From an optimization exercise on the open Yosys and OpenROAD flow, aimed at small area, a short achievable clock period and few clock cycles per item; shortcuts taken in it are not production practice. RTL that was checked went through simulation tests only; none was proved equivalent to the original. Some runs may be left out. An edit can pass the tests and still lose a function that they never use. Function not checked in run 2: the RTL went through the layout flow alone.

## flow/subFloat64Sigs_cobkb_rom.dat

```
8
7
6
6
5
5
5
5
4
4
4
4
4
4
4
4
3
3
3
3
3
3
3
3
3
3
3
3
3
3
3
3
2
2
2
2
2
2
2
2
2
2
2
2
2
2
2
2
2
2
2
2
2
2
2
2
2
2
2
2
2
2
2
2
1
1
1
1
1
1
1
1
1
1
1
1
1
1
1
1
1
1
1
1
1
1
1
1
1
1
1
1
1
1
1
1
1
1
1
1
1
1
1
1
1
1
1
1
1
1
1
1
1
1
1
1
1
1
1
1
1
1
1
1
1
1
1
1
0
0
0
0
0
0
0
0
0
0
0
0
0
0
0
0
0
0
0
0
0
0
0
0
0
0
0
0
0
0
0
0
0
0
0
0
0
0
0
0
0
0
0
0
0
0
0
0
0
0
0
0
0
0
0
0
0
0
0
0
0
0
0
0
0
0
0
0
0
0
0
0
0
0
0
0
0
0
0
0
0
0
0
0
0
0
0
0
0
0
0
0
0
0
0
0
0
0
0
0
0
0
0
0
0
0
0
0
0
0
0
0
0
0
0
0
0
0
0
0
0
0
0
0
0
0
0
0

```

## flow/constraint.sdc

```tcl
create_clock -name core_clock -period 10.0 [get_ports {ap_clk}]
set_input_delay 2.0000 -clock core_clock [delete_from_list [all_inputs] [get_ports {ap_clk}]]
set_output_delay 2.0000 -clock core_clock [all_outputs]
set_load 0.01 [all_outputs]
```

## flow/config.mk

```make
export PLATFORM = sky130hd
export DESIGN_NAME = subFloat64Sigs
export DESIGN_NICKNAME = subFloat64Sigs
export VERILOG_FILES = /design/flow/design.v
export SDC_FILE = /design/flow/constraint.sdc
export NUM_CORES = 4
export LEC_CHECK = 0
export CAP_MARGIN = 20
export CORE_MARGIN = 2
export CORE_UTILIZATION = 40
export SLEW_MARGIN = 20
```

## flow/run.sh

```bash
#!/bin/bash
# synth_recipe.tcl (not shown) runs the flow's synth.tcl, then flattens the netlist and writes it again
# the make line also repeats each setting of config.mk as NAME=value (left out here)
make -C /OpenROAD-flow-scripts/flow DESIGN_CONFIG=/design/flow/config.mk WORK_HOME=/design/flow/orfs CLKGATE_MAP_FILE= SYNTH_SCRIPT=/design/flow/synth_recipe.tcl finish
```

## flow/design.v

```verilog
`timescale 1 ns / 1 ps
module subFloat64Sigs_cobkb_rom (
addr0, ce0, q0, clk);
parameter DWIDTH = 4;
parameter AWIDTH = 8;
parameter MEM_SIZE = 256;
input[AWIDTH-1:0] addr0;
input ce0;
output reg[DWIDTH-1:0] q0;
input clk;
reg [DWIDTH-1:0] ram[0:MEM_SIZE-1];
initial begin
    $readmemh("subFloat64Sigs_cobkb_rom.dat", ram);
end
always @(posedge clk)  
begin 
    if (ce0) 
    begin
        q0 <= ram[addr0];
    end
end
endmodule
`timescale 1 ns / 1 ps
module subFloat64Sigs_cobkb(
    reset,
    clk,
    address0,
    ce0,
    q0);
parameter DataWidth = 32'd4;
parameter AddressRange = 32'd256;
parameter AddressWidth = 32'd8;
input reset;
input clk;
input[AddressWidth - 1:0] address0;
input ce0;
output[DataWidth - 1:0] q0;
subFloat64Sigs_cobkb_rom subFloat64Sigs_cobkb_rom_U(
    .clk( clk ),
    .addr0( address0 ),
    .ce0( ce0 ),
    .q0( q0 ));
endmodule
`timescale 1 ns / 1 ps 
module roundAndPackFloat64 (
        ap_clk,
        ap_rst,
        ap_start,
        ap_done,
        ap_idle,
        ap_ready,
        zSign,
        zExp,
        zSig,
        float_exception_flag_i,
        float_exception_flag_o,
        float_exception_flag_o_ap_vld,
        ap_return
);
parameter    ap_ST_fsm_state1 = 4'd1;
parameter    ap_ST_fsm_state2 = 4'd2;
parameter    ap_ST_fsm_state3 = 4'd4;
parameter    ap_ST_fsm_state4 = 4'd8;
input   ap_clk;
input   ap_rst;
input   ap_start;
output   ap_done;
output   ap_idle;
output   ap_ready;
input  [0:0] zSign;
input  [11:0] zExp;
input  [63:0] zSig;
input  [31:0] float_exception_flag_i;
output  [31:0] float_exception_flag_o;
output   float_exception_flag_o_ap_vld;
output  [63:0] ap_return;
reg ap_done;
reg ap_idle;
reg ap_ready;
reg[31:0] float_exception_flag_o;
reg float_exception_flag_o_ap_vld;
reg[63:0] ap_return;
(* fsm_encoding = "none" *) reg   [3:0] ap_CS_fsm;
wire    ap_CS_fsm_state1;
wire   [9:0] roundBits_fu_143_p1;
wire   [0:0] tmp_s_fu_147_p2;
reg   [0:0] tmp_s_reg_450;
wire   [0:0] tmp_24_fu_153_p2;
reg   [0:0] tmp_24_reg_454;
wire   [0:0] tmp_25_fu_159_p2;
reg   [0:0] tmp_25_reg_458;
wire   [0:0] tmp_56_fu_171_p3;
reg   [0:0] tmp_56_reg_462;
wire   [11:0] count_assign_fu_187_p2;
reg   [11:0] count_assign_reg_469;
wire   [0:0] tmp_57_fu_179_p3;
wire   [0:0] icmp_fu_203_p2;
reg   [0:0] icmp_reg_474;
wire   [63:0] tmp_74_i9_fu_229_p2;
wire   [63:0] z_6_fu_298_p3;
wire    ap_CS_fsm_state2;
wire   [9:0] roundBits_2_fu_305_p1;
wire   [53:0] zSig_assign_2_fu_381_p2;
reg   [53:0] zSig_assign_2_reg_500;
wire    ap_CS_fsm_state3;
reg   [63:0] zSig_assign1_reg_94;
reg   [11:0] zExp_assign_1_reg_105;
reg   [9:0] roundBits_1_reg_119;
reg   [63:0] ap_phi_mux_p_0_phi_fu_133_p4;
reg   [63:0] p_0_reg_130;
wire   [63:0] tmp_74_i8_fu_416_p2;
wire    ap_CS_fsm_state4;
wire   [0:0] tmp_29_fu_309_p2;
wire   [0:0] tmp_30_fu_327_p2;
wire   [31:0] float_exception_flag_9_fu_209_p2;
wire   [31:0] float_exception_flag_1_fu_315_p2;
wire   [31:0] tmp_31_fu_333_p2;
wire   [63:0] tmp_26_fu_165_p2;
wire   [1:0] tmp_58_fu_193_p4;
wire   [63:0] tmp_i_fu_221_p3;
wire   [63:0] tmp_37_i_fu_235_p1;
wire   [5:0] tmp_59_fu_243_p1;
wire   [63:0] tmp_41_i_fu_246_p1;
wire   [63:0] tmp_42_i_fu_250_p2;
wire   [63:0] tmp_38_i_fu_238_p2;
wire   [0:0] tmp_60_fu_261_p1;
wire   [0:0] tmp_43_i_fu_255_p2;
wire   [62:0] tmp_3_i_fu_271_p4;
wire   [0:0] tmp_2_i_fu_265_p2;
wire   [0:0] tmp_44_i_fu_289_p2;
wire   [63:0] z_fu_281_p3;
wire   [63:0] z_2_fu_294_p1;
wire   [63:0] tmp_32_fu_345_p2;
wire   [0:0] tmp_33_fu_361_p2;
wire   [31:0] tmp_34_fu_367_p1;
wire   [31:0] tmp_35_fu_371_p2;
wire   [53:0] zSig_assign_1_cast_fu_351_p4;
wire  signed [53:0] tmp_53_cast_fu_377_p1;
wire   [0:0] tmp_36_fu_387_p2;
wire   [11:0] tmp_fu_392_p3;
wire   [63:0] tmp_72_i_fu_400_p3;
wire   [63:0] tmp_73_i_fu_408_p4;
reg   [63:0] ap_return_preg;
reg   [3:0] ap_NS_fsm;
always @ (posedge ap_clk) begin
    if (ap_rst == 1'b1) begin
        ap_CS_fsm <= ap_ST_fsm_state1;
    end else begin
        ap_CS_fsm <= ap_NS_fsm;
    end
end
always @ (posedge ap_clk) begin
    if (ap_rst == 1'b1) begin
        ap_return_preg <= 64'd0;
    end else begin
        if ((1'b1 == ap_CS_fsm_state4)) begin
            ap_return_preg <= ap_phi_mux_p_0_phi_fu_133_p4;
        end
    end
end
always @ (posedge ap_clk) begin
    if (((1'b1 == ap_CS_fsm_state4) & ((tmp_s_reg_450 == 1'd0) | (((tmp_25_reg_458 == 1'd0) & (tmp_24_reg_454 == 1'd0)) | ((tmp_56_reg_462 == 1'd0) & (tmp_24_reg_454 == 1'd0)))))) begin
        p_0_reg_130 <= tmp_74_i8_fu_416_p2;
    end else if (((ap_start == 1'b1) & (1'b1 == ap_CS_fsm_state1) & (((tmp_24_fu_153_p2 == 1'd1) & (tmp_s_fu_147_p2 == 1'd1)) | ((tmp_56_fu_171_p3 == 1'd1) & (tmp_25_fu_159_p2 == 1'd1) & (tmp_s_fu_147_p2 == 1'd1))))) begin
        p_0_reg_130 <= tmp_74_i9_fu_229_p2;
    end
end
always @ (posedge ap_clk) begin
    if ((((ap_start == 1'b1) & (tmp_s_fu_147_p2 == 1'd0) & (1'b1 == ap_CS_fsm_state1)) | ((ap_start == 1'b1) & (1'b1 == ap_CS_fsm_state1) & (((tmp_57_fu_179_p3 == 1'd0) & (tmp_25_fu_159_p2 == 1'd0) & (tmp_24_fu_153_p2 == 1'd0) & (tmp_s_fu_147_p2 == 1'd1)) | ((tmp_57_fu_179_p3 == 1'd0) & (tmp_56_fu_171_p3 == 1'd0) & (tmp_24_fu_153_p2 == 1'd0) & (tmp_s_fu_147_p2 == 1'd1)))))) begin
        roundBits_1_reg_119 <= roundBits_fu_143_p1;
    end else if ((1'b1 == ap_CS_fsm_state2)) begin
        roundBits_1_reg_119 <= roundBits_2_fu_305_p1;
    end
end
always @ (posedge ap_clk) begin
    if ((((ap_start == 1'b1) & (tmp_s_fu_147_p2 == 1'd0) & (1'b1 == ap_CS_fsm_state1)) | ((ap_start == 1'b1) & (1'b1 == ap_CS_fsm_state1) & (((tmp_57_fu_179_p3 == 1'd0) & (tmp_25_fu_159_p2 == 1'd0) & (tmp_24_fu_153_p2 == 1'd0) & (tmp_s_fu_147_p2 == 1'd1)) | ((tmp_57_fu_179_p3 == 1'd0) & (tmp_56_fu_171_p3 == 1'd0) & (tmp_24_fu_153_p2 == 1'd0) & (tmp_s_fu_147_p2 == 1'd1)))))) begin
        zExp_assign_1_reg_105 <= zExp;
    end else if ((1'b1 == ap_CS_fsm_state2)) begin
        zExp_assign_1_reg_105 <= 12'd0;
    end
end
always @ (posedge ap_clk) begin
    if ((((ap_start == 1'b1) & (tmp_s_fu_147_p2 == 1'd0) & (1'b1 == ap_CS_fsm_state1)) | ((ap_start == 1'b1) & (1'b1 == ap_CS_fsm_state1) & (((tmp_57_fu_179_p3 == 1'd0) & (tmp_25_fu_159_p2 == 1'd0) & (tmp_24_fu_153_p2 == 1'd0) & (tmp_s_fu_147_p2 == 1'd1)) | ((tmp_57_fu_179_p3 == 1'd0) & (tmp_56_fu_171_p3 == 1'd0) & (tmp_24_fu_153_p2 == 1'd0) & (tmp_s_fu_147_p2 == 1'd1)))))) begin
        zSig_assign1_reg_94 <= zSig;
    end else if ((1'b1 == ap_CS_fsm_state2)) begin
        zSig_assign1_reg_94 <= z_6_fu_298_p3;
    end
end
always @ (posedge ap_clk) begin
    if (((ap_start == 1'b1) & (1'b1 == ap_CS_fsm_state1) & (((tmp_25_fu_159_p2 == 1'd0) & (tmp_57_fu_179_p3 == 1'd1) & (tmp_24_fu_153_p2 == 1'd0) & (tmp_s_fu_147_p2 == 1'd1)) | ((tmp_56_fu_171_p3 == 1'd0) & (tmp_57_fu_179_p3 == 1'd1) & (tmp_24_fu_153_p2 == 1'd0) & (tmp_s_fu_147_p2 == 1'd1))))) begin
        count_assign_reg_469 <= count_assign_fu_187_p2;
        icmp_reg_474 <= icmp_fu_203_p2;
    end
end
always @ (posedge ap_clk) begin
    if (((ap_start == 1'b1) & (tmp_s_fu_147_p2 == 1'd1) & (1'b1 == ap_CS_fsm_state1))) begin
        tmp_24_reg_454 <= tmp_24_fu_153_p2;
    end
end
always @ (posedge ap_clk) begin
    if (((ap_start == 1'b1) & (tmp_24_fu_153_p2 == 1'd0) & (tmp_s_fu_147_p2 == 1'd1) & (1'b1 == ap_CS_fsm_state1))) begin
        tmp_25_reg_458 <= tmp_25_fu_159_p2;
    end
end
always @ (posedge ap_clk) begin
    if (((ap_start == 1'b1) & (tmp_25_fu_159_p2 == 1'd1) & (tmp_24_fu_153_p2 == 1'd0) & (tmp_s_fu_147_p2 == 1'd1) & (1'b1 == ap_CS_fsm_state1))) begin
        tmp_56_reg_462 <= tmp_26_fu_165_p2[32'd63];
    end
end
always @ (posedge ap_clk) begin
    if (((ap_start == 1'b1) & (1'b1 == ap_CS_fsm_state1))) begin
        tmp_s_reg_450 <= tmp_s_fu_147_p2;
    end
end
always @ (posedge ap_clk) begin
    if ((1'b1 == ap_CS_fsm_state3)) begin
        zSig_assign_2_reg_500 <= zSig_assign_2_fu_381_p2;
    end
end
always @ (*) begin
    if (((1'b1 == ap_CS_fsm_state4) | ((ap_start == 1'b0) & (1'b1 == ap_CS_fsm_state1)))) begin
        ap_done = 1'b1;
    end else begin
        ap_done = 1'b0;
    end
end
always @ (*) begin
    if (((ap_start == 1'b0) & (1'b1 == ap_CS_fsm_state1))) begin
        ap_idle = 1'b1;
    end else begin
        ap_idle = 1'b0;
    end
end
always @ (*) begin
    if (((1'b1 == ap_CS_fsm_state4) & ((tmp_s_reg_450 == 1'd0) | (((tmp_25_reg_458 == 1'd0) & (tmp_24_reg_454 == 1'd0)) | ((tmp_56_reg_462 == 1'd0) & (tmp_24_reg_454 == 1'd0)))))) begin
        ap_phi_mux_p_0_phi_fu_133_p4 = tmp_74_i8_fu_416_p2;
    end else begin
        ap_phi_mux_p_0_phi_fu_133_p4 = p_0_reg_130;
    end
end
always @ (*) begin
    if ((1'b1 == ap_CS_fsm_state4)) begin
        ap_ready = 1'b1;
    end else begin
        ap_ready = 1'b0;
    end
end
always @ (*) begin
    if ((1'b1 == ap_CS_fsm_state4)) begin
        ap_return = ap_phi_mux_p_0_phi_fu_133_p4;
    end else begin
        ap_return = ap_return_preg;
    end
end
always @ (*) begin
    if (((tmp_30_fu_327_p2 == 1'd0) & (1'b1 == ap_CS_fsm_state3))) begin
        float_exception_flag_o = tmp_31_fu_333_p2;
    end else if (((tmp_29_fu_309_p2 == 1'd0) & (1'b1 == ap_CS_fsm_state2))) begin
        float_exception_flag_o = float_exception_flag_1_fu_315_p2;
    end else if (((ap_start == 1'b1) & (1'b1 == ap_CS_fsm_state1) & (((tmp_24_fu_153_p2 == 1'd1) & (tmp_s_fu_147_p2 == 1'd1)) | ((tmp_56_fu_171_p3 == 1'd1) & (tmp_25_fu_159_p2 == 1'd1) & (tmp_s_fu_147_p2 == 1'd1))))) begin
        float_exception_flag_o = float_exception_flag_9_fu_209_p2;
    end else begin
        float_exception_flag_o = float_exception_flag_i;
    end
end
always @ (*) begin
    if ((((tmp_30_fu_327_p2 == 1'd0) & (1'b1 == ap_CS_fsm_state3)) | ((tmp_29_fu_309_p2 == 1'd0) & (1'b1 == ap_CS_fsm_state2)) | ((ap_start == 1'b1) & (1'b1 == ap_CS_fsm_state1) & (((tmp_24_fu_153_p2 == 1'd1) & (tmp_s_fu_147_p2 == 1'd1)) | ((tmp_56_fu_171_p3 == 1'd1) & (tmp_25_fu_159_p2 == 1'd1) & (tmp_s_fu_147_p2 == 1'd1)))))) begin
        float_exception_flag_o_ap_vld = 1'b1;
    end else begin
        float_exception_flag_o_ap_vld = 1'b0;
    end
end
always @ (*) begin
    case (ap_CS_fsm)
        ap_ST_fsm_state1 : begin
            if (((ap_start == 1'b1) & (1'b1 == ap_CS_fsm_state1) & (((tmp_24_fu_153_p2 == 1'd1) & (tmp_s_fu_147_p2 == 1'd1)) | ((tmp_56_fu_171_p3 == 1'd1) & (tmp_25_fu_159_p2 == 1'd1) & (tmp_s_fu_147_p2 == 1'd1))))) begin
                ap_NS_fsm = ap_ST_fsm_state4;
            end else if (((ap_start == 1'b1) & (1'b1 == ap_CS_fsm_state1) & (((tmp_25_fu_159_p2 == 1'd0) & (tmp_57_fu_179_p3 == 1'd1) & (tmp_24_fu_153_p2 == 1'd0) & (tmp_s_fu_147_p2 == 1'd1)) | ((tmp_56_fu_171_p3 == 1'd0) & (tmp_57_fu_179_p3 == 1'd1) & (tmp_24_fu_153_p2 == 1'd0) & (tmp_s_fu_147_p2 == 1'd1))))) begin
                ap_NS_fsm = ap_ST_fsm_state2;
            end else if (((ap_start == 1'b1) & (1'b1 == ap_CS_fsm_state1) & ((tmp_s_fu_147_p2 == 1'd0) | (((tmp_57_fu_179_p3 == 1'd0) & (tmp_25_fu_159_p2 == 1'd0) & (tmp_24_fu_153_p2 == 1'd0)) | ((tmp_57_fu_179_p3 == 1'd0) & (tmp_56_fu_171_p3 == 1'd0) & (tmp_24_fu_153_p2 == 1'd0)))))) begin
                ap_NS_fsm = ap_ST_fsm_state3;
            end else begin
                ap_NS_fsm = ap_ST_fsm_state1;
            end
        end
        ap_ST_fsm_state2 : begin
            ap_NS_fsm = ap_ST_fsm_state3;
        end
        ap_ST_fsm_state3 : begin
            ap_NS_fsm = ap_ST_fsm_state4;
        end
        ap_ST_fsm_state4 : begin
            ap_NS_fsm = ap_ST_fsm_state1;
        end
        default : begin
            ap_NS_fsm = 'bx;
        end
    endcase
end
assign ap_CS_fsm_state1 = ap_CS_fsm[32'd0];
assign ap_CS_fsm_state2 = ap_CS_fsm[32'd1];
assign ap_CS_fsm_state3 = ap_CS_fsm[32'd2];
assign ap_CS_fsm_state4 = ap_CS_fsm[32'd3];
assign count_assign_fu_187_p2 = (12'd0 - zExp);
assign float_exception_flag_1_fu_315_p2 = (float_exception_flag_i | 32'd4);
assign float_exception_flag_9_fu_209_p2 = (float_exception_flag_i | 32'd9);
assign icmp_fu_203_p2 = ((tmp_58_fu_193_p4 != 2'd1) ? 1'b1 : 1'b0);
assign roundBits_2_fu_305_p1 = z_6_fu_298_p3[9:0];
assign roundBits_fu_143_p1 = zSig[9:0];
assign tmp_24_fu_153_p2 = (($signed(zExp) > $signed(12'd2045)) ? 1'b1 : 1'b0);
assign tmp_25_fu_159_p2 = ((zExp == 12'd2045) ? 1'b1 : 1'b0);
assign tmp_26_fu_165_p2 = (zSig + 64'd512);
assign tmp_29_fu_309_p2 = ((roundBits_2_fu_305_p1 == 10'd0) ? 1'b1 : 1'b0);
assign tmp_2_i_fu_265_p2 = (tmp_60_fu_261_p1 | tmp_43_i_fu_255_p2);
assign tmp_30_fu_327_p2 = ((roundBits_1_reg_119 == 10'd0) ? 1'b1 : 1'b0);
assign tmp_31_fu_333_p2 = (float_exception_flag_i | 32'd1);
assign tmp_32_fu_345_p2 = (zSig_assign1_reg_94 + 64'd512);
assign tmp_33_fu_361_p2 = ((roundBits_1_reg_119 == 10'd512) ? 1'b1 : 1'b0);
assign tmp_34_fu_367_p1 = tmp_33_fu_361_p2;
assign tmp_35_fu_371_p2 = (tmp_34_fu_367_p1 ^ 32'd4294967295);
assign tmp_36_fu_387_p2 = ((zSig_assign_2_reg_500 == 54'd0) ? 1'b1 : 1'b0);
assign tmp_37_i_fu_235_p1 = count_assign_reg_469;
assign tmp_38_i_fu_238_p2 = zSig >> tmp_37_i_fu_235_p1;
assign tmp_3_i_fu_271_p4 = {{tmp_38_i_fu_238_p2[63:1]}};
assign tmp_41_i_fu_246_p1 = tmp_59_fu_243_p1;
assign tmp_42_i_fu_250_p2 = zSig << tmp_41_i_fu_246_p1;
assign tmp_43_i_fu_255_p2 = ((tmp_42_i_fu_250_p2 != 64'd0) ? 1'b1 : 1'b0);
assign tmp_44_i_fu_289_p2 = ((zSig != 64'd0) ? 1'b1 : 1'b0);
assign tmp_53_cast_fu_377_p1 = $signed(tmp_35_fu_371_p2);
assign tmp_56_fu_171_p3 = tmp_26_fu_165_p2[32'd63];
assign tmp_57_fu_179_p3 = zExp[32'd11];
assign tmp_58_fu_193_p4 = {{count_assign_fu_187_p2[7:6]}};
assign tmp_59_fu_243_p1 = zExp[5:0];
assign tmp_60_fu_261_p1 = tmp_38_i_fu_238_p2[0:0];
assign tmp_72_i_fu_400_p3 = {{tmp_fu_392_p3}, {52'd0}};
assign tmp_73_i_fu_408_p4 = {{{zSign}, {9'd0}}, {zSig_assign_2_reg_500}};
assign tmp_74_i8_fu_416_p2 = (tmp_72_i_fu_400_p3 + tmp_73_i_fu_408_p4);
assign tmp_74_i9_fu_229_p2 = (tmp_i_fu_221_p3 | 64'd9218868437227405312);
assign tmp_fu_392_p3 = ((tmp_36_fu_387_p2[0:0] === 1'b1) ? 12'd0 : zExp_assign_1_reg_105);
assign tmp_i_fu_221_p3 = {{zSign}, {63'd0}};
assign tmp_s_fu_147_p2 = ((zExp > 12'd2044) ? 1'b1 : 1'b0);
assign zSig_assign_1_cast_fu_351_p4 = {{tmp_32_fu_345_p2[63:10]}};
assign zSig_assign_2_fu_381_p2 = (zSig_assign_1_cast_fu_351_p4 & tmp_53_cast_fu_377_p1);
assign z_2_fu_294_p1 = tmp_44_i_fu_289_p2;
assign z_6_fu_298_p3 = ((icmp_reg_474[0:0] === 1'b1) ? z_fu_281_p3 : z_2_fu_294_p1);
assign z_fu_281_p3 = {{tmp_3_i_fu_271_p4}, {tmp_2_i_fu_265_p2}};
endmodule  
`timescale 1 ns / 1 ps 
module subFloat64Sigs (
        ap_clk,
        ap_rst,
        ap_start,
        ap_done,
        ap_idle,
        ap_ready,
        a,
        b,
        zSign,
        ap_return
);
parameter    ap_ST_fsm_state1 = 12'd1;
parameter    ap_ST_fsm_state2 = 12'd2;
parameter    ap_ST_fsm_state3 = 12'd4;
parameter    ap_ST_fsm_state4 = 12'd8;
parameter    ap_ST_fsm_state5 = 12'd16;
parameter    ap_ST_fsm_state6 = 12'd32;
parameter    ap_ST_fsm_state7 = 12'd64;
parameter    ap_ST_fsm_state8 = 12'd128;
parameter    ap_ST_fsm_state9 = 12'd256;
parameter    ap_ST_fsm_state10 = 12'd512;
parameter    ap_ST_fsm_state11 = 12'd1024;
parameter    ap_ST_fsm_state12 = 12'd2048;
input   ap_clk;
input   ap_rst;
input   ap_start;
output   ap_done;
output   ap_idle;
output   ap_ready;
input  [63:0] a;
input  [63:0] b;
input  [0:0] zSign;
output  [63:0] ap_return;
reg ap_done;
reg ap_idle;
reg ap_ready;
reg[63:0] ap_return;
(* fsm_encoding = "none" *) reg   [11:0] ap_CS_fsm;
wire    ap_CS_fsm_state1;
reg   [31:0] float_exception_flag;
wire   [7:0] countLeadingZerosHig_address0;
reg    countLeadingZerosHig_ce0;
wire   [3:0] countLeadingZerosHig_q0;
wire   [10:0] aExp_fu_352_p4;
reg   [10:0] aExp_reg_1355;
wire   [10:0] bExp_fu_368_p4;
reg   [10:0] bExp_reg_1361;
wire   [11:0] expDiff_fu_382_p2;
reg   [11:0] expDiff_reg_1366;
wire   [51:0] tmp_14_fu_392_p1;
reg   [51:0] tmp_14_reg_1372;
wire   [62:0] aSig_cast1_cast_fu_404_p1;
reg   [62:0] aSig_cast1_cast_reg_1378;
wire   [51:0] tmp_18_fu_408_p1;
reg   [51:0] tmp_18_reg_1385;
wire   [62:0] bSig_cast1_cast_fu_420_p1;
wire   [0:0] tmp_fu_424_p2;
reg   [0:0] tmp_reg_1396;
wire   [0:0] tmp_24_fu_430_p3;
reg   [0:0] tmp_24_reg_1400;
wire   [0:0] grp_fu_288_p2;
reg   [0:0] tmp_s_reg_1404;
wire   [10:0] p_s_fu_438_p3;
wire   [10:0] p_2_fu_446_p3;
wire   [0:0] tmp_13_fu_454_p2;
reg   [0:0] tmp_13_reg_1418;
wire   [0:0] tmp_21_fu_460_p2;
reg   [0:0] tmp_21_reg_1422;
wire   [63:0] b1_2_mux_fu_556_p3;
wire   [0:0] tmp_11_fu_472_p2;
wire   [63:0] a1_5_fu_564_p3;
wire   [0:0] tmp_22_fu_550_p2;
wire   [0:0] tmp_9_fu_572_p2;
reg   [0:0] tmp_9_reg_1442;
wire   [63:0] b1_1_mux_fu_662_p3;
wire   [0:0] tmp_3_fu_578_p2;
wire   [63:0] a1_4_fu_670_p3;
wire   [0:0] tmp_19_fu_656_p2;
wire   [63:0] tmp_74_i_fu_686_p2;
reg   [0:0] tmp_5_reg_1467;
wire   [62:0] bSig_2_fu_714_p3;
reg   [62:0] bSig_2_reg_1471;
wire   [10:0] expDiff_1_fu_722_p3;
reg   [10:0] expDiff_1_reg_1479;
wire   [0:0] icmp9_fu_744_p2;
reg   [0:0] icmp9_reg_1485;
wire   [5:0] tmp_31_i_fu_750_p2;
reg   [5:0] tmp_31_i_reg_1490;
wire   [63:0] b1_mux_fu_840_p3;
wire   [0:0] tmp_7_fu_756_p2;
wire   [63:0] a1_3_fu_848_p3;
wire   [0:0] tmp_15_fu_834_p2;
wire   [62:0] aSig_3_fu_870_p3;
reg   [62:0] aSig_3_reg_1511;
wire    ap_CS_fsm_state2;
wire   [11:0] count_assign_1_fu_892_p2;
reg   [11:0] count_assign_1_reg_1518;
wire   [0:0] tmp_i6_15_fu_898_p2;
reg   [0:0] tmp_i6_15_reg_1523;
wire   [0:0] icmp_fu_914_p2;
reg   [0:0] icmp_reg_1529;
wire   [0:0] tmp_35_i_fu_930_p2;
reg   [0:0] tmp_35_i_reg_1534;
wire   [62:0] z_4_fu_998_p3;
wire    ap_CS_fsm_state3;
wire   [62:0] bSig_4_fu_1004_p4;
wire   [63:0] zSig_1_fu_1021_p2;
wire    ap_CS_fsm_state4;
wire   [0:0] grp_fu_346_p2;
wire   [62:0] z_5_fu_1114_p3;
wire    ap_CS_fsm_state5;
wire   [62:0] aSig_1_fu_1121_p4;
wire   [63:0] zSig_fu_1138_p2;
wire    ap_CS_fsm_state6;
wire   [0:0] icmp1_fu_1154_p2;
reg   [0:0] icmp1_reg_1574;
wire    ap_CS_fsm_state7;
wire   [0:0] icmp2_fu_1192_p2;
reg   [0:0] icmp2_reg_1579;
reg   [7:0] tmp_54_reg_1585;
reg   [7:0] tmp_39_reg_1590;
reg   [7:0] tmp_40_reg_1595;
wire   [0:0] icmp3_fu_1242_p2;
reg   [0:0] icmp3_reg_1600;
wire    ap_CS_fsm_state8;
wire  signed [6:0] shiftCount_1_fu_1304_p2;
reg  signed [6:0] shiftCount_1_reg_1610;
wire    ap_CS_fsm_state9;
wire   [11:0] tmp_i5_21_fu_1326_p2;
reg   [11:0] tmp_i5_21_reg_1616;
wire    ap_CS_fsm_state10;
wire   [63:0] tmp_76_i_fu_1337_p2;
reg   [63:0] tmp_76_i_reg_1621;
wire   [63:0] grp_roundAndPackFloat64_fu_278_ap_return;
reg   [63:0] tmp_77_i_reg_1626;
wire    ap_CS_fsm_state11;
wire    grp_roundAndPackFloat64_fu_278_ap_ready;
wire    grp_roundAndPackFloat64_fu_278_ap_done;
wire    grp_roundAndPackFloat64_fu_278_ap_start;
wire    grp_roundAndPackFloat64_fu_278_ap_idle;
wire   [31:0] grp_roundAndPackFloat64_fu_278_float_exception_flag_o;
wire    grp_roundAndPackFloat64_fu_278_float_exception_flag_o_ap_vld;
reg   [62:0] aSig_s_reg_159;
reg   [62:0] tmp_23_reg_168;
reg   [10:0] zExp_1_reg_177;
reg   [62:0] bSig_s_reg_187;
reg   [62:0] tmp_20_reg_196;
reg   [10:0] zExp_reg_205;
reg   [63:0] zSig_assign_reg_215;
reg   [10:0] zExp2_reg_225;
reg   [0:0] zSign_assign_1_reg_237;
reg   [63:0] ap_phi_mux_p_0_phi_fu_252_p22;
reg   [63:0] p_0_reg_247;
wire    ap_CS_fsm_state12;
reg    grp_roundAndPackFloat64_fu_278_ap_start_reg;
wire   [63:0] tmp_85_i_i_i_fu_1253_p1;
wire   [31:0] grp_fu_334_p2;
reg   [10:0] grp_fu_293_p0;
wire   [11:0] aExp_cast_fu_364_p1;
wire   [11:0] bExp_cast_fu_378_p1;
wire   [61:0] aSig_fu_396_p3;
wire   [61:0] bSig_fu_412_p3;
wire   [0:0] grp_fu_293_p2;
wire   [61:0] tmp_10_fu_466_p2;
wire   [11:0] grp_fu_298_p4;
wire   [62:0] tmp_i5_fu_478_p3;
wire   [50:0] tmp_47_fu_492_p1;
wire   [0:0] tmp_i6_fu_486_p2;
wire   [0:0] tmp_56_i_fu_496_p2;
wire   [63:0] tmp_48_fu_508_p2;
wire   [11:0] grp_fu_308_p4;
wire   [62:0] tmp_i9_fu_520_p3;
wire   [50:0] tmp_49_fu_534_p1;
wire   [0:0] tmp_i10_fu_528_p2;
wire   [0:0] tmp_56_i5_fu_538_p2;
wire   [0:0] tmp_57_i5_fu_544_p2;
wire   [0:0] tmp_57_i_fu_502_p2;
wire   [63:0] grp_fu_324_p2;
wire   [63:0] grp_fu_318_p2;
wire   [0:0] tmp_i4_fu_514_p2;
wire   [62:0] tmp_i8_fu_584_p3;
wire   [50:0] tmp_44_fu_598_p1;
wire   [0:0] tmp_i_fu_592_p2;
wire   [0:0] tmp_56_i3_fu_602_p2;
wire   [63:0] tmp_45_fu_614_p2;
wire   [62:0] tmp_i1_fu_626_p3;
wire   [50:0] tmp_46_fu_640_p1;
wire   [0:0] tmp_i9_14_fu_634_p2;
wire   [0:0] tmp_56_i4_fu_644_p2;
wire   [0:0] tmp_57_i4_fu_650_p2;
wire   [0:0] tmp_57_i3_fu_608_p2;
wire   [0:0] tmp_i3_fu_620_p2;
wire   [63:0] tmp_i2_fu_678_p3;
wire   [10:0] tmp_6_fu_388_p1;
wire   [0:0] tmp_8_fu_692_p2;
wire   [62:0] bSig_1_fu_704_p4;
wire   [10:0] expDiff_2_cast_fu_698_p2;
wire   [4:0] tmp_27_fu_734_p4;
wire   [5:0] tmp_25_fu_730_p1;
wire   [62:0] tmp_i2_16_fu_762_p3;
wire   [50:0] tmp_33_fu_776_p1;
wire   [0:0] tmp_i7_fu_770_p2;
wire   [0:0] tmp_56_i1_fu_780_p2;
wire   [63:0] tmp_35_fu_792_p2;
wire   [62:0] tmp_i7_18_fu_804_p3;
wire   [50:0] tmp_38_fu_818_p1;
wire   [0:0] tmp_i8_19_fu_812_p2;
wire   [0:0] tmp_56_i2_fu_822_p2;
wire   [0:0] tmp_57_i2_fu_828_p2;
wire   [0:0] tmp_57_i1_fu_786_p2;
wire   [0:0] tmp_i1_17_fu_798_p2;
wire   [62:0] aSig_2_fu_861_p4;
wire   [11:0] expDiff_2_fu_856_p2;
wire   [11:0] expDiff_3_fu_881_p3;
wire   [5:0] tmp_42_fu_904_p4;
wire   [5:0] tmp_41_fu_888_p1;
wire   [63:0] aSig_3_cast_fu_877_p1;
wire   [63:0] tmp_33_i_fu_920_p1;
wire   [63:0] tmp_34_i_fu_924_p2;
wire   [62:0] tmp_29_i_cast_fu_936_p1;
wire   [62:0] tmp_30_i_fu_939_p2;
wire   [0:0] tmp_43_fu_944_p1;
wire   [61:0] tmp_16_fu_953_p4;
wire   [0:0] tmp_2_i_fu_948_p2;
wire   [0:0] tmp_36_i_fu_971_p2;
wire   [0:0] sel_tmp_i_fu_980_p2;
wire   [0:0] sel_tmp1_i_fu_985_p2;
wire   [62:0] tmp_17_fu_963_p3;
wire   [62:0] z_5_cast_fu_976_p1;
wire   [62:0] z_2_fu_990_p3;
wire   [63:0] tmp_23_cast_fu_1017_p1;
wire   [63:0] aSig_cast_fu_1013_p1;
wire   [62:0] tmp_29_i43_cast_fu_1035_p1;
wire   [63:0] bSig_2_cast_fu_1027_p1;
wire   [63:0] tmp_33_i1_fu_1043_p1;
wire   [63:0] tmp_34_i1_fu_1046_p2;
wire   [62:0] tmp_30_i1_fu_1038_p2;
wire   [0:0] tmp_30_fu_1058_p1;
wire   [0:0] tmp_35_i1_fu_1052_p2;
wire   [61:0] tmp_2_fu_1068_p4;
wire   [0:0] tmp_2_i1_fu_1062_p2;
wire   [0:0] tmp_36_i1_fu_1086_p2;
wire   [0:0] tmp_i_20_fu_1030_p2;
wire   [0:0] sel_tmp_i1_fu_1095_p2;
wire   [0:0] sel_tmp1_i1_fu_1101_p2;
wire   [62:0] tmp_1_fu_1078_p3;
wire   [62:0] z_1_cast_fu_1091_p1;
wire   [62:0] z_fu_1106_p3;
wire   [63:0] tmp_20_cast_fu_1134_p1;
wire   [63:0] bSig_cast_fu_1130_p1;
wire   [31:0] tmp_50_fu_1144_p4;
wire   [31:0] tmp_51_fu_1160_p1;
wire   [31:0] tmp_36_fu_1164_p4;
wire   [31:0] tmp_37_fu_1174_p3;
wire   [15:0] tmp_52_fu_1182_p4;
wire   [31:0] tmp_53_fu_1198_p2;
wire   [31:0] p_a_i_i_i_fu_1204_p3;
wire   [7:0] p_v_fu_1247_p3;
wire   [4:0] shiftCount_fu_1265_p3;
wire   [4:0] p_i_i_i_fu_1258_p3;
wire   [4:0] shiftCount_1_i_i_i_fu_1272_p3;
wire   [5:0] shiftCount_1_i_i_i_c_fu_1279_p1;
wire   [5:0] countLeadingZerosHig_3_fu_1283_p1;
wire   [5:0] tmp26_fu_1287_p2;
wire   [6:0] tmp63_cast_fu_1293_p1;
wire   [6:0] tmp64_cast_cast_fu_1297_p3;
wire   [11:0] zExp2_cast_fu_1310_p1;
wire   [11:0] zExp_2_fu_1314_p2;
wire  signed [11:0] shiftCount_3_cast_fu_1323_p1;
wire  signed [31:0] shiftCount_3_cast1_fu_1320_p1;
wire   [63:0] tmp_75_i_fu_1333_p1;
reg   [63:0] ap_return_preg;
reg   [11:0] ap_NS_fsm;
subFloat64Sigs_cobkb #(
    .DataWidth( 4 ),
    .AddressRange( 256 ),
    .AddressWidth( 8 ))
countLeadingZerosHig_U(
    .clk(ap_clk),
    .reset(ap_rst),
    .address0(countLeadingZerosHig_address0),
    .ce0(countLeadingZerosHig_ce0),
    .q0(countLeadingZerosHig_q0)
);
roundAndPackFloat64 grp_roundAndPackFloat64_fu_278(
    .ap_clk(ap_clk),
    .ap_rst(ap_rst),
    .ap_start(grp_roundAndPackFloat64_fu_278_ap_start),
    .ap_done(grp_roundAndPackFloat64_fu_278_ap_done),
    .ap_idle(grp_roundAndPackFloat64_fu_278_ap_idle),
    .ap_ready(grp_roundAndPackFloat64_fu_278_ap_ready),
    .zSign(zSign_assign_1_reg_237),
    .zExp(tmp_i5_21_reg_1616),
    .zSig(tmp_76_i_reg_1621),
    .float_exception_flag_i(float_exception_flag),
    .float_exception_flag_o(grp_roundAndPackFloat64_fu_278_float_exception_flag_o),
    .float_exception_flag_o_ap_vld(grp_roundAndPackFloat64_fu_278_float_exception_flag_o_ap_vld),
    .ap_return(grp_roundAndPackFloat64_fu_278_ap_return)
);
always @ (posedge ap_clk) begin
    if (ap_rst == 1'b1) begin
        ap_CS_fsm <= ap_ST_fsm_state1;
    end else begin
        ap_CS_fsm <= ap_NS_fsm;
    end
end
always @ (posedge ap_clk) begin
    if (ap_rst == 1'b1) begin
        ap_return_preg <= 64'd0;
    end else begin
        if ((1'b1 == ap_CS_fsm_state12)) begin
            ap_return_preg <= ap_phi_mux_p_0_phi_fu_252_p22;
        end
    end
end
always @ (posedge ap_clk) begin
    if (ap_rst == 1'b1) begin
        grp_roundAndPackFloat64_fu_278_ap_start_reg <= 1'b0;
    end else begin
        if ((1'b1 == ap_CS_fsm_state10)) begin
            grp_roundAndPackFloat64_fu_278_ap_start_reg <= 1'b1;
        end else if ((grp_roundAndPackFloat64_fu_278_ap_ready == 1'b1)) begin
            grp_roundAndPackFloat64_fu_278_ap_start_reg <= 1'b0;
        end
    end
end
always @ (posedge ap_clk) begin
    if (((tmp_21_fu_460_p2 == 1'd1) & (tmp_13_fu_454_p2 == 1'd0) & (grp_fu_288_p2 == 1'd0) & (tmp_24_fu_430_p3 == 1'd0) & (tmp_fu_424_p2 == 1'd0) & (1'b1 == ap_CS_fsm_state1) & (ap_start == 1'b1))) begin
        aSig_s_reg_159 <= aSig_cast1_cast_fu_404_p1;
    end else if ((1'b1 == ap_CS_fsm_state3)) begin
        aSig_s_reg_159 <= z_4_fu_998_p3;
    end
end
always @ (posedge ap_clk) begin
    if (((tmp_13_fu_454_p2 == 1'd1) & (grp_fu_288_p2 == 1'd0) & (tmp_24_fu_430_p3 == 1'd0) & (tmp_fu_424_p2 == 1'd0) & (1'b1 == ap_CS_fsm_state1) & (ap_start == 1'b1))) begin
        bSig_s_reg_187 <= bSig_cast1_cast_fu_420_p1;
    end else if ((1'b1 == ap_CS_fsm_state5)) begin
        bSig_s_reg_187 <= z_5_fu_1114_p3;
    end
end
always @ (posedge ap_clk) begin
    if ((((tmp_15_fu_834_p2 == 1'd1) & (grp_fu_288_p2 == 1'd1) & (tmp_7_fu_756_p2 == 1'd0) & (tmp_fu_424_p2 == 1'd1) & (1'b1 == ap_CS_fsm_state1) & (ap_start == 1'b1)) | ((tmp_22_fu_550_p2 == 1'd1) & (grp_fu_288_p2 == 1'd1) & (tmp_11_fu_472_p2 == 1'd0) & (tmp_24_fu_430_p3 == 1'd0) & (tmp_fu_424_p2 == 1'd0) & (1'b1 == ap_CS_fsm_state1) & (ap_start == 1'b1)) | ((tmp_11_fu_472_p2 == 1'd1) & (grp_fu_288_p2 == 1'd1) & (tmp_24_fu_430_p3 == 1'd0) & (tmp_fu_424_p2 == 1'd0) & (1'b1 == ap_CS_fsm_state1) & (ap_start == 1'b1)) | ((tmp_19_fu_656_p2 == 1'd1) & (tmp_9_fu_572_p2 == 1'd1) & (tmp_3_fu_578_p2 == 1'd0) & (tmp_24_fu_430_p3 == 1'd1) & (tmp_fu_424_p2 == 1'd0) & (1'b1 == ap_CS_fsm_state1) & (ap_start == 1'b1)))) begin
        float_exception_flag <= grp_fu_334_p2;
    end else if (((grp_roundAndPackFloat64_fu_278_float_exception_flag_o_ap_vld == 1'b1) & (1'b1 == ap_CS_fsm_state11))) begin
        float_exception_flag <= grp_roundAndPackFloat64_fu_278_float_exception_flag_o;
    end
end
always @ (posedge ap_clk) begin
    if (((tmp_21_fu_460_p2 == 1'd0) & (tmp_13_fu_454_p2 == 1'd0) & (grp_fu_288_p2 == 1'd0) & (tmp_24_fu_430_p3 == 1'd0) & (tmp_fu_424_p2 == 1'd0) & (1'b1 == ap_CS_fsm_state1) & (ap_start == 1'b1))) begin
        p_0_reg_247 <= 64'd0;
    end else if (((tmp_15_fu_834_p2 == 1'd1) & (grp_fu_288_p2 == 1'd1) & (tmp_7_fu_756_p2 == 1'd0) & (tmp_fu_424_p2 == 1'd1) & (1'b1 == ap_CS_fsm_state1) & (ap_start == 1'b1))) begin
        p_0_reg_247 <= b1_mux_fu_840_p3;
    end else if (((tmp_7_fu_756_p2 == 1'd1) & (grp_fu_288_p2 == 1'd1) & (tmp_fu_424_p2 == 1'd1) & (1'b1 == ap_CS_fsm_state1) & (ap_start == 1'b1))) begin
        p_0_reg_247 <= a;
    end else if (((tmp_19_fu_656_p2 == 1'd1) & (tmp_9_fu_572_p2 == 1'd1) & (tmp_3_fu_578_p2 == 1'd0) & (tmp_24_fu_430_p3 == 1'd1) & (tmp_fu_424_p2 == 1'd0) & (1'b1 == ap_CS_fsm_state1) & (ap_start == 1'b1))) begin
        p_0_reg_247 <= b1_1_mux_fu_662_p3;
    end else if (((tmp_22_fu_550_p2 == 1'd1) & (grp_fu_288_p2 == 1'd1) & (tmp_11_fu_472_p2 == 1'd0) & (tmp_24_fu_430_p3 == 1'd0) & (tmp_fu_424_p2 == 1'd0) & (1'b1 == ap_CS_fsm_state1) & (ap_start == 1'b1))) begin
        p_0_reg_247 <= b1_2_mux_fu_556_p3;
    end else if (((grp_fu_288_p2 == 1'd1) & (tmp_15_fu_834_p2 == 1'd0) & (tmp_7_fu_756_p2 == 1'd0) & (tmp_fu_424_p2 == 1'd1) & (1'b1 == ap_CS_fsm_state1) & (ap_start == 1'b1))) begin
        p_0_reg_247 <= a1_3_fu_848_p3;
    end else if (((tmp_9_fu_572_p2 == 1'd1) & (tmp_19_fu_656_p2 == 1'd0) & (tmp_3_fu_578_p2 == 1'd0) & (tmp_24_fu_430_p3 == 1'd1) & (tmp_fu_424_p2 == 1'd0) & (1'b1 == ap_CS_fsm_state1) & (ap_start == 1'b1))) begin
        p_0_reg_247 <= a1_4_fu_670_p3;
    end else if (((grp_fu_288_p2 == 1'd1) & (tmp_11_fu_472_p2 == 1'd0) & (tmp_22_fu_550_p2 == 1'd0) & (tmp_24_fu_430_p3 == 1'd0) & (tmp_fu_424_p2 == 1'd0) & (1'b1 == ap_CS_fsm_state1) & (ap_start == 1'b1))) begin
        p_0_reg_247 <= a1_5_fu_564_p3;
    end else if (((tmp_11_fu_472_p2 == 1'd1) & (grp_fu_288_p2 == 1'd1) & (tmp_24_fu_430_p3 == 1'd0) & (tmp_fu_424_p2 == 1'd0) & (1'b1 == ap_CS_fsm_state1) & (ap_start == 1'b1))) begin
        p_0_reg_247 <= 64'd9223372036854775807;
    end else if (((tmp_3_fu_578_p2 == 1'd1) & (tmp_9_fu_572_p2 == 1'd1) & (tmp_24_fu_430_p3 == 1'd1) & (tmp_fu_424_p2 == 1'd0) & (1'b1 == ap_CS_fsm_state1) & (ap_start == 1'b1))) begin
        p_0_reg_247 <= tmp_74_i_fu_686_p2;
    end else if (((1'b1 == ap_CS_fsm_state12) & (((((tmp_9_reg_1442 == 1'd0) & (tmp_24_reg_1400 == 1'd1) & (tmp_reg_1396 == 1'd0)) | ((tmp_5_reg_1467 == 1'd0) & (tmp_reg_1396 == 1'd1))) | ((tmp_21_reg_1422 == 1'd1) & (tmp_s_reg_1404 == 1'd0) & (tmp_24_reg_1400 == 1'd0) & (tmp_reg_1396 == 1'd0))) | ((tmp_13_reg_1418 == 1'd1) & (tmp_s_reg_1404 == 1'd0) & (tmp_24_reg_1400 == 1'd0) & (tmp_reg_1396 == 1'd0))))) begin
        p_0_reg_247 <= tmp_77_i_reg_1626;
    end
end
always @ (posedge ap_clk) begin
    if (((tmp_13_fu_454_p2 == 1'd1) & (grp_fu_288_p2 == 1'd0) & (tmp_24_fu_430_p3 == 1'd0) & (tmp_fu_424_p2 == 1'd0) & (1'b1 == ap_CS_fsm_state1) & (ap_start == 1'b1))) begin
                tmp_20_reg_196[62 : 10] <= aSig_cast1_cast_fu_404_p1[62 : 10];
    end else if ((1'b1 == ap_CS_fsm_state5)) begin
                tmp_20_reg_196[62 : 10] <= aSig_1_fu_1121_p4[62 : 10];
    end
end
always @ (posedge ap_clk) begin
    if (((tmp_21_fu_460_p2 == 1'd1) & (tmp_13_fu_454_p2 == 1'd0) & (grp_fu_288_p2 == 1'd0) & (tmp_24_fu_430_p3 == 1'd0) & (tmp_fu_424_p2 == 1'd0) & (1'b1 == ap_CS_fsm_state1) & (ap_start == 1'b1))) begin
                tmp_23_reg_168[62 : 10] <= bSig_cast1_cast_fu_420_p1[62 : 10];
    end else if ((1'b1 == ap_CS_fsm_state3)) begin
                tmp_23_reg_168[62 : 10] <= bSig_4_fu_1004_p4[62 : 10];
    end
end
always @ (posedge ap_clk) begin
    if ((1'b1 == ap_CS_fsm_state4)) begin
        zExp2_reg_225 <= zExp_1_reg_177;
    end else if ((1'b1 == ap_CS_fsm_state6)) begin
        zExp2_reg_225 <= zExp_reg_205;
    end
end
always @ (posedge ap_clk) begin
    if (((tmp_21_fu_460_p2 == 1'd1) & (tmp_13_fu_454_p2 == 1'd0) & (grp_fu_288_p2 == 1'd0) & (tmp_24_fu_430_p3 == 1'd0) & (tmp_fu_424_p2 == 1'd0) & (1'b1 == ap_CS_fsm_state1) & (ap_start == 1'b1))) begin
        zExp_1_reg_177 <= p_s_fu_438_p3;
    end else if ((1'b1 == ap_CS_fsm_state3)) begin
        zExp_1_reg_177 <= bExp_reg_1361;
    end
end
always @ (posedge ap_clk) begin
    if (((tmp_13_fu_454_p2 == 1'd1) & (grp_fu_288_p2 == 1'd0) & (tmp_24_fu_430_p3 == 1'd0) & (tmp_fu_424_p2 == 1'd0) & (1'b1 == ap_CS_fsm_state1) & (ap_start == 1'b1))) begin
        zExp_reg_205 <= p_2_fu_446_p3;
    end else if ((1'b1 == ap_CS_fsm_state5)) begin
        zExp_reg_205 <= aExp_reg_1355;
    end
end
always @ (posedge ap_clk) begin
    if ((1'b1 == ap_CS_fsm_state4)) begin
        zSig_assign_reg_215 <= zSig_1_fu_1021_p2;
    end else if ((1'b1 == ap_CS_fsm_state6)) begin
        zSig_assign_reg_215 <= zSig_fu_1138_p2;
    end
end
always @ (posedge ap_clk) begin
    if ((1'b1 == ap_CS_fsm_state4)) begin
        zSign_assign_1_reg_237 <= grp_fu_346_p2;
    end else if ((1'b1 == ap_CS_fsm_state6)) begin
        zSign_assign_1_reg_237 <= zSign;
    end
end
always @ (posedge ap_clk) begin
    if (((1'b1 == ap_CS_fsm_state1) & (ap_start == 1'b1))) begin
        aExp_reg_1355 <= {{a[62:52]}};
        aSig_cast1_cast_reg_1378[61 : 10] <= aSig_cast1_cast_fu_404_p1[61 : 10];
        bExp_reg_1361 <= {{b[62:52]}};
        expDiff_reg_1366 <= expDiff_fu_382_p2;
        tmp_14_reg_1372 <= tmp_14_fu_392_p1;
        tmp_18_reg_1385 <= tmp_18_fu_408_p1;
        tmp_reg_1396 <= tmp_fu_424_p2;
    end
end
always @ (posedge ap_clk) begin
    if ((1'b1 == ap_CS_fsm_state2)) begin
        aSig_3_reg_1511[62 : 10] <= aSig_3_fu_870_p3[62 : 10];
        count_assign_1_reg_1518 <= count_assign_1_fu_892_p2;
        icmp_reg_1529 <= icmp_fu_914_p2;
        tmp_35_i_reg_1534 <= tmp_35_i_fu_930_p2;
        tmp_i6_15_reg_1523 <= tmp_i6_15_fu_898_p2;
    end
end
always @ (posedge ap_clk) begin
    if (((grp_fu_288_p2 == 1'd0) & (tmp_fu_424_p2 == 1'd1) & (1'b1 == ap_CS_fsm_state1) & (ap_start == 1'b1))) begin
        bSig_2_reg_1471[62 : 10] <= bSig_2_fu_714_p3[62 : 10];
        expDiff_1_reg_1479 <= expDiff_1_fu_722_p3;
        icmp9_reg_1485 <= icmp9_fu_744_p2;
        tmp_31_i_reg_1490 <= tmp_31_i_fu_750_p2;
    end
end
always @ (posedge ap_clk) begin
    if ((1'b1 == ap_CS_fsm_state7)) begin
        icmp1_reg_1574 <= icmp1_fu_1154_p2;
        icmp2_reg_1579 <= icmp2_fu_1192_p2;
        tmp_39_reg_1590 <= {{p_a_i_i_i_fu_1204_p3[23:16]}};
        tmp_40_reg_1595 <= {{p_a_i_i_i_fu_1204_p3[31:24]}};
        tmp_54_reg_1585 <= {{p_a_i_i_i_fu_1204_p3[31:24]}};
    end
end
always @ (posedge ap_clk) begin
    if ((1'b1 == ap_CS_fsm_state8)) begin
        icmp3_reg_1600 <= icmp3_fu_1242_p2;
    end
end
always @ (posedge ap_clk) begin
    if ((1'b1 == ap_CS_fsm_state9)) begin
        shiftCount_1_reg_1610 <= shiftCount_1_fu_1304_p2;
    end
end
always @ (posedge ap_clk) begin
    if (((grp_fu_288_p2 == 1'd0) & (tmp_24_fu_430_p3 == 1'd0) & (tmp_fu_424_p2 == 1'd0) & (1'b1 == ap_CS_fsm_state1) & (ap_start == 1'b1))) begin
        tmp_13_reg_1418 <= tmp_13_fu_454_p2;
    end
end
always @ (posedge ap_clk) begin
    if (((tmp_13_fu_454_p2 == 1'd0) & (grp_fu_288_p2 == 1'd0) & (tmp_24_fu_430_p3 == 1'd0) & (tmp_fu_424_p2 == 1'd0) & (1'b1 == ap_CS_fsm_state1) & (ap_start == 1'b1))) begin
        tmp_21_reg_1422 <= tmp_21_fu_460_p2;
    end
end
always @ (posedge ap_clk) begin
    if (((tmp_fu_424_p2 == 1'd0) & (1'b1 == ap_CS_fsm_state1) & (ap_start == 1'b1))) begin
        tmp_24_reg_1400 <= expDiff_fu_382_p2[32'd11];
    end
end
always @ (posedge ap_clk) begin
    if (((tmp_fu_424_p2 == 1'd1) & (1'b1 == ap_CS_fsm_state1) & (ap_start == 1'b1))) begin
        tmp_5_reg_1467 <= grp_fu_288_p2;
    end
end
always @ (posedge ap_clk) begin
    if ((1'b1 == ap_CS_fsm_state10)) begin
        tmp_76_i_reg_1621 <= tmp_76_i_fu_1337_p2;
        tmp_i5_21_reg_1616 <= tmp_i5_21_fu_1326_p2;
    end
end
always @ (posedge ap_clk) begin
    if (((grp_roundAndPackFloat64_fu_278_ap_done == 1'b1) & (1'b1 == ap_CS_fsm_state11))) begin
        tmp_77_i_reg_1626 <= grp_roundAndPackFloat64_fu_278_ap_return;
    end
end
always @ (posedge ap_clk) begin
    if (((tmp_24_fu_430_p3 == 1'd1) & (tmp_fu_424_p2 == 1'd0) & (1'b1 == ap_CS_fsm_state1) & (ap_start == 1'b1))) begin
        tmp_9_reg_1442 <= tmp_9_fu_572_p2;
    end
end
always @ (posedge ap_clk) begin
    if (((tmp_24_fu_430_p3 == 1'd0) & (tmp_fu_424_p2 == 1'd0) & (1'b1 == ap_CS_fsm_state1) & (ap_start == 1'b1))) begin
        tmp_s_reg_1404 <= grp_fu_288_p2;
    end
end
always @ (*) begin
    if (((1'b1 == ap_CS_fsm_state12) | ((ap_start == 1'b0) & (1'b1 == ap_CS_fsm_state1)))) begin
        ap_done = 1'b1;
    end else begin
        ap_done = 1'b0;
    end
end
always @ (*) begin
    if (((ap_start == 1'b0) & (1'b1 == ap_CS_fsm_state1))) begin
        ap_idle = 1'b1;
    end else begin
        ap_idle = 1'b0;
    end
end
always @ (*) begin
    if (((1'b1 == ap_CS_fsm_state12) & (((((tmp_9_reg_1442 == 1'd0) & (tmp_24_reg_1400 == 1'd1) & (tmp_reg_1396 == 1'd0)) | ((tmp_5_reg_1467 == 1'd0) & (tmp_reg_1396 == 1'd1))) | ((tmp_21_reg_1422 == 1'd1) & (tmp_s_reg_1404 == 1'd0) & (tmp_24_reg_1400 == 1'd0) & (tmp_reg_1396 == 1'd0))) | ((tmp_13_reg_1418 == 1'd1) & (tmp_s_reg_1404 == 1'd0) & (tmp_24_reg_1400 == 1'd0) & (tmp_reg_1396 == 1'd0))))) begin
        ap_phi_mux_p_0_phi_fu_252_p22 = tmp_77_i_reg_1626;
    end else begin
        ap_phi_mux_p_0_phi_fu_252_p22 = p_0_reg_247;
    end
end
always @ (*) begin
    if ((1'b1 == ap_CS_fsm_state12)) begin
        ap_ready = 1'b1;
    end else begin
        ap_ready = 1'b0;
    end
end
always @ (*) begin
    if ((1'b1 == ap_CS_fsm_state12)) begin
        ap_return = ap_phi_mux_p_0_phi_fu_252_p22;
    end else begin
        ap_return = ap_return_preg;
    end
end
always @ (*) begin
    if ((1'b1 == ap_CS_fsm_state8)) begin
        countLeadingZerosHig_ce0 = 1'b1;
    end else begin
        countLeadingZerosHig_ce0 = 1'b0;
    end
end
always @ (*) begin
    if ((1'b1 == ap_CS_fsm_state2)) begin
        grp_fu_293_p0 = aExp_reg_1355;
    end else if ((1'b1 == ap_CS_fsm_state1)) begin
        grp_fu_293_p0 = {{a[62:52]}};
    end else begin
        grp_fu_293_p0 = 'bx;
    end
end
always @ (*) begin
    case (ap_CS_fsm)
        ap_ST_fsm_state1 : begin
            if (((grp_fu_288_p2 == 1'd0) & (tmp_fu_424_p2 == 1'd1) & (1'b1 == ap_CS_fsm_state1) & (ap_start == 1'b1))) begin
                ap_NS_fsm = ap_ST_fsm_state5;
            end else if (((tmp_9_fu_572_p2 == 1'd0) & (tmp_24_fu_430_p3 == 1'd1) & (tmp_fu_424_p2 == 1'd0) & (1'b1 == ap_CS_fsm_state1) & (ap_start == 1'b1))) begin
                ap_NS_fsm = ap_ST_fsm_state2;
            end else if (((1'b1 == ap_CS_fsm_state1) & (ap_start == 1'b1) & (((((grp_fu_288_p2 == 1'd1) & (tmp_fu_424_p2 == 1'd1)) | ((tmp_9_fu_572_p2 == 1'd1) & (tmp_24_fu_430_p3 == 1'd1) & (tmp_fu_424_p2 == 1'd0))) | ((tmp_21_fu_460_p2 == 1'd0) & (tmp_13_fu_454_p2 == 1'd0) & (tmp_24_fu_430_p3 == 1'd0) & (tmp_fu_424_p2 == 1'd0))) | ((grp_fu_288_p2 == 1'd1) & (tmp_24_fu_430_p3 == 1'd0) & (tmp_fu_424_p2 == 1'd0))))) begin
                ap_NS_fsm = ap_ST_fsm_state12;
            end else if (((tmp_21_fu_460_p2 == 1'd1) & (tmp_13_fu_454_p2 == 1'd0) & (grp_fu_288_p2 == 1'd0) & (tmp_24_fu_430_p3 == 1'd0) & (tmp_fu_424_p2 == 1'd0) & (1'b1 == ap_CS_fsm_state1) & (ap_start == 1'b1))) begin
                ap_NS_fsm = ap_ST_fsm_state4;
            end else if (((tmp_13_fu_454_p2 == 1'd1) & (grp_fu_288_p2 == 1'd0) & (tmp_24_fu_430_p3 == 1'd0) & (tmp_fu_424_p2 == 1'd0) & (1'b1 == ap_CS_fsm_state1) & (ap_start == 1'b1))) begin
                ap_NS_fsm = ap_ST_fsm_state6;
            end else begin
                ap_NS_fsm = ap_ST_fsm_state1;
            end
        end
        ap_ST_fsm_state2 : begin
            ap_NS_fsm = ap_ST_fsm_state3;
        end
        ap_ST_fsm_state3 : begin
            ap_NS_fsm = ap_ST_fsm_state4;
        end
        ap_ST_fsm_state4 : begin
            ap_NS_fsm = ap_ST_fsm_state7;
        end
        ap_ST_fsm_state5 : begin
            ap_NS_fsm = ap_ST_fsm_state6;
        end
        ap_ST_fsm_state6 : begin
            ap_NS_fsm = ap_ST_fsm_state7;
        end
        ap_ST_fsm_state7 : begin
            ap_NS_fsm = ap_ST_fsm_state8;
        end
        ap_ST_fsm_state8 : begin
            ap_NS_fsm = ap_ST_fsm_state9;
        end
        ap_ST_fsm_state9 : begin
            ap_NS_fsm = ap_ST_fsm_state10;
        end
        ap_ST_fsm_state10 : begin
            ap_NS_fsm = ap_ST_fsm_state11;
        end
        ap_ST_fsm_state11 : begin
            if (((grp_roundAndPackFloat64_fu_278_ap_done == 1'b1) & (1'b1 == ap_CS_fsm_state11))) begin
                ap_NS_fsm = ap_ST_fsm_state12;
            end else begin
                ap_NS_fsm = ap_ST_fsm_state11;
            end
        end
        ap_ST_fsm_state12 : begin
            ap_NS_fsm = ap_ST_fsm_state1;
        end
        default : begin
            ap_NS_fsm = 'bx;
        end
    endcase
end
assign a1_3_fu_848_p3 = ((tmp_i1_17_fu_798_p2[0:0] === 1'b1) ? grp_fu_324_p2 : grp_fu_318_p2);
assign a1_4_fu_670_p3 = ((tmp_i3_fu_620_p2[0:0] === 1'b1) ? grp_fu_324_p2 : grp_fu_318_p2);
assign a1_5_fu_564_p3 = ((tmp_i4_fu_514_p2[0:0] === 1'b1) ? grp_fu_324_p2 : grp_fu_318_p2);
assign aExp_cast_fu_364_p1 = aExp_fu_352_p4;
assign aExp_fu_352_p4 = {{a[62:52]}};
assign aSig_1_fu_1121_p4 = {{{{1'd1}, {tmp_14_reg_1372}}}, {10'd0}};
assign aSig_2_fu_861_p4 = {{{{1'd1}, {tmp_14_reg_1372}}}, {10'd0}};
assign aSig_3_cast_fu_877_p1 = aSig_3_fu_870_p3;
assign aSig_3_fu_870_p3 = ((grp_fu_293_p2[0:0] === 1'b1) ? aSig_cast1_cast_reg_1378 : aSig_2_fu_861_p4);
assign aSig_cast1_cast_fu_404_p1 = aSig_fu_396_p3;
assign aSig_cast_fu_1013_p1 = aSig_s_reg_159;
assign aSig_fu_396_p3 = {{tmp_14_fu_392_p1}, {10'd0}};
assign ap_CS_fsm_state1 = ap_CS_fsm[32'd0];
assign ap_CS_fsm_state10 = ap_CS_fsm[32'd9];
assign ap_CS_fsm_state11 = ap_CS_fsm[32'd10];
assign ap_CS_fsm_state12 = ap_CS_fsm[32'd11];
assign ap_CS_fsm_state2 = ap_CS_fsm[32'd1];
assign ap_CS_fsm_state3 = ap_CS_fsm[32'd2];
assign ap_CS_fsm_state4 = ap_CS_fsm[32'd3];
assign ap_CS_fsm_state5 = ap_CS_fsm[32'd4];
assign ap_CS_fsm_state6 = ap_CS_fsm[32'd5];
assign ap_CS_fsm_state7 = ap_CS_fsm[32'd6];
assign ap_CS_fsm_state8 = ap_CS_fsm[32'd7];
assign ap_CS_fsm_state9 = ap_CS_fsm[32'd8];
assign b1_1_mux_fu_662_p3 = ((tmp_57_i4_fu_650_p2[0:0] === 1'b1) ? grp_fu_324_p2 : grp_fu_318_p2);
assign b1_2_mux_fu_556_p3 = ((tmp_57_i5_fu_544_p2[0:0] === 1'b1) ? grp_fu_324_p2 : grp_fu_318_p2);
assign b1_mux_fu_840_p3 = ((tmp_57_i2_fu_828_p2[0:0] === 1'b1) ? grp_fu_324_p2 : grp_fu_318_p2);
assign bExp_cast_fu_378_p1 = bExp_fu_368_p4;
assign bExp_fu_368_p4 = {{b[62:52]}};
assign bSig_1_fu_704_p4 = {{{{1'd1}, {tmp_18_fu_408_p1}}}, {10'd0}};
assign bSig_2_cast_fu_1027_p1 = bSig_2_reg_1471;
assign bSig_2_fu_714_p3 = ((tmp_8_fu_692_p2[0:0] === 1'b1) ? bSig_cast1_cast_fu_420_p1 : bSig_1_fu_704_p4);
assign bSig_4_fu_1004_p4 = {{{{1'd1}, {tmp_18_reg_1385}}}, {10'd0}};
assign bSig_cast1_cast_fu_420_p1 = bSig_fu_412_p3;
assign bSig_cast_fu_1130_p1 = bSig_s_reg_187;
assign bSig_fu_412_p3 = {{tmp_18_fu_408_p1}, {10'd0}};
assign countLeadingZerosHig_3_fu_1283_p1 = countLeadingZerosHig_q0;
assign countLeadingZerosHig_address0 = tmp_85_i_i_i_fu_1253_p1;
assign count_assign_1_fu_892_p2 = (12'd0 - expDiff_3_fu_881_p3);
assign expDiff_1_fu_722_p3 = ((tmp_8_fu_692_p2[0:0] === 1'b1) ? expDiff_2_cast_fu_698_p2 : tmp_6_fu_388_p1);
assign expDiff_2_cast_fu_698_p2 = ($signed(11'd2047) + $signed(tmp_6_fu_388_p1));
assign expDiff_2_fu_856_p2 = (12'd1 + expDiff_reg_1366);
assign expDiff_3_fu_881_p3 = ((grp_fu_293_p2[0:0] === 1'b1) ? expDiff_2_fu_856_p2 : expDiff_reg_1366);
assign expDiff_fu_382_p2 = (aExp_cast_fu_364_p1 - bExp_cast_fu_378_p1);
assign grp_fu_288_p2 = ((aExp_fu_352_p4 == 11'd2047) ? 1'b1 : 1'b0);
assign grp_fu_293_p2 = ((grp_fu_293_p0 == 11'd0) ? 1'b1 : 1'b0);
assign grp_fu_298_p4 = {{a[62:51]}};
assign grp_fu_308_p4 = {{b[62:51]}};
assign grp_fu_318_p2 = (64'd2251799813685248 | a);
assign grp_fu_324_p2 = (b | 64'd2251799813685248);
assign grp_fu_334_p2 = (float_exception_flag | 32'd16);
assign grp_fu_346_p2 = (zSign ^ 1'd1);
assign grp_roundAndPackFloat64_fu_278_ap_start = grp_roundAndPackFloat64_fu_278_ap_start_reg;
assign icmp1_fu_1154_p2 = ((tmp_50_fu_1144_p4 == 32'd0) ? 1'b1 : 1'b0);
assign icmp2_fu_1192_p2 = ((tmp_52_fu_1182_p4 == 16'd0) ? 1'b1 : 1'b0);
assign icmp3_fu_1242_p2 = ((tmp_54_reg_1585 == 8'd0) ? 1'b1 : 1'b0);
assign icmp9_fu_744_p2 = ((tmp_27_fu_734_p4 == 5'd0) ? 1'b1 : 1'b0);
assign icmp_fu_914_p2 = (($signed(tmp_42_fu_904_p4) < $signed(6'd1)) ? 1'b1 : 1'b0);
assign p_2_fu_446_p3 = ((grp_fu_293_p2[0:0] === 1'b1) ? 11'd1 : aExp_fu_352_p4);
assign p_a_i_i_i_fu_1204_p3 = ((icmp2_fu_1192_p2[0:0] === 1'b1) ? tmp_53_fu_1198_p2 : tmp_37_fu_1174_p3);
assign p_i_i_i_fu_1258_p3 = ((icmp2_reg_1579[0:0] === 1'b1) ? 5'd16 : 5'd0);
assign p_s_fu_438_p3 = ((grp_fu_293_p2[0:0] === 1'b1) ? 11'd1 : bExp_fu_368_p4);
assign p_v_fu_1247_p3 = ((icmp3_fu_1242_p2[0:0] === 1'b1) ? tmp_39_reg_1590 : tmp_40_reg_1595);
assign sel_tmp1_i1_fu_1101_p2 = (sel_tmp_i1_fu_1095_p2 & icmp9_reg_1485);
assign sel_tmp1_i_fu_985_p2 = (sel_tmp_i_fu_980_p2 & icmp_reg_1529);
assign sel_tmp_i1_fu_1095_p2 = (tmp_i_20_fu_1030_p2 ^ 1'd1);
assign sel_tmp_i_fu_980_p2 = (tmp_i6_15_reg_1523 ^ 1'd1);
assign shiftCount_1_fu_1304_p2 = (tmp63_cast_fu_1293_p1 + tmp64_cast_cast_fu_1297_p3);
assign shiftCount_1_i_i_i_c_fu_1279_p1 = shiftCount_1_i_i_i_fu_1272_p3;
assign shiftCount_1_i_i_i_fu_1272_p3 = ((icmp3_reg_1600[0:0] === 1'b1) ? shiftCount_fu_1265_p3 : p_i_i_i_fu_1258_p3);
assign shiftCount_3_cast1_fu_1320_p1 = shiftCount_1_reg_1610;
assign shiftCount_3_cast_fu_1323_p1 = shiftCount_1_reg_1610;
assign shiftCount_fu_1265_p3 = ((icmp2_reg_1579[0:0] === 1'b1) ? 5'd24 : 5'd8);
assign tmp26_fu_1287_p2 = (shiftCount_1_i_i_i_c_fu_1279_p1 + countLeadingZerosHig_3_fu_1283_p1);
assign tmp63_cast_fu_1293_p1 = tmp26_fu_1287_p2;
assign tmp64_cast_cast_fu_1297_p3 = ((icmp1_reg_1574[0:0] === 1'b1) ? 7'd31 : 7'd127);
assign tmp_10_fu_466_p2 = (bSig_fu_412_p3 | aSig_fu_396_p3);
assign tmp_11_fu_472_p2 = ((tmp_10_fu_466_p2 == 62'd0) ? 1'b1 : 1'b0);
assign tmp_13_fu_454_p2 = ((bSig_fu_412_p3 < aSig_fu_396_p3) ? 1'b1 : 1'b0);
assign tmp_14_fu_392_p1 = a[51:0];
assign tmp_15_fu_834_p2 = (tmp_57_i2_fu_828_p2 | tmp_57_i1_fu_786_p2);
assign tmp_16_fu_953_p4 = {{tmp_30_i_fu_939_p2[62:1]}};
assign tmp_17_fu_963_p3 = {{tmp_16_fu_953_p4}, {tmp_2_i_fu_948_p2}};
assign tmp_18_fu_408_p1 = b[51:0];
assign tmp_19_fu_656_p2 = (tmp_57_i4_fu_650_p2 | tmp_57_i3_fu_608_p2);
assign tmp_1_fu_1078_p3 = {{tmp_2_fu_1068_p4}, {tmp_2_i1_fu_1062_p2}};
assign tmp_20_cast_fu_1134_p1 = tmp_20_reg_196;
assign tmp_21_fu_460_p2 = ((aSig_fu_396_p3 < bSig_fu_412_p3) ? 1'b1 : 1'b0);
assign tmp_22_fu_550_p2 = (tmp_57_i_fu_502_p2 | tmp_57_i5_fu_544_p2);
assign tmp_23_cast_fu_1017_p1 = tmp_23_reg_168;
assign tmp_24_fu_430_p3 = expDiff_fu_382_p2[32'd11];
assign tmp_25_fu_730_p1 = expDiff_1_fu_722_p3[5:0];
assign tmp_27_fu_734_p4 = {{expDiff_1_fu_722_p3[10:6]}};
assign tmp_29_i43_cast_fu_1035_p1 = expDiff_1_reg_1479;
assign tmp_29_i_cast_fu_936_p1 = count_assign_1_reg_1518;
assign tmp_2_fu_1068_p4 = {{tmp_30_i1_fu_1038_p2[62:1]}};
assign tmp_2_i1_fu_1062_p2 = (tmp_35_i1_fu_1052_p2 | tmp_30_fu_1058_p1);
assign tmp_2_i_fu_948_p2 = (tmp_43_fu_944_p1 | tmp_35_i_reg_1534);
assign tmp_30_fu_1058_p1 = tmp_30_i1_fu_1038_p2[0:0];
assign tmp_30_i1_fu_1038_p2 = bSig_2_reg_1471 >> tmp_29_i43_cast_fu_1035_p1;
assign tmp_30_i_fu_939_p2 = aSig_3_reg_1511 >> tmp_29_i_cast_fu_936_p1;
assign tmp_31_i_fu_750_p2 = (6'd0 - tmp_25_fu_730_p1);
assign tmp_33_fu_776_p1 = a[50:0];
assign tmp_33_i1_fu_1043_p1 = tmp_31_i_reg_1490;
assign tmp_33_i_fu_920_p1 = tmp_41_fu_888_p1;
assign tmp_34_i1_fu_1046_p2 = bSig_2_cast_fu_1027_p1 << tmp_33_i1_fu_1043_p1;
assign tmp_34_i_fu_924_p2 = aSig_3_cast_fu_877_p1 << tmp_33_i_fu_920_p1;
assign tmp_35_fu_792_p2 = b << 64'd1;
assign tmp_35_i1_fu_1052_p2 = ((tmp_34_i1_fu_1046_p2 != 64'd0) ? 1'b1 : 1'b0);
assign tmp_35_i_fu_930_p2 = ((tmp_34_i_fu_924_p2 != 64'd0) ? 1'b1 : 1'b0);
assign tmp_36_fu_1164_p4 = {{zSig_assign_reg_215[63:32]}};
assign tmp_36_i1_fu_1086_p2 = ((bSig_2_reg_1471 != 63'd0) ? 1'b1 : 1'b0);
assign tmp_36_i_fu_971_p2 = ((aSig_3_reg_1511 != 63'd0) ? 1'b1 : 1'b0);
assign tmp_37_fu_1174_p3 = ((icmp1_fu_1154_p2[0:0] === 1'b1) ? tmp_51_fu_1160_p1 : tmp_36_fu_1164_p4);
assign tmp_38_fu_818_p1 = b[50:0];
assign tmp_3_fu_578_p2 = ((bSig_fu_412_p3 == 62'd0) ? 1'b1 : 1'b0);
assign tmp_41_fu_888_p1 = expDiff_3_fu_881_p3[5:0];
assign tmp_42_fu_904_p4 = {{count_assign_1_fu_892_p2[11:6]}};
assign tmp_43_fu_944_p1 = tmp_30_i_fu_939_p2[0:0];
assign tmp_44_fu_598_p1 = a[50:0];
assign tmp_45_fu_614_p2 = b << 64'd1;
assign tmp_46_fu_640_p1 = b[50:0];
assign tmp_47_fu_492_p1 = a[50:0];
assign tmp_48_fu_508_p2 = b << 64'd1;
assign tmp_49_fu_534_p1 = b[50:0];
assign tmp_50_fu_1144_p4 = {{zSig_assign_reg_215[63:32]}};
assign tmp_51_fu_1160_p1 = zSig_assign_reg_215[31:0];
assign tmp_52_fu_1182_p4 = {{tmp_37_fu_1174_p3[31:16]}};
assign tmp_53_fu_1198_p2 = tmp_37_fu_1174_p3 << 32'd16;
assign tmp_56_i1_fu_780_p2 = ((tmp_33_fu_776_p1 != 51'd0) ? 1'b1 : 1'b0);
assign tmp_56_i2_fu_822_p2 = ((tmp_38_fu_818_p1 != 51'd0) ? 1'b1 : 1'b0);
assign tmp_56_i3_fu_602_p2 = ((tmp_44_fu_598_p1 != 51'd0) ? 1'b1 : 1'b0);
assign tmp_56_i4_fu_644_p2 = ((tmp_46_fu_640_p1 != 51'd0) ? 1'b1 : 1'b0);
assign tmp_56_i5_fu_538_p2 = ((tmp_49_fu_534_p1 != 51'd0) ? 1'b1 : 1'b0);
assign tmp_56_i_fu_496_p2 = ((tmp_47_fu_492_p1 != 51'd0) ? 1'b1 : 1'b0);
assign tmp_57_i1_fu_786_p2 = (tmp_i7_fu_770_p2 & tmp_56_i1_fu_780_p2);
assign tmp_57_i2_fu_828_p2 = (tmp_i8_19_fu_812_p2 & tmp_56_i2_fu_822_p2);
assign tmp_57_i3_fu_608_p2 = (tmp_i_fu_592_p2 & tmp_56_i3_fu_602_p2);
assign tmp_57_i4_fu_650_p2 = (tmp_i9_14_fu_634_p2 & tmp_56_i4_fu_644_p2);
assign tmp_57_i5_fu_544_p2 = (tmp_i10_fu_528_p2 & tmp_56_i5_fu_538_p2);
assign tmp_57_i_fu_502_p2 = (tmp_i6_fu_486_p2 & tmp_56_i_fu_496_p2);
assign tmp_6_fu_388_p1 = expDiff_fu_382_p2[10:0];
assign tmp_74_i_fu_686_p2 = (tmp_i2_fu_678_p3 | 64'd9218868437227405312);
assign tmp_75_i_fu_1333_p1 = $unsigned(shiftCount_3_cast1_fu_1320_p1);
assign tmp_76_i_fu_1337_p2 = zSig_assign_reg_215 << tmp_75_i_fu_1333_p1;
assign tmp_7_fu_756_p2 = ((aSig_fu_396_p3 == 62'd0) ? 1'b1 : 1'b0);
assign tmp_85_i_i_i_fu_1253_p1 = p_v_fu_1247_p3;
assign tmp_8_fu_692_p2 = ((bExp_fu_368_p4 == 11'd0) ? 1'b1 : 1'b0);
assign tmp_9_fu_572_p2 = ((bExp_fu_368_p4 == 11'd2047) ? 1'b1 : 1'b0);
assign tmp_fu_424_p2 = (($signed(expDiff_fu_382_p2) > $signed(12'd0)) ? 1'b1 : 1'b0);
assign tmp_i10_fu_528_p2 = ((tmp_i9_fu_520_p3 == 63'd9218868437227405312) ? 1'b1 : 1'b0);
assign tmp_i1_17_fu_798_p2 = ((tmp_35_fu_792_p2 > 64'd18437736874454810624) ? 1'b1 : 1'b0);
assign tmp_i1_fu_626_p3 = {{grp_fu_308_p4}, {51'd0}};
assign tmp_i2_16_fu_762_p3 = {{grp_fu_298_p4}, {51'd0}};
assign tmp_i2_fu_678_p3 = {{grp_fu_346_p2}, {63'd0}};
assign tmp_i3_fu_620_p2 = ((tmp_45_fu_614_p2 > 64'd18437736874454810624) ? 1'b1 : 1'b0);
assign tmp_i4_fu_514_p2 = ((tmp_48_fu_508_p2 > 64'd18437736874454810624) ? 1'b1 : 1'b0);
assign tmp_i5_21_fu_1326_p2 = ($signed(zExp_2_fu_1314_p2) - $signed(shiftCount_3_cast_fu_1323_p1));
assign tmp_i5_fu_478_p3 = {{grp_fu_298_p4}, {51'd0}};
assign tmp_i6_15_fu_898_p2 = ((expDiff_3_fu_881_p3 == 12'd0) ? 1'b1 : 1'b0);
assign tmp_i6_fu_486_p2 = ((tmp_i5_fu_478_p3 == 63'd9218868437227405312) ? 1'b1 : 1'b0);
assign tmp_i7_18_fu_804_p3 = {{grp_fu_308_p4}, {51'd0}};
assign tmp_i7_fu_770_p2 = ((tmp_i2_16_fu_762_p3 == 63'd9218868437227405312) ? 1'b1 : 1'b0);
assign tmp_i8_19_fu_812_p2 = ((tmp_i7_18_fu_804_p3 == 63'd9218868437227405312) ? 1'b1 : 1'b0);
assign tmp_i8_fu_584_p3 = {{grp_fu_298_p4}, {51'd0}};
assign tmp_i9_14_fu_634_p2 = ((tmp_i1_fu_626_p3 == 63'd9218868437227405312) ? 1'b1 : 1'b0);
assign tmp_i9_fu_520_p3 = {{grp_fu_308_p4}, {51'd0}};
assign tmp_i_20_fu_1030_p2 = ((expDiff_1_reg_1479 == 11'd0) ? 1'b1 : 1'b0);
assign tmp_i_fu_592_p2 = ((tmp_i8_fu_584_p3 == 63'd9218868437227405312) ? 1'b1 : 1'b0);
assign zExp2_cast_fu_1310_p1 = zExp2_reg_225;
assign zExp_2_fu_1314_p2 = ($signed(12'd4095) + $signed(zExp2_cast_fu_1310_p1));
assign zSig_1_fu_1021_p2 = (tmp_23_cast_fu_1017_p1 - aSig_cast_fu_1013_p1);
assign zSig_fu_1138_p2 = (tmp_20_cast_fu_1134_p1 - bSig_cast_fu_1130_p1);
assign z_1_cast_fu_1091_p1 = tmp_36_i1_fu_1086_p2;
assign z_2_fu_990_p3 = ((sel_tmp1_i_fu_985_p2[0:0] === 1'b1) ? tmp_17_fu_963_p3 : z_5_cast_fu_976_p1);
assign z_4_fu_998_p3 = ((tmp_i6_15_reg_1523[0:0] === 1'b1) ? aSig_3_reg_1511 : z_2_fu_990_p3);
assign z_5_cast_fu_976_p1 = tmp_36_i_fu_971_p2;
assign z_5_fu_1114_p3 = ((tmp_i_20_fu_1030_p2[0:0] === 1'b1) ? bSig_2_reg_1471 : z_fu_1106_p3);
assign z_fu_1106_p3 = ((sel_tmp1_i1_fu_1101_p2[0:0] === 1'b1) ? tmp_1_fu_1078_p3 : z_1_cast_fu_1091_p1);
always @ (posedge ap_clk) begin
    aSig_cast1_cast_reg_1378[9:0] <= 10'b0000000000;
    aSig_cast1_cast_reg_1378[62] <= 1'b0;
    bSig_2_reg_1471[9:0] <= 10'b0000000000;
    aSig_3_reg_1511[9:0] <= 10'b0000000000;
    tmp_23_reg_168[9:0] <= 10'b0000000000;
    tmp_20_reg_196[9:0] <= 10'b0000000000;
end
endmodule  
```

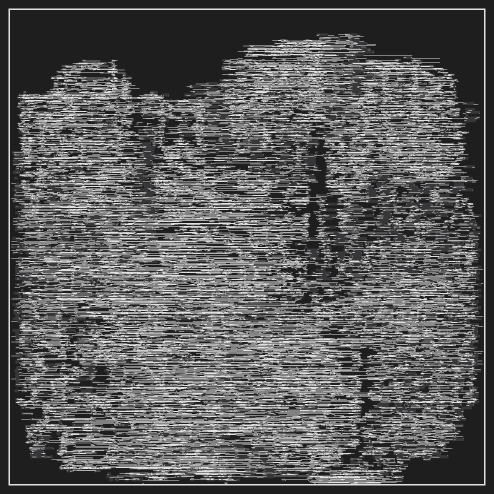
(run_1/layer_met1.png)
main direction: horizontal
longest straight run: 193 um
wire length on this layer: 136 mm
nets with wire on the layer: 8,068
global-route track usage on met1: 0.438
wirelength, routed: 349,000 um

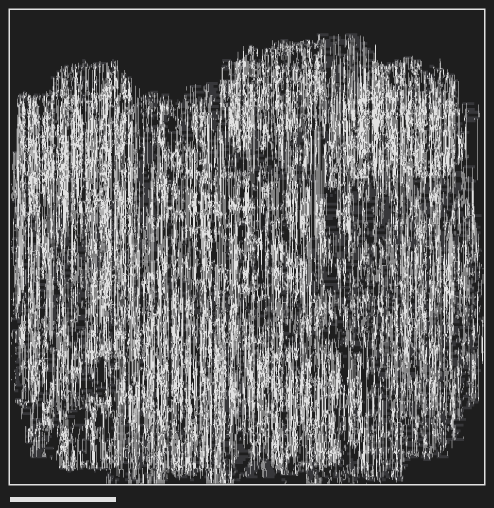
(run_1/layer_met2.png)
The bar under the picture is 100 um long.
main direction: vertical
nets with wire on the layer: 6,958
longest straight run: 165 um
share of all routed wire: 43%

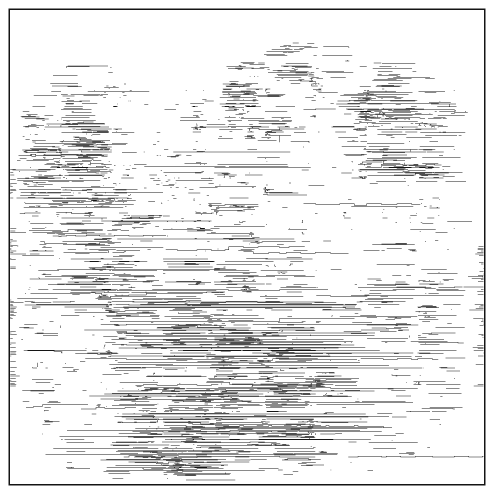
(run_1/layer_met3.png)
nets with wire on the layer: 1,367
share of all routed wire: 12%
wire length on this layer: 40.9 mm
GR Util met3: 0.0958
vias: 69,500

==> impl_metrics.tcl, run 1 <==
set metrics [dict create \
    result_of_the_run "complete, no violations" \
    timing.critical_path.arrival_ns 7.66 \
    post_synthesis_register_bit_count 1203 \
    clk_pin_slew_ns 0.06 \
    layoutNonFillerInstCount 10900 \
    chipWidth_um 449 \
    hold_path_class "flip-flop to flip-flop" \
    timing.max_slew.rel_slack 0.249 \
    drt_first_iter_violations 9608 \
    min_period_over_period 0.720 \
    min_to "tmp_20_reg_196[62]" \
    cts_inserted_buffers 137 \
    clock_sink_count 1203 \
    rr_worst_depth 15 \
    grt_pass1_wl_um 485000 \
    synth_area_leader_cell "sky130_fd_sc_hd__edfxtp_1" \
    number_of_levels_in_the_clock_h_tree 4 \
    use_met2 0.497 \
    synthMuxAreaShare 0.136 \
    cts_hold_repair.buffers 0 \
    max_clock_freq_ghz 0.139 \
    postRouteAntennaNets 0 \
    worstPathCellList "clkdlybuf4s50_1 -> inv_1 -> ha_1 -> or4_1 -> nor2_1 -> nand4_1 -> nand3b_1 -> a21oi_1 -> o21ai_0 -> and4_1 -> a21oi_4 -> buf_4 -> nand2_1 -> nand2_4 -> buf_4" \
    post_cts_setup_buffer_count 0 \
    r2r-start "ap_CS_fsm[1]" \
    clk_root_buffer_cell "sky130_fd_sc_hd__clkbuf_16" \
    floorplan.initialDensity 0.402 \
    synth.distinct_cells 100 \
    drc_errors 0 \
    drive_above_1_share 0.105 \
    synthArstFlopShare 0 \
    fin_tns_setup_ns 0 \
    dp_cells 10600 \
    synth_xor_area_frac 0.0250 \
    die_h_um 449 \
    avgViaCountPerCell 6.40 \
    synthToLayoutAreaGrowth_pct 11.6 \
    grt_overflow 0 \
    timing.clock.skew_ns 0.0424 \
    fp.dieArea_mm2 0.202 \
    hpwl_um 264000 \
    placement_rows 163 \
    metal_1_wl_um 136000 \
    crit_type "input pin to flip-flop" \
    setup_ws_ns 2.80 \
    met2_length_um 150000 \
    crit_end "tmp_20_reg_196[23]" \
    tightest_slew_ns 1.12 \
    mappedNetlistNets 8547 \
    path_buf_inv 4 \
    synth_compound_gate_area_share 0.154 \
    worst_setup_path_start_kind "input pin" \
    worst_path_most_repeated_cell "sky130_fd_sc_hd__buf_4" \
    adder_and_majority_cell_fraction_of_the_synthesized_area 0.0406 \
    timing.final.crit_period_ns 7.20 \
    gp_congestion 1.06 \
    final_hold_violations 0 \
    crit-reg2reg-capture "tmp_35_i_reg_1534" \
    io_buffer_count 198 \
    antenna_found_initial 32 \
    cp-startpoint "b[39]" \
    post-route-util 0.449 \
    post_synthesis_area_per_instance_um2 9.71 \
    grt_pass1_vias 64100 \
    synth_edf_count 970 \
    grt_setup_unrepaired "no" \
    top_layer "met5" \
]
Testbench counts for the RTL of run 1, summed over its fixed seeds: cycles 27,537, items 2,400.
run 1: worst min-delay path, stage by stage (launching register included):
cell,delay (ns)
sky130_fd_sc_hd__dfxtp_1,0.33
sky130_fd_sc_hd__nor2_1,0.05
sky130_fd_sc_hd__nor2_1,0.07
run 1: layout by cell type, fill, tap and decap left out, types with 53 or more instances in the layout:
cell type	Yosys	layout
sky130_fd_sc_hd__clkbuf_16	0	137
sky130_fd_sc_hd__a211oi_1	106	105
sky130_fd_sc_hd__clkdlybuf4s50_1	0	197
sky130_fd_sc_hd__nor2b_1	202	202
sky130_fd_sc_hd__and2_1	61	58
sky130_fd_sc_hd__nand2_1	859	856
sky130_fd_sc_hd__mux4_2	222	222
sky130_fd_sc_hd__xor2_1	83	83
sky130_fd_sc_hd__a21oi_1	484	483
sky130_fd_sc_hd__inv_1	373	369
sky130_fd_sc_hd__xnor2_1	143	143
sky130_fd_sc_hd__o21ai_0	485	484
sky130_fd_sc_hd__nor2_1	661	658
sky130_fd_sc_hd__a22o_1	79	79
sky130_fd_sc_hd__and3_1	169	168
sky130_fd_sc_hd__a21o_1	69	68
sky130_fd_sc_hd__nand4_1	103	103
sky130_fd_sc_hd__ha_1	251	251
sky130_fd_sc_hd__o31ai_1	53	53
sky130_fd_sc_hd__edfxtp_1	970	970
sky130_fd_sc_hd__o22ai_1	53	53
sky130_fd_sc_hd__nor4_1	155	152
sky130_fd_sc_hd__o211ai_1	146	146
sky130_fd_sc_hd__nor3_1	146	145
sky130_fd_sc_hd__dfxtp_1	233	226
sky130_fd_sc_hd__buf_4	8	161
sky130_fd_sc_hd__a31oi_1	105	103
sky130_fd_sc_hd__mux2i_1	384	383
sky130_fd_sc_hd__mux2_2	169	169
sky130_fd_sc_hd__nand3_1	272	271
run 1: area by class of cell:
| cell class | count | area [um^2] |
|---|---|---|
| Antenna cell | 6 | 15.0 |
| Timing Repair Buffer | 360 | 3220 |
| Inverter | 394 | 1480 |
| Sequential cell | 1203 | 33800 |
| Multi-Input combinational cell | 5995 | 41900 |
| Tap cell | 2640 | 3300 |
| Clock buffer | 177 | 3700 |
| Fill cell | 18800 | 109000 |
| Clock inverter | 76 | 1010 |
## Run 2: files that changed since run 1, shown whole
removed: flow/subFloat64Sigs_cobkb_rom.dat
removed: flow/run.sh
==> flow/design.v <==
`timescale 1 ns / 1 ps
module subFloat64Sigs (
        ap_clk,
        ap_rst,
        ap_start,
        ap_done,
        ap_idle,
        ap_ready,
        a,
        b,
        zSign,
        ap_return
);
input   ap_clk;
input   ap_rst;
input   ap_start;
output   ap_done;
output   ap_idle;
output   ap_ready;
input  [63:0] a;
input  [63:0] b;
input  [0:0] zSign;
output  [63:0] ap_return;
integer k;
reg slow;
reg [54:2] Zreg;
reg [10:0] eXreg;
reg negReg;
wire [10:0] ea = a[62:52];
wire [10:0] eb = b[62:52];
wire [51:0] fa = a[51:0];
wire [51:0] fb = b[51:0];
wire aMax = &ea;
wire bMax = &eb;
wire aFz  = ~|fa;
wire bFz  = ~|fb;
wire aNaN = aMax & ~aFz;
wire bNaN = bMax & ~bFz;
wire aSNaN = aNaN & ~fa[51];
wire bSNaN = bNaN & ~fb[51];
wire aInf = aMax & aFz;
wire bInf = bMax & bFz;
reg [63:0] special;
always @(*) begin
    if (bSNaN | (bNaN & ~aSNaN))
        special = b | 64'h0008_0000_0000_0000;
    else if (aNaN)
        special = a | 64'h0008_0000_0000_0000;
    else if (aInf & bInf)
        special = 64'h7FFF_FFFF_FFFF_FFFF;
    else if (aInf)
        special = a;
    else
        special = {~zSign, 11'h7FF, 52'd0};
end
wire isSpecial = aMax | bMax;
wire za = ~|ea;
wire zb = ~|eb;
wire [10:0] eaE = {ea[10:1], ea[0] | za};
wire [10:0] ebE = {eb[10:1], eb[0] | zb};
wire [52:0] mA = {~za, fa};
wire [52:0] mB = {~zb, fb};
wire [11:0] dab = {1'b0, ea} - {1'b0, eb};
wire [11:0] dba = {1'b0, eb} - {1'b0, ea};
wire [10:0] dAbs = dab[11] ? dba[10:0] : dab[10:0];
wire swap = dab[11];
wire [52:0] mX = swap ? mB : mA;
wire [10:0] eX = swap ? ebE : eaE;
wire eXis1 = eX == 11'd1;
wire [55:0] Zfull = {1'b0, Zreg, 2'b00};
wire [10:0] limN = eXreg - 11'd1;
reg  [55:0] Zl;
always @(*) begin
    for (k = 0; k < 56; k = k + 1)
        Zl[k] = Zfull[k] | (limN == 55 - k);
end
reg  [5:0] sN;
always @(*) begin
    sN = 6'd0;
    for (k = 0; k < 56; k = k + 1)
        if (Zl[k]) sN = 6'd55 - k;
end
wire zX = swap ? zb : za;
wire zY = swap ? za : zb;
wire [51:0] fY = swap ? fa : fb;
wire [55:0] YwF = (zY & ~zX) ? {fY, 4'b0000} : {~zY, fY, 3'b000};
reg  [55:0] YwS;
always @(*) begin
    for (k = 0; k < 56; k = k + 1)
        YwS[k] = Zfull[55 - k];
end
wire [55:0] Yw = slow ? YwS : YwF;
wire bigSh = ~slow & (|dAbs[10:6]);
wire [5:0] sh = slow ? sN : dAbs[5:0];
wire [56*7-1:0] ST;
wire [5:0] SO;
assign ST[55:0] = Yw;
genvar m;
generate
    for (m = 0; m < 6; m = m + 1) begin : shs
        assign ST[(m+1)*56 +: 56] = sh[m] ? (ST[m*56 +: 56] >> (1 << m)) : ST[m*56 +: 56];
        assign SO[m] = sh[m] & (|ST[m*56 +: (1 << m)]);
    end
endgenerate
wire [55:0] Ys = bigSh ? 56'd0 : ST[6*56 +: 56];
wire yNZ = swap ? ~(za & aFz) : ~(zb & bFz);
wire sticky = ~slow & (bigSh ? yNZ : (|SO));
wire [55:0] Yal = {Ys[55:1], Ys[0] | sticky};
wire [52:0] Yhi = Yal[55:3];
wire [2:0]  Ylo = Yal[2:0];
wire [52:0] pg = ~(mX ^ Yhi);
wire [52:0] gg = mX & ~Yhi;
wire [53*7-1:0] GK;
wire [53*7-1:0] PK;
assign GK[52:0] = gg;
assign PK[52:0] = pg;
genvar l, i;
generate
    for (l = 0; l < 6; l = l + 1) begin : lv
        for (i = 0; i < 53; i = i + 1) begin : bt
            if ((i >> l) & 1) begin : cmb
                localparam integer J = ((i >> l) << l) - 1;
                assign GK[(l+1)*53+i] = GK[l*53+i] | (PK[l*53+i] & GK[l*53+J]);
                assign PK[(l+1)*53+i] = PK[l*53+i] & PK[l*53+J];
            end else begin : pas
                assign GK[(l+1)*53+i] = GK[l*53+i];
                assign PK[(l+1)*53+i] = PK[l*53+i];
            end
        end
    end
endgenerate
wire [52:0] Gp = GK[6*53 +: 53];
wire [52:0] Pp = PK[6*53 +: 53];
wire [52:0] S  = pg ^ {Gp[51:0], 1'b0};
wire [52:0] S1 = pg ^ {Gp[51:0] | Pp[51:0], 1'b1};
wire cout1 = Gp[52] | Pp[52];
wire nz = |Ylo;
wire [2:0] L = 3'd0 - Ylo;             
wire hi  = nz ? S[52] : S1[52];        
wire u51 = nz ? S[51] : S1[51];        
wire incH = L[2] & (L[1] | L[0] | S[0]);
wire selH = ~nz | incH;
wire incL = L[1] & (L[0] | L[2]);
wire selL = ~nz | (L[2] & incL);
wire ovL = selL & S1[52];
wire [10:0] eXm1 = eX - 11'd1;
wire selU = hi ? selH : selL;
wire [51:0] U = selU ? S1[51:0] : S[51:0];
wire [51:0] fracF = hi ? U : {U[50:0], nz & (L[2] ^ incL)};
wire [10:0] expF = (hi | ovL) ? eX : eXm1;
wire neg = ~nz & ~cout1;
reg  [55:0] N;
always @(*) begin
    for (k = 0; k < 56; k = k + 1)
        N[k] = Ys[55 - k];
end
wire [10:0] eNs = eXreg - {5'd0, sN};
wire [62:0] resSlow = {N[55] ? eNs : 11'd0, N[54:3]};
wire zeroZ = ~|Zreg;
wire fastOK = isSpecial | (~neg & (hi | (u51 & ~eXis1)));
wire ovr = isSpecial | slow;
wire [62:0] ovrVal = isSpecial ? special[62:0] : resSlow;
assign ap_return[63] = isSpecial ? special[63] : (~(slow & zeroZ) & (zSign ^ swap ^ (slow & negReg)));
assign ap_return[62:0] = ovr ? ovrVal : {expF, fracF};
assign ap_ready = ap_start & (slow | fastOK);
assign ap_idle  = ~ap_start;
assign ap_done  = ap_ready | ap_idle;
always @(posedge ap_clk) begin
    if (ap_rst == 1'b1)
        slow <= 1'b0;
    else
        slow <= ap_start & ~slow & ~fastOK;
end
always @(posedge ap_clk) begin
    Zreg <= {(neg ? ~S[51:0] : (nz ? S[51:0] : S1[51:0])), L[2]};
    negReg <= neg;
    eXreg <= eX;
end
endmodule
==> flow/flow/run.sh <==
#!/bin/bash
# The standard layout (standard.sh) with these changes:
# - adders are not mapped to the library's full/half-adder cells before ABC,
#   so ABC can restructure the carry logic;
# - port buffers are plain buffers (buf_4) instead of delay cells;
# - the resizer may change a cell's footprint when it resizes.
# make's output goes to flow_make.log; each ORFS step logs under orfs/logs.
set -euo pipefail
bash standard.sh ADDER_MAP_FILE= "BUFFER_PORTS_ARGS=-buffer_cell sky130_fd_sc_hd__buf_4" MATCH_CELL_FOOTPRINT=0 finish > flow_make.log 2>&1
==> flow/standard.sh <==
#!/bin/bash
# synth_recipe.tcl (not shown) runs the flow's synth.tcl, then flattens the netlist and writes it again
# the make line also repeats each setting of config.mk as NAME=value (left out here)
make -C /OpenROAD-flow-scripts/flow DESIGN_CONFIG=/design/flow/config.mk WORK_HOME=/design/flow/orfs CLKGATE_MAP_FILE= SYNTH_SCRIPT=/design/flow/synth_recipe.tcl "${@:-finish}"
==> flow/config.mk <==
export PLATFORM = sky130hd
export DESIGN_NAME = subFloat64Sigs
export DESIGN_NICKNAME = subFloat64Sigs
export VERILOG_FILES = /design/flow/design.v
export SDC_FILE = /design/flow/constraint.sdc
export NUM_CORES = 4
export LEC_CHECK = 0
export ABC_AREA = 0
export CAP_MARGIN = 20
export CORE_MARGIN = 2
export CORE_UTILIZATION = 60
export GPL_TIMING_DRIVEN = 0
export SLEW_MARGIN = 20
==> run 2 against run 1 <==
The flow now stops in global routing (5_1_grt). Synthesized area is 72% lower. Synthesized cell count is 59% lower.
==> impl_metrics.tcl, run 2 <==
set metrics [dict create \
    number_of_levels_in_the_clock_h_tree 3 \
    post_synthesis_area_per_instance_um2 6.51 \
    mappedNetlistNets 3518 \
    grt_pass1_vias 41100 \
    cts_inserted_buffers 9 \
    synth_top_cells_by_area "sky130_fd_sc_hd__nand2_1, sky130_fd_sc_hd__o21ai_0, sky130_fd_sc_hd__dfxtp_1, sky130_fd_sc_hd__mux2i_1, sky130_fd_sc_hd__nor2_1" \
    synth.cells.most_frequent "sky130_fd_sc_hd__nand2_1, sky130_fd_sc_hd__nor2_1, sky130_fd_sc_hd__o21ai_0" \
    grt.total_usage 0.944 \
    clk_root_buffer_cell "sky130_fd_sc_hd__clkbuf_16" \
    chipWidth_um 196 \
    post_synthesis_register_bit_count 66 \
    netlist_area_mm2 0.0220 \
    syn_inst 3386 \
    gp_congestion 1.49 \
    placement_rows 70 \
    run_stopping_error "[ERROR GRT-0116] Global routing finished with congestion. Check the congestion regions in the DRC Viewer." \
    grt_pass1_wl_um 276000 \
    die_h_um 196 \
    synth-seq-area-share 0.0600 \
    yosys_warnings 1 \
    grt_overflow 1517 \
    synthFlopType "sky130_fd_sc_hd__dfxtp_1" \
    floorplan.initialDensity 0.606 \
    synth_edf_count 0 \
    result_of_the_run "did not finish" \
    synth.distinct_cells 130 \
    pin_count_of_the_biggest_net_entering_global_routing 20 \
    synth.top_cell.area_share 0.0642 \
    top_level_ports 199 \
    cts_buffer_depth 2 \
    io_buffer_count 187 \
    hpwl_um 119000 \
    synth_area_leader_cell "sky130_fd_sc_hd__nand2_1" \
    most_repeated_cell_in_the_gate_level_netlist_after_synthesis "sky130_fd_sc_hd__nand2_1" \
    cts_hold_repair.buffers 0 \
    clock_sink_count 66 \
    synthArstFlopShare 0 \
    failed_stage "global routing (5_1_grt)" \
]
==> run 2: cells by family after synthesis <==
| logic type | count (synthesis) | synth area share |
|---|---|---|
| AO/OA/AOI/OAI | 1282 | 0.405 |
| XOR/XNOR | 184 | 0.0738 |
| adder cells (fa/ha/maj) | 52 | 0.0241 |
| buffers and inverters | 312 | 0.0653 |
| flip-flops | 66 | 0.0600 |
| multiplexers | 151 | 0.0725 |
| AND/OR/NAND/NOR | 1339 | 0.300 |
==> run 2: metrics by stage <==
| stage | hold slack (ns) | cells | TNS [ns] | area, um^2 | setup WS (ns) |
|---|---|---|---|---|---|
| after CTS | 1.57 | 4303 | -64.20 | 30300 | -1.25 |
| after detailed placement | 1.61 | 4044 | -285.37 | 24900 | -3.70 |
| after global placement | 1.58 | 4041 | -274.24 | 24900 | -3.62 |
| after floorplan | 1.10 | 3386 | -7.99 | 22900 | -0.334 |
==> run 2: worst max-delay path by stage <==
stage | startpoint | endpoint | slack [ns] | cells after the start
after global placement | a[52] | ap_return[48] | -3.62 | 30
after floorplan | a[56] | ap_return[45] | -0.33 | 28
after detailed placement | a[53] | ap_return[48] | -3.70 | 29
after CTS | b[57] | ap_return[35] | -1.25 | 30
==> run 2: repair_timing <==
item                       in CTS
cloned                          5
setup endpoints to repair     118
buffers inserted              241
resized for setup             782
pin swaps                     201
==> run 2: layer usage <==
metal | overflow | global-route usage
met1 | 130 | 0.903
met2 | 833 | 1.07
met3 | 129 | 0.853
met4 | 408 | 0.976
met5 | 17 | 0.731
==> run 3: changes to the inputs <==
--- a/flow/design.v
+++ b/flow/design.v
@@ -74,12 +74,30 @@
     for (k = 0; k < 56; k = k + 1)
         Zl[k] = Zfull[k] | (limN == 55 - k);
 end
-reg  [5:0] sN;
-always @(*) begin
-    sN = 6'd0;
-    for (k = 0; k < 56; k = k + 1)
-        if (Zl[k]) sN = 6'd55 - k;
-end
+wire [63:0] lzIn = {Zl, 8'hFF};
+wire [127:0] LV;                  
+wire [64*6-1:0] LC;               
+assign LV[63:0] = lzIn;
+genvar q, r;
+generate
+    for (q = 1; q <= 6; q = q + 1) begin : lzl
+        for (r = 0; r < (64 >> q); r = r + 1) begin : lzg
+            localparam integer VI = 128 - (128 >> (q - 1));    
+            localparam integer VO = 128 - (128 >> q);          
+            wire vh = LV[VI + 2*r + 1];
+            wire vl = LV[VI + 2*r];
+            assign LV[VO + r] = vh | vl;
+            if (q == 1) begin : first
+                assign LC[r] = ~vh;
+            end else begin : later
+                wire [q-2:0] ch = LC[64*(q-2) + (2*r+1)*(q-1) +: (q-1)];
+                wire [q-2:0] cl = LC[64*(q-2) + (2*r)*(q-1) +: (q-1)];
+                assign LC[64*(q-1) + r*q +: q] = vh ? {1'b0, ch} : {1'b1, cl};
+            end
+        end
+    end
+endgenerate
+wire [5:0] sN = LC[64*5 +: 6];
 wire zX = swap ? zb : za;
 wire zY = swap ? za : zb;
 wire [51:0] fY = swap ? fa : fb;
==> run 3 against run 2 <==
The flow again stops in global routing (5_1_grt). Synthesized cell count down 0.35%. Synthesized area up 0.65%.
==> impl_metrics.tcl, run 3 <==
set metrics [dict create \
    placed_area_mm2 0.0250 \
    failed_stage "global routing (5_1_grt)" \
    dp_cells 4033 \
    yosys_warnings 1 \
    cts_hold_repair.buffers 0 \
    netlist_area_mm2 0.0222 \
    synthFlopType "sky130_fd_sc_hd__dfxtp_1" \
    synthArstFlopShare 0 \
    grt_overflow 955 \
    clock_sink_count 66 \
    pin_count_of_the_biggest_net_entering_global_routing 15 \
    gp_congestion 1.52 \
    run_stopping_error "[ERROR GRT-0116] Global routing finished with congestion. Check the congestion regions in the DRC Viewer." \
    number_of_levels_in_the_clock_h_tree 3 \
    synth_compound_gate_area_share 0.405 \
    floorplan.initialDensity 0.607 \
    synth.cells.most_frequent "sky130_fd_sc_hd__nand2_1, sky130_fd_sc_hd__nor2_1, sky130_fd_sc_hd__o21ai_0" \
    cts_buffer_depth 2 \
    clk_root_buffer_cell "sky130_fd_sc_hd__clkbuf_16" \
    synth.top_cell.area_share 0.0596 \
    post_synthesis_area_per_instance_um2 6.57 \
    top_level_ports 199 \
    syn_inst 3374 \
    die_h_um 196 \
    synth_top_cells_by_area "sky130_fd_sc_hd__dfxtp_1, sky130_fd_sc_hd__nand2_1, sky130_fd_sc_hd__mux2i_1, sky130_fd_sc_hd__o21ai_0, sky130_fd_sc_hd__a21oi_1" \
    synth-seq-area-share 0.0596 \
    post_synth_simple_gate_area 0.280 \
    chipWidth_um 196 \
    post_synthesis_register_bit_count 66 \
    synth_xor_area_frac 0.0730 \
    result_of_the_run "did not finish" \
    mappedNetlistNets 3506 \
    hpwl_um 119000 \
    placement_rows 70 \
    grt_pass1_vias 39400 \
    main_combinational_cell_family_by_area_after_synthesis "compound AO/OA/AOI/OAI gates" \
    io_buffer_count 190 \
    synth.distinct_cells 112 \
    adder_and_majority_cell_fraction_of_the_synthesized_area 0.0226 \
    synthMuxAreaShare 0.0948 \
    grt_pass1_wl_um 265000 \
    synth_area_leader_cell "sky130_fd_sc_hd__dfxtp_1" \
    synth_edf_count 0 \
    grt.total_usage 0.904 \
    cts_inserted_buffers 9 \
    most_repeated_cell_in_the_gate_level_netlist_after_synthesis "sky130_fd_sc_hd__nand2_1" \
]
Testbench counts for the RTL of run 3, summed over its fixed seeds: cycles 2,448, items 2,400.
run 3: per-stage QoR:
stage / hold WS, ns / setup WS, ns
floorplan: 1.12 / -0.599
global placement: 1.51 / -3.83
detailed placement: 1.54 / -3.54
CTS: 1.74 / -1.28
run 3: worst max-delay path by stage:
stage	to	slack, ns	cells past startpoint
2_1_floorplan	ap_return[21]	-0.60	30
3_3_place_gp	ap_return[6]	-3.83	27
3_5_place_dp	ap_return[13]	-3.54	30
4_1_cts	ap_return[37]	-1.28	31
run 3: logic make-up after synthesis:
kind of cell,after synthesis
compound gates,1291
flops,66
fa+ha+maj,50
xor+xnor,185
mux,183
buf+inv,337
simple gates,1262
run 3: repair_timing:
action                                  CTS
gates resized for setup                 743
gates cloned                              4
pin swaps                               129
endpoints found under the setup margin  119
buffers inserted                        176
run 3: routing by layer:
metal / GRT overflow / global-route usage
met1: 82 / 0.897
met2: 447 / 1.01
met3: 121 / 0.815
met4: 287 / 0.891
met5: 18 / 0.645
==> run 4: changes to the inputs <==
--- a/flow/config.mk
+++ b/flow/config.mk
@@ -5,9 +5,10 @@
 export SDC_FILE = /design/flow/constraint.sdc
 export NUM_CORES = 4
 export LEC_CHECK = 0
-export ABC_AREA = 0
+export ABC_AREA = 1
 export CAP_MARGIN = 20
 export CORE_MARGIN = 2
-export CORE_UTILIZATION = 60
+export CORE_UTILIZATION = 35
 export GPL_TIMING_DRIVEN = 0
+export SETUP_SLACK_MARGIN = 0.3
 export SLEW_MARGIN = 20
==> run 4 against run 3 <==
Now clean on timing, DRC and antenna. Synthesized area decreased by 10%. Synthesized cell count increased by 19%.
==> impl_metrics.tcl, run 4 <==
set metrics [dict create \
    synth_edf_count 0 \
    grt_setup_unrepaired "yes" \
    pin_count_of_the_biggest_net_entering_global_routing 13 \
    setup_ws_ns 0.358 \
    mappedNetlistNets 4157 \
    layoutNonFillerInstCount 5103 \
    place_worst_setup_slack_ns -1.70 \
    grt_pass1_wl_um 190000 \
    synth_top_cells_by_area "sky130_fd_sc_hd__nand2_1, sky130_fd_sc_hd__nand3_1, sky130_fd_sc_hd__o21ai_0, sky130_fd_sc_hd__inv_1, sky130_fd_sc_hd__dfxtp_1" \
    synthFlopType "sky130_fd_sc_hd__dfxtp_1" \
    grt_pass1_vias 27400 \
    clock_sink_count 66 \
    drt_first_iter_violations 4110 \
    synth-seq-area-share 0.0662 \
    multi_input_area_mm2 0.0188 \
    clk_root_buffer_cell "sky130_fd_sc_hd__clkbuf_16" \
    timing.max_slew.rel_slack 0.215 \
    result_of_the_run "complete, no violations" \
    vias 30800 \
    most_repeated_cell_in_the_gate_level_netlist_after_synthesis "sky130_fd_sc_hd__nand2_1" \
    cts-resized-gates 457 \
    dp_cells 4979 \
    clk_pin_slew_ns 0.06 \
    mostFrequentLayoutCell "sky130_fd_sc_hd__nand2_1" \
    max_clock_freq_ghz 0.104 \
    path_buf_inv 13 \
    drc_errors 0 \
    post_cts_setup_buffer_count 25 \
    postRouteAntennaNets 0 \
    routed_wirelength_um 138000 \
    floorplan.initialDensity 0.354 \
    cts_buffer_depth 2 \
    avgViaCountPerCell 6.04 \
    layout_common_cells "sky130_fd_sc_hd__nand2_1, sky130_fd_sc_hd__nand3_1, sky130_fd_sc_hd__inv_1, sky130_fd_sc_hd__buf_4, sky130_fd_sc_hd__nor2_1" \
    timing.final.crit_period_ns 9.64 \
    n_fill_cell 6449 \
    synth_area_leader_cell "sky130_fd_sc_hd__nand2_1" \
    netlist_area_mm2 0.0200 \
    hold_path_class "flip-flop to flip-flop" \
    grt_overflow 0 \
    yosys_warnings 1 \
    tightest_slew_ns 1.17 \
    antenna_found_initial 16 \
    top_level_ports 199 \
    number_of_levels_in_the_clock_h_tree 3 \
    post_synthesis_register_bit_count 66 \
    drive_above_1_share 0.262 \
]
## run 4: cell count changes after synthesis, sizes merged, moves of 71 or more
cell	previous run	this run
nand2	352	1387
nand3	85	767
inv	77	407
a21oi	245	114
mux2i	130	0
xnor2	132	19
a211oi	97	2
nor3	124	33
o21ai	265	351
clkbuf	153	82
## run 4: cells by family after synthesis
family	synth area share
xor+xnor	0.0394
simple gates	0.584
flops	0.0662
buf+inv	0.135
compound gates	0.175
## run 4: layout make-up
class / count / area share
Clock buffer: 9 / 0.00836
Clock inverter: 7 / 0.00437
Timing Repair Buffer: 296 / 0.0882
Tap cell: 756 / 0.0351
Inverter: 409 / 0.0582
Multi-Input combinational cell: 3338 / 0.696
Antenna cell: 8 / 0.000743
Buffer: 214 / 0.0596
Sequential cell: 66 / 0.0490
## run 4: final timing paths
path | from | end | depth (start not counted)
min reg2reg | Zreg[49] | Zreg[2] | 11
min | Zreg[49] | Zreg[2] | 11
max reg2reg | eXreg[1] | Zreg[27] | 41
max | b[59] | ap_return[0] | 41
## run 4: stage by stage
stage | cell area [um^2] | util | setup TNS, ns
after global placement | 22400 | 0.397 | -105.55
after global routing | 26900 | 0.477 | 0
final | 26900 | 0.478 | 0
after floorplan | 20000 | - | 0
after detailed placement | 22400 | 0.397 | -98.62
after CTS | 24200 | 0.430 | 0
## run 4: per-layer routing
layer,wire length [um],up-vias,share of wire,track usage
li1,-,14000,-,-
met1,55200,14400,0.40,0.582
met2,57300,1962,0.42,0.673
met3,14700,446,0.11,0.0787
met4,10300,12,0.075,0.247
met5,72,-,0.00052,0
## run 4: tightest hold or removal path, stage by stage, from the launching register on
cell	delay (ns)
sky130_fd_sc_hd__dfxtp_1	0.41
sky130_fd_sc_hd__o21ai_4	0.13
sky130_fd_sc_hd__nand2_2	0.10
sky130_fd_sc_hd__nand3_1	0.09
sky130_fd_sc_hd__nand3_1	0.10
sky130_fd_sc_hd__a21oi_1	0.07
sky130_fd_sc_hd__nand2_1	0.10
sky130_fd_sc_hd__a21oi_2	0.08
sky130_fd_sc_hd__nand2_4	0.14
sky130_fd_sc_hd__nand2_4	0.08
sky130_fd_sc_hd__nand3_1	0.20
sky130_fd_sc_hd__xor2_1	0.14
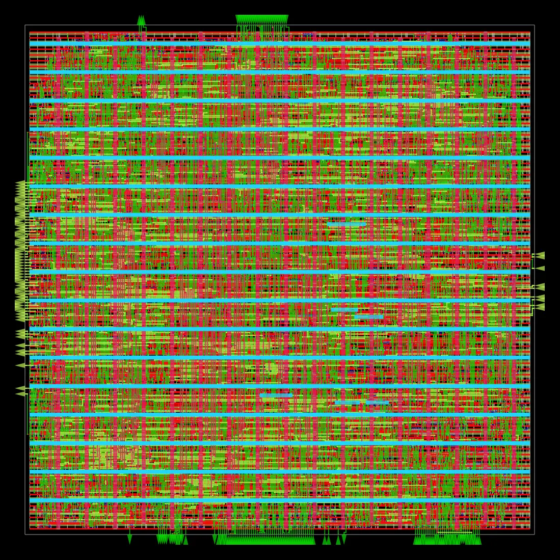
(run_4/layout.png)
vertical extent of the die: 243 um
final cell area excluding filler cells: 0.0269 mm^2
Die X: 243 um

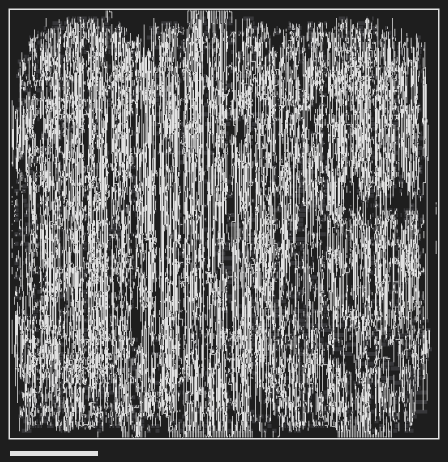
(run_4/layer_met2.png)
The bar under the picture is 50 um long.
main direction: vertical
nets with wire on the layer: 3,745
wire length on this layer: 57.3 mm
longest straight run: 154 um
share of all routed wire: 42%

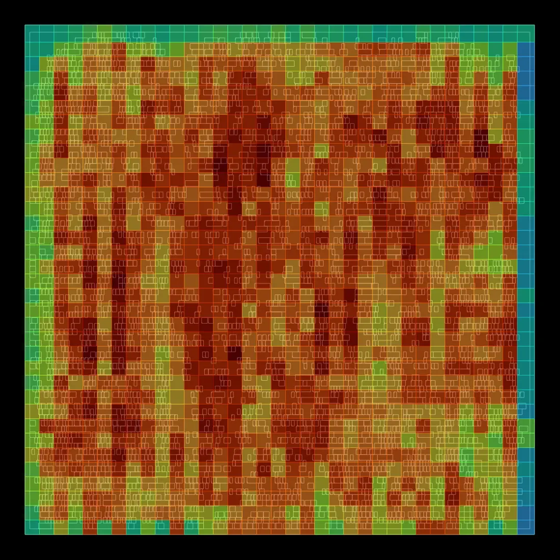
(run_4/congestion.png)
GR Util met3: 0.0787
global-route total usage across every layer: 0.440
global-route track usage on met1: 0.582
post-layout util: 0.478

==> run 5: changes to the inputs <==
==> flow/flow/run.sh (replaced) <==
#!/bin/bash
# The standard layout (standard.sh) with these changes:
# - adders are not mapped to the library's full/half-adder cells before ABC,
#   so ABC can restructure the carry logic;
# - port buffers are plain buffers (buf_1, upsized by the resizer where timing needs it) instead of delay cells;
# - the resizer may change a cell's footprint when it resizes.
# make's output goes to flow_make.log; each ORFS step logs under orfs/logs.
set -euo pipefail
bash standard.sh ADDER_MAP_FILE= "BUFFER_PORTS_ARGS=-buffer_cell sky130_fd_sc_hd__buf_1" MATCH_CELL_FOOTPRINT=0 finish > flow_make.log 2>&1
==> run 5 against run 4 <==
Clock-buffer cell count increased by 2. Cell area decreased by 3.9%. Non-clock buffer count decreased by 15. Via count increased by 0.87%. Hold slack improved by 0.070 ns. Synthesized cell count unchanged. Die area unchanged. First-iteration DRC count increased by 20%. Critical path depth increased by 4.
==> impl_metrics.tcl, run 5 <==
set metrics [dict create \
    result_of_the_run "complete, no violations" \
    most_repeated_cell_in_the_gate_level_netlist_after_synthesis "sky130_fd_sc_hd__nand2_1" \
    worst_path_most_repeated_cell "sky130_fd_sc_hd__nand2_2" \
    timing.critical_path.arrival_ns 7.70 \
    drc_errors 0 \
    cts_buffer_depth 2 \
    timing.max_slew.rel_slack 0.166 \
    synth_edf_count 0 \
    maxCapViolations 0 \
    multi_input_area_mm2 0.0186 \
    crit_type "input pin to output port" \
    hold_path_class "flip-flop to flip-flop" \
    avgViaCountPerCell 6.11 \
    synth_area_leader_cell "sky130_fd_sc_hd__nand2_1" \
    nNetsFinal 4451 \
    wire_per_inst_um 26.3 \
    post_synthesis_register_bit_count 66 \
    timing.final.crit_period_ns 9.70 \
    gr-max-usage-layer "met2" \
    floorplan.initialDensity 0.354 \
    hpwl_um 110000 \
    synth.cells.most_frequent "sky130_fd_sc_hd__nand2_1, sky130_fd_sc_hd__nand3_1, sky130_fd_sc_hd__inv_1" \
    coreArea_mm2 0.0564 \
    yosys_warnings 1 \
    synth_top_cells_by_area "sky130_fd_sc_hd__nand2_1, sky130_fd_sc_hd__nand3_1, sky130_fd_sc_hd__o21ai_0, sky130_fd_sc_hd__inv_1, sky130_fd_sc_hd__dfxtp_1" \
    tightest_slew_ns 1.24 \
    grt_setup_unrepaired "no" \
    report.final.setup_viol 0 \
    synth-seq-area-share 0.0662 \
    max_clock_freq_ghz 0.103 \
    clk_pin_slew_ns 0.06 \
    synthToLayoutAreaGrowth_pct 29.8 \
    timing.clock.skew_ns 0.0121 \
    grt_pass1_wl_um 185000 \
    drive_above_1_share 0.216 \
    antenna_found_initial 18 \
    crit_family "simple AND/OR/NAND/NOR gates" \
    drt_first_iter_violations 4948 \
    pin_count_of_the_biggest_net_entering_global_routing 11 \
    use_met2 0.620 \
    maximum_fanout_along_the_worst_path 10 \
    chipWidth_um 243 \
    worst_setup_path_start_kind "input pin" \
    clock_sink_count 66 \
    synth.distinct_cells 61 \
    drtPass1Iterations 9 \
    syn_inst 4025 \
    final-seq-area_mm2 0.00132 \
    die_h_um 243 \
    grt_overflow 0 \
    postRouteAntennaNets 0 \
    gp_congestion 1.10 \
    largest-register "Zreg" \
    netlist_area_mm2 0.0200 \
    io_buffer_count 198 \
    placed_area_mm2 0.0217 \
    fin_tns_setup_ns 0 \
    post_synthesis_area_per_instance_um2 4.96 \
    cts_tree "built" \
    mappedNetlistNets 4157 \
    final_hold_violations 0 \
    cp.required_ns 8.00 \
    path_buf_inv 8 \
    grt.total_usage 0.424 \
    critPathMaxStageDelay_ns 0.25 \
    cts_inserted_buffers 9 \
    layout_common_cells "sky130_fd_sc_hd__nand2_1, sky130_fd_sc_hd__nand3_1, sky130_fd_sc_hd__inv_1, sky130_fd_sc_hd__nor2_1, sky130_fd_sc_hd__o21ai_0" \
    mostFrequentLayoutCell "sky130_fd_sc_hd__nand2_1" \
    critPathCaptureType "output port" \
    synth.top_cell.area_share 0.254 \
    n_fill_cell 6409 \
    min_period_over_period 0.970 \
    number_of_levels_in_the_clock_h_tree 3 \
    synthFlopType "sky130_fd_sc_hd__dfxtp_1" \
    post-route-util 0.459 \
    place_worst_setup_slack_ns -1.53 \
    grt_pass1_vias 26800 \
    worst_skew_pair.late_latency_ns 0.35 \
    clk_root_buffer_cell "sky130_fd_sc_hd__clkbuf_16" \
    setup_ws_ns 0.299 \
    vias 31100 \
    groute.layer.met3.usage 0.0931 \
    synthArstFlopShare 0 \
]
==> run 5: cell counts after synthesis <==
Identical to the previous run, type by type.
==> run 5: stage by stage <==
step                      hold WS, ns  instances
final                            1.77       5082
after global routing             1.77       5078
after CTS                        1.72       5017
after detailed placement         1.74       4979
after global placement           1.90       4979
after floorplan                  1.07       4025
==> run 5: worst min-delay path, delay by kind of cell, from the launching register on <==
kind             cells  cell delay (ns)
AO/OA/AOI/OAI        3             0.28
XOR/XNOR             1             0.15
flip-flops           1             0.37
AND/OR/NAND/NOR      7             0.92
==> run 5: cell families after synthesis <==
| group | share of synthesized area |
|---|---|
| XOR/XNOR | 0.0394 |
| AND/OR/NAND/NOR | 0.584 |
| AO/OA/AOI/OAI | 0.175 |
| buffers and inverters | 0.135 |
| flip-flops | 0.0662 |
==> run 5: worst paths after layout <==
path                            slack, ns            end      from  cells past startpoint
worst min register to register       1.77        Zreg[2]  Zreg[50]                     11
worst max register to register       2.62       Zreg[25]  eXreg[1]                     39
worst min-delay path                 1.77        Zreg[2]  Zreg[50]                     11
worst max-delay path                 0.30  ap_return[49]     b[60]                     45
==> run 5: metal layers <==
metal / wire length (um) / vias up
met5: 20 / -
met2: 54100 / 2277
met4: 10800 / 4
met1: 51800 / 14300
li1: - / 14000
met3: 17000 / 455
==> run 5: layout make-up <==
cell class              instances  area share
clock buffers                  11     0.00937
clock inverters                 3     0.00251
multi-input cells            3338       0.717
flip-flops and latches         66      0.0510
inverters                     409      0.0602
well taps                     756      0.0365
plain buffers                 213      0.0614
repair buffers                282      0.0612
diodes                          4    0.000386
==> run 5: timing repair <==
item,4_1_cts,5_1_grt
gates resized for setup,482,518
hold buffers,0,0
setup buffers,24,54
gates cloned,0,7
pin swaps,29,107
endpoints found under the setup margin,65,65
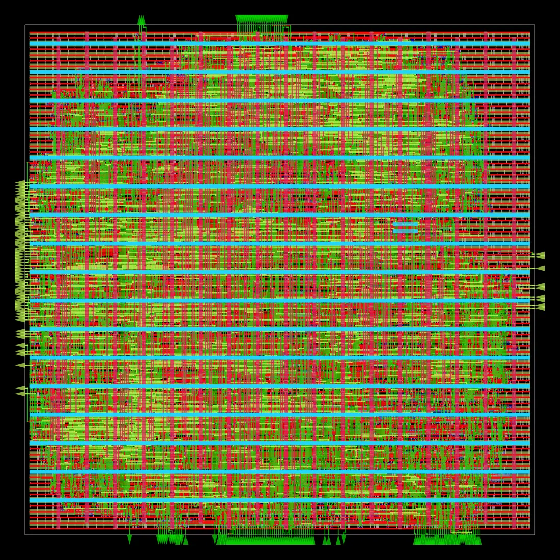
(run_5/layout.png)
number of primary I/O pins: 199
overall die area: 0.0589 mm^2
site row count: 87
Non-Filler Instances: 5,082
final cell area excluding filler cells: 0.0259 mm^2

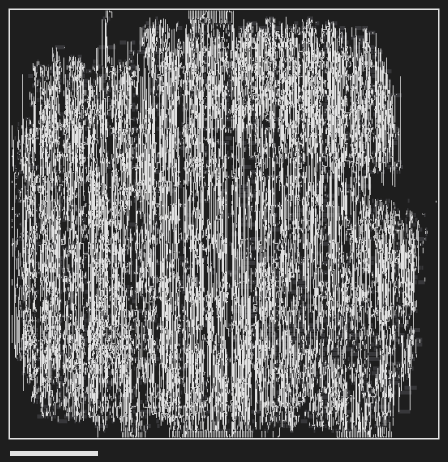
(run_5/layer_met2.png)
The bar under the picture is 50 um long.
wire length on this layer: 54.1 mm
longest straight run: 105 um
share of all routed wire: 40%
main direction: vertical

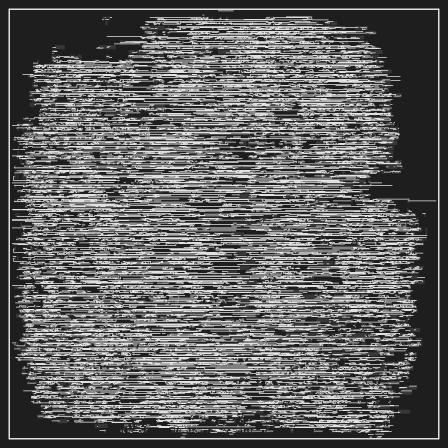
(run_5/layer_met1.png)
wirelength, routed: 134,000 um
global-route track usage on met1: 0.561

==> run 6: changes to the inputs <==
--- a/flow/config.mk
+++ b/flow/config.mk
@@ -10,5 +10,6 @@
 export CORE_MARGIN = 2
 export CORE_UTILIZATION = 35
 export GPL_TIMING_DRIVEN = 0
+export PLACE_DENSITY = 0.72
 export SETUP_SLACK_MARGIN = 0.3
 export SLEW_MARGIN = 20
==> run 6 against run 5 <==
Still clean. Global-route usage rose by 2.0 points. Register-to-register slack got worse by 0.11 ns. Sequential share of layout area barely moved. Synthesized area did not move. Core utilization barely moved. Clock-buffer cell count rose by 1. Non-clock buffer count rose by 3. Via count fell by 0.23%. Hold slack got worse by 0.085 ns. Critical endpoint is now ap_return[1]. Largest cell class unchanged.
==> impl_metrics.tcl, run 6 <==
set metrics [dict create \
    tightest_slew_ns 1.31 \
    timing.critical_path.arrival_ns 7.84 \
    worst_path_most_repeated_cell "sky130_fd_sc_hd__inv_1" \
    pin_count_of_the_biggest_net_entering_global_routing 12 \
    final_hold_violations 0 \
    coreArea_mm2 0.0564 \
    die_h_um 243 \
    cp.required_ns 8.00 \
    synth.distinct_cells 61 \
    worst_setup_path_start_kind "input pin" \
    synth-seq-area-share 0.0662 \
    mappedNetlistNets 4157 \
    gp_congestion 1.08 \
    yosys_warnings 1 \
    syn_inst 4025 \
    max_clock_freq_ghz 0.102 \
    cts_buffer_depth 2 \
    cts_inserted_buffers 9 \
    result_of_the_run "complete, no violations" \
    clock_sink_count 66 \
    critPathCaptureType "output port" \
    largest-register "Zreg" \
    synth_edf_count 0 \
    adder_and_majority_cell_fraction_of_the_synthesized_area 0 \
    min_period_over_period 0.984 \
    grt_pass1_vias 27200 \
    n_fill_cell 6403 \
    crit_end "ap_return[1]" \
    synth_area_leader_cell "sky130_fd_sc_hd__nand2_1" \
    maxCapViolations 0 \
    post_synthesis_area_per_instance_um2 4.96 \
    main_combinational_cell_family_by_area_after_synthesis "simple AND/OR/NAND/NOR gates" \
    drtPass1Iterations 8 \
    timing.clock.skew_ns 0.0193 \
    synth.cells.most_frequent "sky130_fd_sc_hd__nand2_1, sky130_fd_sc_hd__nand3_1, sky130_fd_sc_hd__inv_1" \
    chipWidth_um 243 \
    postRouteAntennaNets 0 \
    crit-reg2reg-capture "Zreg[29]" \
    synth_compound_gate_area_share 0.175 \
    post_synthesis_register_bit_count 66 \
    synth.top_cell.area_share 0.254 \
    worst_skew_pair.late_latency_ns 0.37 \
    clk_pin_slew_ns 0.07 \
    synth_top_cells_by_area "sky130_fd_sc_hd__nand2_1, sky130_fd_sc_hd__nand3_1, sky130_fd_sc_hd__o21ai_0, sky130_fd_sc_hd__inv_1, sky130_fd_sc_hd__dfxtp_1" \
    drc_errors 0 \
    r2r-start "eXreg[0]" \
    synthArstFlopShare 0 \
    layoutNonFillerInstCount 5085 \
    mostFrequentLayoutCell "sky130_fd_sc_hd__nand2_1" \
    synthToLayoutAreaGrowth_pct 29.7 \
    clk_root_buffer_cell "sky130_fd_sc_hd__clkbuf_16" \
    final-seq-area_mm2 0.00132 \
    hold_path_class "flip-flop to flip-flop" \
    most_repeated_cell_in_the_gate_level_netlist_after_synthesis "sky130_fd_sc_hd__nand2_1" \
    hpwl_um 115000 \
]
[run 6: cell counts after synthesis]
No cell type changed its count.
[run 6: how the worst min path moves through the flow]
stage	from	end	slack (ns)	cells after the start
after floorplan	Zreg[52]	Zreg[2]	1.07	11
after global placement	Zreg[52]	Zreg[2]	1.82	11
after detailed placement	slow	slow	1.77	6
after CTS	Zreg[50]	Zreg[2]	1.75	11
after global routing	Zreg[50]	Zreg[2]	1.75	11
final	Zreg[50]	Zreg[2]	1.69	11
[run 6: per-stage QoR]
stage                     setup TNS [ns]  worst slack [ns]  hold slack (ns)
final                                  0             0.164             1.69
after global routing                   0             0.114             1.75
after CTS                              0             0.285             1.75
after detailed placement          -93.82             -1.65             1.77
after global placement            -95.11             -1.68             1.82
after floorplan                        0              1.57             1.07
[run 6: cell families after synthesis]
family                    after synthesis
xor gates and xnor gates               89
buffers and inverters                 623
and+or+nand+nor                      2636
DFF                                    66
AOI/OAI and AO/OA                     611
[run 6: cell type report]
class / instances / area share
Sequential cell: 66 / 0.0510
Clock inverter: 4 / 0.00382
Multi-Input combinational cell: 3337 / 0.720
Tap cell: 756 / 0.0365
Clock buffer: 12 / 0.00952
Timing Repair Buffer: 284 / 0.0592
Inverter: 409 / 0.0600
Buffer: 214 / 0.0593
Antenna cell: 3 / 0.000290
[run 6: per-layer routing]
metal  vias up  routed length, um  track usage
li1      14000                  -            -
met1     14400              54800        0.593
met2      2237              57100        0.662
met3       407              16800       0.0966
met4         6               9710        0.238
met5         -                174            0
[run 6: what timing repair did]
action,4_1_cts,5_1_grt
cloned,3,1
setup endpoints to repair,65,65
setup buffers,30,53
pin swaps,39,104
gates resized for setup,497,508
[run 6: critical path: cells and delay by family]
kind | cells | cell delay (ns)
AO/OA/AOI/OAI | 3 | 1.27
buffers and inverters | 10 | 1.37
XOR/XNOR | 1 | 0.13
AND/OR/NAND/NOR | 22 | 3.04
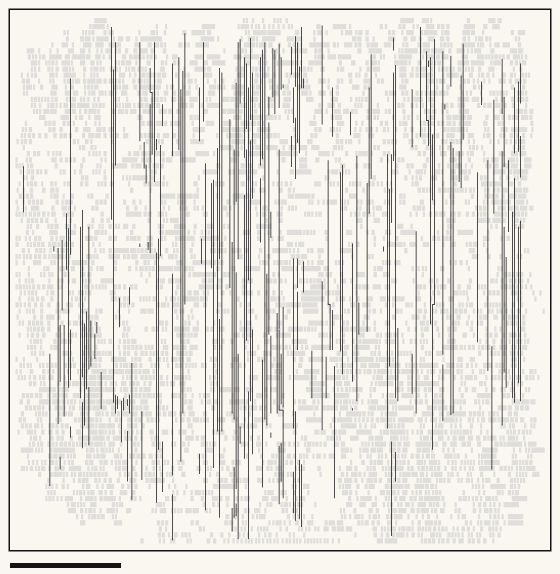
(run_6/layer_met4.png)
The bar under the picture is 50 um long.
nets with wire on the layer: 171
wire length on this layer: 9,710 um
longest straight run: 169 um
wirelength, routed: 139,000 um
vias: 31,000

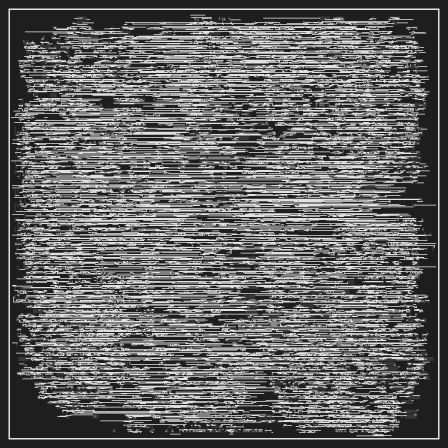
(run_6/layer_met1.png)
global-route track usage on met1: 0.593

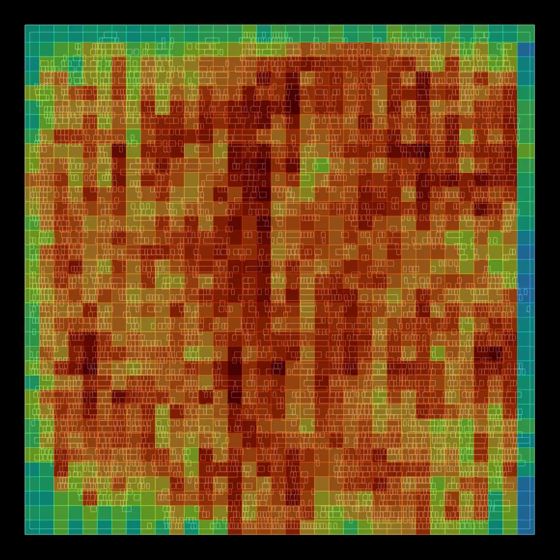
(run_6/congestion.png)
post-layout util: 0.459
global-route total usage across every layer: 0.444

==> run 7: changes to the inputs <==
--- a/flow/config.mk
+++ b/flow/config.mk
@@ -10,6 +10,5 @@
 export CORE_MARGIN = 2
 export CORE_UTILIZATION = 35
 export GPL_TIMING_DRIVEN = 0
-export PLACE_DENSITY = 0.72
-export SETUP_SLACK_MARGIN = 0.3
+export SETUP_SLACK_MARGIN = 0.2
 export SLEW_MARGIN = 20
==> run 7 against run 6 <==
Non-clock buffer count fell by 31. Setup slack better by 0.10 ns. First-iteration DRC count increased by 11%. Via count decreased by 0.53%. Sequential share of layout area up 0.14 points. Register-to-register slack improved by 0.19 ns. Cell count shrank 0.67%. Synthesized area is the same. Critical path depth is 4 higher. Synthesized cell count did not move. Largest cell class unchanged.
==> impl_metrics.tcl, run 7 <==
set metrics [dict create \
    result_of_the_run "complete, no violations" \
    synth-seq-area-share 0.0662 \
    hpwl_um 110000 \
    clock_sink_count 66 \
    avgViaCountPerCell 6.10 \
    r2r-start "eXreg[1]" \
    min_period_over_period 0.973 \
    synthFlopType "sky130_fd_sc_hd__dfxtp_1" \
    holdCritStartpoint "Zreg[50]" \
    placement_rows 87 \
    pin_count_of_the_biggest_net_entering_global_routing 11 \
    synth.distinct_cells 61 \
    timing.max_slew.rel_slack 0.196 \
    synth_compound_gate_area_share 0.175 \
    most_repeated_cell_in_the_gate_level_netlist_after_synthesis "sky130_fd_sc_hd__nand2_1" \
    n_fill_cell 6485 \
    rr_worst_depth 33 \
    cts_inserted_buffers 9 \
    grt.total_usage 0.423 \
    grt_pass1_wl_um 184000 \
    placed_area_mm2 0.0217 \
    drt_first_iter_violations 4646 \
    synth.cells.most_frequent "sky130_fd_sc_hd__nand2_1, sky130_fd_sc_hd__nand3_1, sky130_fd_sc_hd__inv_1" \
    synthArstFlopShare 0 \
    gp_congestion 1.10 \
    cts_tree "built" \
    antenna_found_initial 17 \
    number_of_levels_in_the_clock_h_tree 3 \
    hold_path_class "flip-flop to flip-flop" \
    final-seq-area_mm2 0.00132 \
    dp_cells 4979 \
    worst_setup_path_start_kind "input pin" \
    synth.top_cell.area_share 0.254 \
    fp.dieArea_mm2 0.0589 \
    max_clock_freq_ghz 0.103 \
    post_synthesis_register_bit_count 66 \
    chipWidth_um 243 \
    cell_count_of_the_worst_hold_path 11 \
    grt_overflow 0 \
]
[run 7: cell counts after synthesis]
No cell type changed its count.
[run 7: layout make-up]
| class | instances | area share |
|---|---|---|
| Tap cell | 756 | 0.0375 |
| Clock inverter | 3 | 0.00258 |
| Multi-Input combinational cell | 3336 | 0.723 |
| Buffer | 214 | 0.0604 |
| Antenna cell | 3 | 0.000298 |
| Inverter | 409 | 0.0617 |
| Timing Repair Buffer | 253 | 0.0521 |
| Sequential cell | 66 | 0.0524 |
| Clock buffer | 11 | 0.00962 |
[run 7: worst max-delay path by stage]
stage | startpoint | to | slack [ns] | depth (start not counted)
final | a[52] | ap_return[49] | 0.27 | 40
after global routing | a[60] | ap_return[22] | 0.1 | 40
after CTS | b[53] | ap_return[21] | 0.17 | 46
after detailed placement | b[52] | ap_return[21] | -1.53 | 39
after global placement | b[52] | ap_return[21] | -1.77 | 31
after floorplan | a[55] | ap_return[0] | 1.57 | 34
[run 7: through the flow]
step                      setup slack, ns  hold WS (ns)  TNS, ns
after CTS                           0.168          1.76        0
after global placement              -1.77          1.90   -98.70
final                               0.266          1.77        0
after global routing               0.0998          1.79        0
after detailed placement            -1.53          1.74   -86.29
after floorplan                      1.57          1.07        0
[run 7: worst register-to-register path: cells and delay by family, from the launching register on]
kind | cells | cell delay [ns]
and+or+nand+nor | 19 | 2.60
buffers and inverters | 9 | 2.15
AOI/OAI and AO/OA | 5 | 2.01
DFF | 1 | 0.34
[run 7: routing by layer]
metal	vias up	part of all wire	GRT usage
li1	13900	-	-
met1	14200	0.39	0.562
met2	2239	0.40	0.615
met3	472	0.13	0.0897
met4	2	0.082	0.273
met5	-	0.000060	0
[run 7: timing repair]
item / in CTS / in global routing
setup endpoints to repair: 65 / 65
gates resized for setup: 403 / 486
gates cloned: 0 / 3
hold buffers: 0 / 0
buffers inserted: 17 / 35
pin swaps: 18 / 73
[run 7: cell families (layout without fill, tap and decap cells)]
| logic type | Yosys count | count (layout) |
|---|---|---|
| xor gates and xnor gates | 89 | 89 |
| buffers and inverters | 623 | 890 |
| DFF | 66 | 66 |
| other | 0 | 3 |
| AOI/OAI and AO/OA | 611 | 611 |
| and+or+nand+nor | 2636 | 2636 |
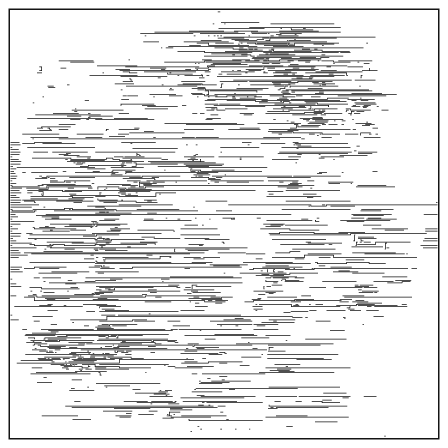
(run_7/layer_met3.png)
GR Util met3: 0.0897
vias: 30,800
wirelength, routed: 133,000 um

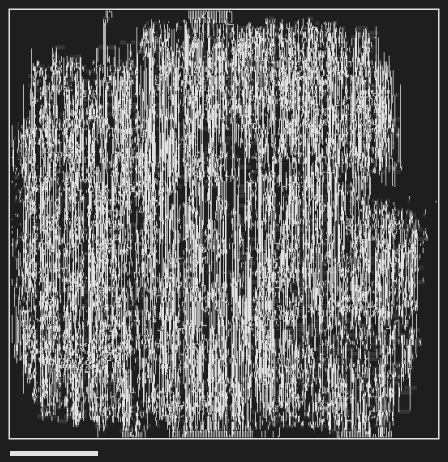
(run_7/layer_met2.png)
The bar under the picture is 50 um long.
share of all routed wire: 40%
wire length on this layer: 53.2 mm
main direction: vertical
nets with wire on the layer: 3,659

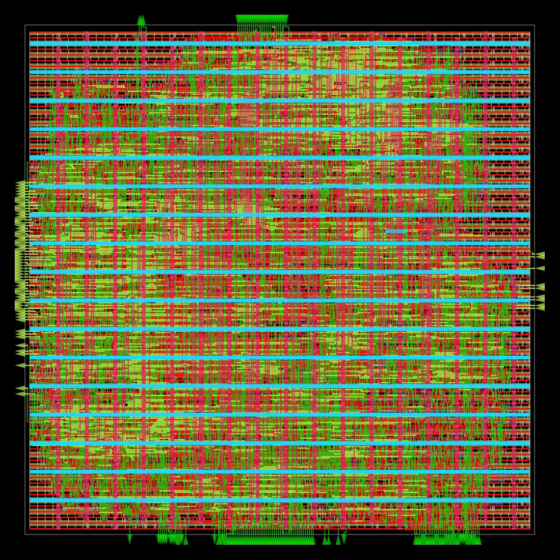
(run_7/layout.png)
final cell area excluding filler cells: 0.0252 mm^2
post-layout util: 0.447
Non-Filler Instances: 5,051

==> run 8: changes to the inputs <==
--- a/flow/config.mk
+++ b/flow/config.mk
@@ -6,9 +6,9 @@
 export NUM_CORES = 4
 export LEC_CHECK = 0
 export ABC_AREA = 1
-export CAP_MARGIN = 20
+export CAP_MARGIN = 0
 export CORE_MARGIN = 2
 export CORE_UTILIZATION = 35
 export GPL_TIMING_DRIVEN = 0
 export SETUP_SLACK_MARGIN = 0.2
-export SLEW_MARGIN = 20
+export SLEW_MARGIN = 0
==> run 8 against run 7 <==
Now fails the layout checks on capacitance limit. Synthesized area unchanged. Via count up 0.66%. Cell count up 0.79%. Critical path depth up 2. First-iteration DRC count down 2.1%. Largest cell class unchanged. Highest routed layer is now met4.
==> impl_metrics.tcl, run 8 <==
set metrics [dict create \
    synth_top_cells_by_area "sky130_fd_sc_hd__nand2_1, sky130_fd_sc_hd__nand3_1, sky130_fd_sc_hd__o21ai_0, sky130_fd_sc_hd__inv_1, sky130_fd_sc_hd__dfxtp_1" \
    cts_tree "built" \
    die_h_um 243 \
    floorplan.initialDensity 0.354 \
    timing.max_slew.rel_slack -0.0117 \
    crit_family "simple AND/OR/NAND/NOR gates" \
    io_buffer_count 198 \
    post_synthesis_register_bit_count 66 \
    maxCapViolations 1 \
    synthToLayoutAreaGrowth_pct 28.5 \
    post_synthesis_area_per_instance_um2 4.96 \
    timing.final.crit_period_ns 9.73 \
    syn_inst 4025 \
    yosys_warnings 1 \
    report.final.setup_viol 0 \
    fp.dieArea_mm2 0.0589 \
    max_clock_freq_ghz 0.103 \
    grt_pass1_vias 26700 \
    timing.critical_path.slowest_stage_cell "sky130_fd_sc_hd__nor4_4" \
    synth.cells.most_frequent "sky130_fd_sc_hd__nand2_1, sky130_fd_sc_hd__nand3_1, sky130_fd_sc_hd__inv_1" \
    chipWidth_um 243 \
    synthFlopType "sky130_fd_sc_hd__dfxtp_1" \
    pin_count_of_the_biggest_net_entering_global_routing 11 \
    cp.required_ns 8.00 \
    critPathCaptureType "output port" \
    cts_inserted_buffers 9 \
    placement_rows 87 \
    synth_edf_count 0 \
    grt_pass1_wl_um 184000 \
    gp_congestion 1.10 \
    largest_register_ff_count 53 \
    final-max-slew-violation-count 10 \
    timing.critical_path.arrival_ns 7.73 \
    layout_common_cells "sky130_fd_sc_hd__nand2_1, sky130_fd_sc_hd__nand3_1, sky130_fd_sc_hd__inv_1, sky130_fd_sc_hd__nor2_1, sky130_fd_sc_hd__o21ai_0" \
    grt_setup_unrepaired "no" \
    mostFrequentLayoutCell "sky130_fd_sc_hd__nand2_1" \
    mappedNetlistNets 4157 \
    wire_per_inst_um 26.1 \
    hpwl_um 110000 \
    synth_area_leader_cell "sky130_fd_sc_hd__nand2_1" \
    grt_overflow 0 \
    top_level_ports 199 \
    fin_tns_setup_ns 0 \
    antenna_found_initial 13 \
    drtPass1Iterations 8 \
    drive_above_1_share 0.205 \
    check.faults "capacitance limit" \
    number_of_levels_in_the_clock_h_tree 3 \
    drc_errors 0 \
    avgViaCountPerCell 6.10 \
    final_hold_violations 0 \
    clk_pin_slew_ns 0.06 \
    synthArstFlopShare 0 \
    clk_root_buffer_cell "sky130_fd_sc_hd__clkbuf_16" \
    largest-register "Zreg" \
    netlist_area_mm2 0.0200 \
    worst_skew_pair.late_latency_ns 0.35 \
    result_of_the_run "complete, but fails checks" \
    worst_path_most_repeated_cell "sky130_fd_sc_hd__nand2_1" \
    crit_type "input pin to output port" \
    hold_path_class "flip-flop to flip-flop" \
    drt_first_iter_violations 4549 \
    biggestRegsByFlops "Zreg (53), eXreg (11)" \
    critPathMaxStageDelay_ns 0.30 \
    postRouteAntennaNets 0 \
    tightest_slew_ns 1.51 \
    min_period_over_period 0.973 \
    synth-seq-area-share 0.0662 \
    coreArea_mm2 0.0564 \
    synth.top_cell.area_share 0.254 \
    cts_hold_repair.buffers 0 \
    path_buf_inv 7 \
    clock_sink_count 66 \
    maximum_fanout_along_the_worst_path 10 \
    grt.total_usage 0.422 \
    nNetsFinal 4461 \
    synth.distinct_cells 61 \
    worst_setup_path_start_kind "input pin" \
    timing.clock.skew_ns 0.00909 \
    cts_buffer_depth 2 \
    most_repeated_cell_in_the_gate_level_netlist_after_synthesis "sky130_fd_sc_hd__nand2_1" \
]
[run 8: cell counts after synthesis]
Identical to the previous run, type by type.
[run 8: final timing paths]
check,slack (ns),to,depth (start not counted),start
worst min-delay path,1.79,Zreg[2],11,Zreg[50]
worst min register to register,1.79,Zreg[2],11,Zreg[50]
worst max-delay path,0.27,ap_return[21],42,a[62]
worst max register to register,2.61,Zreg[27],41,eXreg[1]
[run 8: metrics by stage]
step | std cells | hold slack (ns) | setup WS, ns | cell area, um^2 | utilization
global route | 5089 | 1.83 | 0.0799 | 25600 | 0.455
finish | 5091 | 1.79 | 0.269 | 25600 | 0.455
global placement | 4979 | 1.90 | -1.77 | 21600 | 0.384
detailed placement | 4979 | 1.89 | -1.63 | 21600 | 0.384
floorplan | 4025 | 1.07 | 1.57 | 20000 | -
CTS | 5014 | 1.73 | 0.199 | 23400 | 0.414
[run 8: final cells by class]
class                           instances  area (um^2)
Timing Repair Buffer                  293         1620
Fill cell                            6493        30700
Antenna cell                            3         7.51
Clock inverter                          3         65.1
Inverter                              409         1550
Sequential cell                        66         1320
Clock buffer                           11          243
Multi-Input combinational cell       3336        18400
Buffer                                214         1510
Tap cell                              756          946
[run 8: logic make-up (layout without fill, tap and decap cells)]
group / Yosys count / count (layout) / synth area share
AND/OR/NAND/NOR: 2636 / 2636 / 0.584
buffers and inverters: 623 / 930 / 0.135
AO/OA/AOI/OAI: 611 / 611 / 0.175
XOR/XNOR: 89 / 89 / 0.0394
flip-flops: 66 / 66 / 0.0662
other: 0 / 3 / 0
[run 8: layer usage]
layer | wire length, um | share of wire | up-vias | GRT usage
li1 | - | - | 14000 | -
met1 | 51300 | 0.39 | 14200 | 0.555
met2 | 53800 | 0.40 | 2356 | 0.618
met3 | 17200 | 0.13 | 448 | 0.0928
met4 | 10600 | 0.080 | 0 | 0.275
met5 | 0 | 0 | - | 0
[run 8: repair_timing]
action,CTS,global route
cloned,0,1
setup endpoints to repair,65,65
buffers inserted,21,73
pin swaps,21,101
gates resized for setup,435,486
[run 8: worst min-delay path: cells and delay by family (launching register included)]
family | cells | cell delay, ns
simple gates | 7 | 0.92
compound gates | 3 | 0.28
xor+xnor | 1 | 0.16
flops | 1 | 0.37
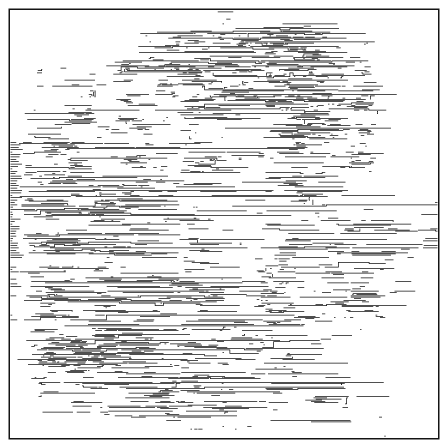
(run_8/layer_met3.png)
wirelength, routed: 133,000 um
vias: 31,000
GR Util met3: 0.0928

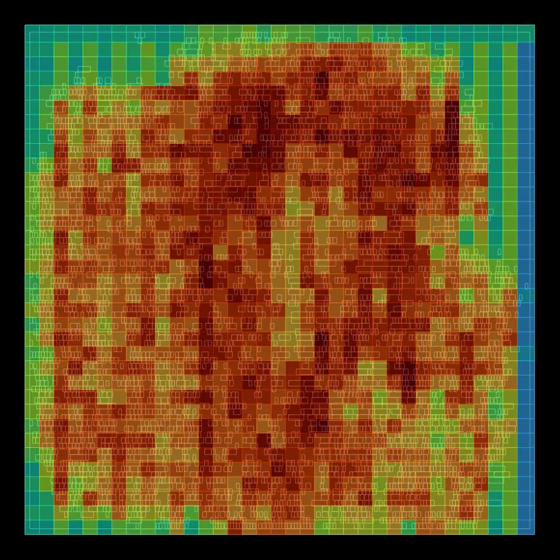
(run_8/congestion.png)
post-layout util: 0.455
highest-utilization routing layer at the global route stage: met2

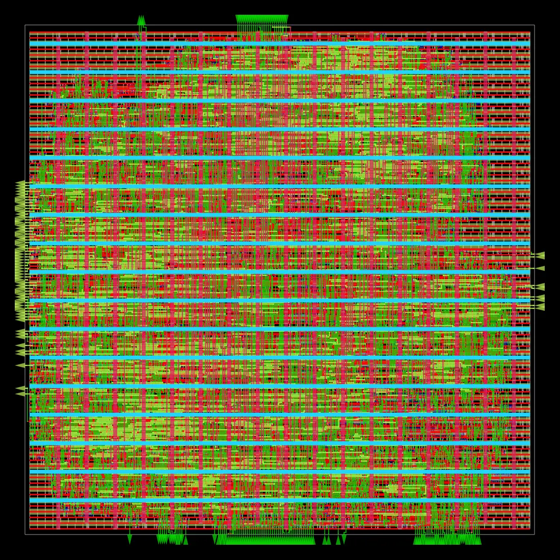
(run_8/layout.png)
Non-Filler Instances: 5,091
final cell area excluding filler cells: 0.0256 mm^2

==> run 9: changes to the inputs <==
--- a/flow/config.mk
+++ b/flow/config.mk
@@ -6,9 +6,9 @@
 export NUM_CORES = 4
 export LEC_CHECK = 0
 export ABC_AREA = 1
-export CAP_MARGIN = 0
+export CAP_MARGIN = 20
 export CORE_MARGIN = 2
 export CORE_UTILIZATION = 35
 export GPL_TIMING_DRIVEN = 0
-export SETUP_SLACK_MARGIN = 0.2
-export SLEW_MARGIN = 0
+export SETUP_SLACK_MARGIN = 0.15
+export SLEW_MARGIN = 20
==> run 9 against run 8 <==
Now clean on timing, DRC and antenna. Clock-buffer cell count did not move. Cell count fell by 0.82%. Hold slack got worse by 0.049 ns. Cell area fell by 3.0%. Clock skew rose by 0.0022 ns. Non-clock buffer count fell by 42. First-iteration DRC count rose by 6.4%. Setup slack got worse by 0.023 ns. Flip-flop and latch count did not move. Wire length fell by 0.61%.
==> impl_metrics.tcl, run 9 <==
set metrics [dict create \
    result_of_the_run "complete, no violations" \
    timing.critical_path.slowest_stage_cell "sky130_fd_sc_hd__nor3_2" \
    gp_congestion 1.10 \
    report.final.setup_viol 0 \
    top_level_ports 199 \
    cell_count_of_the_worst_hold_path 11 \
    drtPass1Iterations 7 \
    mostFrequentLayoutCell "sky130_fd_sc_hd__nand2_1" \
    hpwl_um 110000 \
    crit_type "input pin to output port" \
    most_repeated_cell_in_the_gate_level_netlist_after_synthesis "sky130_fd_sc_hd__nand2_1" \
    routed_wirelength_um 132000 \
    multi_input_area_mm2 0.0180 \
    chipWidth_um 243 \
    synth.distinct_cells 61 \
    placed_area_mm2 0.0217 \
    clk_pin_slew_ns 0.06 \
    post_synthesis_register_bit_count 66 \
    synth_edf_count 0 \
    min_period_over_period 0.975 \
    drc_errors 0 \
    coreArea_mm2 0.0564 \
    drt_first_iter_violations 4841 \
    synthArstFlopShare 0 \
    floorplan.initialDensity 0.354 \
    holdCritStartpoint "Zreg[50]" \
    regToRegSetupSlack_ns 2.37 \
    largest-register "Zreg" \
    final-max-slew-violation-count 0 \
    tightest_slew_ns 1.36 \
    critPathCaptureType "output port" \
    mappedNetlistNets 4157 \
    r2r-start "eXreg[1]" \
    synth.cells.most_frequent "sky130_fd_sc_hd__nand2_1, sky130_fd_sc_hd__nand3_1, sky130_fd_sc_hd__inv_1" \
    grt_pass1_wl_um 184000 \
    synth.top_cell.area_share 0.254 \
    final-seq-area_mm2 0.00132 \
    drive_above_1_share 0.184 \
    worst_setup_path_start_kind "input pin" \
    fp.dieArea_mm2 0.0589 \
    min_to "Zreg[2]" \
    nNetsFinal 4420 \
    metal_1_wl_um 51800 \
    hold_path_class "flip-flop to flip-flop" \
    critPathMaxStageDelay_ns 0.25 \
    cts_buffer_depth 2 \
    placement_rows 87 \
    post_synthesis_area_per_instance_um2 4.96 \
    avgViaCountPerCell 6.06 \
    yosys_warnings 1 \
    n_fill_cell 6514 \
    largest_register_ff_count 53 \
    grt_overflow 0 \
    synthToLayoutAreaGrowth_pct 24.7 \
    max_clock_freq_ghz 0.103 \
    post-route-cell-area_mm2 0.0249 \
    maximum_fanout_along_the_worst_path 10 \
    io_buffer_count 198 \
    fin_tns_setup_ns 0 \
    worst_skew_pair.late_latency_ns 0.35 \
    synthFlopType "sky130_fd_sc_hd__dfxtp_1" \
    grt.total_usage 0.423 \
    clk_root_buffer_cell "sky130_fd_sc_hd__clkbuf_16" \
    grt_pass1_vias 26600 \
    dp_cells 4979 \
    timing.final.crit_period_ns 9.75 \
    synth_top_cells_by_area "sky130_fd_sc_hd__nand2_1, sky130_fd_sc_hd__nand3_1, sky130_fd_sc_hd__o21ai_0, sky130_fd_sc_hd__inv_1, sky130_fd_sc_hd__dfxtp_1" \
    final_hold_violations 0 \
    biggestRegsByFlops "Zreg (53), eXreg (11)" \
    timing.clock.skew_ns 0.0113 \
    postRouteAntennaNets 0 \
    pin_count_of_the_biggest_net_entering_global_routing 11 \
    synth_area_leader_cell "sky130_fd_sc_hd__nand2_1" \
    layoutNonFillerInstCount 5049 \
    synth-seq-area-share 0.0662 \
    antenna_found_initial 17 \
    worst_path_most_repeated_cell "sky130_fd_sc_hd__nand2_1" \
    netlist_area_mm2 0.0200 \
    cp.required_ns 8.00 \
    die_h_um 243 \
    timing.max_slew.rel_slack 0.0821 \
    tightest_hold_margin_ns 1.74 \
    layout_common_cells "sky130_fd_sc_hd__nand2_1, sky130_fd_sc_hd__nand3_1, sky130_fd_sc_hd__inv_1, sky130_fd_sc_hd__nor2_1, sky130_fd_sc_hd__o21ai_0" \
    grt_setup_unrepaired "no" \
    crit-reg2reg-capture "Zreg[27]" \
    top_layer "met5" \
    clock_sink_count 66 \
    timing.critical_path.arrival_ns 7.75 \
    rr_worst_depth 38 \
]
[run 9: through the flow]
stage,utilization,setup slack (ns)
after floorplan,-,1.57
after global placement,0.384,-1.77
after detailed placement,0.384,-1.53
after CTS,0.411,0.157
after global routing,0.441,0.0495
final,0.441,0.245
[run 9: worst max path at each step]
stage	endpoint	from	cells past startpoint	slack [ns]
6_report	ap_return[48]	a[60]	42	0.25
5_1_grt	ap_return[22]	a[60]	41	0.05
3_3_place_gp	ap_return[21]	b[52]	31	-1.77
4_1_cts	ap_return[21]	b[53]	50	0.16
2_1_floorplan	ap_return[0]	a[55]	34	1.57
3_5_place_dp	ap_return[21]	b[52]	39	-1.53
[run 9: per-layer routing]
| layer | vias to the layer above | global-route usage |
|---|---|---|
| met5 | - | 0 |
| met4 | 2 | 0.267 |
| met3 | 463 | 0.0851 |
| met2 | 2113 | 0.619 |
| met1 | 14100 | 0.564 |
| li1 | 13900 | - |
[run 9: layout make-up]
cell class	instances	area share
diodes	2	0.000201
plain buffers	214	0.0598
clock buffers	11	0.00975
clock inverters	3	0.00261
inverters	409	0.0624
multi-input cells	3337	0.724
flip-flops and latches	66	0.0531
well taps	756	0.0380
repair buffers	251	0.0503
[run 9: cells by family after synthesis]
kind of cell,Yosys count,share of synthesized area
xor gates and xnor gates,89,0.0394
buffers and inverters,623,0.135
and+or+nand+nor,2636,0.584
AOI/OAI and AO/OA,611,0.175
DFF,66,0.0662
[run 9: critical path: cells and delay by family]
kind	cells	cell delay, ns
buffers and inverters	6	0.82
AND/OR/NAND/NOR	36	4.87
[run 9: what timing repair did]
action                                  CTS  global route
cloned                                    0             2
resized for setup                       398           407
hold buffers                              0             0
endpoints found under the setup margin   65            65
setup buffers                            17            35
pin swaps                                18            71
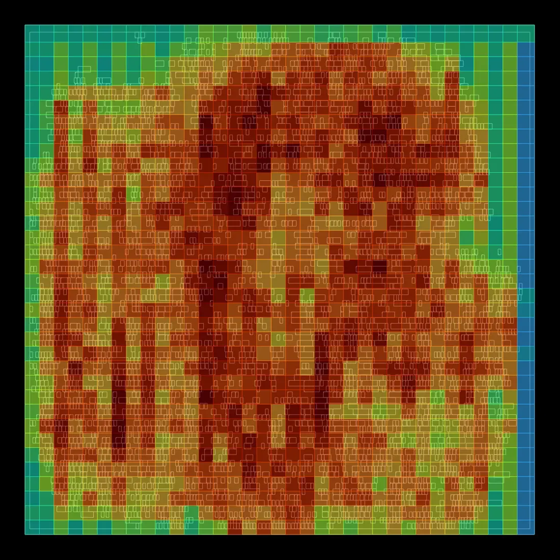
(run_9/congestion.png)
post-layout util: 0.441
routed wire length per instance: 26.2 um

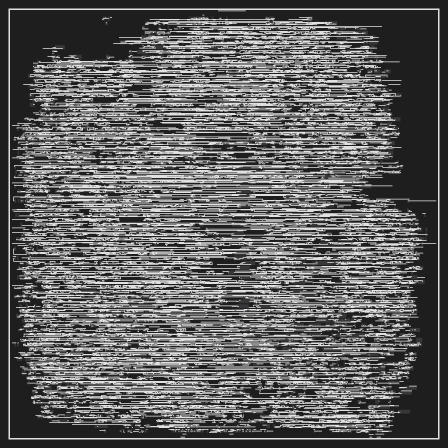
(run_9/layer_met1.png)
main direction: horizontal
nets with wire on the layer: 4,191
longest straight run: 135 um
share of all routed wire: 39%
wire length on this layer: 51.8 mm

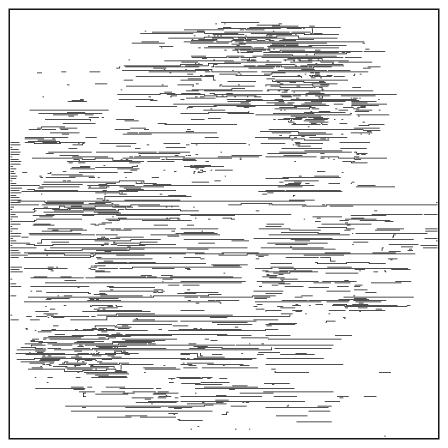
(run_9/layer_met3.png)
main direction: horizontal
nets with wire on the layer: 829
wire length on this layer: 16,200 um
share of all routed wire: 12%
vias: 30,600
GR Util met3: 0.0851


==> screenshots <==
Routing congestion map.
Plate I
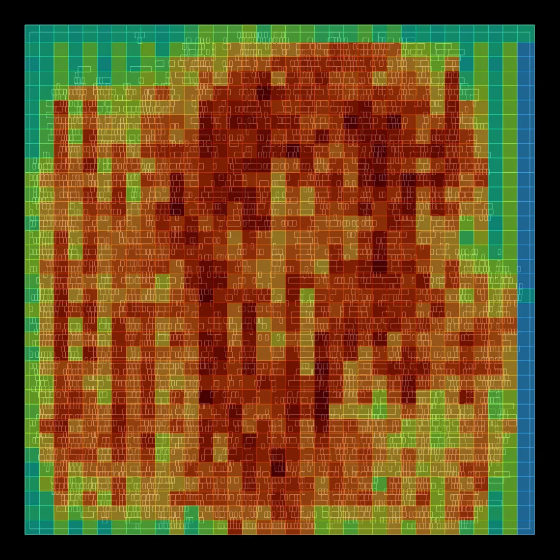
Plate II
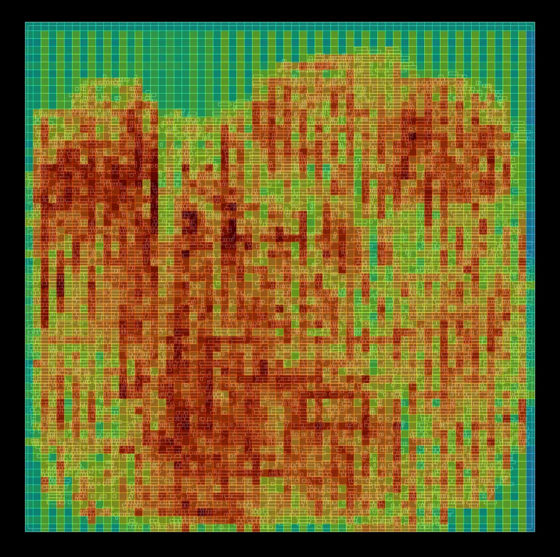
run 7: Plate I
run 1: Plate II
The one with the highest track usage is Plate I.
The one with the most wire per cell is Plate II.


==> screenshots <==
Metal 1.
image #1
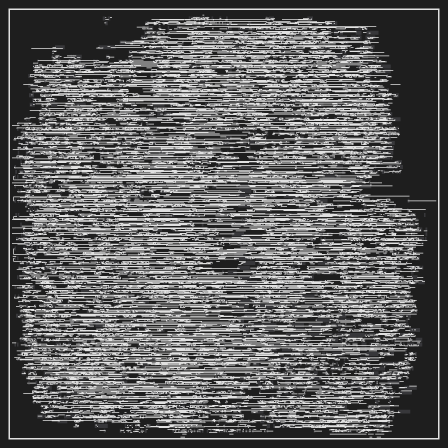
image #2
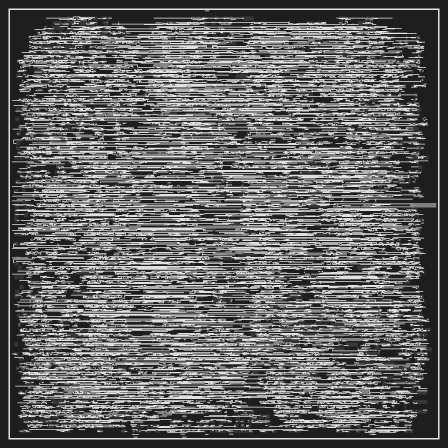
Image #1 is run 7.
Image #2 is run 4.

Key to image #2:
share of all routed wire: 40%
wire length on this layer: 55.2 mm
main direction: horizontal

-- re-timing with driven ports --
The flow's constraints put no driver on any port. The routed layouts listed below were extracted and timed again, unchanged, in two steps.
Step 1 (the two cells are an assumption about what drives the block):
set clk [get_ports {ap_clk}]
set_driving_cell -lib_cell sky130_fd_sc_hd__clkbuf_16 $clk
set_driving_cell -lib_cell sky130_fd_sc_hd__buf_2 [delete_from_list [all_inputs] $clk]
Step 2 also shifts input and output timing later by t, the mid clock arrival at the registers, as if the neighbouring blocks saw the same clock.
a / b / c = no drivers / after step 1 / after step 2; a / b = the first two.
run | t, ns | setup WS [ns] | slew at the worst register clock pin (ns) | cell pins on the clock port's net
run 1 | 0.907 | 2.795 / 2.860 / 1.953 | 0.08 / 0.08 | 1
run 4 | 0.400 | 0.358 / 0.331 / 0.331 | 0.06 / 0.06 | 1
run 5 | 0.393 | 0.299 / 0.276 / 0.276 | 0.06 / 0.06 | 1
run 6 | 0.413 | 0.164 / 0.137 / 0.137 | 0.07 / 0.07 | 1
run 7 | 0.398 | 0.266 / 0.240 / 0.240 | 0.06 / 0.06 | 1
run 8 | 0.394 | 0.268 / 0.242 / 0.242 | 0.06 / 0.06 | 1
run 9 | 0.395 | 0.245 / 0.219 / 0.219 | 0.06 / 0.06 | 1
For run 1, which loses most, drivers alone change the setup slack by +0.065 ns; drivers and shift together by -0.842 ns.
